Background: an optimization exercise with open tools, aiming at small area and a short achievable clock period. Do not read the settings as production practice.
Function was checked by simulation only, so behaviour that the tests miss may differ from the original.
The series may have gaps, and a smaller design here may also do less where the tests do not look.
Power figures rest on the tool's default switching activity, not on a simulated workload.

## flow/constraint.sdc

```tcl
create_clock -name core_clock -period 4.5 [get_ports {clk}]
set_input_delay 0.9000 -clock core_clock [delete_from_list [all_inputs] [get_ports {clk}]]
set_output_delay 0.9000 -clock core_clock [all_outputs]
set_load 0.01 [all_outputs]
```

## flow/flow/bubble2.py

```python
#!/usr/bin/env python3
"""Choose the polarity of every full-adder cell in a flat sky130hd Yosys netlist so that the
netlist needs as few inverters as possible, then rebuild its inverters.

A full adder with all three inputs complemented gives both outputs complemented:
fa(~a, ~b, ~c) = (~sum, ~cout). Synthesis maps many adders in the inverted form and puts an
inverter on adder inputs and outputs. Here every inverter is taken out, each signal is traced to
its source with the parity of the inverters on the way, each adder gets a polarity (0: as it is,
1: all its pins complemented) from a local search, and one inverter is put back for each signal
that some pin needs complemented. Registers, ports and all other cells keep their function and
names; the netlist's function is unchanged.

Gates that have a complemented twin with the same inputs (nand2 and and2, o21ai and o21a, ...)
may also be swapped for their twin where that saves area, so that a signal can be had in either
polarity without an inverter.

usage: bubble2.py LIB IN.v OUT.v
"""
import random, re, sys

libtxt = open(sys.argv[1]).read()
LIB = {}
for m in re.finditer(r'cell\s*\(\s*"?(sky130_fd_sc_hd__\w+)"?\s*\)\s*\{', libtxt):
    nxt = libtxt.find("cell (", m.end())
    seg = libtxt[m.end(): nxt if nxt > 0 else len(libtxt)]
    area = float(re.search(r"area\s*:\s*([0-9.]+)", seg).group(1))
    pins = re.findall(r'pin\s*\(\s*"?(\w+)"?\s*\)\s*\{\s*[^}]*?direction\s*:\s*"?(\w+)"?', seg, re.S)
    LIB[m.group(1)] = (area, {p for p, d in pins if d == "input"}, [p for p, d in pins if d == "output"])
PAIRS = """and2 nand2 and3 nand3 and4 nand4 or2 nor2 or3 nor3 or4 nor4 xor2 xnor2 xor3 xnor3
and2b nand2b and3b nand3b and4b nand4b and4bb nand4bb or2b nor2b or3b nor3b or4b nor4b or4bb nor4bb
a21o a21oi a211o a211oi a2111o a2111oi a21bo a21boi a22o a22oi a221o a221oi a2bb2o a2bb2oi
a311o a311oi a31o a31oi a32o a32oi a41o a41oi o21a o21ai o211a o211ai o2111a o2111ai o21ba o21bai
o221a o221ai o22a o22ai o2bb2a o2bb2ai o311a o311ai o31a o31ai o32a o32ai o41a o41ai mux2 mux2i""".split()
TWIN = {}
for i in range(0, len(PAIRS), 2):
    TWIN[PAIRS[i]] = PAIRS[i + 1]
    TWIN[PAIRS[i + 1]] = PAIRS[i]
P = "sky130_fd_sc_hd__"


def twin_of(typ):
    """The complemented twin cell of typ (same drive if the library has it), or None."""
    mm = re.match(P + r"(\w+?)_(\d+)$", typ)
    if not mm or mm.group(1) not in TWIN or typ not in LIB:
        return None
    base = P + TWIN[mm.group(1)]
    for size in (mm.group(2), "1", "2", "0", "4"):
        t = f"{base}_{size}"
        if t in LIB and LIB[t][1] == LIB[typ][1] and len(LIB[t][2]) == 1 and len(LIB[typ][2]) == 1:
            return t
    return None


src = open(sys.argv[2]).read()
OUT_PINS = {"Y", "X", "SUM", "COUT", "Q", "Q_N", "HI", "LO"}
FA_IN = ("A", "B", "CIN")
INV = "sky130_fd_sc_hd__inv_1"

m = re.search(r"module\s+(\w+)\s*\((.*?)\);(.*)endmodule", src, re.S)
top, portlist, body = m.group(1), m.group(2), m.group(3)
decls, assigns, cells, order, ports = [], [], {}, [], set()
for st in re.split(r";\s*\n", body):
    s = st.strip()
    if not s:
        continue
    if re.match(r"(input|output|inout|wire)\b", s):
        decls.append(s + " ;")
        mm = re.match(r"(input|output|inout)\s+(\[[^\]]*\]\s*)?(\S+)", s)
        if mm:
            ports.add(mm.group(3))
        continue
    if s.startswith("assign"):
        assigns.append(s + " ;")
        continue
    mm = re.match(r"(\S+)\s+(\S+)\s*\((.*)\)\s*$", s, re.S)
    if not mm:
        raise SystemExit("cannot parse: " + s[:200])
    typ, name, conns = mm.groups()
    pins = {pm.group(1): pm.group(2).strip() for pm in re.finditer(r"\.(\w+)\(([^()]*)\)", conns)}
    cells[name] = [typ, pins]
    order.append(name)
if assigns:
    raise SystemExit("netlist has assign statements; not handled")


def is_port(net):
    return re.sub(r"\[\d+\]$", "", net) in ports


driver = {}
for c in order:
    for p, net in cells[c][1].items():
        if p in OUT_PINS:
            driver[net] = c

# removable inverters: every inverter whose output is not a port
inv = {c for c in order if cells[c][0].startswith(("sky130_fd_sc_hd__inv_", "sky130_fd_sc_hd__clkinv_"))
       and not is_port(cells[c][1]["Y"])}
fas = [c for c in order if cells[c][0].startswith("sky130_fd_sc_hd__fa_")]
fixed = {c for c in fas if any(is_port(cells[c][1][p]) for p in ("SUM", "COUT"))}
flip_ok = [c for c in fas if c not in fixed]


def root(net):
    par = 0
    while net in driver and driver[net] in inv:
        net = cells[driver[net]][1]["A"]
        par ^= 1
    return net, par


# loads: every input pin of a kept cell, as (root, parity)
loads = {}          # root -> list of (cell, pin, parity)
pinroot = {}        # (cell, pin) -> (root, parity)
for c in order:
    if c in inv:
        continue
    for p, net in cells[c][1].items():
        if p in OUT_PINS or net.startswith("1'"):
            continue
        r, q = root(net)
        loads.setdefault(r, []).append((c, p, q))
        pinroot[(c, p)] = (r, q)
# inverter outputs that reach nothing are dropped with the inverter

isfa = set(fas)
twin = {}
for c in order:
    if c in inv or c in isfa:
        continue
    t = twin_of(cells[c][0])
    if t and not any(is_port(n) for p, n in cells[c][1].items() if p in OUT_PINS):
        twin[c] = t
var = flip_ok + list(twin)
pol = {c: 0 for c in var}
INV_AREA = LIB[INV][0]
swap_cost = {c: LIB[t][0] - LIB[cells[c][0]][0] for c, t in twin.items()}


def avail(r):
    return pol.get(driver.get(r), 0)


def need(c, p, q):
    return q ^ (pol[c] if (c in isfa and p in FA_IN and c in pol) else 0)


def cost(r):
    a = avail(r)
    return INV_AREA if any(need(c, p, q) != a for (c, p, q) in loads.get(r, ())) else 0.0


def outs(c):
    return [n for p, n in cells[c][1].items() if p in OUT_PINS]


def touched(f):
    rs = set(outs(f))
    if f in isfa:
        for p in FA_IN:
            if (f, p) in pinroot:
                rs.add(pinroot[(f, p)][0])
    return rs


def own(f):
    return swap_cost.get(f, 0.0) * pol[f]


def total():
    return sum(cost(r) for r in loads) + sum(own(c) for c in twin)


start = total()
# Seed the search: adders joined sum/carry to input want p_g = p_f ^ parity; set them by a
# breadth-first walk over those joins, then try each connected group in both polarities.
adj = {f: [] for f in flip_ok}
for r, ls in loads.items():
    f = driver.get(r)
    if f not in adj:
        continue
    for (g, p, q) in ls:
        if g in adj and p in FA_IN and g != f:
            adj[f].append((g, q))
            adj[g].append((f, q))
seen = set()
groups = []
for s0 in flip_ok:
    if s0 in seen:
        continue
    seen.add(s0)
    comp_l = [s0]
    pol[s0] = 0
    queue = [s0]
    while queue:
        f = queue.pop()
        for g, q in adj[f]:
            if g not in seen:
                seen.add(g)
                pol[g] = pol[f] ^ q
                comp_l.append(g)
                queue.append(g)
    groups.append(comp_l)
seeded = total()
for comp_l in groups:
    before = total()
    for f in comp_l:
        pol[f] ^= 1
    if total() >= before:
        for f in comp_l:
            pol[f] ^= 1
if total() > start:
    for f in flip_ok:
        pol[f] = 0
start_seeded = total()
best, best_pol = start_seeded, dict(pol)
cur = start_seeded
rng = random.Random(1)
for it in range(80):
    rng.shuffle(var)
    improved = False
    for f in var:
        rs = touched(f)
        before = sum(cost(r) for r in rs) + own(f)
        pol[f] ^= 1
        after = sum(cost(r) for r in rs) + own(f)
        d = after - before
        if d < -1e-9 or (abs(d) < 1e-9 and rng.random() < 0.3):
            cur += d
            if d < -1e-9:
                improved = True
        else:
            pol[f] ^= 1
    if cur < best - 1e-9:
        best, best_pol = cur, dict(pol)
    if not improved and it > 30:
        break
pol = best_pol
for c, t in twin.items():
    if pol[c]:
        pins = cells[c][1]
        (op,) = [p for p in pins if p in OUT_PINS]
        net = pins.pop(op)
        pins[LIB[t][2][0]] = net
        cells[c][0] = t

# rebuild
newdecl, k = [], [0]
comp = {}


def complement(r):
    if r not in comp:
        k[0] += 1
        nn = f"_bubn{k[0]}_"
        newdecl.append(f"wire {nn};")
        ci = f"_bubinv{k[0]}_"
        cells[ci] = [INV, {"A": r, "Y": nn}]
        order.append(ci)
        comp[r] = nn
    return comp[r]


for c in list(order):
    if c in inv or c not in cells:
        continue
    typ, pins = cells[c]
    for p in list(pins):
        if (c, p) not in pinroot:
            continue
        r, q = pinroot[(c, p)]
        pins[p] = r if need(c, p, q) == avail(r) else complement(r)
for c in inv:
    del cells[c]

n_inv0 = len(inv)
sys.stderr.write(f"bubble2: {len(fas)} adders, {sum(pol[c] for c in flip_ok)} flipped, "
                 f"{sum(pol[c] for c in twin)} of {len(twin)} gates swapped for their twin, "
                 f"inverters {n_inv0} -> {len(comp)} (area cost {start:.1f}, seeded {start_seeded:.1f}, "
                 f"{len(groups)} groups, final {best:.1f})\n")

out = [f"module {top}({portlist});"]
out += ["  " + d for d in decls]
out += ["  " + d for d in newdecl]
for name in order:
    if name not in cells:
        continue
    typ, pins = cells[name]
    conn = ",\n".join(f"    .{p}({n}{' ' if n.startswith(chr(92)) else ''})" for p, n in pins.items())
    out.append(f"  {typ} {name} (\n{conn}\n  );")
out.append("endmodule")
open(sys.argv[3], "w").write("\n".join(out) + "\n")
```

## flow/standard.sh

```bash
#!/bin/bash
# synth_recipe.tcl (not shown) runs the flow's synth.tcl, then flattens the netlist and writes it again
# the make line also repeats each setting of config.mk as NAME=value (left out here)
make -C /OpenROAD-flow-scripts/flow DESIGN_CONFIG=/design/flow/config.mk WORK_HOME=/design/flow/orfs CLKGATE_MAP_FILE= SYNTH_SCRIPT=/design/flow/synth_recipe.tcl "${@:-finish}"
```

## flow/design.v

```verilog
module simd_vector_mac (
    input clk,
    input rst_n,
    input valid_i,
    input start_i,
    input last_i,
    input [63:0] A,
    input [63:0] B,
    output vector_mac_valid_o,
    output [37:0] vector_mac_data_o
);
    wire one1;
    wire two2;
    wire bp3;
    wire bp4;
    wire bp5;
    wire bp6;
    wire bp7;
    wire bp8;
    wire bp9;
    wire bp10;
    wire bp11;
    wire bp12;
    wire bp13;
    wire bp14;
    wire bp15;
    wire bp16;
    wire bp17;
    wire bp18;
    wire bp19;
    wire bn20;
    wire one21;
    wire two22;
    wire bp23;
    wire bp24;
    wire bp25;
    wire bp26;
    wire bp27;
    wire bp28;
    wire bp29;
    wire bp30;
    wire bp31;
    wire bp32;
    wire bp33;
    wire bp34;
    wire bp35;
    wire bp36;
    wire bp37;
    wire bp38;
    wire bp39;
    wire bn40;
    wire one41;
    wire two42;
    wire bp43;
    wire bp44;
    wire bp45;
    wire bp46;
    wire bp47;
    wire bp48;
    wire bp49;
    wire bp50;
    wire bp51;
    wire bp52;
    wire bp53;
    wire bp54;
    wire bp55;
    wire bp56;
    wire bp57;
    wire bp58;
    wire bp59;
    wire bn60;
    wire one61;
    wire two62;
    wire bp63;
    wire bp64;
    wire bp65;
    wire bp66;
    wire bp67;
    wire bp68;
    wire bp69;
    wire bp70;
    wire bp71;
    wire bp72;
    wire bp73;
    wire bp74;
    wire bp75;
    wire bp76;
    wire bp77;
    wire bp78;
    wire bp79;
    wire bn80;
    wire one81;
    wire two82;
    wire bp83;
    wire bp84;
    wire bp85;
    wire bp86;
    wire bp87;
    wire bp88;
    wire bp89;
    wire bp90;
    wire bp91;
    wire bp92;
    wire bp93;
    wire bp94;
    wire bp95;
    wire bp96;
    wire bp97;
    wire bp98;
    wire bp99;
    wire bn100;
    wire one101;
    wire two102;
    wire bp103;
    wire bp104;
    wire bp105;
    wire bp106;
    wire bp107;
    wire bp108;
    wire bp109;
    wire bp110;
    wire bp111;
    wire bp112;
    wire bp113;
    wire bp114;
    wire bp115;
    wire bp116;
    wire bp117;
    wire bp118;
    wire bp119;
    wire bn120;
    wire one121;
    wire two122;
    wire bp123;
    wire bp124;
    wire bp125;
    wire bp126;
    wire bp127;
    wire bp128;
    wire bp129;
    wire bp130;
    wire bp131;
    wire bp132;
    wire bp133;
    wire bp134;
    wire bp135;
    wire bp136;
    wire bp137;
    wire bp138;
    wire bp139;
    wire bn140;
    wire one141;
    wire two142;
    wire bp143;
    wire bp144;
    wire bp145;
    wire bp146;
    wire bp147;
    wire bp148;
    wire bp149;
    wire bp150;
    wire bp151;
    wire bp152;
    wire bp153;
    wire bp154;
    wire bp155;
    wire bp156;
    wire bp157;
    wire bp158;
    wire bp159;
    wire bn160;
    wire one161;
    wire two162;
    wire bp163;
    wire bp164;
    wire bp165;
    wire bp166;
    wire bp167;
    wire bp168;
    wire bp169;
    wire bp170;
    wire bp171;
    wire bp172;
    wire bp173;
    wire bp174;
    wire bp175;
    wire bp176;
    wire bp177;
    wire bp178;
    wire bp179;
    wire bn180;
    wire one181;
    wire two182;
    wire bp183;
    wire bp184;
    wire bp185;
    wire bp186;
    wire bp187;
    wire bp188;
    wire bp189;
    wire bp190;
    wire bp191;
    wire bp192;
    wire bp193;
    wire bp194;
    wire bp195;
    wire bp196;
    wire bp197;
    wire bp198;
    wire bp199;
    wire bn200;
    wire one201;
    wire two202;
    wire bp203;
    wire bp204;
    wire bp205;
    wire bp206;
    wire bp207;
    wire bp208;
    wire bp209;
    wire bp210;
    wire bp211;
    wire bp212;
    wire bp213;
    wire bp214;
    wire bp215;
    wire bp216;
    wire bp217;
    wire bp218;
    wire bp219;
    wire bn220;
    wire one221;
    wire two222;
    wire bp223;
    wire bp224;
    wire bp225;
    wire bp226;
    wire bp227;
    wire bp228;
    wire bp229;
    wire bp230;
    wire bp231;
    wire bp232;
    wire bp233;
    wire bp234;
    wire bp235;
    wire bp236;
    wire bp237;
    wire bp238;
    wire bp239;
    wire bn240;
    wire one241;
    wire two242;
    wire bp243;
    wire bp244;
    wire bp245;
    wire bp246;
    wire bp247;
    wire bp248;
    wire bp249;
    wire bp250;
    wire bp251;
    wire bp252;
    wire bp253;
    wire bp254;
    wire bp255;
    wire bp256;
    wire bp257;
    wire bp258;
    wire bp259;
    wire bn260;
    wire one261;
    wire two262;
    wire bp263;
    wire bp264;
    wire bp265;
    wire bp266;
    wire bp267;
    wire bp268;
    wire bp269;
    wire bp270;
    wire bp271;
    wire bp272;
    wire bp273;
    wire bp274;
    wire bp275;
    wire bp276;
    wire bp277;
    wire bp278;
    wire bp279;
    wire bn280;
    wire one281;
    wire two282;
    wire bp283;
    wire bp284;
    wire bp285;
    wire bp286;
    wire bp287;
    wire bp288;
    wire bp289;
    wire bp290;
    wire bp291;
    wire bp292;
    wire bp293;
    wire bp294;
    wire bp295;
    wire bp296;
    wire bp297;
    wire bp298;
    wire bp299;
    wire bn300;
    wire one301;
    wire two302;
    wire bp303;
    wire bp304;
    wire bp305;
    wire bp306;
    wire bp307;
    wire bp308;
    wire bp309;
    wire bp310;
    wire bp311;
    wire bp312;
    wire bp313;
    wire bp314;
    wire bp315;
    wire bp316;
    wire bp317;
    wire bp318;
    wire bp319;
    wire bn320;
    wire one321;
    wire two322;
    wire bp323;
    wire bp324;
    wire bp325;
    wire bp326;
    wire bp327;
    wire bp328;
    wire bp329;
    wire bp330;
    wire bp331;
    wire bp332;
    wire bp333;
    wire bp334;
    wire bp335;
    wire bp336;
    wire bp337;
    wire bp338;
    wire bp339;
    wire bn340;
    wire one341;
    wire two342;
    wire bp343;
    wire bp344;
    wire bp345;
    wire bp346;
    wire bp347;
    wire bp348;
    wire bp349;
    wire bp350;
    wire bp351;
    wire bp352;
    wire bp353;
    wire bp354;
    wire bp355;
    wire bp356;
    wire bp357;
    wire bp358;
    wire bp359;
    wire bn360;
    wire one361;
    wire two362;
    wire bp363;
    wire bp364;
    wire bp365;
    wire bp366;
    wire bp367;
    wire bp368;
    wire bp369;
    wire bp370;
    wire bp371;
    wire bp372;
    wire bp373;
    wire bp374;
    wire bp375;
    wire bp376;
    wire bp377;
    wire bp378;
    wire bp379;
    wire bn380;
    wire one381;
    wire two382;
    wire bp383;
    wire bp384;
    wire bp385;
    wire bp386;
    wire bp387;
    wire bp388;
    wire bp389;
    wire bp390;
    wire bp391;
    wire bp392;
    wire bp393;
    wire bp394;
    wire bp395;
    wire bp396;
    wire bp397;
    wire bp398;
    wire bp399;
    wire bn400;
    wire one401;
    wire two402;
    wire bp403;
    wire bp404;
    wire bp405;
    wire bp406;
    wire bp407;
    wire bp408;
    wire bp409;
    wire bp410;
    wire bp411;
    wire bp412;
    wire bp413;
    wire bp414;
    wire bp415;
    wire bp416;
    wire bp417;
    wire bp418;
    wire bp419;
    wire bn420;
    wire one421;
    wire two422;
    wire bp423;
    wire bp424;
    wire bp425;
    wire bp426;
    wire bp427;
    wire bp428;
    wire bp429;
    wire bp430;
    wire bp431;
    wire bp432;
    wire bp433;
    wire bp434;
    wire bp435;
    wire bp436;
    wire bp437;
    wire bp438;
    wire bp439;
    wire bn440;
    wire one441;
    wire two442;
    wire bp443;
    wire bp444;
    wire bp445;
    wire bp446;
    wire bp447;
    wire bp448;
    wire bp449;
    wire bp450;
    wire bp451;
    wire bp452;
    wire bp453;
    wire bp454;
    wire bp455;
    wire bp456;
    wire bp457;
    wire bp458;
    wire bp459;
    wire bn460;
    wire one461;
    wire two462;
    wire bp463;
    wire bp464;
    wire bp465;
    wire bp466;
    wire bp467;
    wire bp468;
    wire bp469;
    wire bp470;
    wire bp471;
    wire bp472;
    wire bp473;
    wire bp474;
    wire bp475;
    wire bp476;
    wire bp477;
    wire bp478;
    wire bp479;
    wire bn480;
    wire one481;
    wire two482;
    wire bp483;
    wire bp484;
    wire bp485;
    wire bp486;
    wire bp487;
    wire bp488;
    wire bp489;
    wire bp490;
    wire bp491;
    wire bp492;
    wire bp493;
    wire bp494;
    wire bp495;
    wire bp496;
    wire bp497;
    wire bp498;
    wire bp499;
    wire bn500;
    wire one501;
    wire two502;
    wire bp503;
    wire bp504;
    wire bp505;
    wire bp506;
    wire bp507;
    wire bp508;
    wire bp509;
    wire bp510;
    wire bp511;
    wire bp512;
    wire bp513;
    wire bp514;
    wire bp515;
    wire bp516;
    wire bp517;
    wire bp518;
    wire bp519;
    wire bn520;
    wire one521;
    wire two522;
    wire bp523;
    wire bp524;
    wire bp525;
    wire bp526;
    wire bp527;
    wire bp528;
    wire bp529;
    wire bp530;
    wire bp531;
    wire bp532;
    wire bp533;
    wire bp534;
    wire bp535;
    wire bp536;
    wire bp537;
    wire bp538;
    wire bp539;
    wire bn540;
    wire one541;
    wire two542;
    wire bp543;
    wire bp544;
    wire bp545;
    wire bp546;
    wire bp547;
    wire bp548;
    wire bp549;
    wire bp550;
    wire bp551;
    wire bp552;
    wire bp553;
    wire bp554;
    wire bp555;
    wire bp556;
    wire bp557;
    wire bp558;
    wire bp559;
    wire bn560;
    wire one561;
    wire two562;
    wire bp563;
    wire bp564;
    wire bp565;
    wire bp566;
    wire bp567;
    wire bp568;
    wire bp569;
    wire bp570;
    wire bp571;
    wire bp572;
    wire bp573;
    wire bp574;
    wire bp575;
    wire bp576;
    wire bp577;
    wire bp578;
    wire bp579;
    wire bn580;
    wire one581;
    wire two582;
    wire bp583;
    wire bp584;
    wire bp585;
    wire bp586;
    wire bp587;
    wire bp588;
    wire bp589;
    wire bp590;
    wire bp591;
    wire bp592;
    wire bp593;
    wire bp594;
    wire bp595;
    wire bp596;
    wire bp597;
    wire bp598;
    wire bp599;
    wire bn600;
    wire one601;
    wire two602;
    wire bp603;
    wire bp604;
    wire bp605;
    wire bp606;
    wire bp607;
    wire bp608;
    wire bp609;
    wire bp610;
    wire bp611;
    wire bp612;
    wire bp613;
    wire bp614;
    wire bp615;
    wire bp616;
    wire bp617;
    wire bp618;
    wire bp619;
    wire bn620;
    wire one621;
    wire two622;
    wire bp623;
    wire bp624;
    wire bp625;
    wire bp626;
    wire bp627;
    wire bp628;
    wire bp629;
    wire bp630;
    wire bp631;
    wire bp632;
    wire bp633;
    wire bp634;
    wire bp635;
    wire bp636;
    wire bp637;
    wire bp638;
    wire bp639;
    wire bn640;
    wire s641;
    wire c642;
    wire s643;
    wire c644;
    wire s645;
    wire c646;
    wire s647;
    wire c648;
    wire s649;
    wire c650;
    wire s651;
    wire c652;
    wire s653;
    wire c654;
    wire s655;
    wire c656;
    wire s657;
    wire c658;
    wire s659;
    wire c660;
    wire s661;
    wire c662;
    wire s663;
    wire c664;
    wire s665;
    wire c666;
    wire s667;
    wire c668;
    wire s669;
    wire c670;
    wire s671;
    wire c672;
    wire s673;
    wire c674;
    wire s675;
    wire c676;
    wire s677;
    wire c678;
    wire s679;
    wire c680;
    wire s681;
    wire c682;
    wire s683;
    wire c684;
    wire s685;
    wire c686;
    wire s687;
    wire c688;
    wire s689;
    wire c690;
    wire s691;
    wire c692;
    wire s693;
    wire c694;
    wire s695;
    wire c696;
    wire s697;
    wire c698;
    wire s699;
    wire c700;
    wire s701;
    wire c702;
    wire s703;
    wire c704;
    wire s705;
    wire c706;
    wire s707;
    wire c708;
    wire s709;
    wire c710;
    wire s711;
    wire c712;
    wire s713;
    wire c714;
    wire s715;
    wire c716;
    wire s717;
    wire c718;
    wire s719;
    wire c720;
    wire s721;
    wire c722;
    wire s723;
    wire c724;
    wire s725;
    wire c726;
    wire s727;
    wire c728;
    wire s729;
    wire c730;
    wire s731;
    wire c732;
    wire s733;
    wire c734;
    wire s735;
    wire c736;
    wire s737;
    wire c738;
    wire s739;
    wire c740;
    wire s741;
    wire c742;
    wire s743;
    wire c744;
    wire s745;
    wire c746;
    wire s747;
    wire c748;
    wire s749;
    wire c750;
    wire s751;
    wire c752;
    wire s753;
    wire c754;
    wire s755;
    wire c756;
    wire s757;
    wire c758;
    wire s759;
    wire c760;
    wire s761;
    wire c762;
    wire s763;
    wire c764;
    wire s765;
    wire c766;
    wire s767;
    wire c768;
    wire s769;
    wire c770;
    wire s771;
    wire c772;
    wire s773;
    wire c774;
    wire s775;
    wire c776;
    wire s777;
    wire c778;
    wire s779;
    wire c780;
    wire s781;
    wire c782;
    wire s783;
    wire c784;
    wire s785;
    wire c786;
    wire s787;
    wire c788;
    wire s789;
    wire c790;
    wire s791;
    wire c792;
    wire s793;
    wire c794;
    wire s795;
    wire c796;
    wire s797;
    wire c798;
    wire s799;
    wire c800;
    wire s801;
    wire c802;
    wire s803;
    wire c804;
    wire s805;
    wire c806;
    wire s807;
    wire c808;
    wire s809;
    wire c810;
    wire s811;
    wire c812;
    wire s813;
    wire c814;
    wire s815;
    wire c816;
    wire s817;
    wire c818;
    wire s819;
    wire c820;
    wire s821;
    wire c822;
    wire s823;
    wire c824;
    wire s825;
    wire c826;
    wire s827;
    wire c828;
    wire s829;
    wire c830;
    wire s831;
    wire c832;
    wire s833;
    wire c834;
    wire s835;
    wire c836;
    wire s837;
    wire c838;
    wire s839;
    wire c840;
    wire s841;
    wire c842;
    wire s843;
    wire c844;
    wire s845;
    wire c846;
    wire s847;
    wire c848;
    wire s849;
    wire c850;
    wire s851;
    wire c852;
    wire s853;
    wire c854;
    wire s855;
    wire c856;
    wire s857;
    wire c858;
    wire s859;
    wire c860;
    wire s861;
    wire c862;
    wire s863;
    wire c864;
    wire s865;
    wire c866;
    wire s867;
    wire c868;
    wire s869;
    wire c870;
    wire s871;
    wire c872;
    wire s873;
    wire c874;
    wire s875;
    wire c876;
    wire s877;
    wire c878;
    wire s879;
    wire c880;
    wire s881;
    wire c882;
    wire s883;
    wire c884;
    wire s885;
    wire c886;
    wire s887;
    wire c888;
    wire s889;
    wire c890;
    wire s891;
    wire c892;
    wire s893;
    wire c894;
    wire s895;
    wire c896;
    wire s897;
    wire c898;
    wire s899;
    wire c900;
    wire s901;
    wire c902;
    wire s903;
    wire c904;
    wire s905;
    wire c906;
    wire s907;
    wire c908;
    wire s909;
    wire c910;
    wire s911;
    wire c912;
    wire s913;
    wire c914;
    wire s915;
    wire c916;
    wire s917;
    wire c918;
    wire s919;
    wire c920;
    wire s921;
    wire c922;
    wire s923;
    wire c924;
    wire s925;
    wire c926;
    wire s927;
    wire c928;
    wire s929;
    wire c930;
    wire s931;
    wire c932;
    wire s933;
    wire c934;
    wire s935;
    wire c936;
    wire s937;
    wire c938;
    wire s939;
    wire c940;
    wire s941;
    wire c942;
    wire s943;
    wire c944;
    wire s945;
    wire c946;
    wire s947;
    wire c948;
    wire s949;
    wire c950;
    wire s951;
    wire c952;
    wire s953;
    wire c954;
    wire s955;
    wire c956;
    wire s957;
    wire c958;
    wire s959;
    wire c960;
    wire s961;
    wire c962;
    wire s963;
    wire c964;
    wire s965;
    wire c966;
    wire s967;
    wire c968;
    wire s969;
    wire c970;
    wire s971;
    wire c972;
    wire s973;
    wire c974;
    wire s975;
    wire c976;
    wire s977;
    wire c978;
    wire s979;
    wire c980;
    wire s981;
    wire c982;
    wire s983;
    wire c984;
    wire s985;
    wire c986;
    wire s987;
    wire c988;
    wire s989;
    wire c990;
    wire s991;
    wire c992;
    wire s993;
    wire c994;
    wire s995;
    wire c996;
    wire s997;
    wire c998;
    wire s999;
    wire c1000;
    wire s1001;
    wire c1002;
    wire s1003;
    wire c1004;
    wire s1005;
    wire c1006;
    wire s1007;
    wire c1008;
    wire s1009;
    wire c1010;
    wire s1011;
    wire c1012;
    wire s1013;
    wire c1014;
    wire s1015;
    wire c1016;
    wire s1017;
    wire c1018;
    wire s1019;
    wire c1020;
    wire s1021;
    wire c1022;
    wire s1023;
    wire c1024;
    wire s1025;
    wire c1026;
    wire s1027;
    wire c1028;
    wire s1029;
    wire c1030;
    wire s1031;
    wire c1032;
    wire s1033;
    wire c1034;
    wire s1035;
    wire c1036;
    wire s1037;
    wire c1038;
    wire s1039;
    wire c1040;
    wire s1041;
    wire c1042;
    wire s1043;
    wire c1044;
    wire s1045;
    wire c1046;
    wire s1047;
    wire c1048;
    wire s1049;
    wire c1050;
    wire s1051;
    wire c1052;
    wire s1053;
    wire c1054;
    wire s1055;
    wire c1056;
    wire s1057;
    wire c1058;
    wire s1059;
    wire c1060;
    wire s1061;
    wire c1062;
    wire s1063;
    wire c1064;
    wire s1065;
    wire c1066;
    wire s1067;
    wire c1068;
    wire s1069;
    wire c1070;
    wire s1071;
    wire c1072;
    wire s1073;
    wire c1074;
    wire s1075;
    wire c1076;
    wire s1077;
    wire c1078;
    wire s1079;
    wire c1080;
    wire s1081;
    wire c1082;
    wire s1083;
    wire c1084;
    wire s1085;
    wire c1086;
    wire s1087;
    wire c1088;
    wire s1089;
    wire c1090;
    wire s1091;
    wire c1092;
    wire s1093;
    wire c1094;
    wire s1095;
    wire c1096;
    wire s1097;
    wire c1098;
    wire s1099;
    wire c1100;
    wire s1101;
    wire c1102;
    wire s1103;
    wire c1104;
    wire s1105;
    wire c1106;
    wire s1107;
    wire c1108;
    wire s1109;
    wire c1110;
    wire s1111;
    wire c1112;
    wire s1113;
    wire c1114;
    wire s1115;
    wire c1116;
    wire s1117;
    wire c1118;
    wire s1119;
    wire c1120;
    wire s1121;
    wire c1122;
    wire s1123;
    wire c1124;
    wire s1125;
    wire c1126;
    wire s1127;
    wire c1128;
    wire s1129;
    wire c1130;
    wire s1131;
    wire c1132;
    wire s1133;
    wire c1134;
    wire s1135;
    wire c1136;
    wire s1137;
    wire c1138;
    wire s1139;
    wire c1140;
    wire s1141;
    wire c1142;
    wire s1143;
    wire c1144;
    wire s1145;
    wire c1146;
    wire s1147;
    wire c1148;
    wire s1149;
    wire c1150;
    wire s1151;
    wire c1152;
    wire s1153;
    wire c1154;
    wire s1155;
    wire c1156;
    wire s1157;
    wire c1158;
    wire s1159;
    wire c1160;
    wire s1161;
    wire c1162;
    wire s1163;
    wire c1164;
    wire s1165;
    wire c1166;
    wire s1167;
    wire c1168;
    wire s1169;
    wire c1170;
    wire s1171;
    wire c1172;
    wire s1173;
    wire c1174;
    wire s1175;
    wire c1176;
    wire s1177;
    wire c1178;
    wire s1179;
    wire c1180;
    wire s1181;
    wire c1182;
    wire s1183;
    wire c1184;
    wire s1185;
    wire c1186;
    wire s1187;
    wire c1188;
    wire s1189;
    wire c1190;
    wire s1191;
    wire c1192;
    wire s1193;
    wire c1194;
    wire s1195;
    wire c1196;
    wire s1197;
    wire c1198;
    wire s1199;
    wire c1200;
    wire s1201;
    wire c1202;
    wire s1203;
    wire c1204;
    wire s1205;
    wire c1206;
    wire s1207;
    wire c1208;
    wire s1209;
    wire c1210;
    wire s1211;
    wire c1212;
    wire s1213;
    wire c1214;
    wire s1215;
    wire c1216;
    wire s1217;
    wire c1218;
    wire s1219;
    wire c1220;
    wire s1221;
    wire c1222;
    wire s1223;
    wire c1224;
    wire s1225;
    wire c1226;
    wire s1227;
    wire c1228;
    wire s1229;
    wire c1230;
    wire s1231;
    wire c1232;
    wire s1233;
    wire c1234;
    wire s1235;
    wire c1236;
    wire s1237;
    wire c1238;
    wire s1239;
    wire c1240;
    wire s1241;
    wire c1242;
    wire s1243;
    wire c1244;
    wire s1245;
    wire c1246;
    wire s1247;
    wire c1248;
    wire s1249;
    wire c1250;
    logic t2_0;
    logic t2_1;
    logic t2_2;
    logic t2_3;
    logic t2_4;
    logic t2_5;
    logic t2_6;
    logic t2_7;
    logic t2_8;
    logic t2_9;
    logic t2_10;
    logic t2_11;
    logic t2_12;
    logic t2_13;
    logic t2_14;
    logic t2_15;
    logic t2_16;
    logic t2_17;
    logic t2_18;
    logic t2_19;
    logic t2_20;
    logic t2_21;
    logic t2_22;
    logic t2_23;
    logic t2_24;
    logic t2_25;
    logic t2_26;
    logic t2_27;
    logic t2_28;
    logic t2_29;
    logic t2_30;
    logic t2_31;
    logic t2_32;
    logic t2_33;
    logic t2_34;
    logic t2_35;
    logic t2_36;
    logic t2_37;
    logic t2_38;
    logic t2_39;
    logic t2_40;
    logic t2_41;
    logic t2_42;
    logic t2_43;
    logic t2_44;
    logic t2_45;
    logic t2_46;
    logic t2_47;
    logic t2_48;
    logic t2_49;
    logic t2_50;
    logic t2_51;
    logic t2_52;
    logic t2_53;
    logic t2_54;
    logic t2_55;
    logic t2_56;
    logic t2_57;
    logic t2_58;
    logic t2_59;
    logic t2_60;
    logic t2_61;
    logic t2_62;
    logic t2_63;
    logic t2_64;
    logic t2_65;
    logic t2_66;
    logic t2_67;
    logic t2_68;
    logic t2_69;
    logic t2_70;
    logic t2_71;
    logic t2_72;
    logic t2_73;
    logic t2_74;
    logic t2_75;
    logic t2_76;
    logic t2_77;
    logic t2_78;
    logic t2_79;
    logic t2_80;
    logic t2_81;
    logic t2_82;
    logic t2_83;
    logic t2_84;
    logic t2_85;
    logic t2_86;
    logic t2_87;
    logic t2_88;
    logic t2_89;
    logic t2_90;
    logic t2_91;
    logic t2_92;
    logic t2_93;
    logic t2_94;
    logic t2_95;
    logic t2_96;
    logic t2_97;
    logic t2_98;
    logic t2_99;
    logic t2_100;
    logic t2_101;
    logic t2_102;
    logic t2_103;
    logic t2_104;
    logic t2_105;
    logic t2_106;
    logic t2_107;
    logic t2_108;
    logic t2_109;
    logic t2_110;
    logic t2_111;
    logic t2_112;
    logic t2_113;
    logic t2_114;
    logic t2_115;
    logic t2_116;
    logic t2_117;
    logic t2_118;
    logic t2_119;
    logic t2_120;
    logic t2_121;
    logic t2_122;
    logic t2_123;
    logic t2_124;
    logic t2_125;
    logic t2_126;
    logic t2_127;
    logic t2_128;
    logic t2_129;
    logic t2_130;
    logic t2_131;
    logic t2_132;
    logic t2_133;
    logic t2_134;
    logic t2_135;
    logic t2_136;
    logic t2_137;
    logic t2_138;
    logic t2_139;
    logic t2_140;
    logic t2_141;
    logic t2_142;
    logic t2_143;
    logic t2_144;
    logic t2_145;
    logic t2_146;
    logic t2_147;
    logic t2_148;
    logic t2_149;
    logic t2_150;
    logic t2_151;
    logic t2_152;
    logic t2_153;
    logic t2_154;
    logic t2_155;
    logic t2_156;
    logic t2_157;
    logic t2_158;
    logic t2_159;
    logic t2_160;
    logic t2_161;
    logic t2_162;
    logic t2_163;
    logic t2_164;
    logic t2_165;
    logic t2_166;
    logic t2_167;
    logic t2_168;
    logic t2_169;
    logic t2_170;
    logic t2_171;
    logic t2_172;
    logic t2_173;
    logic t2_174;
    logic t2_175;
    logic t2_176;
    logic t2_177;
    logic t2_178;
    logic t2_179;
    logic t2_180;
    logic t2_181;
    logic t2_182;
    logic t2_183;
    logic t2_184;
    logic t2_185;
    logic t2_186;
    logic t2_187;
    logic t2_188;
    logic t2_189;
    logic t2_190;
    logic t2_191;
    logic t2_192;
    logic t2_193;
    logic t2_194;
    logic t2_195;
    logic t2_196;
    logic t2_197;
    logic t2_198;
    logic t2_199;
    logic t2_200;
    logic t2_201;
    logic t2_202;
    logic t2_203;
    logic t2_204;
    logic t2_205;
    logic t2_206;
    logic t2_207;
    logic t2_208;
    logic t2_209;
    logic t2_210;
    logic t2_211;
    logic t2_212;
    logic t2_213;
    logic t2_214;
    logic t2_215;
    logic t2_216;
    logic t2_217;
    logic t2_218;
    logic t2_219;
    logic t2_220;
    logic t2_221;
    logic t2_222;
    logic t2_223;
    logic t2_224;
    logic t2_225;
    logic t2_226;
    logic t2_227;
    logic t2_228;
    logic t2_229;
    logic t2_230;
    logic t2_231;
    logic t2_232;
    logic t2_233;
    logic t2_234;
    logic t2_235;
    logic t2_236;
    logic t2_237;
    logic t2_238;
    logic t2_239;
    logic t2_240;
    logic t2_241;
    logic t2_242;
    logic t2_243;
    logic t2_244;
    logic t2_245;
    logic t2_246;
    logic t2_247;
    logic t2_248;
    logic t2_249;
    logic t2_250;
    logic t2_251;
    logic t2_252;
    logic t2_253;
    logic t2_254;
    logic t2_255;
    logic t2_256;
    logic t2_257;
    logic t2_258;
    logic t2_259;
    logic t2_260;
    logic t2_261;
    logic t2_262;
    logic t2_263;
    logic t2_264;
    logic t2_265;
    logic t2_266;
    logic t2_267;
    logic t2_268;
    logic t2_269;
    logic t2_270;
    logic t2_271;
    logic t2_272;
    logic t2_273;
    logic t2_274;
    logic t2_275;
    logic t2_276;
    logic t2_277;
    wire s1251;
    wire c1252;
    wire s1253;
    wire c1254;
    wire s1255;
    wire c1256;
    wire s1257;
    wire c1258;
    wire s1259;
    wire c1260;
    wire s1261;
    wire c1262;
    wire s1263;
    wire c1264;
    wire s1265;
    wire c1266;
    wire s1267;
    wire c1268;
    wire s1269;
    wire c1270;
    wire s1271;
    wire c1272;
    wire s1273;
    wire c1274;
    wire s1275;
    wire c1276;
    wire s1277;
    wire c1278;
    wire s1279;
    wire c1280;
    wire s1281;
    wire c1282;
    wire s1283;
    wire c1284;
    wire s1285;
    wire c1286;
    wire s1287;
    wire c1288;
    wire s1289;
    wire c1290;
    wire s1291;
    wire c1292;
    wire s1293;
    wire c1294;
    wire s1295;
    wire c1296;
    wire s1297;
    wire c1298;
    wire s1299;
    wire c1300;
    wire s1301;
    wire c1302;
    wire s1303;
    wire c1304;
    wire s1305;
    wire c1306;
    wire s1307;
    wire c1308;
    wire s1309;
    wire c1310;
    wire s1311;
    wire c1312;
    wire s1313;
    wire c1314;
    wire s1315;
    wire c1316;
    wire s1317;
    wire c1318;
    wire s1319;
    wire c1320;
    wire s1321;
    wire c1322;
    wire s1323;
    wire c1324;
    wire s1325;
    wire c1326;
    wire s1327;
    wire c1328;
    wire s1329;
    wire c1330;
    wire s1331;
    wire c1332;
    wire s1333;
    wire c1334;
    wire s1335;
    wire c1336;
    wire s1337;
    wire c1338;
    wire s1339;
    wire c1340;
    wire s1341;
    wire c1342;
    wire s1343;
    wire c1344;
    wire s1345;
    wire c1346;
    wire s1347;
    wire c1348;
    wire s1349;
    wire c1350;
    wire s1351;
    wire c1352;
    wire s1353;
    wire c1354;
    wire s1355;
    wire c1356;
    wire s1357;
    wire c1358;
    wire s1359;
    wire c1360;
    wire s1361;
    wire c1362;
    wire s1363;
    wire c1364;
    wire s1365;
    wire c1366;
    wire s1367;
    wire c1368;
    wire s1369;
    wire c1370;
    wire s1371;
    wire c1372;
    wire s1373;
    wire c1374;
    wire s1375;
    wire c1376;
    wire s1377;
    wire c1378;
    wire s1379;
    wire c1380;
    wire s1381;
    wire c1382;
    wire s1383;
    wire c1384;
    wire s1385;
    wire c1386;
    wire s1387;
    wire c1388;
    wire s1389;
    wire c1390;
    wire s1391;
    wire c1392;
    wire s1393;
    wire c1394;
    wire s1395;
    wire c1396;
    wire s1397;
    wire c1398;
    wire s1399;
    wire c1400;
    wire s1401;
    wire c1402;
    wire s1403;
    wire c1404;
    wire s1405;
    wire c1406;
    wire s1407;
    wire c1408;
    wire s1409;
    wire c1410;
    wire s1411;
    wire c1412;
    wire s1413;
    wire c1414;
    wire s1415;
    wire c1416;
    wire s1417;
    wire c1418;
    wire s1419;
    wire c1420;
    wire s1421;
    wire c1422;
    wire s1423;
    wire c1424;
    wire s1425;
    wire c1426;
    wire s1427;
    wire c1428;
    wire s1429;
    wire c1430;
    wire s1431;
    wire c1432;
    wire s1433;
    wire c1434;
    wire s1435;
    wire c1436;
    wire s1437;
    wire c1438;
    wire s1439;
    wire c1440;
    wire s1441;
    wire c1442;
    wire s1443;
    wire c1444;
    wire s1445;
    wire c1446;
    wire s1447;
    wire c1448;
    wire s1449;
    wire c1450;
    wire s1451;
    wire c1452;
    wire s1453;
    wire c1454;
    wire s1455;
    wire c1456;
    wire s1457;
    wire c1458;
    wire s1459;
    wire c1460;
    wire s1461;
    wire c1462;
    wire s1463;
    wire c1464;
    wire s1465;
    wire c1466;
    wire s1467;
    wire c1468;
    wire s1469;
    wire c1470;
    wire s1471;
    wire c1472;
    wire s1473;
    wire c1474;
    wire s1475;
    wire c1476;
    wire s1477;
    wire c1478;
    wire s1479;
    wire c1480;
    wire s1481;
    wire c1482;
    wire s1483;
    wire c1484;
    wire s1485;
    wire c1486;
    wire s1487;
    wire c1488;
    wire s1489;
    wire c1490;
    wire s1491;
    wire c1492;
    wire s1493;
    wire c1494;
    wire s1495;
    wire c1496;
    wire s1497;
    wire c1498;
    wire s1499;
    wire c1500;
    wire s1501;
    wire c1502;
    wire s1503;
    wire c1504;
    wire s1505;
    wire c1506;
    wire s1507;
    wire c1508;
    wire s1509;
    wire c1510;
    wire s1511;
    wire c1512;
    wire s1513;
    wire c1514;
    wire s1515;
    wire c1516;
    wire s1517;
    wire c1518;
    wire s1519;
    wire c1520;
    wire s1521;
    wire c1522;
    wire s1523;
    wire c1524;
    wire s1525;
    wire c1526;
    wire s1527;
    wire c1528;
    wire s1529;
    wire c1530;
    wire s1531;
    wire c1532;
    wire s1533;
    wire c1534;
    wire s1535;
    wire c1536;
    wire s1537;
    wire c1538;
    wire s1539;
    wire c1540;
    wire s1541;
    wire c1542;
    wire s1543;
    wire c1544;
    wire s1545;
    wire c1546;
    wire s1547;
    wire c1548;
    wire s1549;
    wire c1550;
    wire s1551;
    wire c1552;
    wire s1553;
    wire c1554;
    wire s1555;
    wire c1556;
    wire s1557;
    wire c1558;
    wire s1559;
    wire c1560;
    wire s1561;
    wire c1562;
    wire s1563;
    wire c1564;
    wire s1565;
    wire c1566;
    wire s1567;
    wire c1568;
    wire s1569;
    wire c1570;
    wire s1571;
    wire c1572;
    wire s1573;
    wire c1574;
    wire s1575;
    wire c1576;
    wire s1577;
    wire c1578;
    wire s1579;
    wire c1580;
    wire s1581;
    wire c1582;
    wire s1583;
    wire c1584;
    wire s1585;
    wire c1586;
    wire s1587;
    wire c1588;
    wire s1589;
    wire c1590;
    wire s1591;
    wire c1592;
    wire s1593;
    wire c1594;
    wire s1595;
    wire c1596;
    wire s1597;
    wire c1598;
    wire s1599;
    wire c1600;
    wire s1601;
    wire c1602;
    wire s1603;
    wire c1604;
    wire s1605;
    wire c1606;
    wire s1607;
    wire c1608;
    wire s1609;
    wire c1610;
    wire s1611;
    wire c1612;
    wire s1613;
    wire c1614;
    wire s1615;
    wire c1616;
    wire s1617;
    wire c1618;
    wire s1619;
    wire c1620;
    wire s1621;
    wire c1622;
    wire s1623;
    wire c1624;
    wire s1625;
    wire c1626;
    wire s1627;
    wire c1628;
    wire s1629;
    wire c1630;
    wire s1631;
    wire c1632;
    wire s1633;
    wire c1634;
    wire s1635;
    wire c1636;
    wire s1637;
    wire c1638;
    wire s1639;
    wire c1640;
    wire s1641;
    wire c1642;
    logic t6_0;
    logic t6_1;
    logic t6_2;
    logic t6_3;
    logic t6_4;
    logic t6_5;
    logic t6_6;
    logic t6_7;
    logic t6_8;
    logic t6_9;
    logic t6_10;
    logic t6_11;
    logic t6_12;
    logic t6_13;
    logic t6_14;
    logic t6_15;
    logic t6_16;
    logic t6_17;
    logic t6_18;
    logic t6_19;
    logic t6_20;
    logic t6_21;
    logic t6_22;
    logic t6_23;
    logic t6_24;
    logic t6_25;
    logic t6_26;
    logic t6_27;
    logic t6_28;
    logic t6_29;
    logic t6_30;
    logic t6_31;
    logic t6_32;
    logic t6_33;
    logic t6_34;
    logic t6_35;
    logic t6_36;
    logic t6_37;
    logic t6_38;
    logic t6_39;
    logic t6_40;
    logic t6_41;
    logic t6_42;
    logic t6_43;
    logic t6_44;
    logic t6_45;
    logic t6_46;
    logic t6_47;
    logic t6_48;
    logic t6_49;
    logic t6_50;
    logic t6_51;
    logic t6_52;
    logic t6_53;
    logic t6_54;
    logic t6_55;
    logic t6_56;
    logic t6_57;
    logic t6_58;
    logic t6_59;
    logic t6_60;
    logic t6_61;
    logic t6_62;
    logic t6_63;
    logic t6_64;
    logic t6_65;
    logic t6_66;
    logic t6_67;
    logic t6_68;
    logic t6_69;
    logic t6_70;
    logic t6_71;
    logic t6_72;
    logic t6_73;
    logic t6_74;
    logic t6_75;
    logic t6_76;
    logic t6_77;
    logic t6_78;
    logic t6_79;
    logic t6_80;
    logic t6_81;
    logic t6_82;
    logic t6_83;
    logic t6_84;
    logic t6_85;
    logic t6_86;
    logic t6_87;
    wire s1643;
    wire c1644;
    wire s1645;
    wire c1646;
    wire s1647;
    wire c1648;
    wire s1649;
    wire c1650;
    wire s1651;
    wire c1652;
    wire s1653;
    wire c1654;
    wire s1655;
    wire c1656;
    wire s1657;
    wire c1658;
    wire s1659;
    wire c1660;
    wire s1661;
    wire c1662;
    wire s1663;
    wire c1664;
    wire s1665;
    wire c1666;
    wire s1667;
    wire c1668;
    wire s1669;
    wire c1670;
    wire s1671;
    wire c1672;
    wire s1673;
    wire c1674;
    wire s1675;
    wire c1676;
    wire s1677;
    wire c1678;
    wire s1679;
    wire c1680;
    wire s1681;
    wire c1682;
    wire s1683;
    wire c1684;
    wire s1685;
    wire c1686;
    wire s1687;
    wire c1688;
    wire s1689;
    wire c1690;
    wire s1691;
    wire c1692;
    wire s1693;
    wire c1694;
    wire s1695;
    wire c1696;
    wire s1697;
    wire c1698;
    wire s1699;
    wire c1700;
    wire s1701;
    wire c1702;
    wire s1703;
    wire c1704;
    wire s1705;
    wire c1706;
    wire s1707;
    wire c1708;
    wire s1709;
    wire c1710;
    wire s1711;
    wire c1712;
    wire s1713;
    wire c1714;
    wire s1715;
    wire c1716;
    wire s1717;
    wire c1718;
    wire s1719;
    wire c1720;
    wire s1721;
    wire c1722;
    wire s1723;
    wire c1724;
    wire [63:0] a_g = A;
    assign one1 = B[0] ^ 1'b0;
    assign two2 = (B[1] & ~B[0] & ~1'b0) | (~B[1] & B[0] & 1'b0);
    assign bp3 = ((one1 & a_g[0]) | (two2 & 1'b0)) ^ B[1];
    assign bp4 = ((one1 & a_g[1]) | (two2 & a_g[0])) ^ B[1];
    assign bp5 = ((one1 & a_g[2]) | (two2 & a_g[1])) ^ B[1];
    assign bp6 = ((one1 & a_g[3]) | (two2 & a_g[2])) ^ B[1];
    assign bp7 = ((one1 & a_g[4]) | (two2 & a_g[3])) ^ B[1];
    assign bp8 = ((one1 & a_g[5]) | (two2 & a_g[4])) ^ B[1];
    assign bp9 = ((one1 & a_g[6]) | (two2 & a_g[5])) ^ B[1];
    assign bp10 = ((one1 & a_g[7]) | (two2 & a_g[6])) ^ B[1];
    assign bp11 = ((one1 & a_g[8]) | (two2 & a_g[7])) ^ B[1];
    assign bp12 = ((one1 & a_g[9]) | (two2 & a_g[8])) ^ B[1];
    assign bp13 = ((one1 & a_g[10]) | (two2 & a_g[9])) ^ B[1];
    assign bp14 = ((one1 & a_g[11]) | (two2 & a_g[10])) ^ B[1];
    assign bp15 = ((one1 & a_g[12]) | (two2 & a_g[11])) ^ B[1];
    assign bp16 = ((one1 & a_g[13]) | (two2 & a_g[12])) ^ B[1];
    assign bp17 = ((one1 & a_g[14]) | (two2 & a_g[13])) ^ B[1];
    assign bp18 = ((one1 & a_g[15]) | (two2 & a_g[14])) ^ B[1];
    assign bp19 = ((one1 & a_g[15]) | (two2 & a_g[15])) ^ B[1];
    assign bn20 = ~bp19;
    assign one21 = B[2] ^ B[1];
    assign two22 = (B[3] & ~B[2] & ~B[1]) | (~B[3] & B[2] & B[1]);
    assign bp23 = ((one21 & a_g[0]) | (two22 & 1'b0)) ^ B[3];
    assign bp24 = ((one21 & a_g[1]) | (two22 & a_g[0])) ^ B[3];
    assign bp25 = ((one21 & a_g[2]) | (two22 & a_g[1])) ^ B[3];
    assign bp26 = ((one21 & a_g[3]) | (two22 & a_g[2])) ^ B[3];
    assign bp27 = ((one21 & a_g[4]) | (two22 & a_g[3])) ^ B[3];
    assign bp28 = ((one21 & a_g[5]) | (two22 & a_g[4])) ^ B[3];
    assign bp29 = ((one21 & a_g[6]) | (two22 & a_g[5])) ^ B[3];
    assign bp30 = ((one21 & a_g[7]) | (two22 & a_g[6])) ^ B[3];
    assign bp31 = ((one21 & a_g[8]) | (two22 & a_g[7])) ^ B[3];
    assign bp32 = ((one21 & a_g[9]) | (two22 & a_g[8])) ^ B[3];
    assign bp33 = ((one21 & a_g[10]) | (two22 & a_g[9])) ^ B[3];
    assign bp34 = ((one21 & a_g[11]) | (two22 & a_g[10])) ^ B[3];
    assign bp35 = ((one21 & a_g[12]) | (two22 & a_g[11])) ^ B[3];
    assign bp36 = ((one21 & a_g[13]) | (two22 & a_g[12])) ^ B[3];
    assign bp37 = ((one21 & a_g[14]) | (two22 & a_g[13])) ^ B[3];
    assign bp38 = ((one21 & a_g[15]) | (two22 & a_g[14])) ^ B[3];
    assign bp39 = ((one21 & a_g[15]) | (two22 & a_g[15])) ^ B[3];
    assign bn40 = ~bp39;
    assign one41 = B[4] ^ B[3];
    assign two42 = (B[5] & ~B[4] & ~B[3]) | (~B[5] & B[4] & B[3]);
    assign bp43 = ((one41 & a_g[0]) | (two42 & 1'b0)) ^ B[5];
    assign bp44 = ((one41 & a_g[1]) | (two42 & a_g[0])) ^ B[5];
    assign bp45 = ((one41 & a_g[2]) | (two42 & a_g[1])) ^ B[5];
    assign bp46 = ((one41 & a_g[3]) | (two42 & a_g[2])) ^ B[5];
    assign bp47 = ((one41 & a_g[4]) | (two42 & a_g[3])) ^ B[5];
    assign bp48 = ((one41 & a_g[5]) | (two42 & a_g[4])) ^ B[5];
    assign bp49 = ((one41 & a_g[6]) | (two42 & a_g[5])) ^ B[5];
    assign bp50 = ((one41 & a_g[7]) | (two42 & a_g[6])) ^ B[5];
    assign bp51 = ((one41 & a_g[8]) | (two42 & a_g[7])) ^ B[5];
    assign bp52 = ((one41 & a_g[9]) | (two42 & a_g[8])) ^ B[5];
    assign bp53 = ((one41 & a_g[10]) | (two42 & a_g[9])) ^ B[5];
    assign bp54 = ((one41 & a_g[11]) | (two42 & a_g[10])) ^ B[5];
    assign bp55 = ((one41 & a_g[12]) | (two42 & a_g[11])) ^ B[5];
    assign bp56 = ((one41 & a_g[13]) | (two42 & a_g[12])) ^ B[5];
    assign bp57 = ((one41 & a_g[14]) | (two42 & a_g[13])) ^ B[5];
    assign bp58 = ((one41 & a_g[15]) | (two42 & a_g[14])) ^ B[5];
    assign bp59 = ((one41 & a_g[15]) | (two42 & a_g[15])) ^ B[5];
    assign bn60 = ~bp59;
    assign one61 = B[6] ^ B[5];
    assign two62 = (B[7] & ~B[6] & ~B[5]) | (~B[7] & B[6] & B[5]);
    assign bp63 = ((one61 & a_g[0]) | (two62 & 1'b0)) ^ B[7];
    assign bp64 = ((one61 & a_g[1]) | (two62 & a_g[0])) ^ B[7];
    assign bp65 = ((one61 & a_g[2]) | (two62 & a_g[1])) ^ B[7];
    assign bp66 = ((one61 & a_g[3]) | (two62 & a_g[2])) ^ B[7];
    assign bp67 = ((one61 & a_g[4]) | (two62 & a_g[3])) ^ B[7];
    assign bp68 = ((one61 & a_g[5]) | (two62 & a_g[4])) ^ B[7];
    assign bp69 = ((one61 & a_g[6]) | (two62 & a_g[5])) ^ B[7];
    assign bp70 = ((one61 & a_g[7]) | (two62 & a_g[6])) ^ B[7];
    assign bp71 = ((one61 & a_g[8]) | (two62 & a_g[7])) ^ B[7];
    assign bp72 = ((one61 & a_g[9]) | (two62 & a_g[8])) ^ B[7];
    assign bp73 = ((one61 & a_g[10]) | (two62 & a_g[9])) ^ B[7];
    assign bp74 = ((one61 & a_g[11]) | (two62 & a_g[10])) ^ B[7];
    assign bp75 = ((one61 & a_g[12]) | (two62 & a_g[11])) ^ B[7];
    assign bp76 = ((one61 & a_g[13]) | (two62 & a_g[12])) ^ B[7];
    assign bp77 = ((one61 & a_g[14]) | (two62 & a_g[13])) ^ B[7];
    assign bp78 = ((one61 & a_g[15]) | (two62 & a_g[14])) ^ B[7];
    assign bp79 = ((one61 & a_g[15]) | (two62 & a_g[15])) ^ B[7];
    assign bn80 = ~bp79;
    assign one81 = B[8] ^ B[7];
    assign two82 = (B[9] & ~B[8] & ~B[7]) | (~B[9] & B[8] & B[7]);
    assign bp83 = ((one81 & a_g[0]) | (two82 & 1'b0)) ^ B[9];
    assign bp84 = ((one81 & a_g[1]) | (two82 & a_g[0])) ^ B[9];
    assign bp85 = ((one81 & a_g[2]) | (two82 & a_g[1])) ^ B[9];
    assign bp86 = ((one81 & a_g[3]) | (two82 & a_g[2])) ^ B[9];
    assign bp87 = ((one81 & a_g[4]) | (two82 & a_g[3])) ^ B[9];
    assign bp88 = ((one81 & a_g[5]) | (two82 & a_g[4])) ^ B[9];
    assign bp89 = ((one81 & a_g[6]) | (two82 & a_g[5])) ^ B[9];
    assign bp90 = ((one81 & a_g[7]) | (two82 & a_g[6])) ^ B[9];
    assign bp91 = ((one81 & a_g[8]) | (two82 & a_g[7])) ^ B[9];
    assign bp92 = ((one81 & a_g[9]) | (two82 & a_g[8])) ^ B[9];
    assign bp93 = ((one81 & a_g[10]) | (two82 & a_g[9])) ^ B[9];
    assign bp94 = ((one81 & a_g[11]) | (two82 & a_g[10])) ^ B[9];
    assign bp95 = ((one81 & a_g[12]) | (two82 & a_g[11])) ^ B[9];
    assign bp96 = ((one81 & a_g[13]) | (two82 & a_g[12])) ^ B[9];
    assign bp97 = ((one81 & a_g[14]) | (two82 & a_g[13])) ^ B[9];
    assign bp98 = ((one81 & a_g[15]) | (two82 & a_g[14])) ^ B[9];
    assign bp99 = ((one81 & a_g[15]) | (two82 & a_g[15])) ^ B[9];
    assign bn100 = ~bp99;
    assign one101 = B[10] ^ B[9];
    assign two102 = (B[11] & ~B[10] & ~B[9]) | (~B[11] & B[10] & B[9]);
    assign bp103 = ((one101 & a_g[0]) | (two102 & 1'b0)) ^ B[11];
    assign bp104 = ((one101 & a_g[1]) | (two102 & a_g[0])) ^ B[11];
    assign bp105 = ((one101 & a_g[2]) | (two102 & a_g[1])) ^ B[11];
    assign bp106 = ((one101 & a_g[3]) | (two102 & a_g[2])) ^ B[11];
    assign bp107 = ((one101 & a_g[4]) | (two102 & a_g[3])) ^ B[11];
    assign bp108 = ((one101 & a_g[5]) | (two102 & a_g[4])) ^ B[11];
    assign bp109 = ((one101 & a_g[6]) | (two102 & a_g[5])) ^ B[11];
    assign bp110 = ((one101 & a_g[7]) | (two102 & a_g[6])) ^ B[11];
    assign bp111 = ((one101 & a_g[8]) | (two102 & a_g[7])) ^ B[11];
    assign bp112 = ((one101 & a_g[9]) | (two102 & a_g[8])) ^ B[11];
    assign bp113 = ((one101 & a_g[10]) | (two102 & a_g[9])) ^ B[11];
    assign bp114 = ((one101 & a_g[11]) | (two102 & a_g[10])) ^ B[11];
    assign bp115 = ((one101 & a_g[12]) | (two102 & a_g[11])) ^ B[11];
    assign bp116 = ((one101 & a_g[13]) | (two102 & a_g[12])) ^ B[11];
    assign bp117 = ((one101 & a_g[14]) | (two102 & a_g[13])) ^ B[11];
    assign bp118 = ((one101 & a_g[15]) | (two102 & a_g[14])) ^ B[11];
    assign bp119 = ((one101 & a_g[15]) | (two102 & a_g[15])) ^ B[11];
    assign bn120 = ~bp119;
    assign one121 = B[12] ^ B[11];
    assign two122 = (B[13] & ~B[12] & ~B[11]) | (~B[13] & B[12] & B[11]);
    assign bp123 = ((one121 & a_g[0]) | (two122 & 1'b0)) ^ B[13];
    assign bp124 = ((one121 & a_g[1]) | (two122 & a_g[0])) ^ B[13];
    assign bp125 = ((one121 & a_g[2]) | (two122 & a_g[1])) ^ B[13];
    assign bp126 = ((one121 & a_g[3]) | (two122 & a_g[2])) ^ B[13];
    assign bp127 = ((one121 & a_g[4]) | (two122 & a_g[3])) ^ B[13];
    assign bp128 = ((one121 & a_g[5]) | (two122 & a_g[4])) ^ B[13];
    assign bp129 = ((one121 & a_g[6]) | (two122 & a_g[5])) ^ B[13];
    assign bp130 = ((one121 & a_g[7]) | (two122 & a_g[6])) ^ B[13];
    assign bp131 = ((one121 & a_g[8]) | (two122 & a_g[7])) ^ B[13];
    assign bp132 = ((one121 & a_g[9]) | (two122 & a_g[8])) ^ B[13];
    assign bp133 = ((one121 & a_g[10]) | (two122 & a_g[9])) ^ B[13];
    assign bp134 = ((one121 & a_g[11]) | (two122 & a_g[10])) ^ B[13];
    assign bp135 = ((one121 & a_g[12]) | (two122 & a_g[11])) ^ B[13];
    assign bp136 = ((one121 & a_g[13]) | (two122 & a_g[12])) ^ B[13];
    assign bp137 = ((one121 & a_g[14]) | (two122 & a_g[13])) ^ B[13];
    assign bp138 = ((one121 & a_g[15]) | (two122 & a_g[14])) ^ B[13];
    assign bp139 = ((one121 & a_g[15]) | (two122 & a_g[15])) ^ B[13];
    assign bn140 = ~bp139;
    assign one141 = B[14] ^ B[13];
    assign two142 = (B[15] & ~B[14] & ~B[13]) | (~B[15] & B[14] & B[13]);
    assign bp143 = ((one141 & a_g[0]) | (two142 & 1'b0)) ^ B[15];
    assign bp144 = ((one141 & a_g[1]) | (two142 & a_g[0])) ^ B[15];
    assign bp145 = ((one141 & a_g[2]) | (two142 & a_g[1])) ^ B[15];
    assign bp146 = ((one141 & a_g[3]) | (two142 & a_g[2])) ^ B[15];
    assign bp147 = ((one141 & a_g[4]) | (two142 & a_g[3])) ^ B[15];
    assign bp148 = ((one141 & a_g[5]) | (two142 & a_g[4])) ^ B[15];
    assign bp149 = ((one141 & a_g[6]) | (two142 & a_g[5])) ^ B[15];
    assign bp150 = ((one141 & a_g[7]) | (two142 & a_g[6])) ^ B[15];
    assign bp151 = ((one141 & a_g[8]) | (two142 & a_g[7])) ^ B[15];
    assign bp152 = ((one141 & a_g[9]) | (two142 & a_g[8])) ^ B[15];
    assign bp153 = ((one141 & a_g[10]) | (two142 & a_g[9])) ^ B[15];
    assign bp154 = ((one141 & a_g[11]) | (two142 & a_g[10])) ^ B[15];
    assign bp155 = ((one141 & a_g[12]) | (two142 & a_g[11])) ^ B[15];
    assign bp156 = ((one141 & a_g[13]) | (two142 & a_g[12])) ^ B[15];
    assign bp157 = ((one141 & a_g[14]) | (two142 & a_g[13])) ^ B[15];
    assign bp158 = ((one141 & a_g[15]) | (two142 & a_g[14])) ^ B[15];
    assign bp159 = ((one141 & a_g[15]) | (two142 & a_g[15])) ^ B[15];
    assign bn160 = ~bp159;
    assign one161 = B[16] ^ 1'b0;
    assign two162 = (B[17] & ~B[16] & ~1'b0) | (~B[17] & B[16] & 1'b0);
    assign bp163 = ((one161 & a_g[16]) | (two162 & 1'b0)) ^ B[17];
    assign bp164 = ((one161 & a_g[17]) | (two162 & a_g[16])) ^ B[17];
    assign bp165 = ((one161 & a_g[18]) | (two162 & a_g[17])) ^ B[17];
    assign bp166 = ((one161 & a_g[19]) | (two162 & a_g[18])) ^ B[17];
    assign bp167 = ((one161 & a_g[20]) | (two162 & a_g[19])) ^ B[17];
    assign bp168 = ((one161 & a_g[21]) | (two162 & a_g[20])) ^ B[17];
    assign bp169 = ((one161 & a_g[22]) | (two162 & a_g[21])) ^ B[17];
    assign bp170 = ((one161 & a_g[23]) | (two162 & a_g[22])) ^ B[17];
    assign bp171 = ((one161 & a_g[24]) | (two162 & a_g[23])) ^ B[17];
    assign bp172 = ((one161 & a_g[25]) | (two162 & a_g[24])) ^ B[17];
    assign bp173 = ((one161 & a_g[26]) | (two162 & a_g[25])) ^ B[17];
    assign bp174 = ((one161 & a_g[27]) | (two162 & a_g[26])) ^ B[17];
    assign bp175 = ((one161 & a_g[28]) | (two162 & a_g[27])) ^ B[17];
    assign bp176 = ((one161 & a_g[29]) | (two162 & a_g[28])) ^ B[17];
    assign bp177 = ((one161 & a_g[30]) | (two162 & a_g[29])) ^ B[17];
    assign bp178 = ((one161 & a_g[31]) | (two162 & a_g[30])) ^ B[17];
    assign bp179 = ((one161 & a_g[31]) | (two162 & a_g[31])) ^ B[17];
    assign bn180 = ~bp179;
    assign one181 = B[18] ^ B[17];
    assign two182 = (B[19] & ~B[18] & ~B[17]) | (~B[19] & B[18] & B[17]);
    assign bp183 = ((one181 & a_g[16]) | (two182 & 1'b0)) ^ B[19];
    assign bp184 = ((one181 & a_g[17]) | (two182 & a_g[16])) ^ B[19];
    assign bp185 = ((one181 & a_g[18]) | (two182 & a_g[17])) ^ B[19];
    assign bp186 = ((one181 & a_g[19]) | (two182 & a_g[18])) ^ B[19];
    assign bp187 = ((one181 & a_g[20]) | (two182 & a_g[19])) ^ B[19];
    assign bp188 = ((one181 & a_g[21]) | (two182 & a_g[20])) ^ B[19];
    assign bp189 = ((one181 & a_g[22]) | (two182 & a_g[21])) ^ B[19];
    assign bp190 = ((one181 & a_g[23]) | (two182 & a_g[22])) ^ B[19];
    assign bp191 = ((one181 & a_g[24]) | (two182 & a_g[23])) ^ B[19];
    assign bp192 = ((one181 & a_g[25]) | (two182 & a_g[24])) ^ B[19];
    assign bp193 = ((one181 & a_g[26]) | (two182 & a_g[25])) ^ B[19];
    assign bp194 = ((one181 & a_g[27]) | (two182 & a_g[26])) ^ B[19];
    assign bp195 = ((one181 & a_g[28]) | (two182 & a_g[27])) ^ B[19];
    assign bp196 = ((one181 & a_g[29]) | (two182 & a_g[28])) ^ B[19];
    assign bp197 = ((one181 & a_g[30]) | (two182 & a_g[29])) ^ B[19];
    assign bp198 = ((one181 & a_g[31]) | (two182 & a_g[30])) ^ B[19];
    assign bp199 = ((one181 & a_g[31]) | (two182 & a_g[31])) ^ B[19];
    assign bn200 = ~bp199;
    assign one201 = B[20] ^ B[19];
    assign two202 = (B[21] & ~B[20] & ~B[19]) | (~B[21] & B[20] & B[19]);
    assign bp203 = ((one201 & a_g[16]) | (two202 & 1'b0)) ^ B[21];
    assign bp204 = ((one201 & a_g[17]) | (two202 & a_g[16])) ^ B[21];
    assign bp205 = ((one201 & a_g[18]) | (two202 & a_g[17])) ^ B[21];
    assign bp206 = ((one201 & a_g[19]) | (two202 & a_g[18])) ^ B[21];
    assign bp207 = ((one201 & a_g[20]) | (two202 & a_g[19])) ^ B[21];
    assign bp208 = ((one201 & a_g[21]) | (two202 & a_g[20])) ^ B[21];
    assign bp209 = ((one201 & a_g[22]) | (two202 & a_g[21])) ^ B[21];
    assign bp210 = ((one201 & a_g[23]) | (two202 & a_g[22])) ^ B[21];
    assign bp211 = ((one201 & a_g[24]) | (two202 & a_g[23])) ^ B[21];
    assign bp212 = ((one201 & a_g[25]) | (two202 & a_g[24])) ^ B[21];
    assign bp213 = ((one201 & a_g[26]) | (two202 & a_g[25])) ^ B[21];
    assign bp214 = ((one201 & a_g[27]) | (two202 & a_g[26])) ^ B[21];
    assign bp215 = ((one201 & a_g[28]) | (two202 & a_g[27])) ^ B[21];
    assign bp216 = ((one201 & a_g[29]) | (two202 & a_g[28])) ^ B[21];
    assign bp217 = ((one201 & a_g[30]) | (two202 & a_g[29])) ^ B[21];
    assign bp218 = ((one201 & a_g[31]) | (two202 & a_g[30])) ^ B[21];
    assign bp219 = ((one201 & a_g[31]) | (two202 & a_g[31])) ^ B[21];
    assign bn220 = ~bp219;
    assign one221 = B[22] ^ B[21];
    assign two222 = (B[23] & ~B[22] & ~B[21]) | (~B[23] & B[22] & B[21]);
    assign bp223 = ((one221 & a_g[16]) | (two222 & 1'b0)) ^ B[23];
    assign bp224 = ((one221 & a_g[17]) | (two222 & a_g[16])) ^ B[23];
    assign bp225 = ((one221 & a_g[18]) | (two222 & a_g[17])) ^ B[23];
    assign bp226 = ((one221 & a_g[19]) | (two222 & a_g[18])) ^ B[23];
    assign bp227 = ((one221 & a_g[20]) | (two222 & a_g[19])) ^ B[23];
    assign bp228 = ((one221 & a_g[21]) | (two222 & a_g[20])) ^ B[23];
    assign bp229 = ((one221 & a_g[22]) | (two222 & a_g[21])) ^ B[23];
    assign bp230 = ((one221 & a_g[23]) | (two222 & a_g[22])) ^ B[23];
    assign bp231 = ((one221 & a_g[24]) | (two222 & a_g[23])) ^ B[23];
    assign bp232 = ((one221 & a_g[25]) | (two222 & a_g[24])) ^ B[23];
    assign bp233 = ((one221 & a_g[26]) | (two222 & a_g[25])) ^ B[23];
    assign bp234 = ((one221 & a_g[27]) | (two222 & a_g[26])) ^ B[23];
    assign bp235 = ((one221 & a_g[28]) | (two222 & a_g[27])) ^ B[23];
    assign bp236 = ((one221 & a_g[29]) | (two222 & a_g[28])) ^ B[23];
    assign bp237 = ((one221 & a_g[30]) | (two222 & a_g[29])) ^ B[23];
    assign bp238 = ((one221 & a_g[31]) | (two222 & a_g[30])) ^ B[23];
    assign bp239 = ((one221 & a_g[31]) | (two222 & a_g[31])) ^ B[23];
    assign bn240 = ~bp239;
    assign one241 = B[24] ^ B[23];
    assign two242 = (B[25] & ~B[24] & ~B[23]) | (~B[25] & B[24] & B[23]);
    assign bp243 = ((one241 & a_g[16]) | (two242 & 1'b0)) ^ B[25];
    assign bp244 = ((one241 & a_g[17]) | (two242 & a_g[16])) ^ B[25];
    assign bp245 = ((one241 & a_g[18]) | (two242 & a_g[17])) ^ B[25];
    assign bp246 = ((one241 & a_g[19]) | (two242 & a_g[18])) ^ B[25];
    assign bp247 = ((one241 & a_g[20]) | (two242 & a_g[19])) ^ B[25];
    assign bp248 = ((one241 & a_g[21]) | (two242 & a_g[20])) ^ B[25];
    assign bp249 = ((one241 & a_g[22]) | (two242 & a_g[21])) ^ B[25];
    assign bp250 = ((one241 & a_g[23]) | (two242 & a_g[22])) ^ B[25];
    assign bp251 = ((one241 & a_g[24]) | (two242 & a_g[23])) ^ B[25];
    assign bp252 = ((one241 & a_g[25]) | (two242 & a_g[24])) ^ B[25];
    assign bp253 = ((one241 & a_g[26]) | (two242 & a_g[25])) ^ B[25];
    assign bp254 = ((one241 & a_g[27]) | (two242 & a_g[26])) ^ B[25];
    assign bp255 = ((one241 & a_g[28]) | (two242 & a_g[27])) ^ B[25];
    assign bp256 = ((one241 & a_g[29]) | (two242 & a_g[28])) ^ B[25];
    assign bp257 = ((one241 & a_g[30]) | (two242 & a_g[29])) ^ B[25];
    assign bp258 = ((one241 & a_g[31]) | (two242 & a_g[30])) ^ B[25];
    assign bp259 = ((one241 & a_g[31]) | (two242 & a_g[31])) ^ B[25];
    assign bn260 = ~bp259;
    assign one261 = B[26] ^ B[25];
    assign two262 = (B[27] & ~B[26] & ~B[25]) | (~B[27] & B[26] & B[25]);
    assign bp263 = ((one261 & a_g[16]) | (two262 & 1'b0)) ^ B[27];
    assign bp264 = ((one261 & a_g[17]) | (two262 & a_g[16])) ^ B[27];
    assign bp265 = ((one261 & a_g[18]) | (two262 & a_g[17])) ^ B[27];
    assign bp266 = ((one261 & a_g[19]) | (two262 & a_g[18])) ^ B[27];
    assign bp267 = ((one261 & a_g[20]) | (two262 & a_g[19])) ^ B[27];
    assign bp268 = ((one261 & a_g[21]) | (two262 & a_g[20])) ^ B[27];
    assign bp269 = ((one261 & a_g[22]) | (two262 & a_g[21])) ^ B[27];
    assign bp270 = ((one261 & a_g[23]) | (two262 & a_g[22])) ^ B[27];
    assign bp271 = ((one261 & a_g[24]) | (two262 & a_g[23])) ^ B[27];
    assign bp272 = ((one261 & a_g[25]) | (two262 & a_g[24])) ^ B[27];
    assign bp273 = ((one261 & a_g[26]) | (two262 & a_g[25])) ^ B[27];
    assign bp274 = ((one261 & a_g[27]) | (two262 & a_g[26])) ^ B[27];
    assign bp275 = ((one261 & a_g[28]) | (two262 & a_g[27])) ^ B[27];
    assign bp276 = ((one261 & a_g[29]) | (two262 & a_g[28])) ^ B[27];
    assign bp277 = ((one261 & a_g[30]) | (two262 & a_g[29])) ^ B[27];
    assign bp278 = ((one261 & a_g[31]) | (two262 & a_g[30])) ^ B[27];
    assign bp279 = ((one261 & a_g[31]) | (two262 & a_g[31])) ^ B[27];
    assign bn280 = ~bp279;
    assign one281 = B[28] ^ B[27];
    assign two282 = (B[29] & ~B[28] & ~B[27]) | (~B[29] & B[28] & B[27]);
    assign bp283 = ((one281 & a_g[16]) | (two282 & 1'b0)) ^ B[29];
    assign bp284 = ((one281 & a_g[17]) | (two282 & a_g[16])) ^ B[29];
    assign bp285 = ((one281 & a_g[18]) | (two282 & a_g[17])) ^ B[29];
    assign bp286 = ((one281 & a_g[19]) | (two282 & a_g[18])) ^ B[29];
    assign bp287 = ((one281 & a_g[20]) | (two282 & a_g[19])) ^ B[29];
    assign bp288 = ((one281 & a_g[21]) | (two282 & a_g[20])) ^ B[29];
    assign bp289 = ((one281 & a_g[22]) | (two282 & a_g[21])) ^ B[29];
    assign bp290 = ((one281 & a_g[23]) | (two282 & a_g[22])) ^ B[29];
    assign bp291 = ((one281 & a_g[24]) | (two282 & a_g[23])) ^ B[29];
    assign bp292 = ((one281 & a_g[25]) | (two282 & a_g[24])) ^ B[29];
    assign bp293 = ((one281 & a_g[26]) | (two282 & a_g[25])) ^ B[29];
    assign bp294 = ((one281 & a_g[27]) | (two282 & a_g[26])) ^ B[29];
    assign bp295 = ((one281 & a_g[28]) | (two282 & a_g[27])) ^ B[29];
    assign bp296 = ((one281 & a_g[29]) | (two282 & a_g[28])) ^ B[29];
    assign bp297 = ((one281 & a_g[30]) | (two282 & a_g[29])) ^ B[29];
    assign bp298 = ((one281 & a_g[31]) | (two282 & a_g[30])) ^ B[29];
    assign bp299 = ((one281 & a_g[31]) | (two282 & a_g[31])) ^ B[29];
    assign bn300 = ~bp299;
    assign one301 = B[30] ^ B[29];
    assign two302 = (B[31] & ~B[30] & ~B[29]) | (~B[31] & B[30] & B[29]);
    assign bp303 = ((one301 & a_g[16]) | (two302 & 1'b0)) ^ B[31];
    assign bp304 = ((one301 & a_g[17]) | (two302 & a_g[16])) ^ B[31];
    assign bp305 = ((one301 & a_g[18]) | (two302 & a_g[17])) ^ B[31];
    assign bp306 = ((one301 & a_g[19]) | (two302 & a_g[18])) ^ B[31];
    assign bp307 = ((one301 & a_g[20]) | (two302 & a_g[19])) ^ B[31];
    assign bp308 = ((one301 & a_g[21]) | (two302 & a_g[20])) ^ B[31];
    assign bp309 = ((one301 & a_g[22]) | (two302 & a_g[21])) ^ B[31];
    assign bp310 = ((one301 & a_g[23]) | (two302 & a_g[22])) ^ B[31];
    assign bp311 = ((one301 & a_g[24]) | (two302 & a_g[23])) ^ B[31];
    assign bp312 = ((one301 & a_g[25]) | (two302 & a_g[24])) ^ B[31];
    assign bp313 = ((one301 & a_g[26]) | (two302 & a_g[25])) ^ B[31];
    assign bp314 = ((one301 & a_g[27]) | (two302 & a_g[26])) ^ B[31];
    assign bp315 = ((one301 & a_g[28]) | (two302 & a_g[27])) ^ B[31];
    assign bp316 = ((one301 & a_g[29]) | (two302 & a_g[28])) ^ B[31];
    assign bp317 = ((one301 & a_g[30]) | (two302 & a_g[29])) ^ B[31];
    assign bp318 = ((one301 & a_g[31]) | (two302 & a_g[30])) ^ B[31];
    assign bp319 = ((one301 & a_g[31]) | (two302 & a_g[31])) ^ B[31];
    assign bn320 = ~bp319;
    assign one321 = B[32] ^ 1'b0;
    assign two322 = (B[33] & ~B[32] & ~1'b0) | (~B[33] & B[32] & 1'b0);
    assign bp323 = ((one321 & a_g[32]) | (two322 & 1'b0)) ^ B[33];
    assign bp324 = ((one321 & a_g[33]) | (two322 & a_g[32])) ^ B[33];
    assign bp325 = ((one321 & a_g[34]) | (two322 & a_g[33])) ^ B[33];
    assign bp326 = ((one321 & a_g[35]) | (two322 & a_g[34])) ^ B[33];
    assign bp327 = ((one321 & a_g[36]) | (two322 & a_g[35])) ^ B[33];
    assign bp328 = ((one321 & a_g[37]) | (two322 & a_g[36])) ^ B[33];
    assign bp329 = ((one321 & a_g[38]) | (two322 & a_g[37])) ^ B[33];
    assign bp330 = ((one321 & a_g[39]) | (two322 & a_g[38])) ^ B[33];
    assign bp331 = ((one321 & a_g[40]) | (two322 & a_g[39])) ^ B[33];
    assign bp332 = ((one321 & a_g[41]) | (two322 & a_g[40])) ^ B[33];
    assign bp333 = ((one321 & a_g[42]) | (two322 & a_g[41])) ^ B[33];
    assign bp334 = ((one321 & a_g[43]) | (two322 & a_g[42])) ^ B[33];
    assign bp335 = ((one321 & a_g[44]) | (two322 & a_g[43])) ^ B[33];
    assign bp336 = ((one321 & a_g[45]) | (two322 & a_g[44])) ^ B[33];
    assign bp337 = ((one321 & a_g[46]) | (two322 & a_g[45])) ^ B[33];
    assign bp338 = ((one321 & a_g[47]) | (two322 & a_g[46])) ^ B[33];
    assign bp339 = ((one321 & a_g[47]) | (two322 & a_g[47])) ^ B[33];
    assign bn340 = ~bp339;
    assign one341 = B[34] ^ B[33];
    assign two342 = (B[35] & ~B[34] & ~B[33]) | (~B[35] & B[34] & B[33]);
    assign bp343 = ((one341 & a_g[32]) | (two342 & 1'b0)) ^ B[35];
    assign bp344 = ((one341 & a_g[33]) | (two342 & a_g[32])) ^ B[35];
    assign bp345 = ((one341 & a_g[34]) | (two342 & a_g[33])) ^ B[35];
    assign bp346 = ((one341 & a_g[35]) | (two342 & a_g[34])) ^ B[35];
    assign bp347 = ((one341 & a_g[36]) | (two342 & a_g[35])) ^ B[35];
    assign bp348 = ((one341 & a_g[37]) | (two342 & a_g[36])) ^ B[35];
    assign bp349 = ((one341 & a_g[38]) | (two342 & a_g[37])) ^ B[35];
    assign bp350 = ((one341 & a_g[39]) | (two342 & a_g[38])) ^ B[35];
    assign bp351 = ((one341 & a_g[40]) | (two342 & a_g[39])) ^ B[35];
    assign bp352 = ((one341 & a_g[41]) | (two342 & a_g[40])) ^ B[35];
    assign bp353 = ((one341 & a_g[42]) | (two342 & a_g[41])) ^ B[35];
    assign bp354 = ((one341 & a_g[43]) | (two342 & a_g[42])) ^ B[35];
    assign bp355 = ((one341 & a_g[44]) | (two342 & a_g[43])) ^ B[35];
    assign bp356 = ((one341 & a_g[45]) | (two342 & a_g[44])) ^ B[35];
    assign bp357 = ((one341 & a_g[46]) | (two342 & a_g[45])) ^ B[35];
    assign bp358 = ((one341 & a_g[47]) | (two342 & a_g[46])) ^ B[35];
    assign bp359 = ((one341 & a_g[47]) | (two342 & a_g[47])) ^ B[35];
    assign bn360 = ~bp359;
    assign one361 = B[36] ^ B[35];
    assign two362 = (B[37] & ~B[36] & ~B[35]) | (~B[37] & B[36] & B[35]);
    assign bp363 = ((one361 & a_g[32]) | (two362 & 1'b0)) ^ B[37];
    assign bp364 = ((one361 & a_g[33]) | (two362 & a_g[32])) ^ B[37];
    assign bp365 = ((one361 & a_g[34]) | (two362 & a_g[33])) ^ B[37];
    assign bp366 = ((one361 & a_g[35]) | (two362 & a_g[34])) ^ B[37];
    assign bp367 = ((one361 & a_g[36]) | (two362 & a_g[35])) ^ B[37];
    assign bp368 = ((one361 & a_g[37]) | (two362 & a_g[36])) ^ B[37];
    assign bp369 = ((one361 & a_g[38]) | (two362 & a_g[37])) ^ B[37];
    assign bp370 = ((one361 & a_g[39]) | (two362 & a_g[38])) ^ B[37];
    assign bp371 = ((one361 & a_g[40]) | (two362 & a_g[39])) ^ B[37];
    assign bp372 = ((one361 & a_g[41]) | (two362 & a_g[40])) ^ B[37];
    assign bp373 = ((one361 & a_g[42]) | (two362 & a_g[41])) ^ B[37];
    assign bp374 = ((one361 & a_g[43]) | (two362 & a_g[42])) ^ B[37];
    assign bp375 = ((one361 & a_g[44]) | (two362 & a_g[43])) ^ B[37];
    assign bp376 = ((one361 & a_g[45]) | (two362 & a_g[44])) ^ B[37];
    assign bp377 = ((one361 & a_g[46]) | (two362 & a_g[45])) ^ B[37];
    assign bp378 = ((one361 & a_g[47]) | (two362 & a_g[46])) ^ B[37];
    assign bp379 = ((one361 & a_g[47]) | (two362 & a_g[47])) ^ B[37];
    assign bn380 = ~bp379;
    assign one381 = B[38] ^ B[37];
    assign two382 = (B[39] & ~B[38] & ~B[37]) | (~B[39] & B[38] & B[37]);
    assign bp383 = ((one381 & a_g[32]) | (two382 & 1'b0)) ^ B[39];
    assign bp384 = ((one381 & a_g[33]) | (two382 & a_g[32])) ^ B[39];
    assign bp385 = ((one381 & a_g[34]) | (two382 & a_g[33])) ^ B[39];
    assign bp386 = ((one381 & a_g[35]) | (two382 & a_g[34])) ^ B[39];
    assign bp387 = ((one381 & a_g[36]) | (two382 & a_g[35])) ^ B[39];
    assign bp388 = ((one381 & a_g[37]) | (two382 & a_g[36])) ^ B[39];
    assign bp389 = ((one381 & a_g[38]) | (two382 & a_g[37])) ^ B[39];
    assign bp390 = ((one381 & a_g[39]) | (two382 & a_g[38])) ^ B[39];
    assign bp391 = ((one381 & a_g[40]) | (two382 & a_g[39])) ^ B[39];
    assign bp392 = ((one381 & a_g[41]) | (two382 & a_g[40])) ^ B[39];
    assign bp393 = ((one381 & a_g[42]) | (two382 & a_g[41])) ^ B[39];
    assign bp394 = ((one381 & a_g[43]) | (two382 & a_g[42])) ^ B[39];
    assign bp395 = ((one381 & a_g[44]) | (two382 & a_g[43])) ^ B[39];
    assign bp396 = ((one381 & a_g[45]) | (two382 & a_g[44])) ^ B[39];
    assign bp397 = ((one381 & a_g[46]) | (two382 & a_g[45])) ^ B[39];
    assign bp398 = ((one381 & a_g[47]) | (two382 & a_g[46])) ^ B[39];
    assign bp399 = ((one381 & a_g[47]) | (two382 & a_g[47])) ^ B[39];
    assign bn400 = ~bp399;
    assign one401 = B[40] ^ B[39];
    assign two402 = (B[41] & ~B[40] & ~B[39]) | (~B[41] & B[40] & B[39]);
    assign bp403 = ((one401 & a_g[32]) | (two402 & 1'b0)) ^ B[41];
    assign bp404 = ((one401 & a_g[33]) | (two402 & a_g[32])) ^ B[41];
    assign bp405 = ((one401 & a_g[34]) | (two402 & a_g[33])) ^ B[41];
    assign bp406 = ((one401 & a_g[35]) | (two402 & a_g[34])) ^ B[41];
    assign bp407 = ((one401 & a_g[36]) | (two402 & a_g[35])) ^ B[41];
    assign bp408 = ((one401 & a_g[37]) | (two402 & a_g[36])) ^ B[41];
    assign bp409 = ((one401 & a_g[38]) | (two402 & a_g[37])) ^ B[41];
    assign bp410 = ((one401 & a_g[39]) | (two402 & a_g[38])) ^ B[41];
    assign bp411 = ((one401 & a_g[40]) | (two402 & a_g[39])) ^ B[41];
    assign bp412 = ((one401 & a_g[41]) | (two402 & a_g[40])) ^ B[41];
    assign bp413 = ((one401 & a_g[42]) | (two402 & a_g[41])) ^ B[41];
    assign bp414 = ((one401 & a_g[43]) | (two402 & a_g[42])) ^ B[41];
    assign bp415 = ((one401 & a_g[44]) | (two402 & a_g[43])) ^ B[41];
    assign bp416 = ((one401 & a_g[45]) | (two402 & a_g[44])) ^ B[41];
    assign bp417 = ((one401 & a_g[46]) | (two402 & a_g[45])) ^ B[41];
    assign bp418 = ((one401 & a_g[47]) | (two402 & a_g[46])) ^ B[41];
    assign bp419 = ((one401 & a_g[47]) | (two402 & a_g[47])) ^ B[41];
    assign bn420 = ~bp419;
    assign one421 = B[42] ^ B[41];
    assign two422 = (B[43] & ~B[42] & ~B[41]) | (~B[43] & B[42] & B[41]);
    assign bp423 = ((one421 & a_g[32]) | (two422 & 1'b0)) ^ B[43];
    assign bp424 = ((one421 & a_g[33]) | (two422 & a_g[32])) ^ B[43];
    assign bp425 = ((one421 & a_g[34]) | (two422 & a_g[33])) ^ B[43];
    assign bp426 = ((one421 & a_g[35]) | (two422 & a_g[34])) ^ B[43];
    assign bp427 = ((one421 & a_g[36]) | (two422 & a_g[35])) ^ B[43];
    assign bp428 = ((one421 & a_g[37]) | (two422 & a_g[36])) ^ B[43];
    assign bp429 = ((one421 & a_g[38]) | (two422 & a_g[37])) ^ B[43];
    assign bp430 = ((one421 & a_g[39]) | (two422 & a_g[38])) ^ B[43];
    assign bp431 = ((one421 & a_g[40]) | (two422 & a_g[39])) ^ B[43];
    assign bp432 = ((one421 & a_g[41]) | (two422 & a_g[40])) ^ B[43];
    assign bp433 = ((one421 & a_g[42]) | (two422 & a_g[41])) ^ B[43];
    assign bp434 = ((one421 & a_g[43]) | (two422 & a_g[42])) ^ B[43];
    assign bp435 = ((one421 & a_g[44]) | (two422 & a_g[43])) ^ B[43];
    assign bp436 = ((one421 & a_g[45]) | (two422 & a_g[44])) ^ B[43];
    assign bp437 = ((one421 & a_g[46]) | (two422 & a_g[45])) ^ B[43];
    assign bp438 = ((one421 & a_g[47]) | (two422 & a_g[46])) ^ B[43];
    assign bp439 = ((one421 & a_g[47]) | (two422 & a_g[47])) ^ B[43];
    assign bn440 = ~bp439;
    assign one441 = B[44] ^ B[43];
    assign two442 = (B[45] & ~B[44] & ~B[43]) | (~B[45] & B[44] & B[43]);
    assign bp443 = ((one441 & a_g[32]) | (two442 & 1'b0)) ^ B[45];
    assign bp444 = ((one441 & a_g[33]) | (two442 & a_g[32])) ^ B[45];
    assign bp445 = ((one441 & a_g[34]) | (two442 & a_g[33])) ^ B[45];
    assign bp446 = ((one441 & a_g[35]) | (two442 & a_g[34])) ^ B[45];
    assign bp447 = ((one441 & a_g[36]) | (two442 & a_g[35])) ^ B[45];
    assign bp448 = ((one441 & a_g[37]) | (two442 & a_g[36])) ^ B[45];
    assign bp449 = ((one441 & a_g[38]) | (two442 & a_g[37])) ^ B[45];
    assign bp450 = ((one441 & a_g[39]) | (two442 & a_g[38])) ^ B[45];
    assign bp451 = ((one441 & a_g[40]) | (two442 & a_g[39])) ^ B[45];
    assign bp452 = ((one441 & a_g[41]) | (two442 & a_g[40])) ^ B[45];
    assign bp453 = ((one441 & a_g[42]) | (two442 & a_g[41])) ^ B[45];
    assign bp454 = ((one441 & a_g[43]) | (two442 & a_g[42])) ^ B[45];
    assign bp455 = ((one441 & a_g[44]) | (two442 & a_g[43])) ^ B[45];
    assign bp456 = ((one441 & a_g[45]) | (two442 & a_g[44])) ^ B[45];
    assign bp457 = ((one441 & a_g[46]) | (two442 & a_g[45])) ^ B[45];
    assign bp458 = ((one441 & a_g[47]) | (two442 & a_g[46])) ^ B[45];
    assign bp459 = ((one441 & a_g[47]) | (two442 & a_g[47])) ^ B[45];
    assign bn460 = ~bp459;
    assign one461 = B[46] ^ B[45];
    assign two462 = (B[47] & ~B[46] & ~B[45]) | (~B[47] & B[46] & B[45]);
    assign bp463 = ((one461 & a_g[32]) | (two462 & 1'b0)) ^ B[47];
    assign bp464 = ((one461 & a_g[33]) | (two462 & a_g[32])) ^ B[47];
    assign bp465 = ((one461 & a_g[34]) | (two462 & a_g[33])) ^ B[47];
    assign bp466 = ((one461 & a_g[35]) | (two462 & a_g[34])) ^ B[47];
    assign bp467 = ((one461 & a_g[36]) | (two462 & a_g[35])) ^ B[47];
    assign bp468 = ((one461 & a_g[37]) | (two462 & a_g[36])) ^ B[47];
    assign bp469 = ((one461 & a_g[38]) | (two462 & a_g[37])) ^ B[47];
    assign bp470 = ((one461 & a_g[39]) | (two462 & a_g[38])) ^ B[47];
    assign bp471 = ((one461 & a_g[40]) | (two462 & a_g[39])) ^ B[47];
    assign bp472 = ((one461 & a_g[41]) | (two462 & a_g[40])) ^ B[47];
    assign bp473 = ((one461 & a_g[42]) | (two462 & a_g[41])) ^ B[47];
    assign bp474 = ((one461 & a_g[43]) | (two462 & a_g[42])) ^ B[47];
    assign bp475 = ((one461 & a_g[44]) | (two462 & a_g[43])) ^ B[47];
    assign bp476 = ((one461 & a_g[45]) | (two462 & a_g[44])) ^ B[47];
    assign bp477 = ((one461 & a_g[46]) | (two462 & a_g[45])) ^ B[47];
    assign bp478 = ((one461 & a_g[47]) | (two462 & a_g[46])) ^ B[47];
    assign bp479 = ((one461 & a_g[47]) | (two462 & a_g[47])) ^ B[47];
    assign bn480 = ~bp479;
    assign one481 = B[48] ^ 1'b0;
    assign two482 = (B[49] & ~B[48] & ~1'b0) | (~B[49] & B[48] & 1'b0);
    assign bp483 = ((one481 & a_g[48]) | (two482 & 1'b0)) ^ B[49];
    assign bp484 = ((one481 & a_g[49]) | (two482 & a_g[48])) ^ B[49];
    assign bp485 = ((one481 & a_g[50]) | (two482 & a_g[49])) ^ B[49];
    assign bp486 = ((one481 & a_g[51]) | (two482 & a_g[50])) ^ B[49];
    assign bp487 = ((one481 & a_g[52]) | (two482 & a_g[51])) ^ B[49];
    assign bp488 = ((one481 & a_g[53]) | (two482 & a_g[52])) ^ B[49];
    assign bp489 = ((one481 & a_g[54]) | (two482 & a_g[53])) ^ B[49];
    assign bp490 = ((one481 & a_g[55]) | (two482 & a_g[54])) ^ B[49];
    assign bp491 = ((one481 & a_g[56]) | (two482 & a_g[55])) ^ B[49];
    assign bp492 = ((one481 & a_g[57]) | (two482 & a_g[56])) ^ B[49];
    assign bp493 = ((one481 & a_g[58]) | (two482 & a_g[57])) ^ B[49];
    assign bp494 = ((one481 & a_g[59]) | (two482 & a_g[58])) ^ B[49];
    assign bp495 = ((one481 & a_g[60]) | (two482 & a_g[59])) ^ B[49];
    assign bp496 = ((one481 & a_g[61]) | (two482 & a_g[60])) ^ B[49];
    assign bp497 = ((one481 & a_g[62]) | (two482 & a_g[61])) ^ B[49];
    assign bp498 = ((one481 & a_g[63]) | (two482 & a_g[62])) ^ B[49];
    assign bp499 = ((one481 & a_g[63]) | (two482 & a_g[63])) ^ B[49];
    assign bn500 = ~bp499;
    assign one501 = B[50] ^ B[49];
    assign two502 = (B[51] & ~B[50] & ~B[49]) | (~B[51] & B[50] & B[49]);
    assign bp503 = ((one501 & a_g[48]) | (two502 & 1'b0)) ^ B[51];
    assign bp504 = ((one501 & a_g[49]) | (two502 & a_g[48])) ^ B[51];
    assign bp505 = ((one501 & a_g[50]) | (two502 & a_g[49])) ^ B[51];
    assign bp506 = ((one501 & a_g[51]) | (two502 & a_g[50])) ^ B[51];
    assign bp507 = ((one501 & a_g[52]) | (two502 & a_g[51])) ^ B[51];
    assign bp508 = ((one501 & a_g[53]) | (two502 & a_g[52])) ^ B[51];
    assign bp509 = ((one501 & a_g[54]) | (two502 & a_g[53])) ^ B[51];
    assign bp510 = ((one501 & a_g[55]) | (two502 & a_g[54])) ^ B[51];
    assign bp511 = ((one501 & a_g[56]) | (two502 & a_g[55])) ^ B[51];
    assign bp512 = ((one501 & a_g[57]) | (two502 & a_g[56])) ^ B[51];
    assign bp513 = ((one501 & a_g[58]) | (two502 & a_g[57])) ^ B[51];
    assign bp514 = ((one501 & a_g[59]) | (two502 & a_g[58])) ^ B[51];
    assign bp515 = ((one501 & a_g[60]) | (two502 & a_g[59])) ^ B[51];
    assign bp516 = ((one501 & a_g[61]) | (two502 & a_g[60])) ^ B[51];
    assign bp517 = ((one501 & a_g[62]) | (two502 & a_g[61])) ^ B[51];
    assign bp518 = ((one501 & a_g[63]) | (two502 & a_g[62])) ^ B[51];
    assign bp519 = ((one501 & a_g[63]) | (two502 & a_g[63])) ^ B[51];
    assign bn520 = ~bp519;
    assign one521 = B[52] ^ B[51];
    assign two522 = (B[53] & ~B[52] & ~B[51]) | (~B[53] & B[52] & B[51]);
    assign bp523 = ((one521 & a_g[48]) | (two522 & 1'b0)) ^ B[53];
    assign bp524 = ((one521 & a_g[49]) | (two522 & a_g[48])) ^ B[53];
    assign bp525 = ((one521 & a_g[50]) | (two522 & a_g[49])) ^ B[53];
    assign bp526 = ((one521 & a_g[51]) | (two522 & a_g[50])) ^ B[53];
    assign bp527 = ((one521 & a_g[52]) | (two522 & a_g[51])) ^ B[53];
    assign bp528 = ((one521 & a_g[53]) | (two522 & a_g[52])) ^ B[53];
    assign bp529 = ((one521 & a_g[54]) | (two522 & a_g[53])) ^ B[53];
    assign bp530 = ((one521 & a_g[55]) | (two522 & a_g[54])) ^ B[53];
    assign bp531 = ((one521 & a_g[56]) | (two522 & a_g[55])) ^ B[53];
    assign bp532 = ((one521 & a_g[57]) | (two522 & a_g[56])) ^ B[53];
    assign bp533 = ((one521 & a_g[58]) | (two522 & a_g[57])) ^ B[53];
    assign bp534 = ((one521 & a_g[59]) | (two522 & a_g[58])) ^ B[53];
    assign bp535 = ((one521 & a_g[60]) | (two522 & a_g[59])) ^ B[53];
    assign bp536 = ((one521 & a_g[61]) | (two522 & a_g[60])) ^ B[53];
    assign bp537 = ((one521 & a_g[62]) | (two522 & a_g[61])) ^ B[53];
    assign bp538 = ((one521 & a_g[63]) | (two522 & a_g[62])) ^ B[53];
    assign bp539 = ((one521 & a_g[63]) | (two522 & a_g[63])) ^ B[53];
    assign bn540 = ~bp539;
    assign one541 = B[54] ^ B[53];
    assign two542 = (B[55] & ~B[54] & ~B[53]) | (~B[55] & B[54] & B[53]);
    assign bp543 = ((one541 & a_g[48]) | (two542 & 1'b0)) ^ B[55];
    assign bp544 = ((one541 & a_g[49]) | (two542 & a_g[48])) ^ B[55];
    assign bp545 = ((one541 & a_g[50]) | (two542 & a_g[49])) ^ B[55];
    assign bp546 = ((one541 & a_g[51]) | (two542 & a_g[50])) ^ B[55];
    assign bp547 = ((one541 & a_g[52]) | (two542 & a_g[51])) ^ B[55];
    assign bp548 = ((one541 & a_g[53]) | (two542 & a_g[52])) ^ B[55];
    assign bp549 = ((one541 & a_g[54]) | (two542 & a_g[53])) ^ B[55];
    assign bp550 = ((one541 & a_g[55]) | (two542 & a_g[54])) ^ B[55];
    assign bp551 = ((one541 & a_g[56]) | (two542 & a_g[55])) ^ B[55];
    assign bp552 = ((one541 & a_g[57]) | (two542 & a_g[56])) ^ B[55];
    assign bp553 = ((one541 & a_g[58]) | (two542 & a_g[57])) ^ B[55];
    assign bp554 = ((one541 & a_g[59]) | (two542 & a_g[58])) ^ B[55];
    assign bp555 = ((one541 & a_g[60]) | (two542 & a_g[59])) ^ B[55];
    assign bp556 = ((one541 & a_g[61]) | (two542 & a_g[60])) ^ B[55];
    assign bp557 = ((one541 & a_g[62]) | (two542 & a_g[61])) ^ B[55];
    assign bp558 = ((one541 & a_g[63]) | (two542 & a_g[62])) ^ B[55];
    assign bp559 = ((one541 & a_g[63]) | (two542 & a_g[63])) ^ B[55];
    assign bn560 = ~bp559;
    assign one561 = B[56] ^ B[55];
    assign two562 = (B[57] & ~B[56] & ~B[55]) | (~B[57] & B[56] & B[55]);
    assign bp563 = ((one561 & a_g[48]) | (two562 & 1'b0)) ^ B[57];
    assign bp564 = ((one561 & a_g[49]) | (two562 & a_g[48])) ^ B[57];
    assign bp565 = ((one561 & a_g[50]) | (two562 & a_g[49])) ^ B[57];
    assign bp566 = ((one561 & a_g[51]) | (two562 & a_g[50])) ^ B[57];
    assign bp567 = ((one561 & a_g[52]) | (two562 & a_g[51])) ^ B[57];
    assign bp568 = ((one561 & a_g[53]) | (two562 & a_g[52])) ^ B[57];
    assign bp569 = ((one561 & a_g[54]) | (two562 & a_g[53])) ^ B[57];
    assign bp570 = ((one561 & a_g[55]) | (two562 & a_g[54])) ^ B[57];
    assign bp571 = ((one561 & a_g[56]) | (two562 & a_g[55])) ^ B[57];
    assign bp572 = ((one561 & a_g[57]) | (two562 & a_g[56])) ^ B[57];
    assign bp573 = ((one561 & a_g[58]) | (two562 & a_g[57])) ^ B[57];
    assign bp574 = ((one561 & a_g[59]) | (two562 & a_g[58])) ^ B[57];
    assign bp575 = ((one561 & a_g[60]) | (two562 & a_g[59])) ^ B[57];
    assign bp576 = ((one561 & a_g[61]) | (two562 & a_g[60])) ^ B[57];
    assign bp577 = ((one561 & a_g[62]) | (two562 & a_g[61])) ^ B[57];
    assign bp578 = ((one561 & a_g[63]) | (two562 & a_g[62])) ^ B[57];
    assign bp579 = ((one561 & a_g[63]) | (two562 & a_g[63])) ^ B[57];
    assign bn580 = ~bp579;
    assign one581 = B[58] ^ B[57];
    assign two582 = (B[59] & ~B[58] & ~B[57]) | (~B[59] & B[58] & B[57]);
    assign bp583 = ((one581 & a_g[48]) | (two582 & 1'b0)) ^ B[59];
    assign bp584 = ((one581 & a_g[49]) | (two582 & a_g[48])) ^ B[59];
    assign bp585 = ((one581 & a_g[50]) | (two582 & a_g[49])) ^ B[59];
    assign bp586 = ((one581 & a_g[51]) | (two582 & a_g[50])) ^ B[59];
    assign bp587 = ((one581 & a_g[52]) | (two582 & a_g[51])) ^ B[59];
    assign bp588 = ((one581 & a_g[53]) | (two582 & a_g[52])) ^ B[59];
    assign bp589 = ((one581 & a_g[54]) | (two582 & a_g[53])) ^ B[59];
    assign bp590 = ((one581 & a_g[55]) | (two582 & a_g[54])) ^ B[59];
    assign bp591 = ((one581 & a_g[56]) | (two582 & a_g[55])) ^ B[59];
    assign bp592 = ((one581 & a_g[57]) | (two582 & a_g[56])) ^ B[59];
    assign bp593 = ((one581 & a_g[58]) | (two582 & a_g[57])) ^ B[59];
    assign bp594 = ((one581 & a_g[59]) | (two582 & a_g[58])) ^ B[59];
    assign bp595 = ((one581 & a_g[60]) | (two582 & a_g[59])) ^ B[59];
    assign bp596 = ((one581 & a_g[61]) | (two582 & a_g[60])) ^ B[59];
    assign bp597 = ((one581 & a_g[62]) | (two582 & a_g[61])) ^ B[59];
    assign bp598 = ((one581 & a_g[63]) | (two582 & a_g[62])) ^ B[59];
    assign bp599 = ((one581 & a_g[63]) | (two582 & a_g[63])) ^ B[59];
    assign bn600 = ~bp599;
    assign one601 = B[60] ^ B[59];
    assign two602 = (B[61] & ~B[60] & ~B[59]) | (~B[61] & B[60] & B[59]);
    assign bp603 = ((one601 & a_g[48]) | (two602 & 1'b0)) ^ B[61];
    assign bp604 = ((one601 & a_g[49]) | (two602 & a_g[48])) ^ B[61];
    assign bp605 = ((one601 & a_g[50]) | (two602 & a_g[49])) ^ B[61];
    assign bp606 = ((one601 & a_g[51]) | (two602 & a_g[50])) ^ B[61];
    assign bp607 = ((one601 & a_g[52]) | (two602 & a_g[51])) ^ B[61];
    assign bp608 = ((one601 & a_g[53]) | (two602 & a_g[52])) ^ B[61];
    assign bp609 = ((one601 & a_g[54]) | (two602 & a_g[53])) ^ B[61];
    assign bp610 = ((one601 & a_g[55]) | (two602 & a_g[54])) ^ B[61];
    assign bp611 = ((one601 & a_g[56]) | (two602 & a_g[55])) ^ B[61];
    assign bp612 = ((one601 & a_g[57]) | (two602 & a_g[56])) ^ B[61];
    assign bp613 = ((one601 & a_g[58]) | (two602 & a_g[57])) ^ B[61];
    assign bp614 = ((one601 & a_g[59]) | (two602 & a_g[58])) ^ B[61];
    assign bp615 = ((one601 & a_g[60]) | (two602 & a_g[59])) ^ B[61];
    assign bp616 = ((one601 & a_g[61]) | (two602 & a_g[60])) ^ B[61];
    assign bp617 = ((one601 & a_g[62]) | (two602 & a_g[61])) ^ B[61];
    assign bp618 = ((one601 & a_g[63]) | (two602 & a_g[62])) ^ B[61];
    assign bp619 = ((one601 & a_g[63]) | (two602 & a_g[63])) ^ B[61];
    assign bn620 = ~bp619;
    assign one621 = B[62] ^ B[61];
    assign two622 = (B[63] & ~B[62] & ~B[61]) | (~B[63] & B[62] & B[61]);
    assign bp623 = ((one621 & a_g[48]) | (two622 & 1'b0)) ^ B[63];
    assign bp624 = ((one621 & a_g[49]) | (two622 & a_g[48])) ^ B[63];
    assign bp625 = ((one621 & a_g[50]) | (two622 & a_g[49])) ^ B[63];
    assign bp626 = ((one621 & a_g[51]) | (two622 & a_g[50])) ^ B[63];
    assign bp627 = ((one621 & a_g[52]) | (two622 & a_g[51])) ^ B[63];
    assign bp628 = ((one621 & a_g[53]) | (two622 & a_g[52])) ^ B[63];
    assign bp629 = ((one621 & a_g[54]) | (two622 & a_g[53])) ^ B[63];
    assign bp630 = ((one621 & a_g[55]) | (two622 & a_g[54])) ^ B[63];
    assign bp631 = ((one621 & a_g[56]) | (two622 & a_g[55])) ^ B[63];
    assign bp632 = ((one621 & a_g[57]) | (two622 & a_g[56])) ^ B[63];
    assign bp633 = ((one621 & a_g[58]) | (two622 & a_g[57])) ^ B[63];
    assign bp634 = ((one621 & a_g[59]) | (two622 & a_g[58])) ^ B[63];
    assign bp635 = ((one621 & a_g[60]) | (two622 & a_g[59])) ^ B[63];
    assign bp636 = ((one621 & a_g[61]) | (two622 & a_g[60])) ^ B[63];
    assign bp637 = ((one621 & a_g[62]) | (two622 & a_g[61])) ^ B[63];
    assign bp638 = ((one621 & a_g[63]) | (two622 & a_g[62])) ^ B[63];
    assign bp639 = ((one621 & a_g[63]) | (two622 & a_g[63])) ^ B[63];
    assign bn640 = ~bp639;
    assign s641 = bp3 ^ B[1] ^ bp163;
    assign c642 = (bp3 & B[1]) | (bp3 & bp163) | (B[1] & bp163);
    assign s643 = B[17] ^ bp323 ^ B[33];
    assign c644 = (B[17] & bp323) | (B[17] & B[33]) | (bp323 & B[33]);
    assign s645 = bp4 ^ bp164 ^ bp324;
    assign c646 = (bp4 & bp164) | (bp4 & bp324) | (bp164 & bp324);
    assign s647 = bp5 ^ bp23 ^ B[3];
    assign c648 = (bp5 & bp23) | (bp5 & B[3]) | (bp23 & B[3]);
    assign s649 = bp165 ^ bp183 ^ B[19];
    assign c650 = (bp165 & bp183) | (bp165 & B[19]) | (bp183 & B[19]);
    assign s651 = bp325 ^ bp343 ^ B[35];
    assign c652 = (bp325 & bp343) | (bp325 & B[35]) | (bp343 & B[35]);
    assign s653 = bp485 ^ bp503 ^ B[51];
    assign c654 = (bp485 & bp503) | (bp485 & B[51]) | (bp503 & B[51]);
    assign s655 = bp6 ^ bp24 ^ bp166;
    assign c656 = (bp6 & bp24) | (bp6 & bp166) | (bp24 & bp166);
    assign s657 = bp184 ^ bp326 ^ bp344;
    assign c658 = (bp184 & bp326) | (bp184 & bp344) | (bp326 & bp344);
    assign s659 = bp7 ^ bp25 ^ bp43;
    assign c660 = (bp7 & bp25) | (bp7 & bp43) | (bp25 & bp43);
    assign s661 = B[5] ^ bp167 ^ bp185;
    assign c662 = (B[5] & bp167) | (B[5] & bp185) | (bp167 & bp185);
    assign s663 = bp203 ^ B[21] ^ bp327;
    assign c664 = (bp203 & B[21]) | (bp203 & bp327) | (B[21] & bp327);
    assign s665 = bp345 ^ bp363 ^ B[37];
    assign c666 = (bp345 & bp363) | (bp345 & B[37]) | (bp363 & B[37]);
    assign s667 = bp487 ^ bp505 ^ bp523;
    assign c668 = (bp487 & bp505) | (bp487 & bp523) | (bp505 & bp523);
    assign s669 = bp8 ^ bp26 ^ bp44;
    assign c670 = (bp8 & bp26) | (bp8 & bp44) | (bp26 & bp44);
    assign s671 = bp168 ^ bp186 ^ bp204;
    assign c672 = (bp168 & bp186) | (bp168 & bp204) | (bp186 & bp204);
    assign s673 = bp328 ^ bp346 ^ bp364;
    assign c674 = (bp328 & bp346) | (bp328 & bp364) | (bp346 & bp364);
    assign s675 = bp488 ^ bp506 ^ bp524;
    assign c676 = (bp488 & bp506) | (bp488 & bp524) | (bp506 & bp524);
    assign s677 = bp9 ^ bp27 ^ bp45;
    assign c678 = (bp9 & bp27) | (bp9 & bp45) | (bp27 & bp45);
    assign s679 = bp63 ^ B[7] ^ bp169;
    assign c680 = (bp63 & B[7]) | (bp63 & bp169) | (B[7] & bp169);
    assign s681 = bp187 ^ bp205 ^ bp223;
    assign c682 = (bp187 & bp205) | (bp187 & bp223) | (bp205 & bp223);
    assign s683 = B[23] ^ bp329 ^ bp347;
    assign c684 = (B[23] & bp329) | (B[23] & bp347) | (bp329 & bp347);
    assign s685 = bp365 ^ bp383 ^ B[39];
    assign c686 = (bp365 & bp383) | (bp365 & B[39]) | (bp383 & B[39]);
    assign s687 = bp489 ^ bp507 ^ bp525;
    assign c688 = (bp489 & bp507) | (bp489 & bp525) | (bp507 & bp525);
    assign s689 = bp10 ^ bp28 ^ bp46;
    assign c690 = (bp10 & bp28) | (bp10 & bp46) | (bp28 & bp46);
    assign s691 = bp64 ^ bp170 ^ bp188;
    assign c692 = (bp64 & bp170) | (bp64 & bp188) | (bp170 & bp188);
    assign s693 = bp206 ^ bp224 ^ bp330;
    assign c694 = (bp206 & bp224) | (bp206 & bp330) | (bp224 & bp330);
    assign s695 = bp348 ^ bp366 ^ bp384;
    assign c696 = (bp348 & bp366) | (bp348 & bp384) | (bp366 & bp384);
    assign s697 = bp490 ^ bp508 ^ bp526;
    assign c698 = (bp490 & bp508) | (bp490 & bp526) | (bp508 & bp526);
    assign s699 = bp11 ^ bp29 ^ bp47;
    assign c700 = (bp11 & bp29) | (bp11 & bp47) | (bp29 & bp47);
    assign s701 = bp65 ^ bp83 ^ B[9];
    assign c702 = (bp65 & bp83) | (bp65 & B[9]) | (bp83 & B[9]);
    assign s703 = bp171 ^ bp189 ^ bp207;
    assign c704 = (bp171 & bp189) | (bp171 & bp207) | (bp189 & bp207);
    assign s705 = bp225 ^ bp243 ^ B[25];
    assign c706 = (bp225 & bp243) | (bp225 & B[25]) | (bp243 & B[25]);
    assign s707 = bp331 ^ bp349 ^ bp367;
    assign c708 = (bp331 & bp349) | (bp331 & bp367) | (bp349 & bp367);
    assign s709 = bp385 ^ bp403 ^ B[41];
    assign c710 = (bp385 & bp403) | (bp385 & B[41]) | (bp403 & B[41]);
    assign s711 = bp491 ^ bp509 ^ bp527;
    assign c712 = (bp491 & bp509) | (bp491 & bp527) | (bp509 & bp527);
    assign s713 = bp545 ^ bp563 ^ B[57];
    assign c714 = (bp545 & bp563) | (bp545 & B[57]) | (bp563 & B[57]);
    assign s715 = bp12 ^ bp30 ^ bp48;
    assign c716 = (bp12 & bp30) | (bp12 & bp48) | (bp30 & bp48);
    assign s717 = bp66 ^ bp84 ^ bp172;
    assign c718 = (bp66 & bp84) | (bp66 & bp172) | (bp84 & bp172);
    assign s719 = bp190 ^ bp208 ^ bp226;
    assign c720 = (bp190 & bp208) | (bp190 & bp226) | (bp208 & bp226);
    assign s721 = bp244 ^ bp332 ^ bp350;
    assign c722 = (bp244 & bp332) | (bp244 & bp350) | (bp332 & bp350);
    assign s723 = bp368 ^ bp386 ^ bp404;
    assign c724 = (bp368 & bp386) | (bp368 & bp404) | (bp386 & bp404);
    assign s725 = bp492 ^ bp510 ^ bp528;
    assign c726 = (bp492 & bp510) | (bp492 & bp528) | (bp510 & bp528);
    assign s727 = bp13 ^ bp31 ^ bp49;
    assign c728 = (bp13 & bp31) | (bp13 & bp49) | (bp31 & bp49);
    assign s729 = bp67 ^ bp85 ^ bp103;
    assign c730 = (bp67 & bp85) | (bp67 & bp103) | (bp85 & bp103);
    assign s731 = B[11] ^ bp173 ^ bp191;
    assign c732 = (B[11] & bp173) | (B[11] & bp191) | (bp173 & bp191);
    assign s733 = bp209 ^ bp227 ^ bp245;
    assign c734 = (bp209 & bp227) | (bp209 & bp245) | (bp227 & bp245);
    assign s735 = bp263 ^ B[27] ^ bp333;
    assign c736 = (bp263 & B[27]) | (bp263 & bp333) | (B[27] & bp333);
    assign s737 = bp351 ^ bp369 ^ bp387;
    assign c738 = (bp351 & bp369) | (bp351 & bp387) | (bp369 & bp387);
    assign s739 = bp405 ^ bp423 ^ B[43];
    assign c740 = (bp405 & bp423) | (bp405 & B[43]) | (bp423 & B[43]);
    assign s741 = bp493 ^ bp511 ^ bp529;
    assign c742 = (bp493 & bp511) | (bp493 & bp529) | (bp511 & bp529);
    assign s743 = bp547 ^ bp565 ^ bp583;
    assign c744 = (bp547 & bp565) | (bp547 & bp583) | (bp565 & bp583);
    assign s745 = bp14 ^ bp32 ^ bp50;
    assign c746 = (bp14 & bp32) | (bp14 & bp50) | (bp32 & bp50);
    assign s747 = bp68 ^ bp86 ^ bp104;
    assign c748 = (bp68 & bp86) | (bp68 & bp104) | (bp86 & bp104);
    assign s749 = bp174 ^ bp192 ^ bp210;
    assign c750 = (bp174 & bp192) | (bp174 & bp210) | (bp192 & bp210);
    assign s751 = bp228 ^ bp246 ^ bp264;
    assign c752 = (bp228 & bp246) | (bp228 & bp264) | (bp246 & bp264);
    assign s753 = bp334 ^ bp352 ^ bp370;
    assign c754 = (bp334 & bp352) | (bp334 & bp370) | (bp352 & bp370);
    assign s755 = bp388 ^ bp406 ^ bp424;
    assign c756 = (bp388 & bp406) | (bp388 & bp424) | (bp406 & bp424);
    assign s757 = bp494 ^ bp512 ^ bp530;
    assign c758 = (bp494 & bp512) | (bp494 & bp530) | (bp512 & bp530);
    assign s759 = bp548 ^ bp566 ^ bp584;
    assign c760 = (bp548 & bp566) | (bp548 & bp584) | (bp566 & bp584);
    assign s761 = bp15 ^ bp33 ^ bp51;
    assign c762 = (bp15 & bp33) | (bp15 & bp51) | (bp33 & bp51);
    assign s763 = bp69 ^ bp87 ^ bp105;
    assign c764 = (bp69 & bp87) | (bp69 & bp105) | (bp87 & bp105);
    assign s765 = bp123 ^ B[13] ^ bp175;
    assign c766 = (bp123 & B[13]) | (bp123 & bp175) | (B[13] & bp175);
    assign s767 = bp193 ^ bp211 ^ bp229;
    assign c768 = (bp193 & bp211) | (bp193 & bp229) | (bp211 & bp229);
    assign s769 = bp247 ^ bp265 ^ bp283;
    assign c770 = (bp247 & bp265) | (bp247 & bp283) | (bp265 & bp283);
    assign s771 = B[29] ^ bp335 ^ bp353;
    assign c772 = (B[29] & bp335) | (B[29] & bp353) | (bp335 & bp353);
    assign s773 = bp371 ^ bp389 ^ bp407;
    assign c774 = (bp371 & bp389) | (bp371 & bp407) | (bp389 & bp407);
    assign s775 = bp425 ^ bp443 ^ B[45];
    assign c776 = (bp425 & bp443) | (bp425 & B[45]) | (bp443 & B[45]);
    assign s777 = bp495 ^ bp513 ^ bp531;
    assign c778 = (bp495 & bp513) | (bp495 & bp531) | (bp513 & bp531);
    assign s779 = bp549 ^ bp567 ^ bp585;
    assign c780 = (bp549 & bp567) | (bp549 & bp585) | (bp567 & bp585);
    assign s781 = bp16 ^ bp34 ^ bp52;
    assign c782 = (bp16 & bp34) | (bp16 & bp52) | (bp34 & bp52);
    assign s783 = bp70 ^ bp88 ^ bp106;
    assign c784 = (bp70 & bp88) | (bp70 & bp106) | (bp88 & bp106);
    assign s785 = bp124 ^ bp176 ^ bp194;
    assign c786 = (bp124 & bp176) | (bp124 & bp194) | (bp176 & bp194);
    assign s787 = bp212 ^ bp230 ^ bp248;
    assign c788 = (bp212 & bp230) | (bp212 & bp248) | (bp230 & bp248);
    assign s789 = bp266 ^ bp284 ^ bp336;
    assign c790 = (bp266 & bp284) | (bp266 & bp336) | (bp284 & bp336);
    assign s791 = bp354 ^ bp372 ^ bp390;
    assign c792 = (bp354 & bp372) | (bp354 & bp390) | (bp372 & bp390);
    assign s793 = bp408 ^ bp426 ^ bp444;
    assign c794 = (bp408 & bp426) | (bp408 & bp444) | (bp426 & bp444);
    assign s795 = bp496 ^ bp514 ^ bp532;
    assign c796 = (bp496 & bp514) | (bp496 & bp532) | (bp514 & bp532);
    assign s797 = bp550 ^ bp568 ^ bp586;
    assign c798 = (bp550 & bp568) | (bp550 & bp586) | (bp568 & bp586);
    assign s799 = bp17 ^ bp35 ^ bp53;
    assign c800 = (bp17 & bp35) | (bp17 & bp53) | (bp35 & bp53);
    assign s801 = bp71 ^ bp89 ^ bp107;
    assign c802 = (bp71 & bp89) | (bp71 & bp107) | (bp89 & bp107);
    assign s803 = bp125 ^ bp143 ^ B[15];
    assign c804 = (bp125 & bp143) | (bp125 & B[15]) | (bp143 & B[15]);
    assign s805 = bp177 ^ bp195 ^ bp213;
    assign c806 = (bp177 & bp195) | (bp177 & bp213) | (bp195 & bp213);
    assign s807 = bp231 ^ bp249 ^ bp267;
    assign c808 = (bp231 & bp249) | (bp231 & bp267) | (bp249 & bp267);
    assign s809 = bp285 ^ bp303 ^ B[31];
    assign c810 = (bp285 & bp303) | (bp285 & B[31]) | (bp303 & B[31]);
    assign s811 = bp337 ^ bp355 ^ bp373;
    assign c812 = (bp337 & bp355) | (bp337 & bp373) | (bp355 & bp373);
    assign s813 = bp391 ^ bp409 ^ bp427;
    assign c814 = (bp391 & bp409) | (bp391 & bp427) | (bp409 & bp427);
    assign s815 = bp445 ^ bp463 ^ B[47];
    assign c816 = (bp445 & bp463) | (bp445 & B[47]) | (bp463 & B[47]);
    assign s817 = bp497 ^ bp515 ^ bp533;
    assign c818 = (bp497 & bp515) | (bp497 & bp533) | (bp515 & bp533);
    assign s819 = bp551 ^ bp569 ^ bp587;
    assign c820 = (bp551 & bp569) | (bp551 & bp587) | (bp569 & bp587);
    assign s821 = bp605 ^ bp623 ^ B[63];
    assign c822 = (bp605 & bp623) | (bp605 & B[63]) | (bp623 & B[63]);
    assign s823 = bp18 ^ bp36 ^ bp54;
    assign c824 = (bp18 & bp36) | (bp18 & bp54) | (bp36 & bp54);
    assign s825 = bp72 ^ bp90 ^ bp108;
    assign c826 = (bp72 & bp90) | (bp72 & bp108) | (bp90 & bp108);
    assign s827 = bp126 ^ bp144 ^ bp178;
    assign c828 = (bp126 & bp144) | (bp126 & bp178) | (bp144 & bp178);
    assign s829 = bp196 ^ bp214 ^ bp232;
    assign c830 = (bp196 & bp214) | (bp196 & bp232) | (bp214 & bp232);
    assign s831 = bp250 ^ bp268 ^ bp286;
    assign c832 = (bp250 & bp268) | (bp250 & bp286) | (bp268 & bp286);
    assign s833 = bp304 ^ bp338 ^ bp356;
    assign c834 = (bp304 & bp338) | (bp304 & bp356) | (bp338 & bp356);
    assign s835 = bp374 ^ bp392 ^ bp410;
    assign c836 = (bp374 & bp392) | (bp374 & bp410) | (bp392 & bp410);
    assign s837 = bp428 ^ bp446 ^ bp464;
    assign c838 = (bp428 & bp446) | (bp428 & bp464) | (bp446 & bp464);
    assign s839 = bp498 ^ bp516 ^ bp534;
    assign c840 = (bp498 & bp516) | (bp498 & bp534) | (bp516 & bp534);
    assign s841 = bp552 ^ bp570 ^ bp588;
    assign c842 = (bp552 & bp570) | (bp552 & bp588) | (bp570 & bp588);
    assign s843 = bn20 ^ bp37 ^ bp55;
    assign c844 = (bn20 & bp37) | (bn20 & bp55) | (bp37 & bp55);
    assign s845 = bp73 ^ bp91 ^ bp109;
    assign c846 = (bp73 & bp91) | (bp73 & bp109) | (bp91 & bp109);
    assign s847 = bp127 ^ bp145 ^ bn180;
    assign c848 = (bp127 & bp145) | (bp127 & bn180) | (bp145 & bn180);
    assign s849 = bp197 ^ bp215 ^ bp233;
    assign c850 = (bp197 & bp215) | (bp197 & bp233) | (bp215 & bp233);
    assign s851 = bp251 ^ bp269 ^ bp287;
    assign c852 = (bp251 & bp269) | (bp251 & bp287) | (bp269 & bp287);
    assign s853 = bp305 ^ bn340 ^ bp357;
    assign c854 = (bp305 & bn340) | (bp305 & bp357) | (bn340 & bp357);
    assign s855 = bp375 ^ bp393 ^ bp411;
    assign c856 = (bp375 & bp393) | (bp375 & bp411) | (bp393 & bp411);
    assign s857 = bp429 ^ bp447 ^ bp465;
    assign c858 = (bp429 & bp447) | (bp429 & bp465) | (bp447 & bp465);
    assign s859 = bn500 ^ bp517 ^ bp535;
    assign c860 = (bn500 & bp517) | (bn500 & bp535) | (bp517 & bp535);
    assign s861 = bp553 ^ bp571 ^ bp589;
    assign c862 = (bp553 & bp571) | (bp553 & bp589) | (bp571 & bp589);
    assign s863 = bp38 ^ bp56 ^ bp74;
    assign c864 = (bp38 & bp56) | (bp38 & bp74) | (bp56 & bp74);
    assign s865 = bp92 ^ bp110 ^ bp128;
    assign c866 = (bp92 & bp110) | (bp92 & bp128) | (bp110 & bp128);
    assign s867 = bp146 ^ bp198 ^ bp216;
    assign c868 = (bp146 & bp198) | (bp146 & bp216) | (bp198 & bp216);
    assign s869 = bp234 ^ bp252 ^ bp270;
    assign c870 = (bp234 & bp252) | (bp234 & bp270) | (bp252 & bp270);
    assign s871 = bp288 ^ bp306 ^ bp358;
    assign c872 = (bp288 & bp306) | (bp288 & bp358) | (bp306 & bp358);
    assign s873 = bp376 ^ bp394 ^ bp412;
    assign c874 = (bp376 & bp394) | (bp376 & bp412) | (bp394 & bp412);
    assign s875 = bp430 ^ bp448 ^ bp466;
    assign c876 = (bp430 & bp448) | (bp430 & bp466) | (bp448 & bp466);
    assign s877 = bp518 ^ bp536 ^ bp554;
    assign c878 = (bp518 & bp536) | (bp518 & bp554) | (bp536 & bp554);
    assign s879 = bp572 ^ bp590 ^ bp608;
    assign c880 = (bp572 & bp590) | (bp572 & bp608) | (bp590 & bp608);
    assign s881 = bn40 ^ bp57 ^ bp75;
    assign c882 = (bn40 & bp57) | (bn40 & bp75) | (bp57 & bp75);
    assign s883 = bp93 ^ bp111 ^ bp129;
    assign c884 = (bp93 & bp111) | (bp93 & bp129) | (bp111 & bp129);
    assign s885 = bp147 ^ bn200 ^ bp217;
    assign c886 = (bp147 & bn200) | (bp147 & bp217) | (bn200 & bp217);
    assign s887 = bp235 ^ bp253 ^ bp271;
    assign c888 = (bp235 & bp253) | (bp235 & bp271) | (bp253 & bp271);
    assign s889 = bp289 ^ bp307 ^ bn360;
    assign c890 = (bp289 & bp307) | (bp289 & bn360) | (bp307 & bn360);
    assign s891 = bp377 ^ bp395 ^ bp413;
    assign c892 = (bp377 & bp395) | (bp377 & bp413) | (bp395 & bp413);
    assign s893 = bp431 ^ bp449 ^ bp467;
    assign c894 = (bp431 & bp449) | (bp431 & bp467) | (bp449 & bp467);
    assign s895 = bn520 ^ bp537 ^ bp555;
    assign c896 = (bn520 & bp537) | (bn520 & bp555) | (bp537 & bp555);
    assign s897 = bp573 ^ bp591 ^ bp609;
    assign c898 = (bp573 & bp591) | (bp573 & bp609) | (bp591 & bp609);
    assign s899 = bp58 ^ bp76 ^ bp94;
    assign c900 = (bp58 & bp76) | (bp58 & bp94) | (bp76 & bp94);
    assign s901 = bp112 ^ bp130 ^ bp148;
    assign c902 = (bp112 & bp130) | (bp112 & bp148) | (bp130 & bp148);
    assign s903 = bp218 ^ bp236 ^ bp254;
    assign c904 = (bp218 & bp236) | (bp218 & bp254) | (bp236 & bp254);
    assign s905 = bp272 ^ bp290 ^ bp308;
    assign c906 = (bp272 & bp290) | (bp272 & bp308) | (bp290 & bp308);
    assign s907 = bp378 ^ bp396 ^ bp414;
    assign c908 = (bp378 & bp396) | (bp378 & bp414) | (bp396 & bp414);
    assign s909 = bp432 ^ bp450 ^ bp468;
    assign c910 = (bp432 & bp450) | (bp432 & bp468) | (bp450 & bp468);
    assign s911 = bp538 ^ bp556 ^ bp574;
    assign c912 = (bp538 & bp556) | (bp538 & bp574) | (bp556 & bp574);
    assign s913 = bp592 ^ bp610 ^ bp628;
    assign c914 = (bp592 & bp610) | (bp592 & bp628) | (bp610 & bp628);
    assign s915 = bn60 ^ bp77 ^ bp95;
    assign c916 = (bn60 & bp77) | (bn60 & bp95) | (bp77 & bp95);
    assign s917 = bp113 ^ bp131 ^ bp149;
    assign c918 = (bp113 & bp131) | (bp113 & bp149) | (bp131 & bp149);
    assign s919 = bn220 ^ bp237 ^ bp255;
    assign c920 = (bn220 & bp237) | (bn220 & bp255) | (bp237 & bp255);
    assign s921 = bp273 ^ bp291 ^ bp309;
    assign c922 = (bp273 & bp291) | (bp273 & bp309) | (bp291 & bp309);
    assign s923 = bn380 ^ bp397 ^ bp415;
    assign c924 = (bn380 & bp397) | (bn380 & bp415) | (bp397 & bp415);
    assign s925 = bp433 ^ bp451 ^ bp469;
    assign c926 = (bp433 & bp451) | (bp433 & bp469) | (bp451 & bp469);
    assign s927 = bn540 ^ bp557 ^ bp575;
    assign c928 = (bn540 & bp557) | (bn540 & bp575) | (bp557 & bp575);
    assign s929 = bp593 ^ bp611 ^ bp629;
    assign c930 = (bp593 & bp611) | (bp593 & bp629) | (bp611 & bp629);
    assign s931 = bp78 ^ bp96 ^ bp114;
    assign c932 = (bp78 & bp96) | (bp78 & bp114) | (bp96 & bp114);
    assign s933 = bp132 ^ bp150 ^ bp238;
    assign c934 = (bp132 & bp150) | (bp132 & bp238) | (bp150 & bp238);
    assign s935 = bp256 ^ bp274 ^ bp292;
    assign c936 = (bp256 & bp274) | (bp256 & bp292) | (bp274 & bp292);
    assign s937 = bp310 ^ bp398 ^ bp416;
    assign c938 = (bp310 & bp398) | (bp310 & bp416) | (bp398 & bp416);
    assign s939 = bp434 ^ bp452 ^ bp470;
    assign c940 = (bp434 & bp452) | (bp434 & bp470) | (bp452 & bp470);
    assign s941 = bp558 ^ bp576 ^ bp594;
    assign c942 = (bp558 & bp576) | (bp558 & bp594) | (bp576 & bp594);
    assign s943 = bp612 ^ bp630 ^ 1'b1;
    assign c944 = (bp612 & bp630) | (bp612 & 1'b1) | (bp630 & 1'b1);
    assign s945 = bn80 ^ bp97 ^ bp115;
    assign c946 = (bn80 & bp97) | (bn80 & bp115) | (bp97 & bp115);
    assign s947 = bp133 ^ bp151 ^ bn240;
    assign c948 = (bp133 & bp151) | (bp133 & bn240) | (bp151 & bn240);
    assign s949 = bp257 ^ bp275 ^ bp293;
    assign c950 = (bp257 & bp275) | (bp257 & bp293) | (bp275 & bp293);
    assign s951 = bp311 ^ bn400 ^ bp417;
    assign c952 = (bp311 & bn400) | (bp311 & bp417) | (bn400 & bp417);
    assign s953 = bp435 ^ bp453 ^ bp471;
    assign c954 = (bp435 & bp453) | (bp435 & bp471) | (bp453 & bp471);
    assign s955 = bn560 ^ bp577 ^ bp595;
    assign c956 = (bn560 & bp577) | (bn560 & bp595) | (bp577 & bp595);
    assign s957 = bp98 ^ bp116 ^ bp134;
    assign c958 = (bp98 & bp116) | (bp98 & bp134) | (bp116 & bp134);
    assign s959 = bp152 ^ bp258 ^ bp276;
    assign c960 = (bp152 & bp258) | (bp152 & bp276) | (bp258 & bp276);
    assign s961 = bp294 ^ bp312 ^ bp418;
    assign c962 = (bp294 & bp312) | (bp294 & bp418) | (bp312 & bp418);
    assign s963 = bp436 ^ bp454 ^ bp472;
    assign c964 = (bp436 & bp454) | (bp436 & bp472) | (bp454 & bp472);
    assign s965 = bp578 ^ bp596 ^ bp614;
    assign c966 = (bp578 & bp596) | (bp578 & bp614) | (bp596 & bp614);
    assign s967 = bn100 ^ bp117 ^ bp135;
    assign c968 = (bn100 & bp117) | (bn100 & bp135) | (bp117 & bp135);
    assign s969 = bp153 ^ bn260 ^ bp277;
    assign c970 = (bp153 & bn260) | (bp153 & bp277) | (bn260 & bp277);
    assign s971 = bp295 ^ bp313 ^ bn420;
    assign c972 = (bp295 & bp313) | (bp295 & bn420) | (bp313 & bn420);
    assign s973 = bp437 ^ bp455 ^ bp473;
    assign c974 = (bp437 & bp455) | (bp437 & bp473) | (bp455 & bp473);
    assign s975 = bn580 ^ bp597 ^ bp615;
    assign c976 = (bn580 & bp597) | (bn580 & bp615) | (bp597 & bp615);
    assign s977 = bp118 ^ bp136 ^ bp154;
    assign c978 = (bp118 & bp136) | (bp118 & bp154) | (bp136 & bp154);
    assign s979 = bp278 ^ bp296 ^ bp314;
    assign c980 = (bp278 & bp296) | (bp278 & bp314) | (bp296 & bp314);
    assign s981 = bp438 ^ bp456 ^ bp474;
    assign c982 = (bp438 & bp456) | (bp438 & bp474) | (bp456 & bp474);
    assign s983 = bp598 ^ bp616 ^ bp634;
    assign c984 = (bp598 & bp616) | (bp598 & bp634) | (bp616 & bp634);
    assign s985 = bn120 ^ bp137 ^ bp155;
    assign c986 = (bn120 & bp137) | (bn120 & bp155) | (bp137 & bp155);
    assign s987 = bn280 ^ bp297 ^ bp315;
    assign c988 = (bn280 & bp297) | (bn280 & bp315) | (bp297 & bp315);
    assign s989 = bn440 ^ bp457 ^ bp475;
    assign c990 = (bn440 & bp457) | (bn440 & bp475) | (bp457 & bp475);
    assign s991 = bn600 ^ bp617 ^ bp635;
    assign c992 = (bn600 & bp617) | (bn600 & bp635) | (bp617 & bp635);
    assign s993 = bp138 ^ bp156 ^ bp298;
    assign c994 = (bp138 & bp156) | (bp138 & bp298) | (bp156 & bp298);
    assign s995 = bp316 ^ bp458 ^ bp476;
    assign c996 = (bp316 & bp458) | (bp316 & bp476) | (bp458 & bp476);
    assign s997 = bp618 ^ bp636 ^ 1'b1;
    assign c998 = (bp618 & bp636) | (bp618 & 1'b1) | (bp636 & 1'b1);
    assign s999 = bn140 ^ bp157 ^ bn300;
    assign c1000 = (bn140 & bp157) | (bn140 & bn300) | (bp157 & bn300);
    assign s1001 = bp317 ^ bn460 ^ bp477;
    assign c1002 = (bp317 & bn460) | (bp317 & bp477) | (bn460 & bp477);
    assign s1003 = bp158 ^ bp318 ^ bp478;
    assign c1004 = (bp158 & bp318) | (bp158 & bp478) | (bp318 & bp478);
    assign s1005 = bn160 ^ bn320 ^ bn480;
    assign c1006 = (bn160 & bn320) | (bn160 & bn480) | (bn320 & bn480);
    assign s1007 = s641 ^ s643 ^ bp483;
    assign c1008 = (s641 & s643) | (s641 & bp483) | (s643 & bp483);
    assign s1009 = s645 ^ bp484 ^ c642;
    assign c1010 = (s645 & bp484) | (s645 & c642) | (bp484 & c642);
    assign s1011 = s647 ^ s649 ^ s651;
    assign c1012 = (s647 & s649) | (s647 & s651) | (s649 & s651);
    assign s1013 = s655 ^ s657 ^ bp486;
    assign c1014 = (s655 & s657) | (s655 & bp486) | (s657 & bp486);
    assign s1015 = bp504 ^ c648 ^ c650;
    assign c1016 = (bp504 & c648) | (bp504 & c650) | (c648 & c650);
    assign s1017 = s659 ^ s661 ^ s663;
    assign c1018 = (s659 & s661) | (s659 & s663) | (s661 & s663);
    assign s1019 = s665 ^ s667 ^ B[53];
    assign c1020 = (s665 & s667) | (s665 & B[53]) | (s667 & B[53]);
    assign s1021 = s669 ^ s671 ^ s673;
    assign c1022 = (s669 & s671) | (s669 & s673) | (s671 & s673);
    assign s1023 = s675 ^ c660 ^ c662;
    assign c1024 = (s675 & c660) | (s675 & c662) | (c660 & c662);
    assign s1025 = c664 ^ c666 ^ c668;
    assign c1026 = (c664 & c666) | (c664 & c668) | (c666 & c668);
    assign s1027 = s677 ^ s679 ^ s681;
    assign c1028 = (s677 & s679) | (s677 & s681) | (s679 & s681);
    assign s1029 = s683 ^ s685 ^ s687;
    assign c1030 = (s683 & s685) | (s683 & s687) | (s685 & s687);
    assign s1031 = bp543 ^ B[55] ^ c670;
    assign c1032 = (bp543 & B[55]) | (bp543 & c670) | (B[55] & c670);
    assign s1033 = c672 ^ c674 ^ c676;
    assign c1034 = (c672 & c674) | (c672 & c676) | (c674 & c676);
    assign s1035 = s689 ^ s691 ^ s693;
    assign c1036 = (s689 & s691) | (s689 & s693) | (s691 & s693);
    assign s1037 = s695 ^ s697 ^ bp544;
    assign c1038 = (s695 & s697) | (s695 & bp544) | (s697 & bp544);
    assign s1039 = c678 ^ c680 ^ c682;
    assign c1040 = (c678 & c680) | (c678 & c682) | (c680 & c682);
    assign s1041 = c684 ^ c686 ^ c688;
    assign c1042 = (c684 & c686) | (c684 & c688) | (c686 & c688);
    assign s1043 = s699 ^ s701 ^ s703;
    assign c1044 = (s699 & s701) | (s699 & s703) | (s701 & s703);
    assign s1045 = s705 ^ s707 ^ s709;
    assign c1046 = (s705 & s707) | (s705 & s709) | (s707 & s709);
    assign s1047 = s711 ^ s713 ^ c690;
    assign c1048 = (s711 & s713) | (s711 & c690) | (s713 & c690);
    assign s1049 = c692 ^ c694 ^ c696;
    assign c1050 = (c692 & c694) | (c692 & c696) | (c694 & c696);
    assign s1051 = s715 ^ s717 ^ s719;
    assign c1052 = (s715 & s717) | (s715 & s719) | (s717 & s719);
    assign s1053 = s721 ^ s723 ^ s725;
    assign c1054 = (s721 & s723) | (s721 & s725) | (s723 & s725);
    assign s1055 = bp546 ^ bp564 ^ c700;
    assign c1056 = (bp546 & bp564) | (bp546 & c700) | (bp564 & c700);
    assign s1057 = c702 ^ c704 ^ c706;
    assign c1058 = (c702 & c704) | (c702 & c706) | (c704 & c706);
    assign s1059 = c708 ^ c710 ^ c712;
    assign c1060 = (c708 & c710) | (c708 & c712) | (c710 & c712);
    assign s1061 = s727 ^ s729 ^ s731;
    assign c1062 = (s727 & s729) | (s727 & s731) | (s729 & s731);
    assign s1063 = s733 ^ s735 ^ s737;
    assign c1064 = (s733 & s735) | (s733 & s737) | (s735 & s737);
    assign s1065 = s739 ^ s741 ^ s743;
    assign c1066 = (s739 & s741) | (s739 & s743) | (s741 & s743);
    assign s1067 = B[59] ^ c716 ^ c718;
    assign c1068 = (B[59] & c716) | (B[59] & c718) | (c716 & c718);
    assign s1069 = c720 ^ c722 ^ c724;
    assign c1070 = (c720 & c722) | (c720 & c724) | (c722 & c724);
    assign s1071 = s745 ^ s747 ^ s749;
    assign c1072 = (s745 & s747) | (s745 & s749) | (s747 & s749);
    assign s1073 = s751 ^ s753 ^ s755;
    assign c1074 = (s751 & s753) | (s751 & s755) | (s753 & s755);
    assign s1075 = s757 ^ s759 ^ c728;
    assign c1076 = (s757 & s759) | (s757 & c728) | (s759 & c728);
    assign s1077 = c730 ^ c732 ^ c734;
    assign c1078 = (c730 & c732) | (c730 & c734) | (c732 & c734);
    assign s1079 = c736 ^ c738 ^ c740;
    assign c1080 = (c736 & c738) | (c736 & c740) | (c738 & c740);
    assign s1081 = s761 ^ s763 ^ s765;
    assign c1082 = (s761 & s763) | (s761 & s765) | (s763 & s765);
    assign s1083 = s767 ^ s769 ^ s771;
    assign c1084 = (s767 & s769) | (s767 & s771) | (s769 & s771);
    assign s1085 = s773 ^ s775 ^ s777;
    assign c1086 = (s773 & s775) | (s773 & s777) | (s775 & s777);
    assign s1087 = s779 ^ bp603 ^ B[61];
    assign c1088 = (s779 & bp603) | (s779 & B[61]) | (bp603 & B[61]);
    assign s1089 = c746 ^ c748 ^ c750;
    assign c1090 = (c746 & c748) | (c746 & c750) | (c748 & c750);
    assign s1091 = c752 ^ c754 ^ c756;
    assign c1092 = (c752 & c754) | (c752 & c756) | (c754 & c756);
    assign s1093 = s781 ^ s783 ^ s785;
    assign c1094 = (s781 & s783) | (s781 & s785) | (s783 & s785);
    assign s1095 = s787 ^ s789 ^ s791;
    assign c1096 = (s787 & s789) | (s787 & s791) | (s789 & s791);
    assign s1097 = s793 ^ s795 ^ s797;
    assign c1098 = (s793 & s795) | (s793 & s797) | (s795 & s797);
    assign s1099 = bp604 ^ c762 ^ c764;
    assign c1100 = (bp604 & c762) | (bp604 & c764) | (c762 & c764);
    assign s1101 = c766 ^ c768 ^ c770;
    assign c1102 = (c766 & c768) | (c766 & c770) | (c768 & c770);
    assign s1103 = c772 ^ c774 ^ c776;
    assign c1104 = (c772 & c774) | (c772 & c776) | (c774 & c776);
    assign s1105 = s799 ^ s801 ^ s803;
    assign c1106 = (s799 & s801) | (s799 & s803) | (s801 & s803);
    assign s1107 = s805 ^ s807 ^ s809;
    assign c1108 = (s805 & s807) | (s805 & s809) | (s807 & s809);
    assign s1109 = s811 ^ s813 ^ s815;
    assign c1110 = (s811 & s813) | (s811 & s815) | (s813 & s815);
    assign s1111 = s817 ^ s819 ^ s821;
    assign c1112 = (s817 & s819) | (s817 & s821) | (s819 & s821);
    assign s1113 = c782 ^ c784 ^ c786;
    assign c1114 = (c782 & c784) | (c782 & c786) | (c784 & c786);
    assign s1115 = c788 ^ c790 ^ c792;
    assign c1116 = (c788 & c790) | (c788 & c792) | (c790 & c792);
    assign s1117 = c794 ^ c796 ^ c798;
    assign c1118 = (c794 & c796) | (c794 & c798) | (c796 & c798);
    assign s1119 = s823 ^ s825 ^ s827;
    assign c1120 = (s823 & s825) | (s823 & s827) | (s825 & s827);
    assign s1121 = s829 ^ s831 ^ s833;
    assign c1122 = (s829 & s831) | (s829 & s833) | (s831 & s833);
    assign s1123 = s835 ^ s837 ^ s839;
    assign c1124 = (s835 & s837) | (s835 & s839) | (s837 & s839);
    assign s1125 = s841 ^ bp606 ^ bp624;
    assign c1126 = (s841 & bp606) | (s841 & bp624) | (bp606 & bp624);
    assign s1127 = c800 ^ c802 ^ c804;
    assign c1128 = (c800 & c802) | (c800 & c804) | (c802 & c804);
    assign s1129 = c806 ^ c808 ^ c810;
    assign c1130 = (c806 & c808) | (c806 & c810) | (c808 & c810);
    assign s1131 = c812 ^ c814 ^ c816;
    assign c1132 = (c812 & c814) | (c812 & c816) | (c814 & c816);
    assign s1133 = c818 ^ c820 ^ c822;
    assign c1134 = (c818 & c820) | (c818 & c822) | (c820 & c822);
    assign s1135 = s843 ^ s845 ^ s847;
    assign c1136 = (s843 & s845) | (s843 & s847) | (s845 & s847);
    assign s1137 = s849 ^ s851 ^ s853;
    assign c1138 = (s849 & s851) | (s849 & s853) | (s851 & s853);
    assign s1139 = s855 ^ s857 ^ s859;
    assign c1140 = (s855 & s857) | (s855 & s859) | (s857 & s859);
    assign s1141 = s861 ^ bp607 ^ bp625;
    assign c1142 = (s861 & bp607) | (s861 & bp625) | (bp607 & bp625);
    assign s1143 = c824 ^ c826 ^ c828;
    assign c1144 = (c824 & c826) | (c824 & c828) | (c826 & c828);
    assign s1145 = c830 ^ c832 ^ c834;
    assign c1146 = (c830 & c832) | (c830 & c834) | (c832 & c834);
    assign s1147 = c836 ^ c838 ^ c840;
    assign c1148 = (c836 & c838) | (c836 & c840) | (c838 & c840);
    assign s1149 = s863 ^ s865 ^ s867;
    assign c1150 = (s863 & s865) | (s863 & s867) | (s865 & s867);
    assign s1151 = s869 ^ s871 ^ s873;
    assign c1152 = (s869 & s871) | (s869 & s873) | (s871 & s873);
    assign s1153 = s875 ^ s877 ^ s879;
    assign c1154 = (s875 & s877) | (s875 & s879) | (s877 & s879);
    assign s1155 = bp626 ^ c844 ^ c846;
    assign c1156 = (bp626 & c844) | (bp626 & c846) | (c844 & c846);
    assign s1157 = c848 ^ c850 ^ c852;
    assign c1158 = (c848 & c850) | (c848 & c852) | (c850 & c852);
    assign s1159 = c854 ^ c856 ^ c858;
    assign c1160 = (c854 & c856) | (c854 & c858) | (c856 & c858);
    assign s1161 = s881 ^ s883 ^ s885;
    assign c1162 = (s881 & s883) | (s881 & s885) | (s883 & s885);
    assign s1163 = s887 ^ s889 ^ s891;
    assign c1164 = (s887 & s889) | (s887 & s891) | (s889 & s891);
    assign s1165 = s893 ^ s895 ^ s897;
    assign c1166 = (s893 & s895) | (s893 & s897) | (s895 & s897);
    assign s1167 = bp627 ^ 1'b1 ^ c864;
    assign c1168 = (bp627 & 1'b1) | (bp627 & c864) | (1'b1 & c864);
    assign s1169 = c866 ^ c868 ^ c870;
    assign c1170 = (c866 & c868) | (c866 & c870) | (c868 & c870);
    assign s1171 = c872 ^ c874 ^ c876;
    assign c1172 = (c872 & c874) | (c872 & c876) | (c874 & c876);
    assign s1173 = s899 ^ s901 ^ s903;
    assign c1174 = (s899 & s901) | (s899 & s903) | (s901 & s903);
    assign s1175 = s905 ^ s907 ^ s909;
    assign c1176 = (s905 & s907) | (s905 & s909) | (s907 & s909);
    assign s1177 = s911 ^ s913 ^ 1'b1;
    assign c1178 = (s911 & s913) | (s911 & 1'b1) | (s913 & 1'b1);
    assign s1179 = c882 ^ c884 ^ c886;
    assign c1180 = (c882 & c884) | (c882 & c886) | (c884 & c886);
    assign s1181 = c888 ^ c890 ^ c892;
    assign c1182 = (c888 & c890) | (c888 & c892) | (c890 & c892);
    assign s1183 = c894 ^ c896 ^ c898;
    assign c1184 = (c894 & c896) | (c894 & c898) | (c896 & c898);
    assign s1185 = s915 ^ s917 ^ s919;
    assign c1186 = (s915 & s917) | (s915 & s919) | (s917 & s919);
    assign s1187 = s921 ^ s923 ^ s925;
    assign c1188 = (s921 & s923) | (s921 & s925) | (s923 & s925);
    assign s1189 = s927 ^ s929 ^ c900;
    assign c1190 = (s927 & s929) | (s927 & c900) | (s929 & c900);
    assign s1191 = c902 ^ c904 ^ c906;
    assign c1192 = (c902 & c904) | (c902 & c906) | (c904 & c906);
    assign s1193 = c908 ^ c910 ^ c912;
    assign c1194 = (c908 & c910) | (c908 & c912) | (c910 & c912);
    assign s1195 = s931 ^ s933 ^ s935;
    assign c1196 = (s931 & s933) | (s931 & s935) | (s933 & s935);
    assign s1197 = s937 ^ s939 ^ s941;
    assign c1198 = (s937 & s939) | (s937 & s941) | (s939 & s941);
    assign s1199 = s943 ^ c916 ^ c918;
    assign c1200 = (s943 & c916) | (s943 & c918) | (c916 & c918);
    assign s1201 = c920 ^ c922 ^ c924;
    assign c1202 = (c920 & c922) | (c920 & c924) | (c922 & c924);
    assign s1203 = c926 ^ c928 ^ c930;
    assign c1204 = (c926 & c928) | (c926 & c930) | (c928 & c930);
    assign s1205 = s945 ^ s947 ^ s949;
    assign c1206 = (s945 & s947) | (s945 & s949) | (s947 & s949);
    assign s1207 = s951 ^ s953 ^ s955;
    assign c1208 = (s951 & s953) | (s951 & s955) | (s953 & s955);
    assign s1209 = bp613 ^ bp631 ^ c932;
    assign c1210 = (bp613 & bp631) | (bp613 & c932) | (bp631 & c932);
    assign s1211 = c934 ^ c936 ^ c938;
    assign c1212 = (c934 & c936) | (c934 & c938) | (c936 & c938);
    assign s1213 = c940 ^ c942 ^ c944;
    assign c1214 = (c940 & c942) | (c940 & c944) | (c942 & c944);
    assign s1215 = s957 ^ s959 ^ s961;
    assign c1216 = (s957 & s959) | (s957 & s961) | (s959 & s961);
    assign s1217 = s963 ^ s965 ^ bp632;
    assign c1218 = (s963 & s965) | (s963 & bp632) | (s965 & bp632);
    assign s1219 = 1'b1 ^ c946 ^ c948;
    assign c1220 = (1'b1 & c946) | (1'b1 & c948) | (c946 & c948);
    assign s1221 = c950 ^ c952 ^ c954;
    assign c1222 = (c950 & c952) | (c950 & c954) | (c952 & c954);
    assign s1223 = s967 ^ s969 ^ s971;
    assign c1224 = (s967 & s969) | (s967 & s971) | (s969 & s971);
    assign s1225 = s973 ^ s975 ^ bp633;
    assign c1226 = (s973 & s975) | (s973 & bp633) | (s975 & bp633);
    assign s1227 = c958 ^ c960 ^ c962;
    assign c1228 = (c958 & c960) | (c958 & c962) | (c960 & c962);
    assign s1229 = s977 ^ s979 ^ s981;
    assign c1230 = (s977 & s979) | (s977 & s981) | (s979 & s981);
    assign s1231 = s983 ^ 1'b1 ^ c968;
    assign c1232 = (s983 & 1'b1) | (s983 & c968) | (1'b1 & c968);
    assign s1233 = c970 ^ c972 ^ c974;
    assign c1234 = (c970 & c972) | (c970 & c974) | (c972 & c974);
    assign s1235 = s985 ^ s987 ^ s989;
    assign c1236 = (s985 & s987) | (s985 & s989) | (s987 & s989);
    assign s1237 = s991 ^ c978 ^ c980;
    assign c1238 = (s991 & c978) | (s991 & c980) | (c978 & c980);
    assign s1239 = s993 ^ s995 ^ s997;
    assign c1240 = (s993 & s995) | (s993 & s997) | (s995 & s997);
    assign s1241 = c986 ^ c988 ^ c990;
    assign c1242 = (c986 & c988) | (c986 & c990) | (c988 & c990);
    assign s1243 = s999 ^ s1001 ^ bn620;
    assign c1244 = (s999 & s1001) | (s999 & bn620) | (s1001 & bn620);
    assign s1245 = bp637 ^ c994 ^ c996;
    assign c1246 = (bp637 & c994) | (bp637 & c996) | (c994 & c996);
    assign s1247 = s1003 ^ bp638 ^ 1'b1;
    assign c1248 = (s1003 & bp638) | (s1003 & 1'b1) | (bp638 & 1'b1);
    assign s1249 = s1005 ^ bn640 ^ c1004;
    assign c1250 = (s1005 & bn640) | (s1005 & c1004) | (bn640 & c1004);
    assign s1251 = t2_2 ^ t2_3 ^ t2_4;
    assign c1252 = (t2_2 & t2_3) | (t2_2 & t2_4) | (t2_3 & t2_4);
    assign s1253 = t2_5 ^ t2_6 ^ t2_7;
    assign c1254 = (t2_5 & t2_6) | (t2_5 & t2_7) | (t2_6 & t2_7);
    assign s1255 = t2_9 ^ t2_10 ^ t2_11;
    assign c1256 = (t2_9 & t2_10) | (t2_9 & t2_11) | (t2_10 & t2_11);
    assign s1257 = t2_14 ^ t2_15 ^ t2_16;
    assign c1258 = (t2_14 & t2_15) | (t2_14 & t2_16) | (t2_15 & t2_16);
    assign s1259 = t2_17 ^ t2_18 ^ t2_19;
    assign c1260 = (t2_17 & t2_18) | (t2_17 & t2_19) | (t2_18 & t2_19);
    assign s1261 = t2_20 ^ t2_21 ^ t2_22;
    assign c1262 = (t2_20 & t2_21) | (t2_20 & t2_22) | (t2_21 & t2_22);
    assign s1263 = t2_25 ^ t2_26 ^ t2_27;
    assign c1264 = (t2_25 & t2_26) | (t2_25 & t2_27) | (t2_26 & t2_27);
    assign s1265 = t2_28 ^ t2_29 ^ t2_30;
    assign c1266 = (t2_28 & t2_29) | (t2_28 & t2_30) | (t2_29 & t2_30);
    assign s1267 = t2_32 ^ t2_33 ^ t2_34;
    assign c1268 = (t2_32 & t2_33) | (t2_32 & t2_34) | (t2_33 & t2_34);
    assign s1269 = t2_35 ^ t2_36 ^ t2_37;
    assign c1270 = (t2_35 & t2_36) | (t2_35 & t2_37) | (t2_36 & t2_37);
    assign s1271 = t2_40 ^ t2_41 ^ t2_42;
    assign c1272 = (t2_40 & t2_41) | (t2_40 & t2_42) | (t2_41 & t2_42);
    assign s1273 = t2_43 ^ t2_44 ^ t2_45;
    assign c1274 = (t2_43 & t2_44) | (t2_43 & t2_45) | (t2_44 & t2_45);
    assign s1275 = t2_46 ^ t2_47 ^ t2_48;
    assign c1276 = (t2_46 & t2_47) | (t2_46 & t2_48) | (t2_47 & t2_48);
    assign s1277 = t2_49 ^ t2_50 ^ t2_51;
    assign c1278 = (t2_49 & t2_50) | (t2_49 & t2_51) | (t2_50 & t2_51);
    assign s1279 = t2_52 ^ t2_53 ^ t2_54;
    assign c1280 = (t2_52 & t2_53) | (t2_52 & t2_54) | (t2_53 & t2_54);
    assign s1281 = t2_55 ^ t2_56 ^ t2_57;
    assign c1282 = (t2_55 & t2_56) | (t2_55 & t2_57) | (t2_56 & t2_57);
    assign s1283 = t2_59 ^ t2_60 ^ t2_61;
    assign c1284 = (t2_59 & t2_60) | (t2_59 & t2_61) | (t2_60 & t2_61);
    assign s1285 = t2_62 ^ t2_63 ^ t2_64;
    assign c1286 = (t2_62 & t2_63) | (t2_62 & t2_64) | (t2_63 & t2_64);
    assign s1287 = t2_65 ^ t2_66 ^ t2_67;
    assign c1288 = (t2_65 & t2_66) | (t2_65 & t2_67) | (t2_66 & t2_67);
    assign s1289 = t2_70 ^ t2_71 ^ t2_72;
    assign c1290 = (t2_70 & t2_71) | (t2_70 & t2_72) | (t2_71 & t2_72);
    assign s1291 = t2_73 ^ t2_74 ^ t2_75;
    assign c1292 = (t2_73 & t2_74) | (t2_73 & t2_75) | (t2_74 & t2_75);
    assign s1293 = t2_76 ^ t2_77 ^ t2_78;
    assign c1294 = (t2_76 & t2_77) | (t2_76 & t2_78) | (t2_77 & t2_78);
    assign s1295 = t2_79 ^ t2_80 ^ t2_81;
    assign c1296 = (t2_79 & t2_80) | (t2_79 & t2_81) | (t2_80 & t2_81);
    assign s1297 = t2_82 ^ t2_83 ^ t2_84;
    assign c1298 = (t2_82 & t2_83) | (t2_82 & t2_84) | (t2_83 & t2_84);
    assign s1299 = t2_85 ^ t2_86 ^ t2_87;
    assign c1300 = (t2_85 & t2_86) | (t2_85 & t2_87) | (t2_86 & t2_87);
    assign s1301 = t2_88 ^ t2_89 ^ t2_90;
    assign c1302 = (t2_88 & t2_89) | (t2_88 & t2_90) | (t2_89 & t2_90);
    assign s1303 = t2_91 ^ t2_92 ^ t2_93;
    assign c1304 = (t2_91 & t2_92) | (t2_91 & t2_93) | (t2_92 & t2_93);
    assign s1305 = t2_95 ^ t2_96 ^ t2_97;
    assign c1306 = (t2_95 & t2_96) | (t2_95 & t2_97) | (t2_96 & t2_97);
    assign s1307 = t2_98 ^ t2_99 ^ t2_100;
    assign c1308 = (t2_98 & t2_99) | (t2_98 & t2_100) | (t2_99 & t2_100);
    assign s1309 = t2_101 ^ t2_102 ^ t2_103;
    assign c1310 = (t2_101 & t2_102) | (t2_101 & t2_103) | (t2_102 & t2_103);
    assign s1311 = t2_104 ^ t2_105 ^ t2_106;
    assign c1312 = (t2_104 & t2_105) | (t2_104 & t2_106) | (t2_105 & t2_106);
    assign s1313 = t2_109 ^ t2_110 ^ t2_111;
    assign c1314 = (t2_109 & t2_110) | (t2_109 & t2_111) | (t2_110 & t2_111);
    assign s1315 = t2_112 ^ t2_113 ^ t2_114;
    assign c1316 = (t2_112 & t2_113) | (t2_112 & t2_114) | (t2_113 & t2_114);
    assign s1317 = t2_115 ^ t2_116 ^ t2_117;
    assign c1318 = (t2_115 & t2_116) | (t2_115 & t2_117) | (t2_116 & t2_117);
    assign s1319 = t2_118 ^ t2_119 ^ t2_120;
    assign c1320 = (t2_118 & t2_119) | (t2_118 & t2_120) | (t2_119 & t2_120);
    assign s1321 = t2_122 ^ t2_123 ^ t2_124;
    assign c1322 = (t2_122 & t2_123) | (t2_122 & t2_124) | (t2_123 & t2_124);
    assign s1323 = t2_125 ^ t2_126 ^ t2_127;
    assign c1324 = (t2_125 & t2_126) | (t2_125 & t2_127) | (t2_126 & t2_127);
    assign s1325 = t2_128 ^ t2_129 ^ t2_130;
    assign c1326 = (t2_128 & t2_129) | (t2_128 & t2_130) | (t2_129 & t2_130);
    assign s1327 = t2_131 ^ t2_132 ^ t2_133;
    assign c1328 = (t2_131 & t2_132) | (t2_131 & t2_133) | (t2_132 & t2_133);
    assign s1329 = t2_134 ^ t2_135 ^ t2_136;
    assign c1330 = (t2_134 & t2_135) | (t2_134 & t2_136) | (t2_135 & t2_136);
    assign s1331 = t2_137 ^ t2_138 ^ t2_139;
    assign c1332 = (t2_137 & t2_138) | (t2_137 & t2_139) | (t2_138 & t2_139);
    assign s1333 = t2_140 ^ t2_141 ^ t2_142;
    assign c1334 = (t2_140 & t2_141) | (t2_140 & t2_142) | (t2_141 & t2_142);
    assign s1335 = t2_143 ^ t2_144 ^ t2_145;
    assign c1336 = (t2_143 & t2_144) | (t2_143 & t2_145) | (t2_144 & t2_145);
    assign s1337 = t2_146 ^ t2_147 ^ t2_148;
    assign c1338 = (t2_146 & t2_147) | (t2_146 & t2_148) | (t2_147 & t2_148);
    assign s1339 = t2_149 ^ t2_150 ^ t2_151;
    assign c1340 = (t2_149 & t2_150) | (t2_149 & t2_151) | (t2_150 & t2_151);
    assign s1341 = t2_153 ^ t2_154 ^ t2_155;
    assign c1342 = (t2_153 & t2_154) | (t2_153 & t2_155) | (t2_154 & t2_155);
    assign s1343 = t2_156 ^ t2_157 ^ t2_158;
    assign c1344 = (t2_156 & t2_157) | (t2_156 & t2_158) | (t2_157 & t2_158);
    assign s1345 = t2_159 ^ t2_160 ^ t2_161;
    assign c1346 = (t2_159 & t2_160) | (t2_159 & t2_161) | (t2_160 & t2_161);
    assign s1347 = t2_162 ^ t2_163 ^ t2_164;
    assign c1348 = (t2_162 & t2_163) | (t2_162 & t2_164) | (t2_163 & t2_164);
    assign s1349 = t2_165 ^ t2_166 ^ t2_167;
    assign c1350 = (t2_165 & t2_166) | (t2_165 & t2_167) | (t2_166 & t2_167);
    assign s1351 = t2_168 ^ t2_169 ^ t2_170;
    assign c1352 = (t2_168 & t2_169) | (t2_168 & t2_170) | (t2_169 & t2_170);
    assign s1353 = t2_171 ^ t2_172 ^ t2_173;
    assign c1354 = (t2_171 & t2_172) | (t2_171 & t2_173) | (t2_172 & t2_173);
    assign s1355 = t2_174 ^ t2_175 ^ t2_176;
    assign c1356 = (t2_174 & t2_175) | (t2_174 & t2_176) | (t2_175 & t2_176);
    assign s1357 = t2_177 ^ t2_178 ^ t2_179;
    assign c1358 = (t2_177 & t2_178) | (t2_177 & t2_179) | (t2_178 & t2_179);
    assign s1359 = t2_182 ^ t2_183 ^ t2_184;
    assign c1360 = (t2_182 & t2_183) | (t2_182 & t2_184) | (t2_183 & t2_184);
    assign s1361 = t2_185 ^ t2_186 ^ t2_187;
    assign c1362 = (t2_185 & t2_186) | (t2_185 & t2_187) | (t2_186 & t2_187);
    assign s1363 = t2_188 ^ t2_189 ^ t2_190;
    assign c1364 = (t2_188 & t2_189) | (t2_188 & t2_190) | (t2_189 & t2_190);
    assign s1365 = t2_191 ^ t2_192 ^ t2_193;
    assign c1366 = (t2_191 & t2_192) | (t2_191 & t2_193) | (t2_192 & t2_193);
    assign s1367 = t2_194 ^ t2_195 ^ t2_196;
    assign c1368 = (t2_194 & t2_195) | (t2_194 & t2_196) | (t2_195 & t2_196);
    assign s1369 = t2_197 ^ t2_198 ^ t2_199;
    assign c1370 = (t2_197 & t2_198) | (t2_197 & t2_199) | (t2_198 & t2_199);
    assign s1371 = t2_200 ^ t2_201 ^ t2_202;
    assign c1372 = (t2_200 & t2_201) | (t2_200 & t2_202) | (t2_201 & t2_202);
    assign s1373 = t2_203 ^ t2_204 ^ t2_205;
    assign c1374 = (t2_203 & t2_204) | (t2_203 & t2_205) | (t2_204 & t2_205);
    assign s1375 = t2_206 ^ t2_207 ^ t2_208;
    assign c1376 = (t2_206 & t2_207) | (t2_206 & t2_208) | (t2_207 & t2_208);
    assign s1377 = t2_209 ^ t2_210 ^ t2_211;
    assign c1378 = (t2_209 & t2_210) | (t2_209 & t2_211) | (t2_210 & t2_211);
    assign s1379 = t2_212 ^ t2_213 ^ t2_214;
    assign c1380 = (t2_212 & t2_213) | (t2_212 & t2_214) | (t2_213 & t2_214);
    assign s1381 = t2_216 ^ t2_217 ^ t2_218;
    assign c1382 = (t2_216 & t2_217) | (t2_216 & t2_218) | (t2_217 & t2_218);
    assign s1383 = t2_219 ^ t2_220 ^ t2_221;
    assign c1384 = (t2_219 & t2_220) | (t2_219 & t2_221) | (t2_220 & t2_221);
    assign s1385 = t2_222 ^ t2_223 ^ t2_224;
    assign c1386 = (t2_222 & t2_223) | (t2_222 & t2_224) | (t2_223 & t2_224);
    assign s1387 = t2_226 ^ t2_227 ^ t2_228;
    assign c1388 = (t2_226 & t2_227) | (t2_226 & t2_228) | (t2_227 & t2_228);
    assign s1389 = t2_229 ^ t2_230 ^ t2_231;
    assign c1390 = (t2_229 & t2_230) | (t2_229 & t2_231) | (t2_230 & t2_231);
    assign s1391 = t2_232 ^ t2_233 ^ t2_234;
    assign c1392 = (t2_232 & t2_233) | (t2_232 & t2_234) | (t2_233 & t2_234);
    assign s1393 = t2_236 ^ t2_237 ^ t2_238;
    assign c1394 = (t2_236 & t2_237) | (t2_236 & t2_238) | (t2_237 & t2_238);
    assign s1395 = t2_239 ^ t2_240 ^ t2_241;
    assign c1396 = (t2_239 & t2_240) | (t2_239 & t2_241) | (t2_240 & t2_241);
    assign s1397 = t2_242 ^ t2_243 ^ t2_244;
    assign c1398 = (t2_242 & t2_243) | (t2_242 & t2_244) | (t2_243 & t2_244);
    assign s1399 = t2_245 ^ t2_246 ^ t2_247;
    assign c1400 = (t2_245 & t2_246) | (t2_245 & t2_247) | (t2_246 & t2_247);
    assign s1401 = t2_248 ^ t2_249 ^ t2_250;
    assign c1402 = (t2_248 & t2_249) | (t2_248 & t2_250) | (t2_249 & t2_250);
    assign s1403 = t2_252 ^ t2_253 ^ t2_254;
    assign c1404 = (t2_252 & t2_253) | (t2_252 & t2_254) | (t2_253 & t2_254);
    assign s1405 = t2_255 ^ t2_256 ^ t2_257;
    assign c1406 = (t2_255 & t2_256) | (t2_255 & t2_257) | (t2_256 & t2_257);
    assign s1407 = t2_259 ^ t2_260 ^ t2_261;
    assign c1408 = (t2_259 & t2_260) | (t2_259 & t2_261) | (t2_260 & t2_261);
    assign s1409 = t2_264 ^ t2_265 ^ t2_266;
    assign c1410 = (t2_264 & t2_265) | (t2_264 & t2_266) | (t2_265 & t2_266);
    assign s1411 = t2_269 ^ t2_270 ^ t2_271;
    assign c1412 = (t2_269 & t2_270) | (t2_269 & t2_271) | (t2_270 & t2_271);
    assign s1413 = 1'b1 ^ t2_276 ^ t2_277;
    assign c1414 = (1'b1 & t2_276) | (1'b1 & t2_277) | (t2_276 & t2_277);
    assign s1415 = s1253 ^ t2_8 ^ c1252;
    assign c1416 = (s1253 & t2_8) | (s1253 & c1252) | (t2_8 & c1252);
    assign s1417 = s1255 ^ t2_12 ^ t2_13;
    assign c1418 = (s1255 & t2_12) | (s1255 & t2_13) | (t2_12 & t2_13);
    assign s1419 = s1257 ^ s1259 ^ c1256;
    assign c1420 = (s1257 & s1259) | (s1257 & c1256) | (s1259 & c1256);
    assign s1421 = s1261 ^ t2_23 ^ t2_24;
    assign c1422 = (s1261 & t2_23) | (s1261 & t2_24) | (t2_23 & t2_24);
    assign s1423 = s1263 ^ s1265 ^ t2_31;
    assign c1424 = (s1263 & s1265) | (s1263 & t2_31) | (s1265 & t2_31);
    assign s1425 = s1267 ^ s1269 ^ t2_38;
    assign c1426 = (s1267 & s1269) | (s1267 & t2_38) | (s1269 & t2_38);
    assign s1427 = t2_39 ^ c1264 ^ c1266;
    assign c1428 = (t2_39 & c1264) | (t2_39 & c1266) | (c1264 & c1266);
    assign s1429 = s1271 ^ s1273 ^ s1275;
    assign c1430 = (s1271 & s1273) | (s1271 & s1275) | (s1273 & s1275);
    assign s1431 = s1277 ^ s1279 ^ s1281;
    assign c1432 = (s1277 & s1279) | (s1277 & s1281) | (s1279 & s1281);
    assign s1433 = t2_58 ^ c1272 ^ c1274;
    assign c1434 = (t2_58 & c1272) | (t2_58 & c1274) | (c1272 & c1274);
    assign s1435 = s1283 ^ s1285 ^ s1287;
    assign c1436 = (s1283 & s1285) | (s1283 & s1287) | (s1285 & s1287);
    assign s1437 = t2_68 ^ t2_69 ^ c1278;
    assign c1438 = (t2_68 & t2_69) | (t2_68 & c1278) | (t2_69 & c1278);
    assign s1439 = s1289 ^ s1291 ^ s1293;
    assign c1440 = (s1289 & s1291) | (s1289 & s1293) | (s1291 & s1293);
    assign s1441 = s1295 ^ c1284 ^ c1286;
    assign c1442 = (s1295 & c1284) | (s1295 & c1286) | (c1284 & c1286);
    assign s1443 = s1297 ^ s1299 ^ s1301;
    assign c1444 = (s1297 & s1299) | (s1297 & s1301) | (s1299 & s1301);
    assign s1445 = s1303 ^ t2_94 ^ c1290;
    assign c1446 = (s1303 & t2_94) | (s1303 & c1290) | (t2_94 & c1290);
    assign s1447 = c1292 ^ c1294 ^ c1296;
    assign c1448 = (c1292 & c1294) | (c1292 & c1296) | (c1294 & c1296);
    assign s1449 = s1305 ^ s1307 ^ s1309;
    assign c1450 = (s1305 & s1307) | (s1305 & s1309) | (s1307 & s1309);
    assign s1451 = s1311 ^ t2_107 ^ t2_108;
    assign c1452 = (s1311 & t2_107) | (s1311 & t2_108) | (t2_107 & t2_108);
    assign s1453 = c1298 ^ c1300 ^ c1302;
    assign c1454 = (c1298 & c1300) | (c1298 & c1302) | (c1300 & c1302);
    assign s1455 = s1313 ^ s1315 ^ s1317;
    assign c1456 = (s1313 & s1315) | (s1313 & s1317) | (s1315 & s1317);
    assign s1457 = s1319 ^ t2_121 ^ c1306;
    assign c1458 = (s1319 & t2_121) | (s1319 & c1306) | (t2_121 & c1306);
    assign s1459 = c1308 ^ c1310 ^ c1312;
    assign c1460 = (c1308 & c1310) | (c1308 & c1312) | (c1310 & c1312);
    assign s1461 = s1321 ^ s1323 ^ s1325;
    assign c1462 = (s1321 & s1323) | (s1321 & s1325) | (s1323 & s1325);
    assign s1463 = s1327 ^ s1329 ^ c1314;
    assign c1464 = (s1327 & s1329) | (s1327 & c1314) | (s1329 & c1314);
    assign s1465 = c1316 ^ c1318 ^ c1320;
    assign c1466 = (c1316 & c1318) | (c1316 & c1320) | (c1318 & c1320);
    assign s1467 = s1331 ^ s1333 ^ s1335;
    assign c1468 = (s1331 & s1333) | (s1331 & s1335) | (s1333 & s1335);
    assign s1469 = s1337 ^ s1339 ^ t2_152;
    assign c1470 = (s1337 & s1339) | (s1337 & t2_152) | (s1339 & t2_152);
    assign s1471 = c1322 ^ c1324 ^ c1326;
    assign c1472 = (c1322 & c1324) | (c1322 & c1326) | (c1324 & c1326);
    assign s1473 = s1341 ^ s1343 ^ s1345;
    assign c1474 = (s1341 & s1343) | (s1341 & s1345) | (s1343 & s1345);
    assign s1475 = s1347 ^ s1349 ^ c1332;
    assign c1476 = (s1347 & s1349) | (s1347 & c1332) | (s1349 & c1332);
    assign s1477 = c1334 ^ c1336 ^ c1338;
    assign c1478 = (c1334 & c1336) | (c1334 & c1338) | (c1336 & c1338);
    assign s1479 = s1351 ^ s1353 ^ s1355;
    assign c1480 = (s1351 & s1353) | (s1351 & s1355) | (s1353 & s1355);
    assign s1481 = s1357 ^ t2_180 ^ t2_181;
    assign c1482 = (s1357 & t2_180) | (s1357 & t2_181) | (t2_180 & t2_181);
    assign s1483 = c1342 ^ c1344 ^ c1346;
    assign c1484 = (c1342 & c1344) | (c1342 & c1346) | (c1344 & c1346);
    assign s1485 = s1359 ^ s1361 ^ s1363;
    assign c1486 = (s1359 & s1361) | (s1359 & s1363) | (s1361 & s1363);
    assign s1487 = s1365 ^ c1352 ^ c1354;
    assign c1488 = (s1365 & c1352) | (s1365 & c1354) | (c1352 & c1354);
    assign s1489 = s1367 ^ s1369 ^ s1371;
    assign c1490 = (s1367 & s1369) | (s1367 & s1371) | (s1369 & s1371);
    assign s1491 = s1373 ^ c1360 ^ c1362;
    assign c1492 = (s1373 & c1360) | (s1373 & c1362) | (c1360 & c1362);
    assign s1493 = s1375 ^ s1377 ^ s1379;
    assign c1494 = (s1375 & s1377) | (s1375 & s1379) | (s1377 & s1379);
    assign s1495 = t2_215 ^ c1368 ^ c1370;
    assign c1496 = (t2_215 & c1368) | (t2_215 & c1370) | (c1368 & c1370);
    assign s1497 = s1381 ^ s1383 ^ s1385;
    assign c1498 = (s1381 & s1383) | (s1381 & s1385) | (s1383 & s1385);
    assign s1499 = t2_225 ^ c1376 ^ c1378;
    assign c1500 = (t2_225 & c1376) | (t2_225 & c1378) | (c1376 & c1378);
    assign s1501 = s1387 ^ s1389 ^ s1391;
    assign c1502 = (s1387 & s1389) | (s1387 & s1391) | (s1389 & s1391);
    assign s1503 = t2_235 ^ c1382 ^ c1384;
    assign c1504 = (t2_235 & c1382) | (t2_235 & c1384) | (c1382 & c1384);
    assign s1505 = s1393 ^ s1395 ^ s1397;
    assign c1506 = (s1393 & s1395) | (s1393 & s1397) | (s1395 & s1397);
    assign s1507 = c1388 ^ c1390 ^ c1392;
    assign c1508 = (c1388 & c1390) | (c1388 & c1392) | (c1390 & c1392);
    assign s1509 = s1399 ^ s1401 ^ t2_251;
    assign c1510 = (s1399 & s1401) | (s1399 & t2_251) | (s1401 & t2_251);
    assign s1511 = c1394 ^ c1396 ^ c1398;
    assign c1512 = (c1394 & c1396) | (c1394 & c1398) | (c1396 & c1398);
    assign s1513 = s1403 ^ s1405 ^ t2_258;
    assign c1514 = (s1403 & s1405) | (s1403 & t2_258) | (s1405 & t2_258);
    assign s1515 = s1407 ^ t2_262 ^ t2_263;
    assign c1516 = (s1407 & t2_262) | (s1407 & t2_263) | (t2_262 & t2_263);
    assign s1517 = s1409 ^ t2_267 ^ t2_268;
    assign c1518 = (s1409 & t2_267) | (s1409 & t2_268) | (t2_267 & t2_268);
    assign s1519 = s1411 ^ t2_272 ^ t2_273;
    assign c1520 = (s1411 & t2_272) | (s1411 & t2_273) | (t2_272 & t2_273);
    assign s1521 = t2_274 ^ t2_275 ^ c1412;
    assign c1522 = (t2_274 & t2_275) | (t2_274 & c1412) | (t2_275 & c1412);
    assign s1523 = s1417 ^ c1254 ^ c1416;
    assign c1524 = (s1417 & c1254) | (s1417 & c1416) | (c1254 & c1416);
    assign s1525 = s1421 ^ c1258 ^ c1260;
    assign c1526 = (s1421 & c1258) | (s1421 & c1260) | (c1258 & c1260);
    assign s1527 = s1423 ^ c1262 ^ c1422;
    assign c1528 = (s1423 & c1262) | (s1423 & c1422) | (c1262 & c1422);
    assign s1529 = s1425 ^ s1427 ^ c1424;
    assign c1530 = (s1425 & s1427) | (s1425 & c1424) | (s1427 & c1424);
    assign s1531 = s1429 ^ c1268 ^ c1270;
    assign c1532 = (s1429 & c1268) | (s1429 & c1270) | (c1268 & c1270);
    assign s1533 = s1431 ^ s1433 ^ c1276;
    assign c1534 = (s1431 & s1433) | (s1431 & c1276) | (s1433 & c1276);
    assign s1535 = s1435 ^ s1437 ^ c1280;
    assign c1536 = (s1435 & s1437) | (s1435 & c1280) | (s1437 & c1280);
    assign s1537 = c1282 ^ c1432 ^ c1434;
    assign c1538 = (c1282 & c1432) | (c1282 & c1434) | (c1432 & c1434);
    assign s1539 = s1439 ^ s1441 ^ c1288;
    assign c1540 = (s1439 & s1441) | (s1439 & c1288) | (s1441 & c1288);
    assign s1541 = s1443 ^ s1445 ^ s1447;
    assign c1542 = (s1443 & s1445) | (s1443 & s1447) | (s1445 & s1447);
    assign s1543 = s1449 ^ s1451 ^ s1453;
    assign c1544 = (s1449 & s1451) | (s1449 & s1453) | (s1451 & s1453);
    assign s1545 = c1304 ^ c1444 ^ c1446;
    assign c1546 = (c1304 & c1444) | (c1304 & c1446) | (c1444 & c1446);
    assign s1547 = s1455 ^ s1457 ^ s1459;
    assign c1548 = (s1455 & s1457) | (s1455 & s1459) | (s1457 & s1459);
    assign s1549 = c1450 ^ c1452 ^ c1454;
    assign c1550 = (c1450 & c1452) | (c1450 & c1454) | (c1452 & c1454);
    assign s1551 = s1461 ^ s1463 ^ s1465;
    assign c1552 = (s1461 & s1463) | (s1461 & s1465) | (s1463 & s1465);
    assign s1553 = c1456 ^ c1458 ^ c1460;
    assign c1554 = (c1456 & c1458) | (c1456 & c1460) | (c1458 & c1460);
    assign s1555 = s1467 ^ s1469 ^ s1471;
    assign c1556 = (s1467 & s1469) | (s1467 & s1471) | (s1469 & s1471);
    assign s1557 = c1328 ^ c1330 ^ c1462;
    assign c1558 = (c1328 & c1330) | (c1328 & c1462) | (c1330 & c1462);
    assign s1559 = s1473 ^ s1475 ^ s1477;
    assign c1560 = (s1473 & s1475) | (s1473 & s1477) | (s1475 & s1477);
    assign s1561 = c1340 ^ c1468 ^ c1470;
    assign c1562 = (c1340 & c1468) | (c1340 & c1470) | (c1468 & c1470);
    assign s1563 = s1479 ^ s1481 ^ s1483;
    assign c1564 = (s1479 & s1481) | (s1479 & s1483) | (s1481 & s1483);
    assign s1565 = c1348 ^ c1350 ^ c1474;
    assign c1566 = (c1348 & c1350) | (c1348 & c1474) | (c1350 & c1474);
    assign s1567 = s1485 ^ s1487 ^ c1356;
    assign c1568 = (s1485 & s1487) | (s1485 & c1356) | (s1487 & c1356);
    assign s1569 = c1358 ^ c1480 ^ c1482;
    assign c1570 = (c1358 & c1480) | (c1358 & c1482) | (c1480 & c1482);
    assign s1571 = s1489 ^ s1491 ^ c1364;
    assign c1572 = (s1489 & s1491) | (s1489 & c1364) | (s1491 & c1364);
    assign s1573 = c1366 ^ c1486 ^ c1488;
    assign c1574 = (c1366 & c1486) | (c1366 & c1488) | (c1486 & c1488);
    assign s1575 = s1493 ^ s1495 ^ c1372;
    assign c1576 = (s1493 & s1495) | (s1493 & c1372) | (s1495 & c1372);
    assign s1577 = c1374 ^ c1490 ^ c1492;
    assign c1578 = (c1374 & c1490) | (c1374 & c1492) | (c1490 & c1492);
    assign s1579 = s1497 ^ s1499 ^ c1380;
    assign c1580 = (s1497 & s1499) | (s1497 & c1380) | (s1499 & c1380);
    assign s1581 = s1501 ^ s1503 ^ c1386;
    assign c1582 = (s1501 & s1503) | (s1501 & c1386) | (s1503 & c1386);
    assign s1583 = s1505 ^ s1507 ^ c1502;
    assign c1584 = (s1505 & s1507) | (s1505 & c1502) | (s1507 & c1502);
    assign s1585 = s1509 ^ s1511 ^ c1506;
    assign c1586 = (s1509 & s1511) | (s1509 & c1506) | (s1511 & c1506);
    assign s1587 = s1513 ^ c1400 ^ c1402;
    assign c1588 = (s1513 & c1400) | (s1513 & c1402) | (c1400 & c1402);
    assign s1589 = s1515 ^ c1404 ^ c1406;
    assign c1590 = (s1515 & c1404) | (s1515 & c1406) | (c1404 & c1406);
    assign s1591 = s1517 ^ c1408 ^ c1516;
    assign c1592 = (s1517 & c1408) | (s1517 & c1516) | (c1408 & c1516);
    assign s1593 = s1519 ^ c1410 ^ c1518;
    assign c1594 = (s1519 & c1410) | (s1519 & c1518) | (c1410 & c1518);
    assign s1595 = s1419 ^ c1418 ^ c1524;
    assign c1596 = (s1419 & c1418) | (s1419 & c1524) | (c1418 & c1524);
    assign s1597 = s1531 ^ c1426 ^ c1428;
    assign c1598 = (s1531 & c1426) | (s1531 & c1428) | (c1426 & c1428);
    assign s1599 = s1533 ^ c1430 ^ c1532;
    assign c1600 = (s1533 & c1430) | (s1533 & c1532) | (c1430 & c1532);
    assign s1601 = s1535 ^ s1537 ^ c1534;
    assign c1602 = (s1535 & s1537) | (s1535 & c1534) | (s1537 & c1534);
    assign s1603 = s1539 ^ c1436 ^ c1438;
    assign c1604 = (s1539 & c1436) | (s1539 & c1438) | (c1436 & c1438);
    assign s1605 = s1541 ^ c1440 ^ c1442;
    assign c1606 = (s1541 & c1440) | (s1541 & c1442) | (c1440 & c1442);
    assign s1607 = s1543 ^ s1545 ^ c1448;
    assign c1608 = (s1543 & s1545) | (s1543 & c1448) | (s1545 & c1448);
    assign s1609 = s1547 ^ s1549 ^ c1544;
    assign c1610 = (s1547 & s1549) | (s1547 & c1544) | (s1549 & c1544);
    assign s1611 = s1551 ^ s1553 ^ c1548;
    assign c1612 = (s1551 & s1553) | (s1551 & c1548) | (s1553 & c1548);
    assign s1613 = s1555 ^ s1557 ^ c1464;
    assign c1614 = (s1555 & s1557) | (s1555 & c1464) | (s1557 & c1464);
    assign s1615 = c1466 ^ c1552 ^ c1554;
    assign c1616 = (c1466 & c1552) | (c1466 & c1554) | (c1552 & c1554);
    assign s1617 = s1559 ^ s1561 ^ c1472;
    assign c1618 = (s1559 & s1561) | (s1559 & c1472) | (s1561 & c1472);
    assign s1619 = s1563 ^ s1565 ^ c1476;
    assign c1620 = (s1563 & s1565) | (s1563 & c1476) | (s1565 & c1476);
    assign s1621 = c1478 ^ c1560 ^ c1562;
    assign c1622 = (c1478 & c1560) | (c1478 & c1562) | (c1560 & c1562);
    assign s1623 = s1567 ^ s1569 ^ c1484;
    assign c1624 = (s1567 & s1569) | (s1567 & c1484) | (s1569 & c1484);
    assign s1625 = s1571 ^ s1573 ^ c1568;
    assign c1626 = (s1571 & s1573) | (s1571 & c1568) | (s1573 & c1568);
    assign s1627 = s1575 ^ s1577 ^ c1572;
    assign c1628 = (s1575 & s1577) | (s1575 & c1572) | (s1577 & c1572);
    assign s1629 = s1579 ^ c1494 ^ c1496;
    assign c1630 = (s1579 & c1494) | (s1579 & c1496) | (c1494 & c1496);
    assign s1631 = s1581 ^ c1498 ^ c1500;
    assign c1632 = (s1581 & c1498) | (s1581 & c1500) | (c1498 & c1500);
    assign s1633 = s1583 ^ c1504 ^ c1582;
    assign c1634 = (s1583 & c1504) | (s1583 & c1582) | (c1504 & c1582);
    assign s1635 = s1585 ^ c1508 ^ c1584;
    assign c1636 = (s1585 & c1508) | (s1585 & c1584) | (c1508 & c1584);
    assign s1637 = s1587 ^ c1510 ^ c1512;
    assign c1638 = (s1587 & c1510) | (s1587 & c1512) | (c1510 & c1512);
    assign s1639 = s1589 ^ c1514 ^ c1588;
    assign c1640 = (s1589 & c1514) | (s1589 & c1588) | (c1514 & c1588);
    assign s1641 = s1521 ^ c1520 ^ c1594;
    assign c1642 = (s1521 & c1520) | (s1521 & c1594) | (c1520 & c1594);
    assign s1643 = t6_6 ^ t6_7 ^ t6_8;
    assign c1644 = (t6_6 & t6_7) | (t6_6 & t6_8) | (t6_7 & t6_8);
    assign s1645 = t6_19 ^ t6_20 ^ t6_21;
    assign c1646 = (t6_19 & t6_20) | (t6_19 & t6_21) | (t6_20 & t6_21);
    assign s1647 = t6_23 ^ t6_24 ^ t6_25;
    assign c1648 = (t6_23 & t6_24) | (t6_23 & t6_25) | (t6_24 & t6_25);
    assign s1649 = t6_26 ^ t6_27 ^ t6_28;
    assign c1650 = (t6_26 & t6_27) | (t6_26 & t6_28) | (t6_27 & t6_28);
    assign s1651 = t6_29 ^ t6_30 ^ t6_31;
    assign c1652 = (t6_29 & t6_30) | (t6_29 & t6_31) | (t6_30 & t6_31);
    assign s1653 = t6_32 ^ t6_33 ^ t6_34;
    assign c1654 = (t6_32 & t6_33) | (t6_32 & t6_34) | (t6_33 & t6_34);
    assign s1655 = t6_35 ^ t6_36 ^ t6_37;
    assign c1656 = (t6_35 & t6_36) | (t6_35 & t6_37) | (t6_36 & t6_37);
    assign s1657 = t6_38 ^ t6_39 ^ t6_40;
    assign c1658 = (t6_38 & t6_39) | (t6_38 & t6_40) | (t6_39 & t6_40);
    assign s1659 = t6_43 ^ t6_44 ^ t6_45;
    assign c1660 = (t6_43 & t6_44) | (t6_43 & t6_45) | (t6_44 & t6_45);
    assign s1661 = t6_46 ^ t6_47 ^ t6_48;
    assign c1662 = (t6_46 & t6_47) | (t6_46 & t6_48) | (t6_47 & t6_48);
    assign s1663 = t6_51 ^ t6_52 ^ t6_53;
    assign c1664 = (t6_51 & t6_52) | (t6_51 & t6_53) | (t6_52 & t6_53);
    assign s1665 = t6_54 ^ t6_55 ^ t6_56;
    assign c1666 = (t6_54 & t6_55) | (t6_54 & t6_56) | (t6_55 & t6_56);
    assign s1667 = t6_57 ^ t6_58 ^ t6_59;
    assign c1668 = (t6_57 & t6_58) | (t6_57 & t6_59) | (t6_58 & t6_59);
    assign s1669 = t6_61 ^ t6_62 ^ t6_63;
    assign c1670 = (t6_61 & t6_62) | (t6_61 & t6_63) | (t6_62 & t6_63);
    assign s1671 = t6_68 ^ t6_69 ^ t6_70;
    assign c1672 = (t6_68 & t6_69) | (t6_68 & t6_70) | (t6_69 & t6_70);
    assign s1673 = t6_73 ^ t6_74 ^ t6_75;
    assign c1674 = (t6_73 & t6_74) | (t6_73 & t6_75) | (t6_74 & t6_75);
    assign s1675 = t6_79 ^ t6_80 ^ t6_81;
    assign c1676 = (t6_79 & t6_80) | (t6_79 & t6_81) | (t6_80 & t6_81);
    assign s1677 = s1657 ^ t6_41;
    assign c1678 = s1657 & t6_41;
    assign s1679 = s1661 ^ t6_49;
    assign c1680 = s1661 & t6_49;
    assign s1681 = t6_9 ^ t6_10;
    assign c1682 = t6_9 & t6_10;
    assign s1683 = t6_11 ^ t6_12;
    assign c1684 = t6_11 & t6_12;
    assign s1685 = t6_13 ^ t6_14;
    assign c1686 = t6_13 & t6_14;
    assign s1687 = t6_15 ^ t6_16;
    assign c1688 = t6_15 & t6_16;
    assign s1689 = t6_17 ^ t6_18;
    assign c1690 = t6_17 & t6_18;
    assign s1691 = s1645 ^ t6_22;
    assign c1692 = s1645 & t6_22;
    assign s1693 = s1647 ^ c1646;
    assign c1694 = s1647 & c1646;
    assign s1695 = s1649 ^ c1648;
    assign c1696 = s1649 & c1648;
    assign s1697 = s1651 ^ c1650;
    assign c1698 = s1651 & c1650;
    assign s1699 = s1653 ^ c1652;
    assign c1700 = s1653 & c1652;
    assign s1701 = s1655 ^ c1654;
    assign c1702 = s1655 & c1654;
    assign s1703 = s1677 ^ t6_42 ^ c1656;
    assign c1704 = (s1677 & t6_42) | (s1677 & c1656) | (t6_42 & c1656);
    assign s1705 = s1659 ^ c1658 ^ c1678;
    assign c1706 = (s1659 & c1658) | (s1659 & c1678) | (c1658 & c1678);
    assign s1707 = s1679 ^ t6_50 ^ c1660;
    assign c1708 = (s1679 & t6_50) | (s1679 & c1660) | (t6_50 & c1660);
    assign s1709 = s1663 ^ c1662 ^ c1680;
    assign c1710 = (s1663 & c1662) | (s1663 & c1680) | (c1662 & c1680);
    assign s1711 = s1665 ^ c1664;
    assign c1712 = s1665 & c1664;
    assign s1713 = s1667 ^ t6_60 ^ c1666;
    assign c1714 = (s1667 & t6_60) | (s1667 & c1666) | (t6_60 & c1666);
    assign s1715 = s1669 ^ c1668;
    assign c1716 = s1669 & c1668;
    assign s1717 = t6_64 ^ t6_65 ^ c1670;
    assign c1718 = (t6_64 & t6_65) | (t6_64 & c1670) | (t6_65 & c1670);
    assign s1719 = t6_66 ^ t6_67;
    assign c1720 = t6_66 & t6_67;
    assign s1721 = t6_71 ^ t6_72;
    assign c1722 = t6_71 & t6_72;
    assign s1723 = t6_76 ^ t6_77;
    assign c1724 = t6_76 & t6_77;
    wire [37:0] row0 = {t6_87, t6_86, t6_85, t6_84, t6_83, t6_82, s1675, t6_78, s1723, s1673, s1721, s1671, s1719, s1717, s1715, s1713, s1711, s1709, s1707, s1705, s1703, s1701, s1699, s1697, s1695, s1693, s1691, s1689, s1687, s1685, s1683, s1681, s1643, t6_5, t6_4, t6_3, t6_2, t6_0};
    wire [37:0] row1 = {1'b0, 1'b0, 1'b0, 1'b0, 1'b0, c1676, 1'b0, c1724, c1674, c1722, c1672, c1720, c1718, c1716, c1714, c1712, c1710, c1708, c1706, c1704, c1702, c1700, c1698, c1696, c1694, c1692, c1690, c1688, c1686, c1684, c1682, c1644, 1'b0, 1'b0, 1'b0, 1'b0, 1'b0, t6_1};
    logic [2:0] v_p, s_p, l_p;
    logic [2:0] clr;   
    assign v_p[0] = valid_i;
    assign s_p[0] = valid_i & start_i;
    assign l_p[0] = valid_i & last_i;
    assign clr[0] = 1'b0;
    always_ff @(posedge clk or negedge rst_n)
        if (!rst_n) begin
            v_p[2:1] <= '0;
            s_p[2:1] <= '0;
            l_p[2:1] <= '0;
            clr[2:1] <= '1;
        end else begin
            v_p[2:1] <= v_p[1:0];
            s_p[2:1] <= s_p[1:0];
            l_p[2:1] <= l_p[1:0];
            clr[2:1] <= clr[1:0];
        end
    always_ff @(posedge clk) begin
        t2_0 <= s1007;
        t2_1 <= B[49];
        t2_2 <= s1009;
        t2_3 <= c644;
        t2_4 <= c1008;
        t2_5 <= s1011;
        t2_6 <= s653;
        t2_7 <= c646;
        t2_8 <= c1010;
        t2_9 <= s1013;
        t2_10 <= s1015;
        t2_11 <= c652;
        t2_12 <= c654;
        t2_13 <= c1012;
        t2_14 <= s1017;
        t2_15 <= s1019;
        t2_16 <= c656;
        t2_17 <= c658;
        t2_18 <= c1014;
        t2_19 <= c1016;
        t2_20 <= s1021;
        t2_21 <= s1023;
        t2_22 <= s1025;
        t2_23 <= c1018;
        t2_24 <= c1020;
        t2_25 <= s1027;
        t2_26 <= s1029;
        t2_27 <= s1031;
        t2_28 <= s1033;
        t2_29 <= c1022;
        t2_30 <= c1024;
        t2_31 <= c1026;
        t2_32 <= s1035;
        t2_33 <= s1037;
        t2_34 <= s1039;
        t2_35 <= s1041;
        t2_36 <= c1028;
        t2_37 <= c1030;
        t2_38 <= c1032;
        t2_39 <= c1034;
        t2_40 <= s1043;
        t2_41 <= s1045;
        t2_42 <= s1047;
        t2_43 <= s1049;
        t2_44 <= c698;
        t2_45 <= c1036;
        t2_46 <= c1038;
        t2_47 <= c1040;
        t2_48 <= c1042;
        t2_49 <= s1051;
        t2_50 <= s1053;
        t2_51 <= s1055;
        t2_52 <= s1057;
        t2_53 <= s1059;
        t2_54 <= c714;
        t2_55 <= c1044;
        t2_56 <= c1046;
        t2_57 <= c1048;
        t2_58 <= c1050;
        t2_59 <= s1061;
        t2_60 <= s1063;
        t2_61 <= s1065;
        t2_62 <= s1067;
        t2_63 <= s1069;
        t2_64 <= c726;
        t2_65 <= c1052;
        t2_66 <= c1054;
        t2_67 <= c1056;
        t2_68 <= c1058;
        t2_69 <= c1060;
        t2_70 <= s1071;
        t2_71 <= s1073;
        t2_72 <= s1075;
        t2_73 <= s1077;
        t2_74 <= s1079;
        t2_75 <= c742;
        t2_76 <= c744;
        t2_77 <= c1062;
        t2_78 <= c1064;
        t2_79 <= c1066;
        t2_80 <= c1068;
        t2_81 <= c1070;
        t2_82 <= s1081;
        t2_83 <= s1083;
        t2_84 <= s1085;
        t2_85 <= s1087;
        t2_86 <= s1089;
        t2_87 <= s1091;
        t2_88 <= c758;
        t2_89 <= c760;
        t2_90 <= c1072;
        t2_91 <= c1074;
        t2_92 <= c1076;
        t2_93 <= c1078;
        t2_94 <= c1080;
        t2_95 <= s1093;
        t2_96 <= s1095;
        t2_97 <= s1097;
        t2_98 <= s1099;
        t2_99 <= s1101;
        t2_100 <= s1103;
        t2_101 <= c778;
        t2_102 <= c780;
        t2_103 <= c1082;
        t2_104 <= c1084;
        t2_105 <= c1086;
        t2_106 <= c1088;
        t2_107 <= c1090;
        t2_108 <= c1092;
        t2_109 <= s1105;
        t2_110 <= s1107;
        t2_111 <= s1109;
        t2_112 <= s1111;
        t2_113 <= s1113;
        t2_114 <= s1115;
        t2_115 <= s1117;
        t2_116 <= c1094;
        t2_117 <= c1096;
        t2_118 <= c1098;
        t2_119 <= c1100;
        t2_120 <= c1102;
        t2_121 <= c1104;
        t2_122 <= s1119;
        t2_123 <= s1121;
        t2_124 <= s1123;
        t2_125 <= s1125;
        t2_126 <= s1127;
        t2_127 <= s1129;
        t2_128 <= s1131;
        t2_129 <= s1133;
        t2_130 <= c1106;
        t2_131 <= c1108;
        t2_132 <= c1110;
        t2_133 <= c1112;
        t2_134 <= c1114;
        t2_135 <= c1116;
        t2_136 <= c1118;
        t2_137 <= s1135;
        t2_138 <= s1137;
        t2_139 <= s1139;
        t2_140 <= s1141;
        t2_141 <= s1143;
        t2_142 <= s1145;
        t2_143 <= s1147;
        t2_144 <= c842;
        t2_145 <= c1120;
        t2_146 <= c1122;
        t2_147 <= c1124;
        t2_148 <= c1126;
        t2_149 <= c1128;
        t2_150 <= c1130;
        t2_151 <= c1132;
        t2_152 <= c1134;
        t2_153 <= s1149;
        t2_154 <= s1151;
        t2_155 <= s1153;
        t2_156 <= s1155;
        t2_157 <= s1157;
        t2_158 <= s1159;
        t2_159 <= c860;
        t2_160 <= c862;
        t2_161 <= c1136;
        t2_162 <= c1138;
        t2_163 <= c1140;
        t2_164 <= c1142;
        t2_165 <= c1144;
        t2_166 <= c1146;
        t2_167 <= c1148;
        t2_168 <= s1161;
        t2_169 <= s1163;
        t2_170 <= s1165;
        t2_171 <= s1167;
        t2_172 <= s1169;
        t2_173 <= s1171;
        t2_174 <= c878;
        t2_175 <= c880;
        t2_176 <= c1150;
        t2_177 <= c1152;
        t2_178 <= c1154;
        t2_179 <= c1156;
        t2_180 <= c1158;
        t2_181 <= c1160;
        t2_182 <= s1173;
        t2_183 <= s1175;
        t2_184 <= s1177;
        t2_185 <= s1179;
        t2_186 <= s1181;
        t2_187 <= s1183;
        t2_188 <= c1162;
        t2_189 <= c1164;
        t2_190 <= c1166;
        t2_191 <= c1168;
        t2_192 <= c1170;
        t2_193 <= c1172;
        t2_194 <= s1185;
        t2_195 <= s1187;
        t2_196 <= s1189;
        t2_197 <= s1191;
        t2_198 <= s1193;
        t2_199 <= c914;
        t2_200 <= c1174;
        t2_201 <= c1176;
        t2_202 <= c1178;
        t2_203 <= c1180;
        t2_204 <= c1182;
        t2_205 <= c1184;
        t2_206 <= s1195;
        t2_207 <= s1197;
        t2_208 <= s1199;
        t2_209 <= s1201;
        t2_210 <= s1203;
        t2_211 <= c1186;
        t2_212 <= c1188;
        t2_213 <= c1190;
        t2_214 <= c1192;
        t2_215 <= c1194;
        t2_216 <= s1205;
        t2_217 <= s1207;
        t2_218 <= s1209;
        t2_219 <= s1211;
        t2_220 <= s1213;
        t2_221 <= c1196;
        t2_222 <= c1198;
        t2_223 <= c1200;
        t2_224 <= c1202;
        t2_225 <= c1204;
        t2_226 <= s1215;
        t2_227 <= s1217;
        t2_228 <= s1219;
        t2_229 <= s1221;
        t2_230 <= c956;
        t2_231 <= c1206;
        t2_232 <= c1208;
        t2_233 <= c1210;
        t2_234 <= c1212;
        t2_235 <= c1214;
        t2_236 <= s1223;
        t2_237 <= s1225;
        t2_238 <= s1227;
        t2_239 <= c964;
        t2_240 <= c966;
        t2_241 <= c1216;
        t2_242 <= c1218;
        t2_243 <= c1220;
        t2_244 <= c1222;
        t2_245 <= s1229;
        t2_246 <= s1231;
        t2_247 <= s1233;
        t2_248 <= c976;
        t2_249 <= c1224;
        t2_250 <= c1226;
        t2_251 <= c1228;
        t2_252 <= s1235;
        t2_253 <= s1237;
        t2_254 <= c982;
        t2_255 <= c984;
        t2_256 <= c1230;
        t2_257 <= c1232;
        t2_258 <= c1234;
        t2_259 <= s1239;
        t2_260 <= s1241;
        t2_261 <= c992;
        t2_262 <= c1236;
        t2_263 <= c1238;
        t2_264 <= s1243;
        t2_265 <= s1245;
        t2_266 <= c998;
        t2_267 <= c1240;
        t2_268 <= c1242;
        t2_269 <= s1247;
        t2_270 <= c1000;
        t2_271 <= c1002;
        t2_272 <= c1244;
        t2_273 <= c1246;
        t2_274 <= s1249;
        t2_275 <= c1248;
        t2_276 <= c1006;
        t2_277 <= c1250;
        t6_0 <= t2_0 & v_p[1];
        t6_1 <= t2_1 & v_p[1];
        t6_2 <= s1251 & v_p[1];
        t6_3 <= s1415 & v_p[1];
        t6_4 <= s1523 & v_p[1];
        t6_5 <= s1595 & v_p[1];
        t6_6 <= s1525 & v_p[1];
        t6_7 <= c1420 & v_p[1];
        t6_8 <= c1596 & v_p[1];
        t6_9 <= s1527 & v_p[1];
        t6_10 <= c1526 & v_p[1];
        t6_11 <= s1529 & v_p[1];
        t6_12 <= c1528 & v_p[1];
        t6_13 <= s1597 & v_p[1];
        t6_14 <= c1530 & v_p[1];
        t6_15 <= s1599 & v_p[1];
        t6_16 <= c1598 & v_p[1];
        t6_17 <= s1601 & v_p[1];
        t6_18 <= c1600 & v_p[1];
        t6_19 <= s1603 & v_p[1];
        t6_20 <= c1536 & v_p[1];
        t6_21 <= c1538 & v_p[1];
        t6_22 <= c1602 & v_p[1];
        t6_23 <= s1605 & v_p[1];
        t6_24 <= c1540 & v_p[1];
        t6_25 <= c1604 & v_p[1];
        t6_26 <= s1607 & v_p[1];
        t6_27 <= c1542 & v_p[1];
        t6_28 <= c1606 & v_p[1];
        t6_29 <= s1609 & v_p[1];
        t6_30 <= c1546 & v_p[1];
        t6_31 <= c1608 & v_p[1];
        t6_32 <= s1611 & v_p[1];
        t6_33 <= c1550 & v_p[1];
        t6_34 <= c1610 & v_p[1];
        t6_35 <= s1613 & v_p[1];
        t6_36 <= s1615 & v_p[1];
        t6_37 <= c1612 & v_p[1];
        t6_38 <= s1617 & v_p[1];
        t6_39 <= c1556 & v_p[1];
        t6_40 <= c1558 & v_p[1];
        t6_41 <= c1614 & v_p[1];
        t6_42 <= c1616 & v_p[1];
        t6_43 <= s1619 & v_p[1];
        t6_44 <= s1621 & v_p[1];
        t6_45 <= c1618 & v_p[1];
        t6_46 <= s1623 & v_p[1];
        t6_47 <= c1564 & v_p[1];
        t6_48 <= c1566 & v_p[1];
        t6_49 <= c1620 & v_p[1];
        t6_50 <= c1622 & v_p[1];
        t6_51 <= s1625 & v_p[1];
        t6_52 <= c1570 & v_p[1];
        t6_53 <= c1624 & v_p[1];
        t6_54 <= s1627 & v_p[1];
        t6_55 <= c1574 & v_p[1];
        t6_56 <= c1626 & v_p[1];
        t6_57 <= s1629 & v_p[1];
        t6_58 <= c1576 & v_p[1];
        t6_59 <= c1578 & v_p[1];
        t6_60 <= c1628 & v_p[1];
        t6_61 <= s1631 & v_p[1];
        t6_62 <= c1580 & v_p[1];
        t6_63 <= c1630 & v_p[1];
        t6_64 <= s1633 & v_p[1];
        t6_65 <= c1632 & v_p[1];
        t6_66 <= s1635 & v_p[1];
        t6_67 <= c1634 & v_p[1];
        t6_68 <= s1637 & v_p[1];
        t6_69 <= c1586 & v_p[1];
        t6_70 <= c1636 & v_p[1];
        t6_71 <= s1639 & v_p[1];
        t6_72 <= c1638 & v_p[1];
        t6_73 <= s1591 & v_p[1];
        t6_74 <= c1590 & v_p[1];
        t6_75 <= c1640 & v_p[1];
        t6_76 <= s1593 & v_p[1];
        t6_77 <= c1592 & v_p[1];
        t6_78 <= s1641 & v_p[1];
        t6_79 <= s1413 & v_p[1];
        t6_80 <= c1522 & v_p[1];
        t6_81 <= c1642 & v_p[1];
        t6_82 <= c1414 & v_p[1];
        t6_83 <= v_p[1];
        t6_84 <= v_p[1];
        t6_85 <= v_p[1];
        t6_86 <= v_p[1];
        t6_87 <= v_p[1];
    end
    logic [37:0] acc_s, acc_c;
    wire          acc_zero = s_p[2] | clr[2];
    wire [37:0] as_g = acc_zero ? '0 : acc_s;
    wire [37:0] ac_g = acc_zero ? '0 : acc_c;
    wire [37:0] x_s = as_g ^ ac_g ^ row0;
    wire [37:0] x_c = ((as_g & ac_g) | (as_g & row0) | (ac_g & row0)) << 1;
    wire [37:0] y_s = x_s ^ x_c ^ row1;
    wire [37:0] y_c = ((x_s & x_c) | (x_s & row1) | (x_c & row1)) << 1;
    always_ff @(posedge clk) begin
        acc_s <= y_s;
        acc_c <= y_c;
    end
    logic [37:0] res_d;
    logic res_v, out_v;
    always_ff @(posedge clk or negedge rst_n)
        if (!rst_n) begin
            res_v <= 1'b0;
            out_v <= 1'b0;
        end else begin
            res_v <= l_p[2];
            out_v <= res_v;
        end
    always_ff @(posedge clk)
        res_d <= acc_s + acc_c;
    assign vector_mac_valid_o = out_v;
    assign vector_mac_data_o = res_d;
endmodule
```

## flow/config.mk

```make
export PLATFORM = sky130hd
export DESIGN_NAME = simd_vector_mac
export DESIGN_NICKNAME = simd_vector_mac
export VERILOG_FILES = /design/flow/design.v
export SDC_FILE = /design/flow/constraint.sdc
export NUM_CORES = 4
export LEC_CHECK = 0
export ABC_AREA = 1
export CAP_MARGIN = 20
export CORE_MARGIN = 2
export CORE_UTILIZATION = 40
export PLACE_DENSITY = 0.8
export SETUP_SLACK_MARGIN = 2.0
export SLEW_MARGIN = 20
```

## flow/flow/run.sh

```bash
#!/bin/bash
# Standard layout, with one netlist step between synthesis and floorplan: bubble2.py chooses the
# polarity of the full-adder cells, fa(~a,~b,~c) = ~fa(a,b,c), and of gates that have a
# complemented twin, so that the netlist needs fewer inverters. Registers are not touched.
# Port buffers are buf_2 cells instead of the delay cells buffer_ports picks by itself.
set -euo pipefail
R=$PWD/orfs/results/$FLOW_PLATFORM/simd_vector_mac/base
LIB=$FLOW_HOME/platforms/$FLOW_PLATFORM/lib/sky130_fd_sc_hd__tt_025C_1v80.lib
bash standard.sh "$R/1_2_yosys.v" > synth.log 2>&1
cp "$R/1_2_yosys.v" "$PWD/1_2_yosys_standard.v"
python3 flow/bubble2.py "$LIB" "$PWD/1_2_yosys_standard.v" "$R/1_2_yosys.v" > bubble.log 2>&1
export BUFFER_PORTS_ARGS="-buffer_cell sky130_fd_sc_hd__buf_2"
bash standard.sh finish > layout.log 2>&1
```

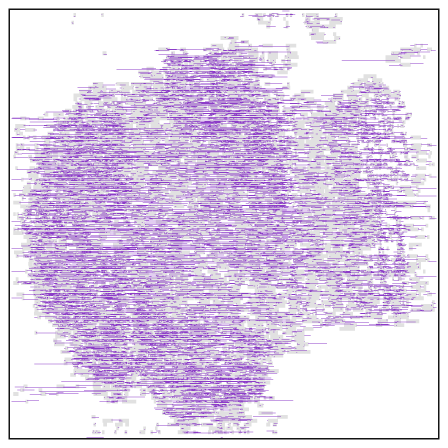
Fig. 1. Signal wires on met1 (run 1).
Cells faint in the background.
The wires run mostly horizontal. 4418 nets have wire on it.
final WL: 136000 um
DR vias: 29.9k

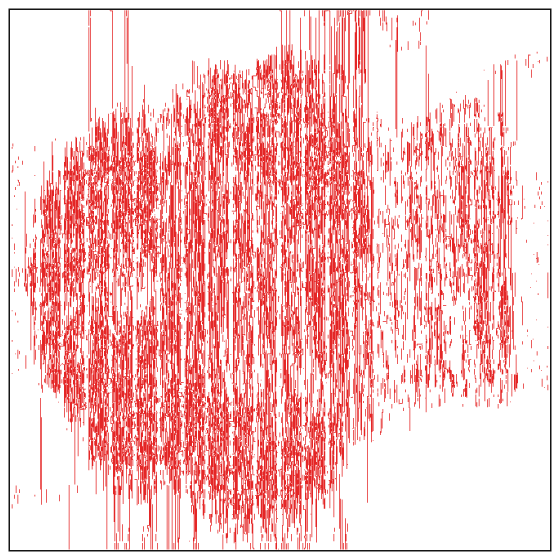
Fig. 2. Met2 routing (run 1).
The longest straight run is 119 um. The layer holds 45% of the routed length.
met2 usage: 43.3%

==> results.txt, run 1 <==
Worst Tran Pin Value 1.16 ns; Largest stage delay, worst path 0.58 ns; fin crit share 60.9%; reg2reg end acc_s[17]$_DFF_P_; Hold Violations, Final 0; first-pass GRT wire length 189000 um; crit path max fanout 1; CTS Buf Count 52; worst-path cell chain fa_1 -> ha_4 -> fa_1 -> fa_2 -> fa_1; io pins 172; MaxCap Viol Count 0; Reg2Reg Depth 5; Synth Cell Area 36000 um^2; RSZ-0062 raised after global routing yes; outcome complete, no violations; area of the multi-input gates 27800 um^2; switch share 47.4%; Most Crowded Layer GR met2; CP Capture Type flip-flop; Pleak 0.0201 uW; core area 89600 um^2; Power, Total 39700 uW; DR WL met3 15400 um; RePlAce Congestion 1.02; HPWL Detailed 97800 um; clk buf depth 3; Die Wd 304 um; initial core utilization 40.2%; CTS Root Buffer Type clkbuf_16; most frequent cells in the layout 383 x dfxtp_1, 326 x fa_1, 303 x xor2_1; Initial DRT Pass Iterations 8; row cnt 110; Port Buffers 171; met2 wire length 61000 um; Top cell by count, worst path fa_1; clock network power share 10.8%; Hold Worst Slack 0.133 ns; Critical Path RT 4.97 ns; grt met1 use 34.5%; PwrDens 828 nW/um^2; Top Family by Delay on Critical Path adder cells; die height 304 um; largest net degree at the start of global routing 80; arrival time at the worst endpoint 3.21 ns; Max Freq 365 MHz; CTS clk-pin slew, worst paths 0.06 ns; Post-Synthesis Cells 3629; element type at the critical path start flip-flop; clock latency (worst-skew pair) 0.62 ns; fill cell instance count of the final layout 7322; Synth Area per Inst 9.93 um^2; final setup vio count 0; gr ovfl total 0; CTS tree built; clk sinks 484; Post-Place Cell Area 39400 um^2; R2R setup slack 1.76 ns; Total Die Area 92500 um^2; CTS H-tree depth 2; switching pwr 18800 uW; Top Metal Used met5; Routed WL per cell 25.9 um; area grow syn2layout 33.1%; Levels on crit path 5; layout net count 4808; worst r2r src t6_40$_DFF_P_; crit path buf inv count 0; Syn. warnings 1; fin area 48000 um^2
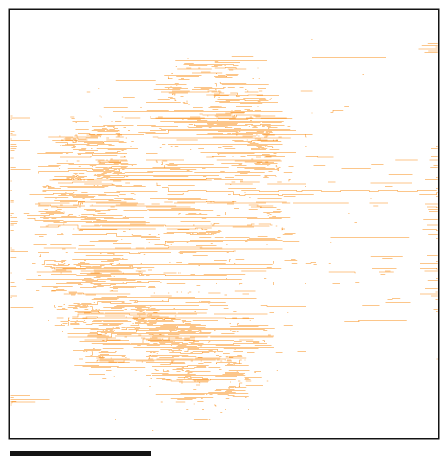
Fig. 3. Signal wires on met3 (run 1).
The bar under the picture is 100 um long.
The layer holds 11% of the routed length. The layer carries 15400 um of wire. The wires run mostly horizontal. 791 nets have wire on it.
met3 Usage GRT: 6.63%

==> run 1: power groups by stage <==
stage	Combinational [uW]	Clock, uW	Sequential (uW)
floorplan	14500	0	7380
global placement	22600	0	8020
detailed placement	23400	0	8050
CTS	24700	4320	8030
global route	29600	4500	8230
finish	27300	4290	8140
==> run 1: final cells by class <==
type                            instances  share of cell area, %
Clock buffer                           66                   3.01
Clock inverter                         29                  0.556
Inverter                              429                   4.21
Multi-Input combinational cell       2533                   57.9
Sequential cell                       484                   20.6
Tap cell                             1176                   3.07
Timing Repair Buffer                  544                   10.6
Timing Repair inverter                  2                 0.0261
==> run 1: registers in the layout (all words and copies together), names as in the netlist, 2 cells and up <==
register,flops
l_p,2
res_d,38
acc_c,37
clr,2
s_p,2
acc_s,38
==> run 1: per-stage QoR <==
| stage | setup WS [ns] | instances |
|---|---|---|
| floorplan | 1.52 | 3629 |
| global placement | 0.719 | 4809 |
| detailed placement | 0.701 | 4809 |
| CTS | 1.78 | 5069 |
| global route | 1.74 | 5263 |
| finish | 1.76 | 5263 |
==> run 1: repair_timing <==
item	CTS	global route
setup buffers	150	186
hold buffers	0	0
pin swaps	135	301
endpoints found under the setup margin	330	169
gates cloned	15	8
resized for setup	375	450
==> inputs of run 2 (changes only) <==
==> flow/flow/run.sh (replaced) <==
#!/bin/bash
# Standard layout, with one netlist step between synthesis and floorplan: bubble2.py chooses the
# polarity of the full-adder cells, fa(~a,~b,~c) = ~fa(a,b,c), and of gates that have a
# complemented twin, so that the netlist needs fewer inverters. Registers are not touched.
# Port buffers are buf_1 cells instead of the delay cells buffer_ports picks by itself.
set -euo pipefail
R=$PWD/orfs/results/$FLOW_PLATFORM/simd_vector_mac/base
LIB=$FLOW_HOME/platforms/$FLOW_PLATFORM/lib/sky130_fd_sc_hd__tt_025C_1v80.lib
bash standard.sh "$R/1_2_yosys.v" > synth.log 2>&1
cp "$R/1_2_yosys.v" "$PWD/1_2_yosys_standard.v"
python3 flow/bubble2.py "$LIB" "$PWD/1_2_yosys_standard.v" "$R/1_2_yosys.v" > bubble.log 2>&1
export BUFFER_PORTS_ARGS="-buffer_cell sky130_fd_sc_hd__buf_1"
bash standard.sh finish > layout.log 2>&1
--- a/flow/config.mk
+++ b/flow/config.mk
@@ -9,6 +9,5 @@
 export CAP_MARGIN = 20
 export CORE_MARGIN = 2
 export CORE_UTILIZATION = 40
-export PLACE_DENSITY = 0.8
-export SETUP_SLACK_MARGIN = 2.0
+export SETUP_SLACK_MARGIN = 1.8
 export SLEW_MARGIN = 20
==> results.txt, run 2 <==
Critical Path RT 5.08 ns (was 4.97 ns); MaxCap Viol Count 0 (unchanged); Top pwr grp combinational logic (unchanged); cts repair resizes 82 (was 375); R2R setup slack 1.77 ns (was 1.76 ns); core area 89600 um^2 (unchanged); worst setup path end t2_226$_DFF_P_ (was acc_s[17]$_DFF_P_); leading cell type in the layout, fill and taps excluded fa_1 (was dfxtp_1); Seq group 7970 uW (was 8140 uW); Layout Cells excl Fill 5045 (was 5263); clk buf depth 3 (unchanged); Final Util 47.7% (was 53.5%); row cnt 110 (unchanged); Routed WL per cell 24.8 um (was 25.9 um); layout net count 4586 (was 4808); reg2reg end t6_57$_DFF_P_ (was acc_s[17]$_DFF_P_); area grow syn2layout 18.7% (was 33.1%); Synth Cell Area 36000 um^2 (unchanged); clk sinks 484 (unchanged); CTS tree built (unchanged); outcome complete, no violations (unchanged); RePlAce Congestion 0.962 (was 1.02); Power, Total 37600 uW (was 39700 uW); CTS Root Buffer Type clkbuf_16 (unchanged); largest net degree at the start of global routing 59 (was 80); fin area 42800 um^2 (was 48000 um^2); Hold Worst Slack 0.196 ns (was 0.133 ns); Port Buffers 171 (unchanged); io pins 172 (unchanged); worst-path cell chain clkbuf_4 -> or2_2 -> nand2_1 -> nand2_2 -> o22ai_1 -> xor2_1 -> fa_2 -> fa_2 (was fa_1 -> ha_4 -> fa_1 -> fa_2 -> fa_1); arrival time at the worst endpoint 3.32 ns (was 3.21 ns); biggest regs acc_s x38, res_d x38, acc_c x37 (unchanged); antenna-violating nets left 0 (unchanged); Largest stage delay, worst path 0.58 ns (about the same); Worst Tran Pin Value 1.00 ns (was 1.16 ns); clock network power share 13.1% (was 10.8%); final setup vio count 0 (unchanged); switching pwr 17900 uW (was 18800 uW); switch share 47.8% (was 47.4%); power consumed by combinational cells 24700 uW (was 27300 uW); Clk power 4920 uW (was 4290 uW); post-synthesis net count 4391 (unchanged); first-pass GRT wire length 182000 um (was 189000 um); Die Wd 304 um (unchanged); CTS Buf Count 55 (was 52); element type at the critical path start input pin (was flip-flop); CTS clk-pin slew, worst paths 0.06 ns (about the same); CTS H-tree depth 2 (unchanged); initial core utilization 40.2% (unchanged); Hold-fix buffers, CTS 0 (unchanged); die height 304 um (unchanged); Initial DRT Pass Iterations 6 (was 8); Post-Synthesis Cells 3629 (unchanged); PwrDens 878 nW/um^2 (was 828 nW/um^2); Reg2Reg Depth 6 (was 5); layout cells sized above 1 19.7% (was 39.0%); Total Die Area 92500 um^2 (unchanged); crit path max fanout 7 (was 1); Synth Area per Inst 9.93 um^2 (unchanged); Levels on crit path 8 (was 5); most frequent cells in the layout 446 x fa_1, 444 x dfxtp_1, 369 x inv_1 (was 383 x dfxtp_1, 326 x fa_1, 303 x xor2_1); CP Capture Type flip-flop (unchanged); Final Worst Setup Slack 1.76 ns (about the same); DR vias 27.3k (was 29.9k); Iter 0 DRT Violations 2465 (was 3793); final WL 125000 um (was 136000 um); Top cell by count, worst path fa_2 (was fa_1); gr ovfl total 0 (unchanged); Pleak 0.0180 uW (was 0.0201 uW); Hold Violations, Final 0 (unchanged); Top Family by Delay on Critical Path adder cells (unchanged); Placed Cells 4821 (was 4809); Syn. warnings 1 (unchanged); fill cell instance count of the final layout 8293 (was 7322); fin crit share 60.8% (was 60.9%); worst r2r src t2_224$_DFF_P_ (was t6_40$_DFF_P_); Post-Place Cell Area 38900 um^2 (was 39400 um^2); HPWL Detailed 97400 um (was 97800 um); crit path buf inv count 1 (was 0)
run 2: area by class of cell:
type / count / area [um^2] / area share, %
clock inverter: 33 / 460 / 1.08
timing repair buffer: 333 / 2180 / 5.10
multi-input combinational: 2520 / 25500 / 59.6
clock buffer: 69 / 1550 / 3.62
inverter: 429 / 1810 / 4.24
tap: 1176 / 1470 / 3.44
sequential: 484 / 9790 / 22.9
timing repair inverter: 1 / 7.51 / 0.0176
run 2: how the worst min path moves through the flow:
stage | startpoint | endpoint | slack (ns) | cells past startpoint
after floorplan | acc_s[0]$_DFF_P_ | res_d[0]$_DFF_P_ | 0.33 | 0
after global placement | l_p[1]$_DFF_PN0_ | l_p[2]$_DFF_PN0_ | 0.33 | 0
after detailed placement | l_p[2]$_DFF_PN0_ | res_v$_DFF_PN0_ | 0.34 | 0
after CTS | rst_n | res_v$_DFF_PN0_ | 0.18 | 1
after global routing | rst_n | l_p[2]$_DFF_PN0_ | 0.22 | 1
final | rst_n | l_p[2]$_DFF_PN0_ | 0.20 | 1
run 2: metal layers:
metal	track usage, %	wire (um)
met1	36.0	51300
met2	41.9	55900
met3	3.66	9930
met4	13.5	7920
met5	0	0
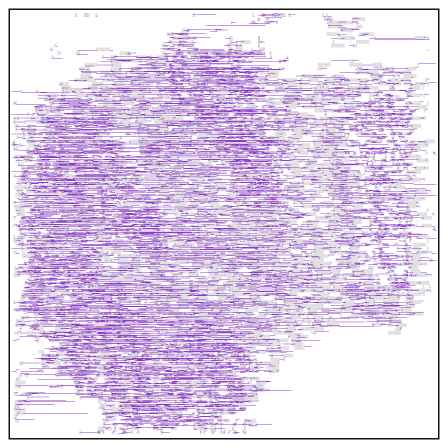
Fig. 4. Signal wires on met1 (run 2).
Cells faint in the background.
The longest straight run is 115 um. 4149 nets have wire on it.

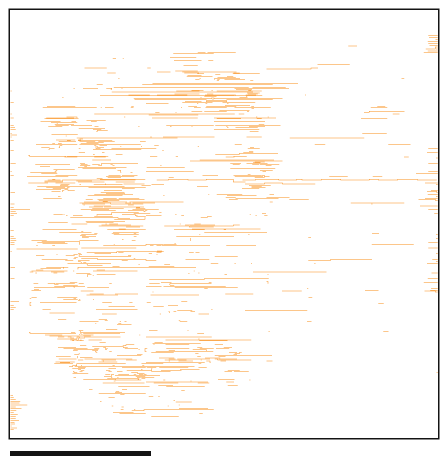
Fig. 5. Signal wires on met3 (run 2).
The bar under the picture is 100 um long.
The layer holds 7.9% of the routed length. The longest straight run is 103 um. The wires run mostly horizontal. The layer carries 9930 um of wire. 531 nets have wire on it.

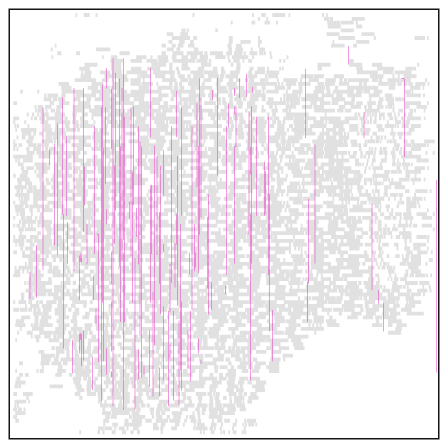
Fig. 6. Met4 routing (run 2).
Cells faint in the background.
The longest straight run is 247 um. The layer holds 6.3% of the routed length. 109 nets have wire on it.

==> inputs of run 3 (changes only) <==
--- a/flow/design.v
+++ b/flow/design.v
@@ -2012,11 +2012,6 @@
     logic t6_80;
     logic t6_81;
     logic t6_82;
-    logic t6_83;
-    logic t6_84;
-    logic t6_85;
-    logic t6_86;
-    logic t6_87;
     wire s1643;
     wire c1644;
     wire s1645;
@@ -2099,6 +2094,71 @@
     wire c1722;
     wire s1723;
     wire c1724;
+    logic t9_0;
+    logic t9_1;
+    logic t9_2;
+    logic t9_3;
+    logic t9_4;
+    logic t9_5;
+    logic t9_6;
+    logic t9_7;
+    logic t9_8;
+    logic t9_9;
+    logic t9_10;
+    logic t9_11;
+    logic t9_12;
+    logic t9_13;
+    logic t9_14;
+    logic t9_15;
+    logic t9_16;
+    logic t9_17;
+    logic t9_18;
+    logic t9_19;
+    logic t9_20;
+    logic t9_21;
+    logic t9_22;
+    logic t9_23;
+    logic t9_24;
+    logic t9_25;
+    logic t9_26;
+    logic t9_27;
+    logic t9_28;
+    logic t9_29;
+    logic t9_30;
+    logic t9_31;
+    logic t9_32;
+    logic t9_33;
+    logic t9_34;
+    logic t9_35;
+    logic t9_36;
+    logic t9_37;
+    logic t9_38;
+    logic t9_39;
+    logic t9_40;
+    logic t9_41;
+    logic t9_42;
+    logic t9_43;
+    logic t9_44;
+    logic t9_45;
+    logic t9_46;
+    logic t9_47;
+    logic t9_48;
+    logic t9_49;
+    logic t9_50;
+    logic t9_51;
+    logic t9_52;
+    logic t9_53;
+    logic t9_54;
+    logic t9_55;
+    logic t9_56;
+    logic t9_57;
+    logic t9_58;
+    logic t9_59;
+    logic t9_60;
+    logic t9_61;
+    logic t9_62;
+    logic t9_63;
+    logic t9_64;
     wire [63:0] a_g = A;
     assign one1 = B[0] ^ 1'b0;
     assign two2 = (B[1] & ~B[0] & ~1'b0) | (~B[1] & B[0] & 1'b0);
@@ -3824,25 +3884,25 @@
     assign c1722 = t6_71 & t6_72;
     assign s1723 = t6_76 ^ t6_77;
     assign c1724 = t6_76 & t6_77;
-    wire [37:0] row0 = {t6_87, t6_86, t6_85, t6_84, t6_83, t6_82, s1675, t6_78, s1723, s1673, s1721, s1671, s1719, s1717, s1715, s1713, s1711, s1709, s1707, s1705, s1703, s1701, s1699, s1697, s1695, s1693, s1691, s1689, s1687, s1685, s1683, s1681, s1643, t6_5, t6_4, t6_3, t6_2, t6_0};
-    wire [37:0] row1 = {1'b0, 1'b0, 1'b0, 1'b0, 1'b0, c1676, 1'b0, c1724, c1674, c1722, c1672, c1720, c1718, c1716, c1714, c1712, c1710, c1708, c1706, c1704, c1702, c1700, c1698, c1696, c1694, c1692, c1690, c1688, c1686, c1684, c1682, c1644, 1'b0, 1'b0, 1'b0, 1'b0, 1'b0, t6_1};
-    logic [2:0] v_p, s_p, l_p;
-    logic [2:0] clr;   
+    wire [37:0] row0 = {t9_64, t9_63, t9_62, t9_61, t9_60, t9_58, t9_57, t9_55, t9_53, t9_51, t9_49, t9_47, t9_45, t9_43, t9_41, t9_39, t9_37, t9_35, t9_33, t9_31, t9_29, t9_27, t9_25, t9_23, t9_21, t9_19, t9_17, t9_15, t9_13, t9_11, t9_9, t9_7, t9_6, t9_5, t9_4, t9_3, t9_2, t9_0};
+    wire [37:0] row1 = {1'b0, 1'b0, 1'b0, 1'b0, 1'b0, t9_59, 1'b0, t9_56, t9_54, t9_52, t9_50, t9_48, t9_46, t9_44, t9_42, t9_40, t9_38, t9_36, t9_34, t9_32, t9_30, t9_28, t9_26, t9_24, t9_22, t9_20, t9_18, t9_16, t9_14, t9_12, t9_10, t9_8, 1'b0, 1'b0, 1'b0, 1'b0, 1'b0, t9_1};
+    logic [3:0] v_p, s_p, l_p;
+    logic [3:0] clr;   
     assign v_p[0] = valid_i;
     assign s_p[0] = valid_i & start_i;
     assign l_p[0] = valid_i & last_i;
     assign clr[0] = 1'b0;
     always_ff @(posedge clk or negedge rst_n)
         if (!rst_n) begin
-            v_p[2:1] <= '0;
-            s_p[2:1] <= '0;
-            l_p[2:1] <= '0;
-            clr[2:1] <= '1;
+            v_p[3:1] <= '0;
+            s_p[3:1] <= '0;
+            l_p[3:1] <= '0;
+            clr[3:1] <= '1;
         end else begin
-            v_p[2:1] <= v_p[1:0];
-            s_p[2:1] <= s_p[1:0];
-            l_p[2:1] <= l_p[1:0];
-            clr[2:1] <= clr[1:0];
+            v_p[3:1] <= v_p[2:0];
+            s_p[3:1] <= s_p[2:0];
+            l_p[3:1] <= l_p[2:0];
+            clr[3:1] <= clr[2:0];
         end
     always_ff @(posedge clk) begin
         t2_0 <= s1007;
@@ -4123,119 +4183,166 @@
         t2_275 <= c1248;
         t2_276 <= c1006;
         t2_277 <= c1250;
-        t6_0 <= t2_0 & v_p[1];
-        t6_1 <= t2_1 & v_p[1];
-        t6_2 <= s1251 & v_p[1];
-        t6_3 <= s1415 & v_p[1];
-        t6_4 <= s1523 & v_p[1];
-        t6_5 <= s1595 & v_p[1];
-        t6_6 <= s1525 & v_p[1];
-        t6_7 <= c1420 & v_p[1];
-        t6_8 <= c1596 & v_p[1];
-        t6_9 <= s1527 & v_p[1];
-        t6_10 <= c1526 & v_p[1];
-        t6_11 <= s1529 & v_p[1];
-        t6_12 <= c1528 & v_p[1];
-        t6_13 <= s1597 & v_p[1];
-        t6_14 <= c1530 & v_p[1];
-        t6_15 <= s1599 & v_p[1];
-        t6_16 <= c1598 & v_p[1];
-        t6_17 <= s1601 & v_p[1];
-        t6_18 <= c1600 & v_p[1];
-        t6_19 <= s1603 & v_p[1];
-        t6_20 <= c1536 & v_p[1];
-        t6_21 <= c1538 & v_p[1];
-        t6_22 <= c1602 & v_p[1];
-        t6_23 <= s1605 & v_p[1];
-        t6_24 <= c1540 & v_p[1];
-        t6_25 <= c1604 & v_p[1];
-        t6_26 <= s1607 & v_p[1];
-        t6_27 <= c1542 & v_p[1];
-        t6_28 <= c1606 & v_p[1];
-        t6_29 <= s1609 & v_p[1];
-        t6_30 <= c1546 & v_p[1];
-        t6_31 <= c1608 & v_p[1];
-        t6_32 <= s1611 & v_p[1];
-        t6_33 <= c1550 & v_p[1];
-        t6_34 <= c1610 & v_p[1];
-        t6_35 <= s1613 & v_p[1];
-        t6_36 <= s1615 & v_p[1];
-        t6_37 <= c1612 & v_p[1];
-        t6_38 <= s1617 & v_p[1];
-        t6_39 <= c1556 & v_p[1];
-        t6_40 <= c1558 & v_p[1];
-        t6_41 <= c1614 & v_p[1];
-        t6_42 <= c1616 & v_p[1];
-        t6_43 <= s1619 & v_p[1];
-        t6_44 <= s1621 & v_p[1];
-        t6_45 <= c1618 & v_p[1];
-        t6_46 <= s1623 & v_p[1];
-        t6_47 <= c1564 & v_p[1];
-        t6_48 <= c1566 & v_p[1];
-        t6_49 <= c1620 & v_p[1];
-        t6_50 <= c1622 & v_p[1];
-        t6_51 <= s1625 & v_p[1];
-        t6_52 <= c1570 & v_p[1];
-        t6_53 <= c1624 & v_p[1];
-        t6_54 <= s1627 & v_p[1];
-        t6_55 <= c1574 & v_p[1];
-        t6_56 <= c1626 & v_p[1];
-        t6_57 <= s1629 & v_p[1];
-        t6_58 <= c1576 & v_p[1];
-        t6_59 <= c1578 & v_p[1];
-        t6_60 <= c1628 & v_p[1];
-        t6_61 <= s1631 & v_p[1];
-        t6_62 <= c1580 & v_p[1];
-        t6_63 <= c1630 & v_p[1];
-        t6_64 <= s1633 & v_p[1];
-        t6_65 <= c1632 & v_p[1];
-        t6_66 <= s1635 & v_p[1];
-        t6_67 <= c1634 & v_p[1];
-        t6_68 <= s1637 & v_p[1];
-        t6_69 <= c1586 & v_p[1];
-        t6_70 <= c1636 & v_p[1];
-        t6_71 <= s1639 & v_p[1];
-        t6_72 <= c1638 & v_p[1];
-        t6_73 <= s1591 & v_p[1];
-        t6_74 <= c1590 & v_p[1];
-        t6_75 <= c1640 & v_p[1];
-        t6_76 <= s1593 & v_p[1];
-        t6_77 <= c1592 & v_p[1];
-        t6_78 <= s1641 & v_p[1];
-        t6_79 <= s1413 & v_p[1];
-        t6_80 <= c1522 & v_p[1];
-        t6_81 <= c1642 & v_p[1];
-        t6_82 <= c1414 & v_p[1];
-        t6_83 <= v_p[1];
-        t6_84 <= v_p[1];
-        t6_85 <= v_p[1];
-        t6_86 <= v_p[1];
-        t6_87 <= v_p[1];
+        t6_0 <= t2_0;
+        t6_1 <= t2_1;
+        t6_2 <= s1251;
+        t6_3 <= s1415;
+        t6_4 <= s1523;
+        t6_5 <= s1595;
+        t6_6 <= s1525;
+        t6_7 <= c1420;
+        t6_8 <= c1596;
+        t6_9 <= s1527;
+        t6_10 <= c1526;
+        t6_11 <= s1529;
+        t6_12 <= c1528;
+        t6_13 <= s1597;
+        t6_14 <= c1530;
+        t6_15 <= s1599;
+        t6_16 <= c1598;
+        t6_17 <= s1601;
+        t6_18 <= c1600;
+        t6_19 <= s1603;
+        t6_20 <= c1536;
+        t6_21 <= c1538;
+        t6_22 <= c1602;
+        t6_23 <= s1605;
+        t6_24 <= c1540;
+        t6_25 <= c1604;
+        t6_26 <= s1607;
+        t6_27 <= c1542;
+        t6_28 <= c1606;
+        t6_29 <= s1609;
+        t6_30 <= c1546;
+        t6_31 <= c1608;
+        t6_32 <= s1611;
+        t6_33 <= c1550;
+        t6_34 <= c1610;
+        t6_35 <= s1613;
+        t6_36 <= s1615;
+        t6_37 <= c1612;
+        t6_38 <= s1617;
+        t6_39 <= c1556;
+        t6_40 <= c1558;
+        t6_41 <= c1614;
+        t6_42 <= c1616;
+        t6_43 <= s1619;
+        t6_44 <= s1621;
+        t6_45 <= c1618;
+        t6_46 <= s1623;
+        t6_47 <= c1564;
+        t6_48 <= c1566;
+        t6_49 <= c1620;
+        t6_50 <= c1622;
+        t6_51 <= s1625;
+        t6_52 <= c1570;
+        t6_53 <= c1624;
+        t6_54 <= s1627;
+        t6_55 <= c1574;
+        t6_56 <= c1626;
+        t6_57 <= s1629;
+        t6_58 <= c1576;
+        t6_59 <= c1578;
+        t6_60 <= c1628;
+        t6_61 <= s1631;
+        t6_62 <= c1580;
+        t6_63 <= c1630;
+        t6_64 <= s1633;
+        t6_65 <= c1632;
+        t6_66 <= s1635;
+        t6_67 <= c1634;
+        t6_68 <= s1637;
+        t6_69 <= c1586;
+        t6_70 <= c1636;
+        t6_71 <= s1639;
+        t6_72 <= c1638;
+        t6_73 <= s1591;
+        t6_74 <= c1590;
+        t6_75 <= c1640;
+        t6_76 <= s1593;
+        t6_77 <= c1592;
+        t6_78 <= s1641;
+        t6_79 <= s1413;
+        t6_80 <= c1522;
+        t6_81 <= c1642;
+        t6_82 <= c1414;
+        t9_0 <= t6_0 & v_p[2];
+        t9_1 <= t6_1 & v_p[2];
+        t9_2 <= t6_2 & v_p[2];
+        t9_3 <= t6_3 & v_p[2];
+        t9_4 <= t6_4 & v_p[2];
+        t9_5 <= t6_5 & v_p[2];
+        t9_6 <= s1643 & v_p[2];
+        t9_7 <= s1681 & v_p[2];
+        t9_8 <= c1644 & v_p[2];
+        t9_9 <= s1683 & v_p[2];
+        t9_10 <= c1682 & v_p[2];
+        t9_11 <= s1685 & v_p[2];
+        t9_12 <= c1684 & v_p[2];
+        t9_13 <= s1687 & v_p[2];
+        t9_14 <= c1686 & v_p[2];
+        t9_15 <= s1689 & v_p[2];
+        t9_16 <= c1688 & v_p[2];
+        t9_17 <= s1691 & v_p[2];
+        t9_18 <= c1690 & v_p[2];
+        t9_19 <= s1693 & v_p[2];
+        t9_20 <= c1692 & v_p[2];
+        t9_21 <= s1695 & v_p[2];
+        t9_22 <= c1694 & v_p[2];
+        t9_23 <= s1697 & v_p[2];
+        t9_24 <= c1696 & v_p[2];
+        t9_25 <= s1699 & v_p[2];
+        t9_26 <= c1698 & v_p[2];
+        t9_27 <= s1701 & v_p[2];
+        t9_28 <= c1700 & v_p[2];
+        t9_29 <= s1703 & v_p[2];
+        t9_30 <= c1702 & v_p[2];
+        t9_31 <= s1705 & v_p[2];
+        t9_32 <= c1704 & v_p[2];
+        t9_33 <= s1707 & v_p[2];
+        t9_34 <= c1706 & v_p[2];
+        t9_35 <= s1709 & v_p[2];
+        t9_36 <= c1708 & v_p[2];
+        t9_37 <= s1711 & v_p[2];
+        t9_38 <= c1710 & v_p[2];
+        t9_39 <= s1713 & v_p[2];
+        t9_40 <= c1712 & v_p[2];
+        t9_41 <= s1715 & v_p[2];
+        t9_42 <= c1714 & v_p[2];
+        t9_43 <= s1717 & v_p[2];
+        t9_44 <= c1716 & v_p[2];
+        t9_45 <= s1719 & v_p[2];
+        t9_46 <= c1718 & v_p[2];
+        t9_47 <= s1671 & v_p[2];
+        t9_48 <= c1720 & v_p[2];
+        t9_49 <= s1721 & v_p[2];
+        t9_50 <= c1672 & v_p[2];
+        t9_51 <= s1673 & v_p[2];
+        t9_52 <= c1722 & v_p[2];
+        t9_53 <= s1723 & v_p[2];
+        t9_54 <= c1674 & v_p[2];
+        t9_55 <= t6_78 & v_p[2];
+        t9_56 <= c1724 & v_p[2];
+        t9_57 <= s1675 & v_p[2];
+        t9_58 <= t6_82 & v_p[2];
+        t9_59 <= c1676 & v_p[2];
+        t9_60 <= v_p[2];
+        t9_61 <= v_p[2];
+        t9_62 <= v_p[2];
+        t9_63 <= v_p[2];
+        t9_64 <= v_p[2];
     end
-    logic [37:0] acc_s, acc_c;
-    wire          acc_zero = s_p[2] | clr[2];
-    wire [37:0] as_g = acc_zero ? '0 : acc_s;
-    wire [37:0] ac_g = acc_zero ? '0 : acc_c;
-    wire [37:0] x_s = as_g ^ ac_g ^ row0;
-    wire [37:0] x_c = ((as_g & ac_g) | (as_g & row0) | (ac_g & row0)) << 1;
-    wire [37:0] y_s = x_s ^ x_c ^ row1;
-    wire [37:0] y_c = ((x_s & x_c) | (x_s & row1) | (x_c & row1)) << 1;
-    always_ff @(posedge clk) begin
-        acc_s <= y_s;
-        acc_c <= y_c;
-    end
-    logic [37:0] res_d;
-    logic res_v, out_v;
-    always_ff @(posedge clk or negedge rst_n)
-        if (!rst_n) begin
-            res_v <= 1'b0;
-            out_v <= 1'b0;
-        end else begin
-            res_v <= l_p[2];
-            out_v <= res_v;
-        end
+    logic [37:0] acc;
+    logic res_v;
+    wire          acc_zero = s_p[3] | clr[3];
+    wire [37:0] acc_g = acc_zero ? '0 : acc;
+    wire [37:0] x_s = acc_g ^ row0 ^ row1;
+    wire [37:0] x_c = ((acc_g & row0) | (acc_g & row1) | (row0 & row1)) << 1;
     always_ff @(posedge clk)
-        res_d <= acc_s + acc_c;
-    assign vector_mac_valid_o = out_v;
-    assign vector_mac_data_o = res_d;
+        acc <= x_s + x_c;
+    always_ff @(posedge clk or negedge rst_n)
+        if (!rst_n) res_v <= 1'b0;
+        else        res_v <= l_p[3];
+    assign vector_mac_valid_o = res_v;
+    assign vector_mac_data_o = acc;
 endmodule
==> flow/flow/run.sh (replaced) <==
#!/bin/bash
# Standard layout, with one netlist step between synthesis and floorplan: bubble2.py chooses the
# polarity of the full-adder cells, fa(~a,~b,~c) = ~fa(a,b,c), and of gates that have a
# complemented twin, so that the netlist needs fewer inverters. Registers are not touched.
set -euo pipefail
R=$PWD/orfs/results/$FLOW_PLATFORM/simd_vector_mac/base
LIB=$FLOW_HOME/platforms/$FLOW_PLATFORM/lib/sky130_fd_sc_hd__tt_025C_1v80.lib
bash standard.sh "$R/1_2_yosys.v" > synth.log 2>&1
cp "$R/1_2_yosys.v" "$PWD/1_2_yosys_standard.v"
python3 flow/bubble2.py "$LIB" "$PWD/1_2_yosys_standard.v" "$R/1_2_yosys.v" > bubble.log 2>&1
bash standard.sh finish > layout.log 2>&1
--- a/flow/config.mk
+++ b/flow/config.mk
@@ -5,9 +5,8 @@
 export SDC_FILE = /design/flow/constraint.sdc
 export NUM_CORES = 4
 export LEC_CHECK = 0
-export ABC_AREA = 1
 export CAP_MARGIN = 20
 export CORE_MARGIN = 2
 export CORE_UTILIZATION = 40
-export SETUP_SLACK_MARGIN = 1.8
+export SETUP_SLACK_MARGIN = 1.9
 export SLEW_MARGIN = 20
==> results.txt, run 3 <==
outcome complete, no violations (unchanged); Hold-fix buffers, CTS 0 (unchanged); R2R setup slack 1.12 ns (was 1.77 ns); Total Die Area 111000 um^2 (was 92500 um^2); die height 333 um (was 304 um); layout cells sized above 1 29.6% (was 19.7%); fill cell instance count of the final layout 9582 (was 8293); CP Capture Type flip-flop (unchanged); crit path max fanout 6 (was 7); element type at the critical path start flip-flop (was input pin); Setup WS pre-CTS 0.436 ns (was 0.658 ns); tap cells 1403 (was 1176); Routed WL per cell 27.0 um (was 24.8 um); power consumed by combinational cells 19900 uW (was 24700 uW); Non-clock buffers 687 (was 333); Hold Path End t6_0$_DFF_P_; non-clk buf share 14.1% (was 5.10%); area of the multi-input gates 34600 um^2 (was 25500 um^2); multi-input logic portion of the cell area 61.7% (was 59.6%); CTS clk-pin slew, worst paths 0.06 ns (about the same); switch share 43.7% (was 47.8%); Seq. cell area 9570 um^2 (was 9790 um^2); antenna-violating nets left 0 (unchanged); Pleak 0.0210 uW (was 0.0180 uW); area grow syn2layout 29.6% (was 18.7%); Multi-In Gates 3887 (was 2520); fin area 56000 um^2 (was 42800 um^2); Final Worst Setup Slack 1.12 ns (was 1.76 ns); core area 107000 um^2 (was 89600 um^2); most frequent cells in the layout 495 x nand2_1, 484 x a21oi_1, 418 x dfxtp_1 (was 446 x fa_1, 444 x dfxtp_1, 369 x inv_1); fin crit share 75.2% (was 60.8%); switching pwr 14100 uW (was 17900 uW); arrival time at the worst endpoint 3.93 ns (was 3.32 ns); worst setup path end acc[24]$_DFF_P_ (was t2_226$_DFF_P_); worst r2r src clr[3]$_DFF_PN1_ (was t2_224$_DFF_P_); largest net degree at the start of global routing 83 (was 59); CTS Root Buffer Type clkbuf_16 (unchanged); sequential cell count 472 (was 484); initial core utilization 40.4% (was 40.2%); clk buf depth 3 (unchanged); PwrDens 576 nW/um^2 (was 878 nW/um^2); Top pwr grp combinational logic (unchanged); Synth Area per Inst 8.53 um^2 (was 9.93 um^2); Reg2Reg Depth 15 (was 6); RePlAce Congestion 0.990 (was 0.962); clock network power share 13.5% (was 13.1%); Syn. warnings 1 (unchanged); HPWL Detailed 126000 um (was 97400 um); Die Wd 333 um (was 304 um); Clk power 4360 uW (was 4920 uW); CTS Buf Count 49 (was 55); Post-Place Cell Area 48400 um^2 (was 38900 um^2); Hold Crit Depth 0; reg2reg end acc[24]$_DFF_P_ (was t6_57$_DFF_P_); io pins 172 (unchanged); Port Buffers 171 (unchanged); clk sinks 472 (was 484); MaxCap Viol Count 0 (unchanged); gr ovfl total 0 (unchanged); row cnt 120 (was 110); Iter 0 DRT Violations 5474 (was 2465); Most flops, register acc; Synth Cell Area 43200 um^2 (was 36000 um^2); CTS H-tree depth 2 (unchanged); Top class by area multi-input combinational cells (unchanged); first-pass GRT wire length 255000 um (was 182000 um); Initial DRT Pass Iterations 8 (was 6); clock buffer count 59 (was 69); Critical Path RT 5.04 ns (was 5.08 ns)
==> run 3: routing by layer <==
metal  part of all wire [%]  wire length, um  vias to the layer above  track usage (%)
met3                    9.3            16800                      454             4.45
met2                     45            80800                     2515             48.9
met1                     40            72300                    20100             42.3
li1                       -                -                    18100                -
met5                 0.0067               12                        -                0
met4                    5.3             9590                        2             12.0
==> run 3: worst max-delay path, stage by stage, from the launching register on <==
cell       delay, ns
dfstp_2         0.54
nor2_4          0.05
buf_12          0.13
clkbuf_16       0.15
and2_1          0.16
ha_1            0.32
ha_1            0.31
a21oi_1         0.26
o21ai_2         0.14
a211oi_4        0.30
o21a_4          0.23
or2_4           0.15
nand2_2         0.08
a311o_2         0.34
inv_2           0.05
xnor2_1         0.09
==> run 3: what timing repair did <==
item,in CTS,in global routing
gates resized for setup,811,354
setup buffers,148,67
pin swaps,102,126
cloned,47,19
setup endpoints to repair,297,158
==> run 3: stage by stage <==
stage               power [uW]  hold slack, ns  std cells
finish                   32300           0.325       6651
detailed placement       26400           0.312       6282
global placement         26100           0.312       6282
global route             34500           0.327       6651
floorplan                19200           0.310       5067
CTS                      31600           0.326       6565
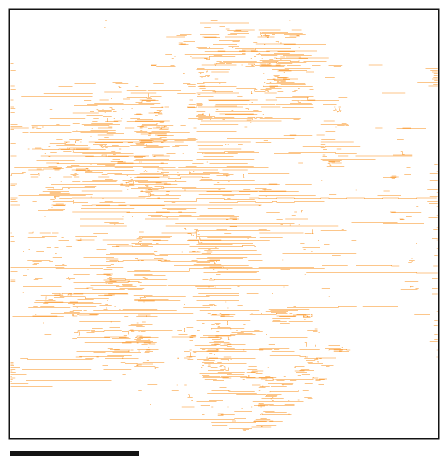
Fig. 7. Signal wires on met3 (run 3).
The bar under the picture is 100 um long.
882 nets have wire on it. The wires run mostly horizontal. The layer holds 9.3% of the routed length. The longest straight run is 134 um. The layer carries 16800 um of wire.
DR vias: 41.1k
final WL: 179000 um

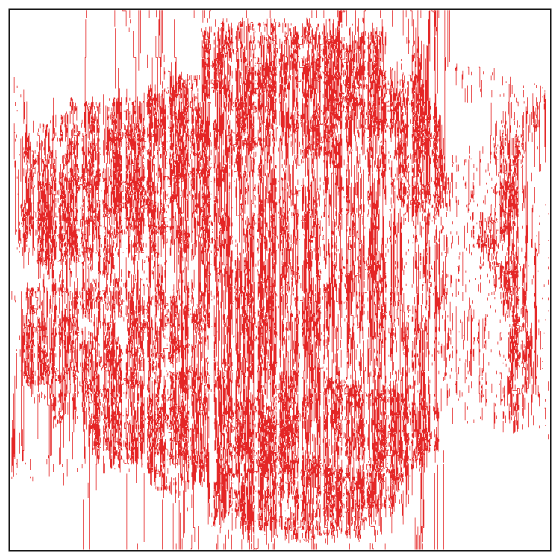
Fig. 8. Met2 routing (run 3).
4802 nets have wire on it. The layer holds 45% of the routed length. The layer carries 80.8 mm of wire.
met2 usage: 48.9%

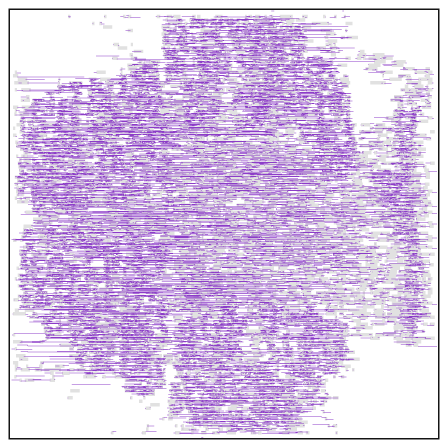
Fig. 9. Signal wires on met1 (run 3).
Cells faint in the background.
The longest straight run is 144 um. 5467 nets have wire on it. The layer holds 40% of the routed length. The layer carries 72.3 mm of wire.

==> run 4: too many edits to list; what changed since run 3 <==
flow/design.v: 4348 -> 4385 lines; modules unchanged: 0
  simd_vector_mac: edited, 4348 -> 4385 lines
--- a/flow/flow/run.sh
+++ b/flow/flow/run.sh
@@ -3,4 +3,5 @@
 # polarity of the full-adder cells, fa(~a,~b,~c) = ~fa(a,b,c), and of gates that have a
 # complemented twin, so that the netlist needs fewer inverters. Registers are not touched.
+# Port buffers are buf_2 cells instead of the delay cells buffer_ports picks by itself.
 set -euo pipefail
 R=$PWD/orfs/results/$FLOW_PLATFORM/simd_vector_mac/base
@@ -9,3 +10,4 @@
 cp "$R/1_2_yosys.v" "$PWD/1_2_yosys_standard.v"
 python3 flow/bubble2.py "$LIB" "$PWD/1_2_yosys_standard.v" "$R/1_2_yosys.v" > bubble.log 2>&1
+export BUFFER_PORTS_ARGS="-buffer_cell sky130_fd_sc_hd__buf_2"
 bash standard.sh finish > layout.log 2>&1
--- a/flow/config.mk
+++ b/flow/config.mk
@@ -6,7 +6,8 @@
 export NUM_CORES = 4
 export LEC_CHECK = 0
+export ABC_AREA = 1
 export CAP_MARGIN = 20
 export CORE_MARGIN = 2
 export CORE_UTILIZATION = 40
-export SETUP_SLACK_MARGIN = 1.9
+export SETUP_SLACK_MARGIN = 1.8
 export SLEW_MARGIN = 20
==> results.txt, run 4 <==
Synth Area per Inst 9.92 um^2 (was 8.53 um^2); layout cells sized above 1 31.8% (was 29.6%); clk tree area frac 4.31% (was 3.09%); RePlAce Congestion 0.978 (was 0.990); clk sinks 409 (was 472); Synth Cell Area 34000 um^2 (was 43200 um^2); Seq. cell area 8300 um^2 (was 9570 um^2); element type at the critical path start flip-flop (unchanged); grt met1 use 38.9% (was 42.3%); Pleak 0.0173 uW (was 0.0210 uW); HPWL Detailed 96300 um (was 126000 um); fill cell instance count of the final layout 7716 (was 9582); clk buf depth 3 (unchanged); PwrDens 974 nW/um^2 (was 576 nW/um^2); post-synthesis net count 4156 (was 5792); CTS Root Buffer Type clkbuf_16 (unchanged); CTS Buf Count 49 (unchanged); Seq area share 20.1% (was 17.1%); CTS H-tree depth 2 (unchanged); first-pass GRT wire length 178000 um (was 255000 um); leading cell type in the layout, fill and taps excluded dfxtp_1 (was nand2_1); Port Buffers 171 (unchanged); fin crit share 74.7% (was 75.2%); Post-Place Cell Area 36800 um^2 (was 48400 um^2); crit path max fanout 4 (was 6); Worst Tran Pin Value 0.919 ns (was 0.948 ns); Syn. warnings 1 (unchanged); Final Util 49.2% (was 52.3%); Hold Worst Slack 0.147 ns (was 0.325 ns); most frequent cells in the layout 363 x dfxtp_1, 362 x fa_1, 313 x nand2_1, 313 x xor2_1, 270 x inv_1 (was 495 x nand2_1, 484 x a21oi_1, 418 x dfxtp_1); Most Crowded Layer GR met2 (unchanged); MaxCap Viol Count 0 (unchanged); arrival time at the worst endpoint 3.83 ns (was 3.93 ns); area of the multi-input gates 26000 um^2 (was 34600 um^2); area grow syn2layout 21.4% (was 29.6%); CP Capture Type flip-flop (unchanged); tap cells 1134 (was 1403); Die Wd 296 um (was 333 um); Placed Cells 4563 (was 6282); worst min path class in2async (was reg2reg); CTS clk-pin slew, worst paths 0.06 ns (about the same); gr ovfl total 0 (unchanged); Post-Synthesis Cells 3428 (was 5067); R2R setup slack 1.14 ns (was 1.12 ns); row cnt 106 (was 120); outcome complete, no violations (unchanged); final setup vio count 0 (unchanged); die height 296 um (was 333 um); layout net count 4319 (was 5936); Layout Cells excl Fill 4766 (was 6651); Most flops, register acc (unchanged); crit path buf inv count 2 (was 3); Hold-fix buffers, CTS 0 (unchanged); Iter 0 DRT Violations 2466 (was 5474); met3 Usage GRT 5.16% (was 4.45%); Inverters 337 (was 114); RSZ-0062 raised after global routing yes (unchanged); Total Die Area 87400 um^2 (was 111000 um^2); vias in the first global route 25.7k (was 37.3k); largest net degree at the start of global routing 42 (was 83); clock buffer count 64 (was 59); antenna-violating nets left 0 (unchanged); Critical Path RT 4.97 ns (was 5.04 ns); Power, Total 40200 uW (was 32300 uW); fin area 41300 um^2 (was 56000 um^2); Setup WS pre-CTS 0.687 ns (was 0.436 ns); non-clk buf share 5.45% (was 14.1%); multi-input logic portion of the cell area 63.1% (was 61.7%); Routed WL per cell 25.7 um (was 27.0 um); worst-path cell chain nor2_4 -> and2_4 -> fa_1 -> fa_1 -> fa_2 -> ha_4 -> fa_2 -> nand3_2 -> nand3_4 -> buf_4 -> buf_6 -> xor2_1 (was nor2_4 -> buf_12 -> clkbuf_16 -> and2_1 -> ha_1 -> ha_1 -> a21oi_1 -> o21ai_2 -> a211oi_4 -> o21a_4 -> or2_4 -> nand2_2 -> a311o_2 -> inv_2 -> xnor2_1); clock latency (worst-skew pair) 0.61 ns (was 0.63 ns); Largest stage delay, worst path 0.54 ns (about the same); min Tclk post-route 3.36 ns (was 3.38 ns); Max Freq 297 MHz (was 296 MHz); Non-clock buffers 320 (was 687); Hold Violations, Final 0 (unchanged); Top class by area multi-input combinational cells (unchanged); CTS tree built (unchanged); cts repair resizes 205 (was 811); crit path max-delay cell type dfstp_2 (unchanged); io pins 172 (unchanged); initial core utilization 40.5% (was 40.4%); Initial DRT Pass Iterations 5 (was 8)
==> run 4: path summary, 6_finish.rpt <==
kind,end,depth (start not counted),start
min in group core_clock,l_p[2]$_DFF_PN0_,0,l_p[1]$_DFF_PN0_
worst max register to register,acc[23]$_DFF_P_,12,clr[2]$_DFF_PN1_
worst min-delay path,v_p[1]$_DFF_PN0_,1,rst_n
worst max-delay path,acc[23]$_DFF_P_,12,clr[2]$_DFF_PN1_
max in group asynchronous,clr[2]$_DFF_PN1_,1,rst_n
worst min register to register,l_p[2]$_DFF_PN0_,0,l_p[1]$_DFF_PN0_
==> run 4: report_power, final <==
part | switching, uW | leakage (uW) | internal [uW]
Combinational | 16400 | 0.0129 | 12500
Sequential | 1400 | 0.00348 | 5610
Clock | 1680 | 0.000873 | 2630
Total | 19500 | 0.0173 | 20700
==> run 4: routing by layer <==
| layer | part of all wire, % | vias up |
|---|---|---|
| li1 | - | 11400 |
| met1 | 42 | 12900 |
| met2 | 45 | 1288 |
| met3 | 8.4 | 223 |
| met4 | 5.0 | 0 |
| met5 | 0 | - |
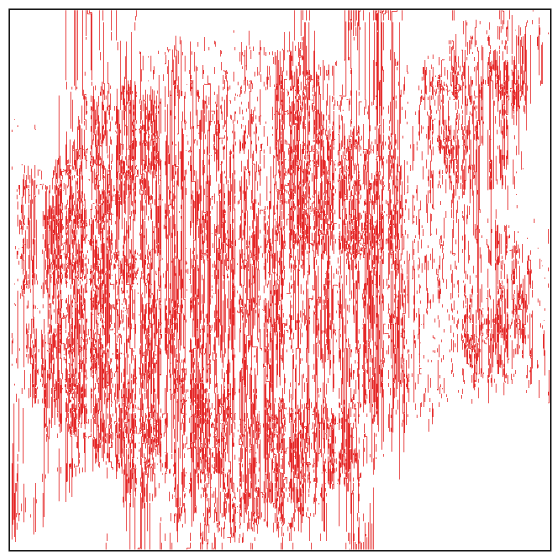
Fig. 10. Met2 routing (run 4).
The longest straight run is 127 um. The layer carries 54.7 mm of wire. The layer holds 45% of the routed length.
met2 usage: 43.1%
final WL: 122000 um
DR vias: 25.8k

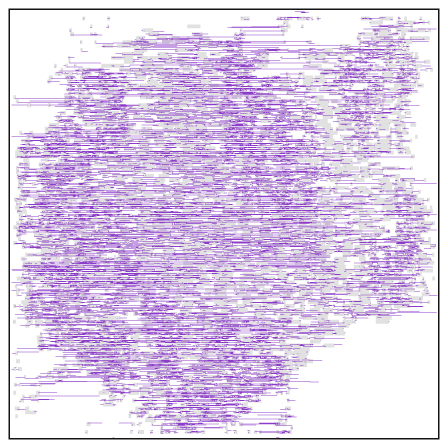
Fig. 11. Signal wires on met1 (run 4).
Cells faint in the background.
The wires run mostly horizontal. The layer carries 51.2 mm of wire.

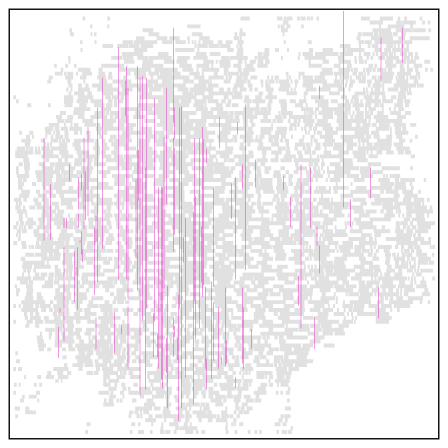
Fig. 12. Met4 routing (run 4).
Cells faint in the background.
The longest straight run is 219 um. The wires run mostly vertical. 91 nets have wire on it.

==> run 5: too many edits to list; what changed since run 4 <==
flow/design.v: 4385 -> 4493 lines; modules unchanged: 0
  simd_vector_mac: edited, 4385 -> 4493 lines
--- a/flow/config.mk
+++ b/flow/config.mk
@@ -10,4 +10,5 @@
 export CORE_MARGIN = 2
 export CORE_UTILIZATION = 40
+export PLACE_DENSITY = 0.8
 export SETUP_SLACK_MARGIN = 1.8
 export SLEW_MARGIN = 20
==> results.txt, run 5 <==
R2R setup slack 1.73 ns (was 1.14 ns); Hold-fix buffers, CTS 0 (unchanged); combinational power share 66.2% (was 71.8%); Post-Place Cell Area 38900 um^2 (was 36800 um^2); area grow syn2layout 18.7% (was 21.4%); cts repair resizes 110 (was 205); clock network power share 12.1% (was 10.7%); CTS H-tree depth 2 (unchanged); Synth Area per Inst 9.87 um^2 (was 9.92 um^2); met2 usage 41.9% (was 43.1%); layout net count 4523 (was 4319); row cnt 109 (was 106); Levels on crit path 6 (was 12); Port Buffers 171 (unchanged); core area 88600 um^2 (was 84000 um^2); RSZ-0062 raised after global routing yes (unchanged); Most Crowded Layer GR met2 (unchanged); Post-Synthesis Cells 3635 (was 3428); fill cell instance count of the final layout 7996 (was 7716); Internal 19500 uW (was 20700 uW); Top Family by Delay on Critical Path adder cells (unchanged); fin crit share 61.6% (was 74.7%); Pleak 0.0182 uW (was 0.0173 uW); Routed WL per cell 25.1 um (was 25.7 um); Placed Cells 4801 (was 4563); element type at the critical path start flip-flop (unchanged); CTS clk-pin slew, worst paths 0.07 ns (was 0.06 ns); Largest stage delay, worst path 0.64 ns (was 0.54 ns); worst-path cell chain fa_1 -> fa_1 -> fa_1 -> fa_2 -> inv_1 -> nor2_1 (was nor2_4 -> and2_4 -> fa_1 -> fa_1 -> fa_2 -> ha_4 -> fa_2 -> nand3_2 -> nand3_4 -> buf_4 -> buf_6 -> xor2_1); clock latency (worst-skew pair) 0.61 ns (about the same); first-pass GRT wire length 182000 um (was 178000 um); largest net degree at the start of global routing 48 (was 42); worst setup path end t6_71$_DFF_P_ (was acc[23]$_DFF_P_); Hold Worst Slack 0.144 ns (was 0.147 ns); worst r2r src t2_259$_DFF_P_ (was clr[2]$_DFF_PN1_); antenna-violating nets left 0 (unchanged); CTS Buf Count 53 (was 49); CP startpoint t2_259$_DFF_P_ (was clr[2]$_DFF_PN1_); Post-CTS Setup Bufs 47 (was 51); Worst Tran Pin Value 0.848 ns (was 0.919 ns); clk buf depth 3 (unchanged); Die Wd 303 um (was 296 um); min Tclk post-route 2.77 ns (was 3.36 ns); gr ovfl total 0 (unchanged); most frequent cells in the layout 451 x fa_1, 442 x dfxtp_1, 369 x inv_1 (was 363 x dfxtp_1, 362 x fa_1, 313 x nand2_1, 313 x xor2_1, 270 x inv_1); CP Capture Type flip-flop (unchanged); post-synthesis net count 4385 (was 4156); Syn. warnings 1 (unchanged); RePlAce Congestion 1.01 (was 0.978); clk sinks 484 (was 409); Critical Path RT 5.02 ns (was 4.97 ns); biggest regs acc_s x38, res_d x38, acc_c x37; Seq pwr share 21.7% (was 17.4%); Layout Cells excl Fill 4983 (was 4766); PwrDens 877 nW/um^2 (was 974 nW/um^2); DRC 0 (unchanged); Setup WS pre-CTS 0.718 ns (was 0.687 ns); Initial DRT Pass Iterations 5 (unchanged); io pins 172 (unchanged); Max Freq 361 MHz (was 297 MHz); Seq. cell area 9790 um^2 (was 8300 um^2); Synth Cell Area 35900 um^2 (was 34000 um^2); Iter 0 DRT Violations 3443 (was 2466); CTS Root Buffer Type clkbuf_16 (unchanged); outcome complete, no violations (unchanged); CTS tree built (unchanged); switching pwr 17800 uW (was 19500 uW); final setup vio count 0 (unchanged); arrival time at the worst endpoint 3.30 ns (was 3.83 ns); Top cell by count, worst path fa_1; met3 Usage GRT 5.84% (was 5.16%); Final Util 48.0% (was 49.2%); Power, Total 37300 uW (was 40200 uW); crit path max fanout 1 (was 4); worst min path class in2async (unchanged); die height 303 um (was 296 um); MaxCap Viol Count 0 (unchanged); Final Worst Setup Slack 1.73 ns (was 1.14 ns); HPWL Detailed 95900 um (was 96300 um); Total Die Area 92100 um^2 (was 87400 um^2); fin area 42600 um^2 (was 41300 um^2); Reg2Reg Depth 6 (was 12); reg2reg end t6_71$_DFF_P_ (was acc[23]$_DFF_P_); crit path max-delay cell type fa_2 (was dfstp_2); vias in the first global route 28.1k (was 25.7k); initial core utilization 40.5% (about the same); area of the multi-input gates 25600 um^2 (was 26000 um^2); leading cell type in the layout, fill and taps excluded fa_1 (was dfxtp_1); switch share 47.8% (was 48.5%); layout cells sized above 1 23.7% (was 31.8%); crit path buf inv count 1 (was 2)
==> run 5: cell types whose count changed in the layout (fill, tap and decap cells not counted), moves of 40 or more <==
cell	change
nor2_1	+47
o22ai_1	+64
fa_2	-56
inv_1	+99
buf_4	-40
dfxtp_1	+79
o22ai_2	-48
fa_1	+89
==> run 5: final cells by class <==
class | count | share of cell area (%)
Multi-Input combinational cell | 2510 | 60.1
Sequential cell | 484 | 23.0
Timing Repair Buffer | 283 | 4.79
Inverter | 440 | 4.43
Tap cell | 1165 | 3.42
Clock buffer | 65 | 3.41
Clock inverter | 34 | 0.832
Timing Repair inverter | 1 | 0.0118
Antenna cell | 1 | 0.00588
==> run 5: power by group through the flow <==
| stage | Sequential (uW) | Clock, uW | Combinational [uW] |
|---|---|---|---|
| 2_1_floorplan | 7410 | 0 | 14400 |
| 3_3_place_gp | 8060 | 0 | 22200 |
| 3_5_place_dp | 8100 | 0 | 23000 |
| 4_1_cts | 8040 | 4560 | 23600 |
| 5_1_grt | 8190 | 4730 | 27100 |
| 6_report | 8100 | 4510 | 24700 |
==> run 5: routing by layer <==
layer	wire, um	part of all wire [%]
met4	10800	8.7
met2	55500	44
met3	13100	11
met5	29	0.023
met1	45500	36
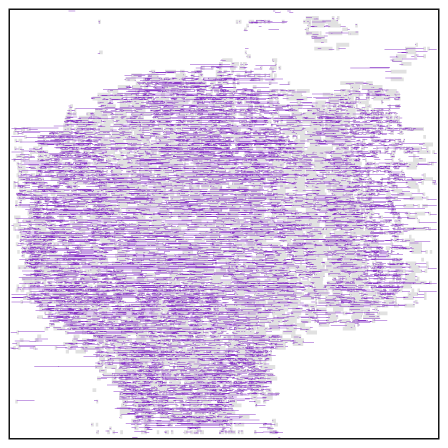
Fig. 13. Signal wires on met1 (run 5).
Cells faint in the background.
The layer holds 36% of the routed length. 4095 nets have wire on it. The layer carries 45.5 mm of wire.
grt met1 use: 33.6%
DR vias: 27.7k
final WL: 125000 um

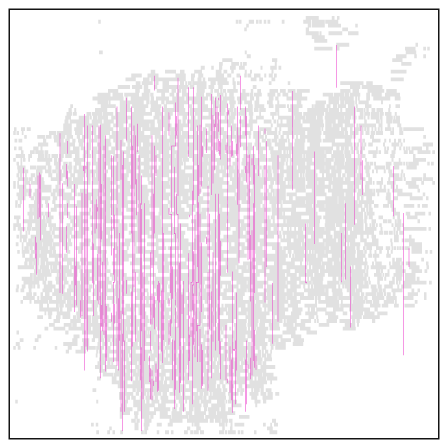
Fig. 14. Met4 routing (run 5).
Cells faint in the background.
The wires run mostly vertical. The layer holds 8.7% of the routed length. 184 nets have wire on it.

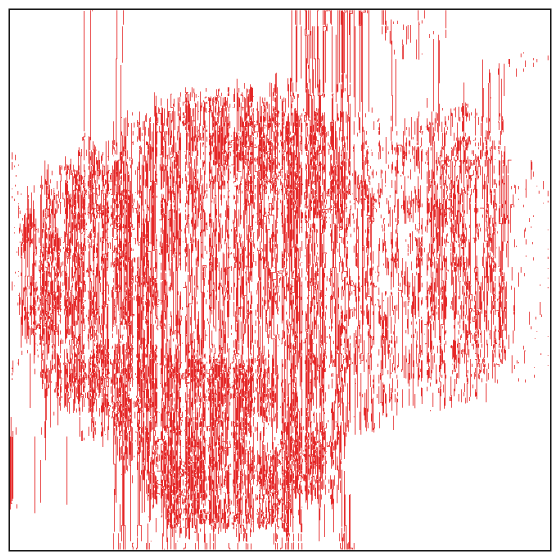
Fig. 15. Met2 routing (run 5).
The layer holds 44% of the routed length. The wires run mostly vertical. The layer carries 55.5 mm of wire. 3884 nets have wire on it.

==> inputs of run 6 (changes only) <==
--- a/flow/config.mk
+++ b/flow/config.mk
@@ -10,5 +10,5 @@
 export CORE_MARGIN = 2
 export CORE_UTILIZATION = 40
 export PLACE_DENSITY = 0.8
-export SETUP_SLACK_MARGIN = 1.8
+export SETUP_SLACK_MARGIN = 1.7
 export SLEW_MARGIN = 20
==> results.txt, run 6 <==
Synth Cell Area 35900 um^2 (unchanged); fin crit share 63.3% (was 61.6%); Top pwr grp combinational logic (unchanged); Top cell by count, worst path fa_1 (unchanged); die height 303 um (unchanged); min Tclk post-route 2.85 ns (was 2.77 ns); Post-Synthesis Cells 3635 (unchanged); initial core utilization 40.5% (unchanged); outcome complete, no violations (unchanged); vias in the first global route 27.6k (was 28.1k); Pleak 0.0179 uW (was 0.0182 uW); M1 WL 45100 um (was 45500 um); Top Metal Used met5 (unchanged); fill cell instance count of the final layout 8096 (was 7996); element type at the critical path start flip-flop (unchanged); Most Crowded Layer GR met2 (unchanged); Port Buffers 171 (unchanged); biggest regs acc_s x38, res_d x38, acc_c x37 (unchanged); worst setup path end t6_51$_DFF_P_ (was t6_71$_DFF_P_); worst-path cell chain fa_1 -> fa_1 -> fa_1 -> fa_1 -> inv_1 -> nor2_1 (was fa_1 -> fa_1 -> fa_1 -> fa_2 -> inv_1 -> nor2_1); met2 wire length 54400 um (was 55500 um); gr ovfl total 0 (unchanged); CTS Root Buffer Type clkbuf_16 (unchanged); Die Wd 303 um (unchanged); clk sinks 484 (unchanged); R2R setup slack 1.65 ns (was 1.73 ns); core area 88600 um^2 (unchanged); CTS Buf Count 53 (unchanged); Max Freq 351 MHz (was 361 MHz); Synth Area per Inst 9.87 um^2 (unchanged); Iter 0 DRT Violations 3124 (was 3443); first-pass GRT wire length 178000 um (was 182000 um); PwrDens 904 nW/um^2 (was 877 nW/um^2); area grow syn2layout 15.2% (was 18.7%); Internal 19400 uW (was 19500 uW); switch share 48.1% (was 47.8%); CP startpoint t2_197$_DFF_P_ (was t2_259$_DFF_P_); RePlAce Congestion 1.02 (was 1.01); Initial DRT Pass Iterations 8 (was 5); antenna-violating nets left 0 (unchanged); Routed WL per cell 24.8 um (was 25.1 um); Hold Violations, Final 0 (unchanged); Total Die Area 92100 um^2 (unchanged); largest net degree at the start of global routing 80 (was 48); DRC 0 (unchanged)
## run 6: critical path, delay by kind of cell, from the launching register on
family	cells	cell delay, ns
and+or+nand+nor	1	0.13
adders and majority gates	4	2.10
DFF	1	0.44
buffers and inverters	1	0.06
## run 6: per-stage QoR
step	cell area (um^2)	hold slack (ns)	std cells	util [%]	worst slack [ns]
after floorplan	37300	0.324	3635	-	1.53
after global placement	38400	0.335	4793	43.3	0.445
after detailed placement	38400	0.337	4793	43.3	0.436
after CTS	40800	0.0947	4926	46.0	1.59
after global routing	41300	0.125	4941	46.6	1.68
final	41300	0.131	4942	46.6	1.65
## run 6: layout make-up
cell class / instances / area share, %
repair buffers: 241 / 3.84
flip-flops and latches: 484 / 23.6
multi-input cells: 2511 / 60.2
inverters: 440 / 4.29
clock inverters: 25 / 0.806
clock buffers: 73 / 3.66
repair inverters: 1 / 0.0121
diodes: 2 / 0.0121
well taps: 1165 / 3.53
## run 6: repair_timing
action / CTS / global route
setup buffers: 33 / 12
hold buffers: 0 / 0
resized for setup: 45 / 97
setup endpoints to repair: 222 / 129
pin swaps: 8 / 18
gates cloned: 2 / 2
endpoints found under the hold margin: 0 / 0
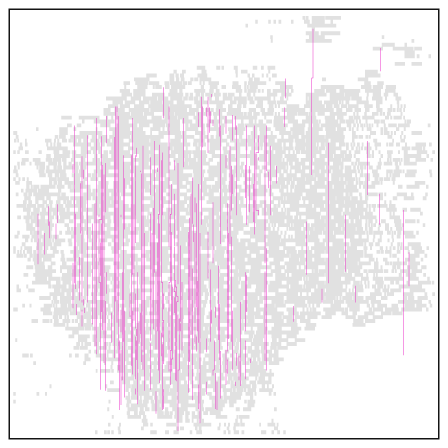
Fig. 16. Met4 routing (run 6).
Cells faint in the background.
The layer carries 9310 um of wire. The longest straight run is 180 um.
DR vias: 27.5k
final WL: 122000 um

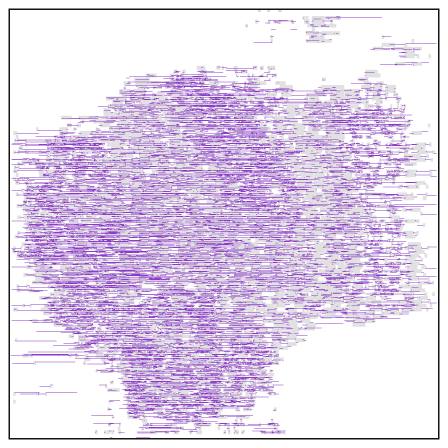
Fig. 17. Signal wires on met1 (run 6).
Cells faint in the background.
4073 nets have wire on it. The layer carries 45.1 mm of wire. The layer holds 37% of the routed length. The wires run mostly horizontal.
grt met1 use: 33.6%

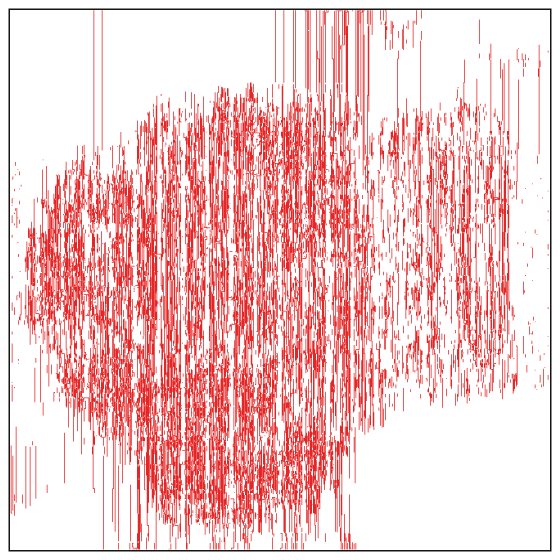
Fig. 18. Met2 routing (run 6).
3851 nets have wire on it. The layer holds 44% of the routed length. The wires run mostly vertical. The longest straight run is 116 um. The layer carries 54.4 mm of wire.
met2 usage: 40.8%

==> inputs of run 7 (changes only) <==
--- a/flow/config.mk
+++ b/flow/config.mk
@@ -6,9 +6,9 @@
 export NUM_CORES = 4
 export LEC_CHECK = 0
 export ABC_AREA = 1
-export CAP_MARGIN = 20
+export CAP_MARGIN = 5
 export CORE_MARGIN = 2
 export CORE_UTILIZATION = 40
 export PLACE_DENSITY = 0.8
-export SETUP_SLACK_MARGIN = 1.7
-export SLEW_MARGIN = 20
+export SETUP_SLACK_MARGIN = 1.8
+export SLEW_MARGIN = 5
==> results.txt, run 7 <==
Seq pwr share 21.7% (was 21.6%); Top cell by count, worst path fa_1 (unchanged); die height 303 um (unchanged); RSZ-0062 raised after global routing yes (unchanged); row cnt 109 (unchanged); Largest stage delay, worst path 0.64 ns (was 0.59 ns); layout cells sized above 1 23.7% (was 17.2%); most frequent cells in the layout 451 x fa_1, 442 x dfxtp_1, 369 x inv_1 (was 524 x fa_1, 463 x dfxtp_1, 401 x inv_1); fill cell instance count of the final layout 7996 (was 8096); Hold Violations, Final 0 (unchanged); clock network power share 12.1% (was 12.3%); clock buffer count 65 (was 73); sequential cell count 484 (unchanged); Pleak 0.0182 uW (was 0.0179 uW); Inserted Diodes 1 (was 2); leading cell type in the layout, fill and taps excluded fa_1 (unchanged); biggest regs acc_s x38, res_d x38, acc_c x37 (unchanged); Die Wd 303 um (unchanged); Post-Place Cell Area 38900 um^2 (was 38400 um^2); Final Util 48.0% (was 46.6%); element type at the critical path start flip-flop (unchanged); initial core utilization 40.5% (unchanged); Placed Cells 4801 (was 4793); worst min path class in2async (unchanged); arrival time at the worst endpoint 3.30 ns (was 3.37 ns); CTS clk-pin slew, worst paths 0.07 ns (was 0.06 ns); switching pwr 17800 uW (was 18000 uW); first-pass GRT wire length 182000 um (was 178000 um); Max Freq 361 MHz (was 351 MHz); Top class by area multi-input combinational cells (unchanged); Setup WS pre-CTS 0.718 ns (was 0.436 ns); Final Worst Setup Slack 1.73 ns (was 1.65 ns); Internal 19500 uW (was 19400 uW); CTS Buf Count 53 (unchanged); worst-path cell chain fa_1 -> fa_1 -> fa_1 -> fa_2 -> inv_1 -> nor2_1 (was fa_1 -> fa_1 -> fa_1 -> fa_1 -> inv_1 -> nor2_1); switch share 47.8% (was 48.1%); Inverters 441 (unchanged); Non-clock buffers 283 (was 241); crit path max fanout 1 (unchanged); clk buf depth 3 (unchanged); Worst Tran Pin Value 0.848 ns (was 0.953 ns); multi-input logic portion of the cell area 60.1% (was 60.2%); CTS Root Buffer Type clkbuf_16 (unchanged); Post-Synthesis Cells 3635 (unchanged); CTS tree built (unchanged); outcome complete, no violations (unchanged); Critical Path RT 5.02 ns (about the same); reg2reg end t6_71$_DFF_P_ (was t6_51$_DFF_P_); tap cells 1165 (unchanged); Seq area share 23.0% (was 23.6%); clock latency (worst-skew pair) 0.61 ns (was 0.64 ns); core area 88600 um^2 (unchanged); post-synthesis net count 4385 (unchanged); non-clk buf share 4.79% (was 3.84%); Port Buffers 171 (unchanged); Synth Area per Inst 9.87 um^2 (unchanged); min Tclk post-route 2.77 ns (was 2.85 ns); Initial DRT Pass Iterations 5 (was 8); area grow syn2layout 18.7% (was 15.2%); Synth Cell Area 35900 um^2 (unchanged); worst r2r src t2_259$_DFF_P_ (was t2_197$_DFF_P_); Iter 0 DRT Violations 3443 (was 3124); CTS H-tree depth 2 (unchanged); fin area 42600 um^2 (was 41300 um^2); fin. max-slew vios 0 (unchanged); DRC 0 (unchanged); Routed WL per cell 25.1 um (was 24.8 um); final setup vio count 0 (unchanged); DR vias 27.7k (was 27.5k); cts repair resizes 110 (was 45); clk sinks 484 (unchanged); layout net count 4523 (was 4482); vias in the first global route 28.1k (was 27.6k); fin crit share 61.6% (was 63.3%); PwrDens 877 nW/um^2 (was 904 nW/um^2); gr ovfl total 0 (unchanged); Layout Cells excl Fill 4983 (was 4942); Reg2Reg Depth 6 (unchanged); HPWL Detailed 95900 um (was 94600 um); area of the multi-input gates 25600 um^2 (was 24900 um^2); Syn. warnings 1 (unchanged); vias per inst 5.56 (was 5.57); R2R setup slack 1.73 ns (was 1.65 ns); antenna-violating nets left 0 (unchanged); MaxCap Viol Count 0 (unchanged); Hold-fix buffers, CTS 0 (unchanged); Power, Total 37300 uW (about the same); clk tree area frac 4.24% (was 4.47%); Post-CTS Setup Bufs 47 (was 33); combinational power share 66.2% (was 66.1%); RePlAce Congestion 1.01 (was 1.02); Hold Worst Slack 0.144 ns (was 0.131 ns); io pins 172 (unchanged); Seq. cell area 9790 um^2 (was 9750 um^2); Total Die Area 92100 um^2 (unchanged); Multi-In Gates 2510 (was 2511)
run 7: critical path: cells and delay by family, from the launching register on:
family | cells | cell delay, ns
adder cells (fa/ha/maj) | 4 | 2.16
flip-flops | 1 | 0.37
AND/OR/NAND/NOR | 1 | 0.10
buffers and inverters | 1 | 0.06
run 7: power groups by stage:
stage	clock network (uW)	registers (uW)	logic (uW)
after floorplan	0	7410	14400
after global placement	0	8060	22200
after detailed placement	0	8100	23000
after CTS	4560	8040	23600
after global routing	4730	8190	27100
final	4510	8100	24700
run 7: worst max path at each step:
stage	cells after the start	from	end	slack (ns)
2_1_floorplan	11	B[39]	t2_195$_DFF_P_	1.53
3_3_place_gp	9	B[13]	t2_259$_DFF_P_	0.71
3_5_place_dp	9	B[13]	t2_259$_DFF_P_	0.72
4_1_cts	6	t2_259$_DFF_P_	t6_71$_DFF_P_	1.76
5_1_grt	6	t2_259$_DFF_P_	t6_71$_DFF_P_	1.70
6_report	6	t2_259$_DFF_P_	t6_71$_DFF_P_	1.73
run 7: metal layers:
metal  part of all wire [%]  global-route usage (%)
met1                     36                    33.6
met2                     44                    41.9
met3                     11                    5.84
met4                    8.7                    18.1
met5                  0.023                       0
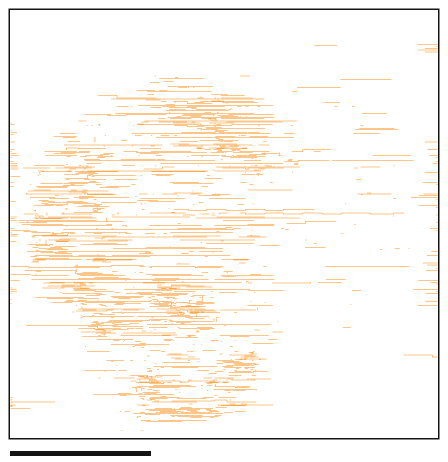
Fig. 19. Signal wires on met3 (run 7).
The bar under the picture is 100 um long.
The longest straight run is 136 um. The layer holds 11% of the routed length. The layer carries 13100 um of wire.
final WL: 125000 um
met3 Usage GRT: 5.84%

==> run 8: too many edits to list; what changed since run 7 <==
flow/design.v: 4493 -> 4589 lines; modules unchanged: 0
  simd_vector_mac: edited, 4493 -> 4589 lines
--- a/flow/config.mk
+++ b/flow/config.mk
@@ -7,8 +7,8 @@
 export LEC_CHECK = 0
 export ABC_AREA = 1
-export CAP_MARGIN = 5
+export CAP_MARGIN = 20
 export CORE_MARGIN = 2
 export CORE_UTILIZATION = 40
 export PLACE_DENSITY = 0.8
 export SETUP_SLACK_MARGIN = 1.8
-export SLEW_MARGIN = 5
+export SLEW_MARGIN = 20
==> results.txt, run 8 <==
outcome complete, no violations (unchanged); Total Die Area 94500 um^2 (was 92100 um^2); Largest stage delay, worst path 0.74 ns (was 0.64 ns); element type at the critical path start input pin (was flip-flop); Initial DRT Pass Iterations 6 (was 5); CP Capture Type flip-flop (unchanged); largest net degree at the start of global routing 58 (was 48); clock latency (worst-skew pair) 0.64 ns (was 0.61 ns); Hold Violations, Final 0 (unchanged); worst-path cell chain buf_2 -> inv_1 -> o22ai_1 -> xor2_2 -> fa_1 -> fa_1 (was fa_1 -> fa_1 -> fa_1 -> fa_2 -> inv_1 -> nor2_1); Seq group 8230 uW (was 8100 uW); initial core utilization 40.3% (was 40.5%); clk sinks 508 (was 484); Syn. warnings 1 (unchanged); biggest regs acc_s x38, res_d x38, acc_c x37 (unchanged); RSZ-0062 raised after global routing yes (unchanged); CP startpoint A[13] (was t2_259$_DFF_P_); crit path buf inv count 2 (was 1); fin crit share 60.7% (was 61.6%); vias in the first global route 28.5k (was 28.1k); HPWL Detailed 98500 um (was 95900 um); crit path max fanout 16 (was 1); fin. max-slew vios 0 (unchanged); Reg2Reg Depth 8 (was 6); final setup vio count 0 (unchanged); worst r2r src clr[2]$_DFF_PN1_ (was t2_259$_DFF_P_); Final Worst Setup Slack 1.77 ns (was 1.73 ns); power consumed by combinational cells 20500 uW (was 24700 uW); Internal 18000 uW (was 19500 uW); Die Wd 307 um (was 303 um); switching pwr 15600 uW (was 17800 uW); Layout Cells excl Fill 5068 (was 4983); worst setup path end t2_264$_DFF_P_ (was t6_71$_DFF_P_); Iter 0 DRT Violations 3235 (was 3443); gr ovfl total 0 (unchanged); Placed Cells 4885 (was 4801); MaxCap Viol Count 0 (unchanged); Worst Tran Pin Value 0.920 ns (was 0.848 ns); Final Util 47.2% (was 48.0%); Synth Area per Inst 9.95 um^2 (was 9.87 um^2); antenna-violating nets left 0 (unchanged); DRC 0 (unchanged); Top cell by count, worst path fa_1 (unchanged); worst min path class in2async (unchanged); Critical Path RT 5.01 ns (was 5.02 ns); area grow syn2layout 17.2% (was 18.7%); layout cells sized above 1 21.5% (was 23.7%); Power, Total 33600 uW (was 37300 uW); Clk power 4940 uW (was 4510 uW); min Tclk post-route 2.73 ns (was 2.77 ns); row cnt 111 (was 109); layout net count 4596 (was 4523); first-pass GRT wire length 188000 um (was 182000 um); Port Buffers 171 (unchanged); Synth Cell Area 36800 um^2 (was 35900 um^2); most frequent cells in the layout 499 x dfxtp_1, 462 x fa_1, 380 x inv_1 (was 451 x fa_1, 442 x dfxtp_1, 369 x inv_1); Levels on crit path 6 (unchanged); clk buf depth 3 (unchanged); arrival time at the worst endpoint 3.24 ns (was 3.30 ns); Top pwr grp combinational logic (unchanged); fin area 43200 um^2 (was 42600 um^2); Setup WS pre-CTS 0.732 ns (was 0.718 ns)
==> run 8: changes by cell type in the layout (fill, tap and decap cells not counted), sizes merged, moves of 6 or more <==
cell   before  now
xnor2     174  183
nor2      207  221
xor2      356  349
and2       53   60
dfxtp     475  499
ha         62   74
nand2     413  407
buf       273  266
==> run 8: final cells by class <==
cell class | instances | area (um^2)
Fill cell | 8226 | 48200
Multi-Input combinational cell | 2547 | 25700
Sequential cell | 508 | 10200
Timing Repair Buffer | 279 | 1890
Inverter | 442 | 1860
Tap cell | 1186 | 1480
Clock buffer | 63 | 1440
Clock inverter | 40 | 546
Timing Repair inverter | 1 | 5.00
Antenna cell | 2 | 5.00
==> run 8: per-layer routing <==
metal / vias to the layer above / global-route usage (%) / routed length [um]
met3: 395 / 5.35 / 12400
li1: 12100 / - / -
met5: - / 0 / 8
met1: 13800 / 34.2 / 48200
met4: 2 / 16.6 / 9800
met2: 1836 / 42.2 / 57400
==> run 8: repair_timing <==
item,4_1_cts,5_1_grt
setup endpoints to repair,245,126
setup buffers,41,31
hold buffers,0,0
resized for setup,76,114
pin swaps,18,52
gates cloned,2,4
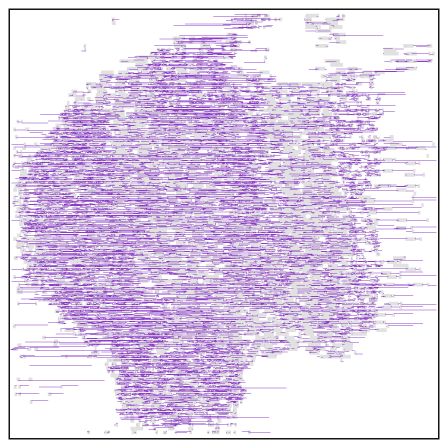
Fig. 20. Signal wires on met1 (run 8).
Cells faint in the background.
The longest straight run is 92.0 um. The layer carries 48.2 mm of wire.
DR vias: 28.1k
final WL: 128000 um
grt met1 use: 34.2%

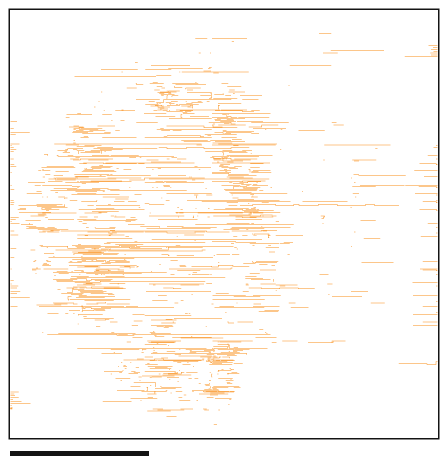
Fig. 21. Signal wires on met3 (run 8).
The bar under the picture is 100 um long.
667 nets have wire on it. The wires run mostly horizontal. The longest straight run is 118 um. The layer holds 9.7% of the routed length. The layer carries 12400 um of wire.

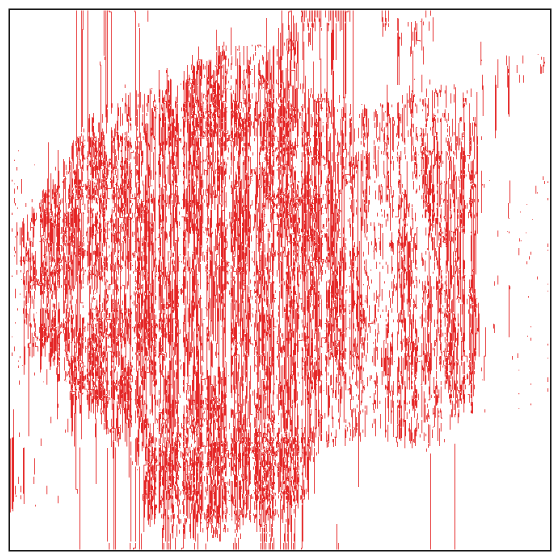
Fig. 22. Met2 routing (run 8).
The layer carries 57.4 mm of wire. The longest straight run is 119 um.
met2 usage: 42.2%

-- static timing again, ports no longer ideal --
How much do the figures lean on ideal ports? The routed layouts below were timed once more, with nothing changed but the port constraints. Step 1: set_driving_cell puts a clkbuf_16 on clk and a buf_2 on each other input, an assumption about the parent block. Step 2 times the ports against the registers' clock, not the clock port: input delays grow and output delays shrink by t, the midpoint of the rising clock arrivals with the driver on. a / b / c = no drivers / after step 1 / after step 2; a / b = the first two.
| run | t (ns) | setup slack, ns | worst hold slack (ns) | latest minus earliest clock arrival (ns) | worst register clock-pin slew, ns |
|---|---|---|---|---|---|
| run 1 | 0.670 | 1.760 / 1.760 / 1.263 | 0.133 / 0.088 / 0.348 | 0.039 / 0.040 | 0.07 / 0.07 |
| run 2 | 0.691 | 1.763 / 1.774 / 1.114 | 0.196 / 0.155 / 0.349 | 0.029 / 0.029 | 0.07 / 0.07 |
| run 3 | 0.666 | 1.118 / 1.118 / 1.118 | 0.325 / 0.325 / 0.325 | 0.058 / 0.058 | 0.07 / 0.07 |
| run 4 | 0.655 | 1.136 / 1.136 / 1.130 | 0.147 / 0.112 / 0.347 | 0.039 / 0.039 | 0.07 / 0.07 |
| run 5 | 0.663 | 1.729 / 1.729 / 1.151 | 0.144 / 0.101 / 0.349 | 0.027 / 0.028 | 0.07 / 0.07 |
| run 6 | 0.682 | 1.649 / 1.649 / 1.042 | 0.131 / 0.089 / 0.338 | 0.047 / 0.046 | 0.07 / 0.07 |
| run 7 | 0.663 | 1.729 / 1.729 / 1.151 | 0.144 / 0.101 / 0.349 | 0.027 / 0.028 | 0.07 / 0.07 |
| run 8 | 0.693 | 1.769 / 1.808 / 1.115 | 0.111 / 0.069 / 0.348 | 0.034 / 0.034 | 0.08 / 0.08 |
After both steps setup and hold are still met in every run listed. For run 8, which loses most, drivers alone change the setup slack by +0.039 ns; drivers and shift together by -0.654 ns.
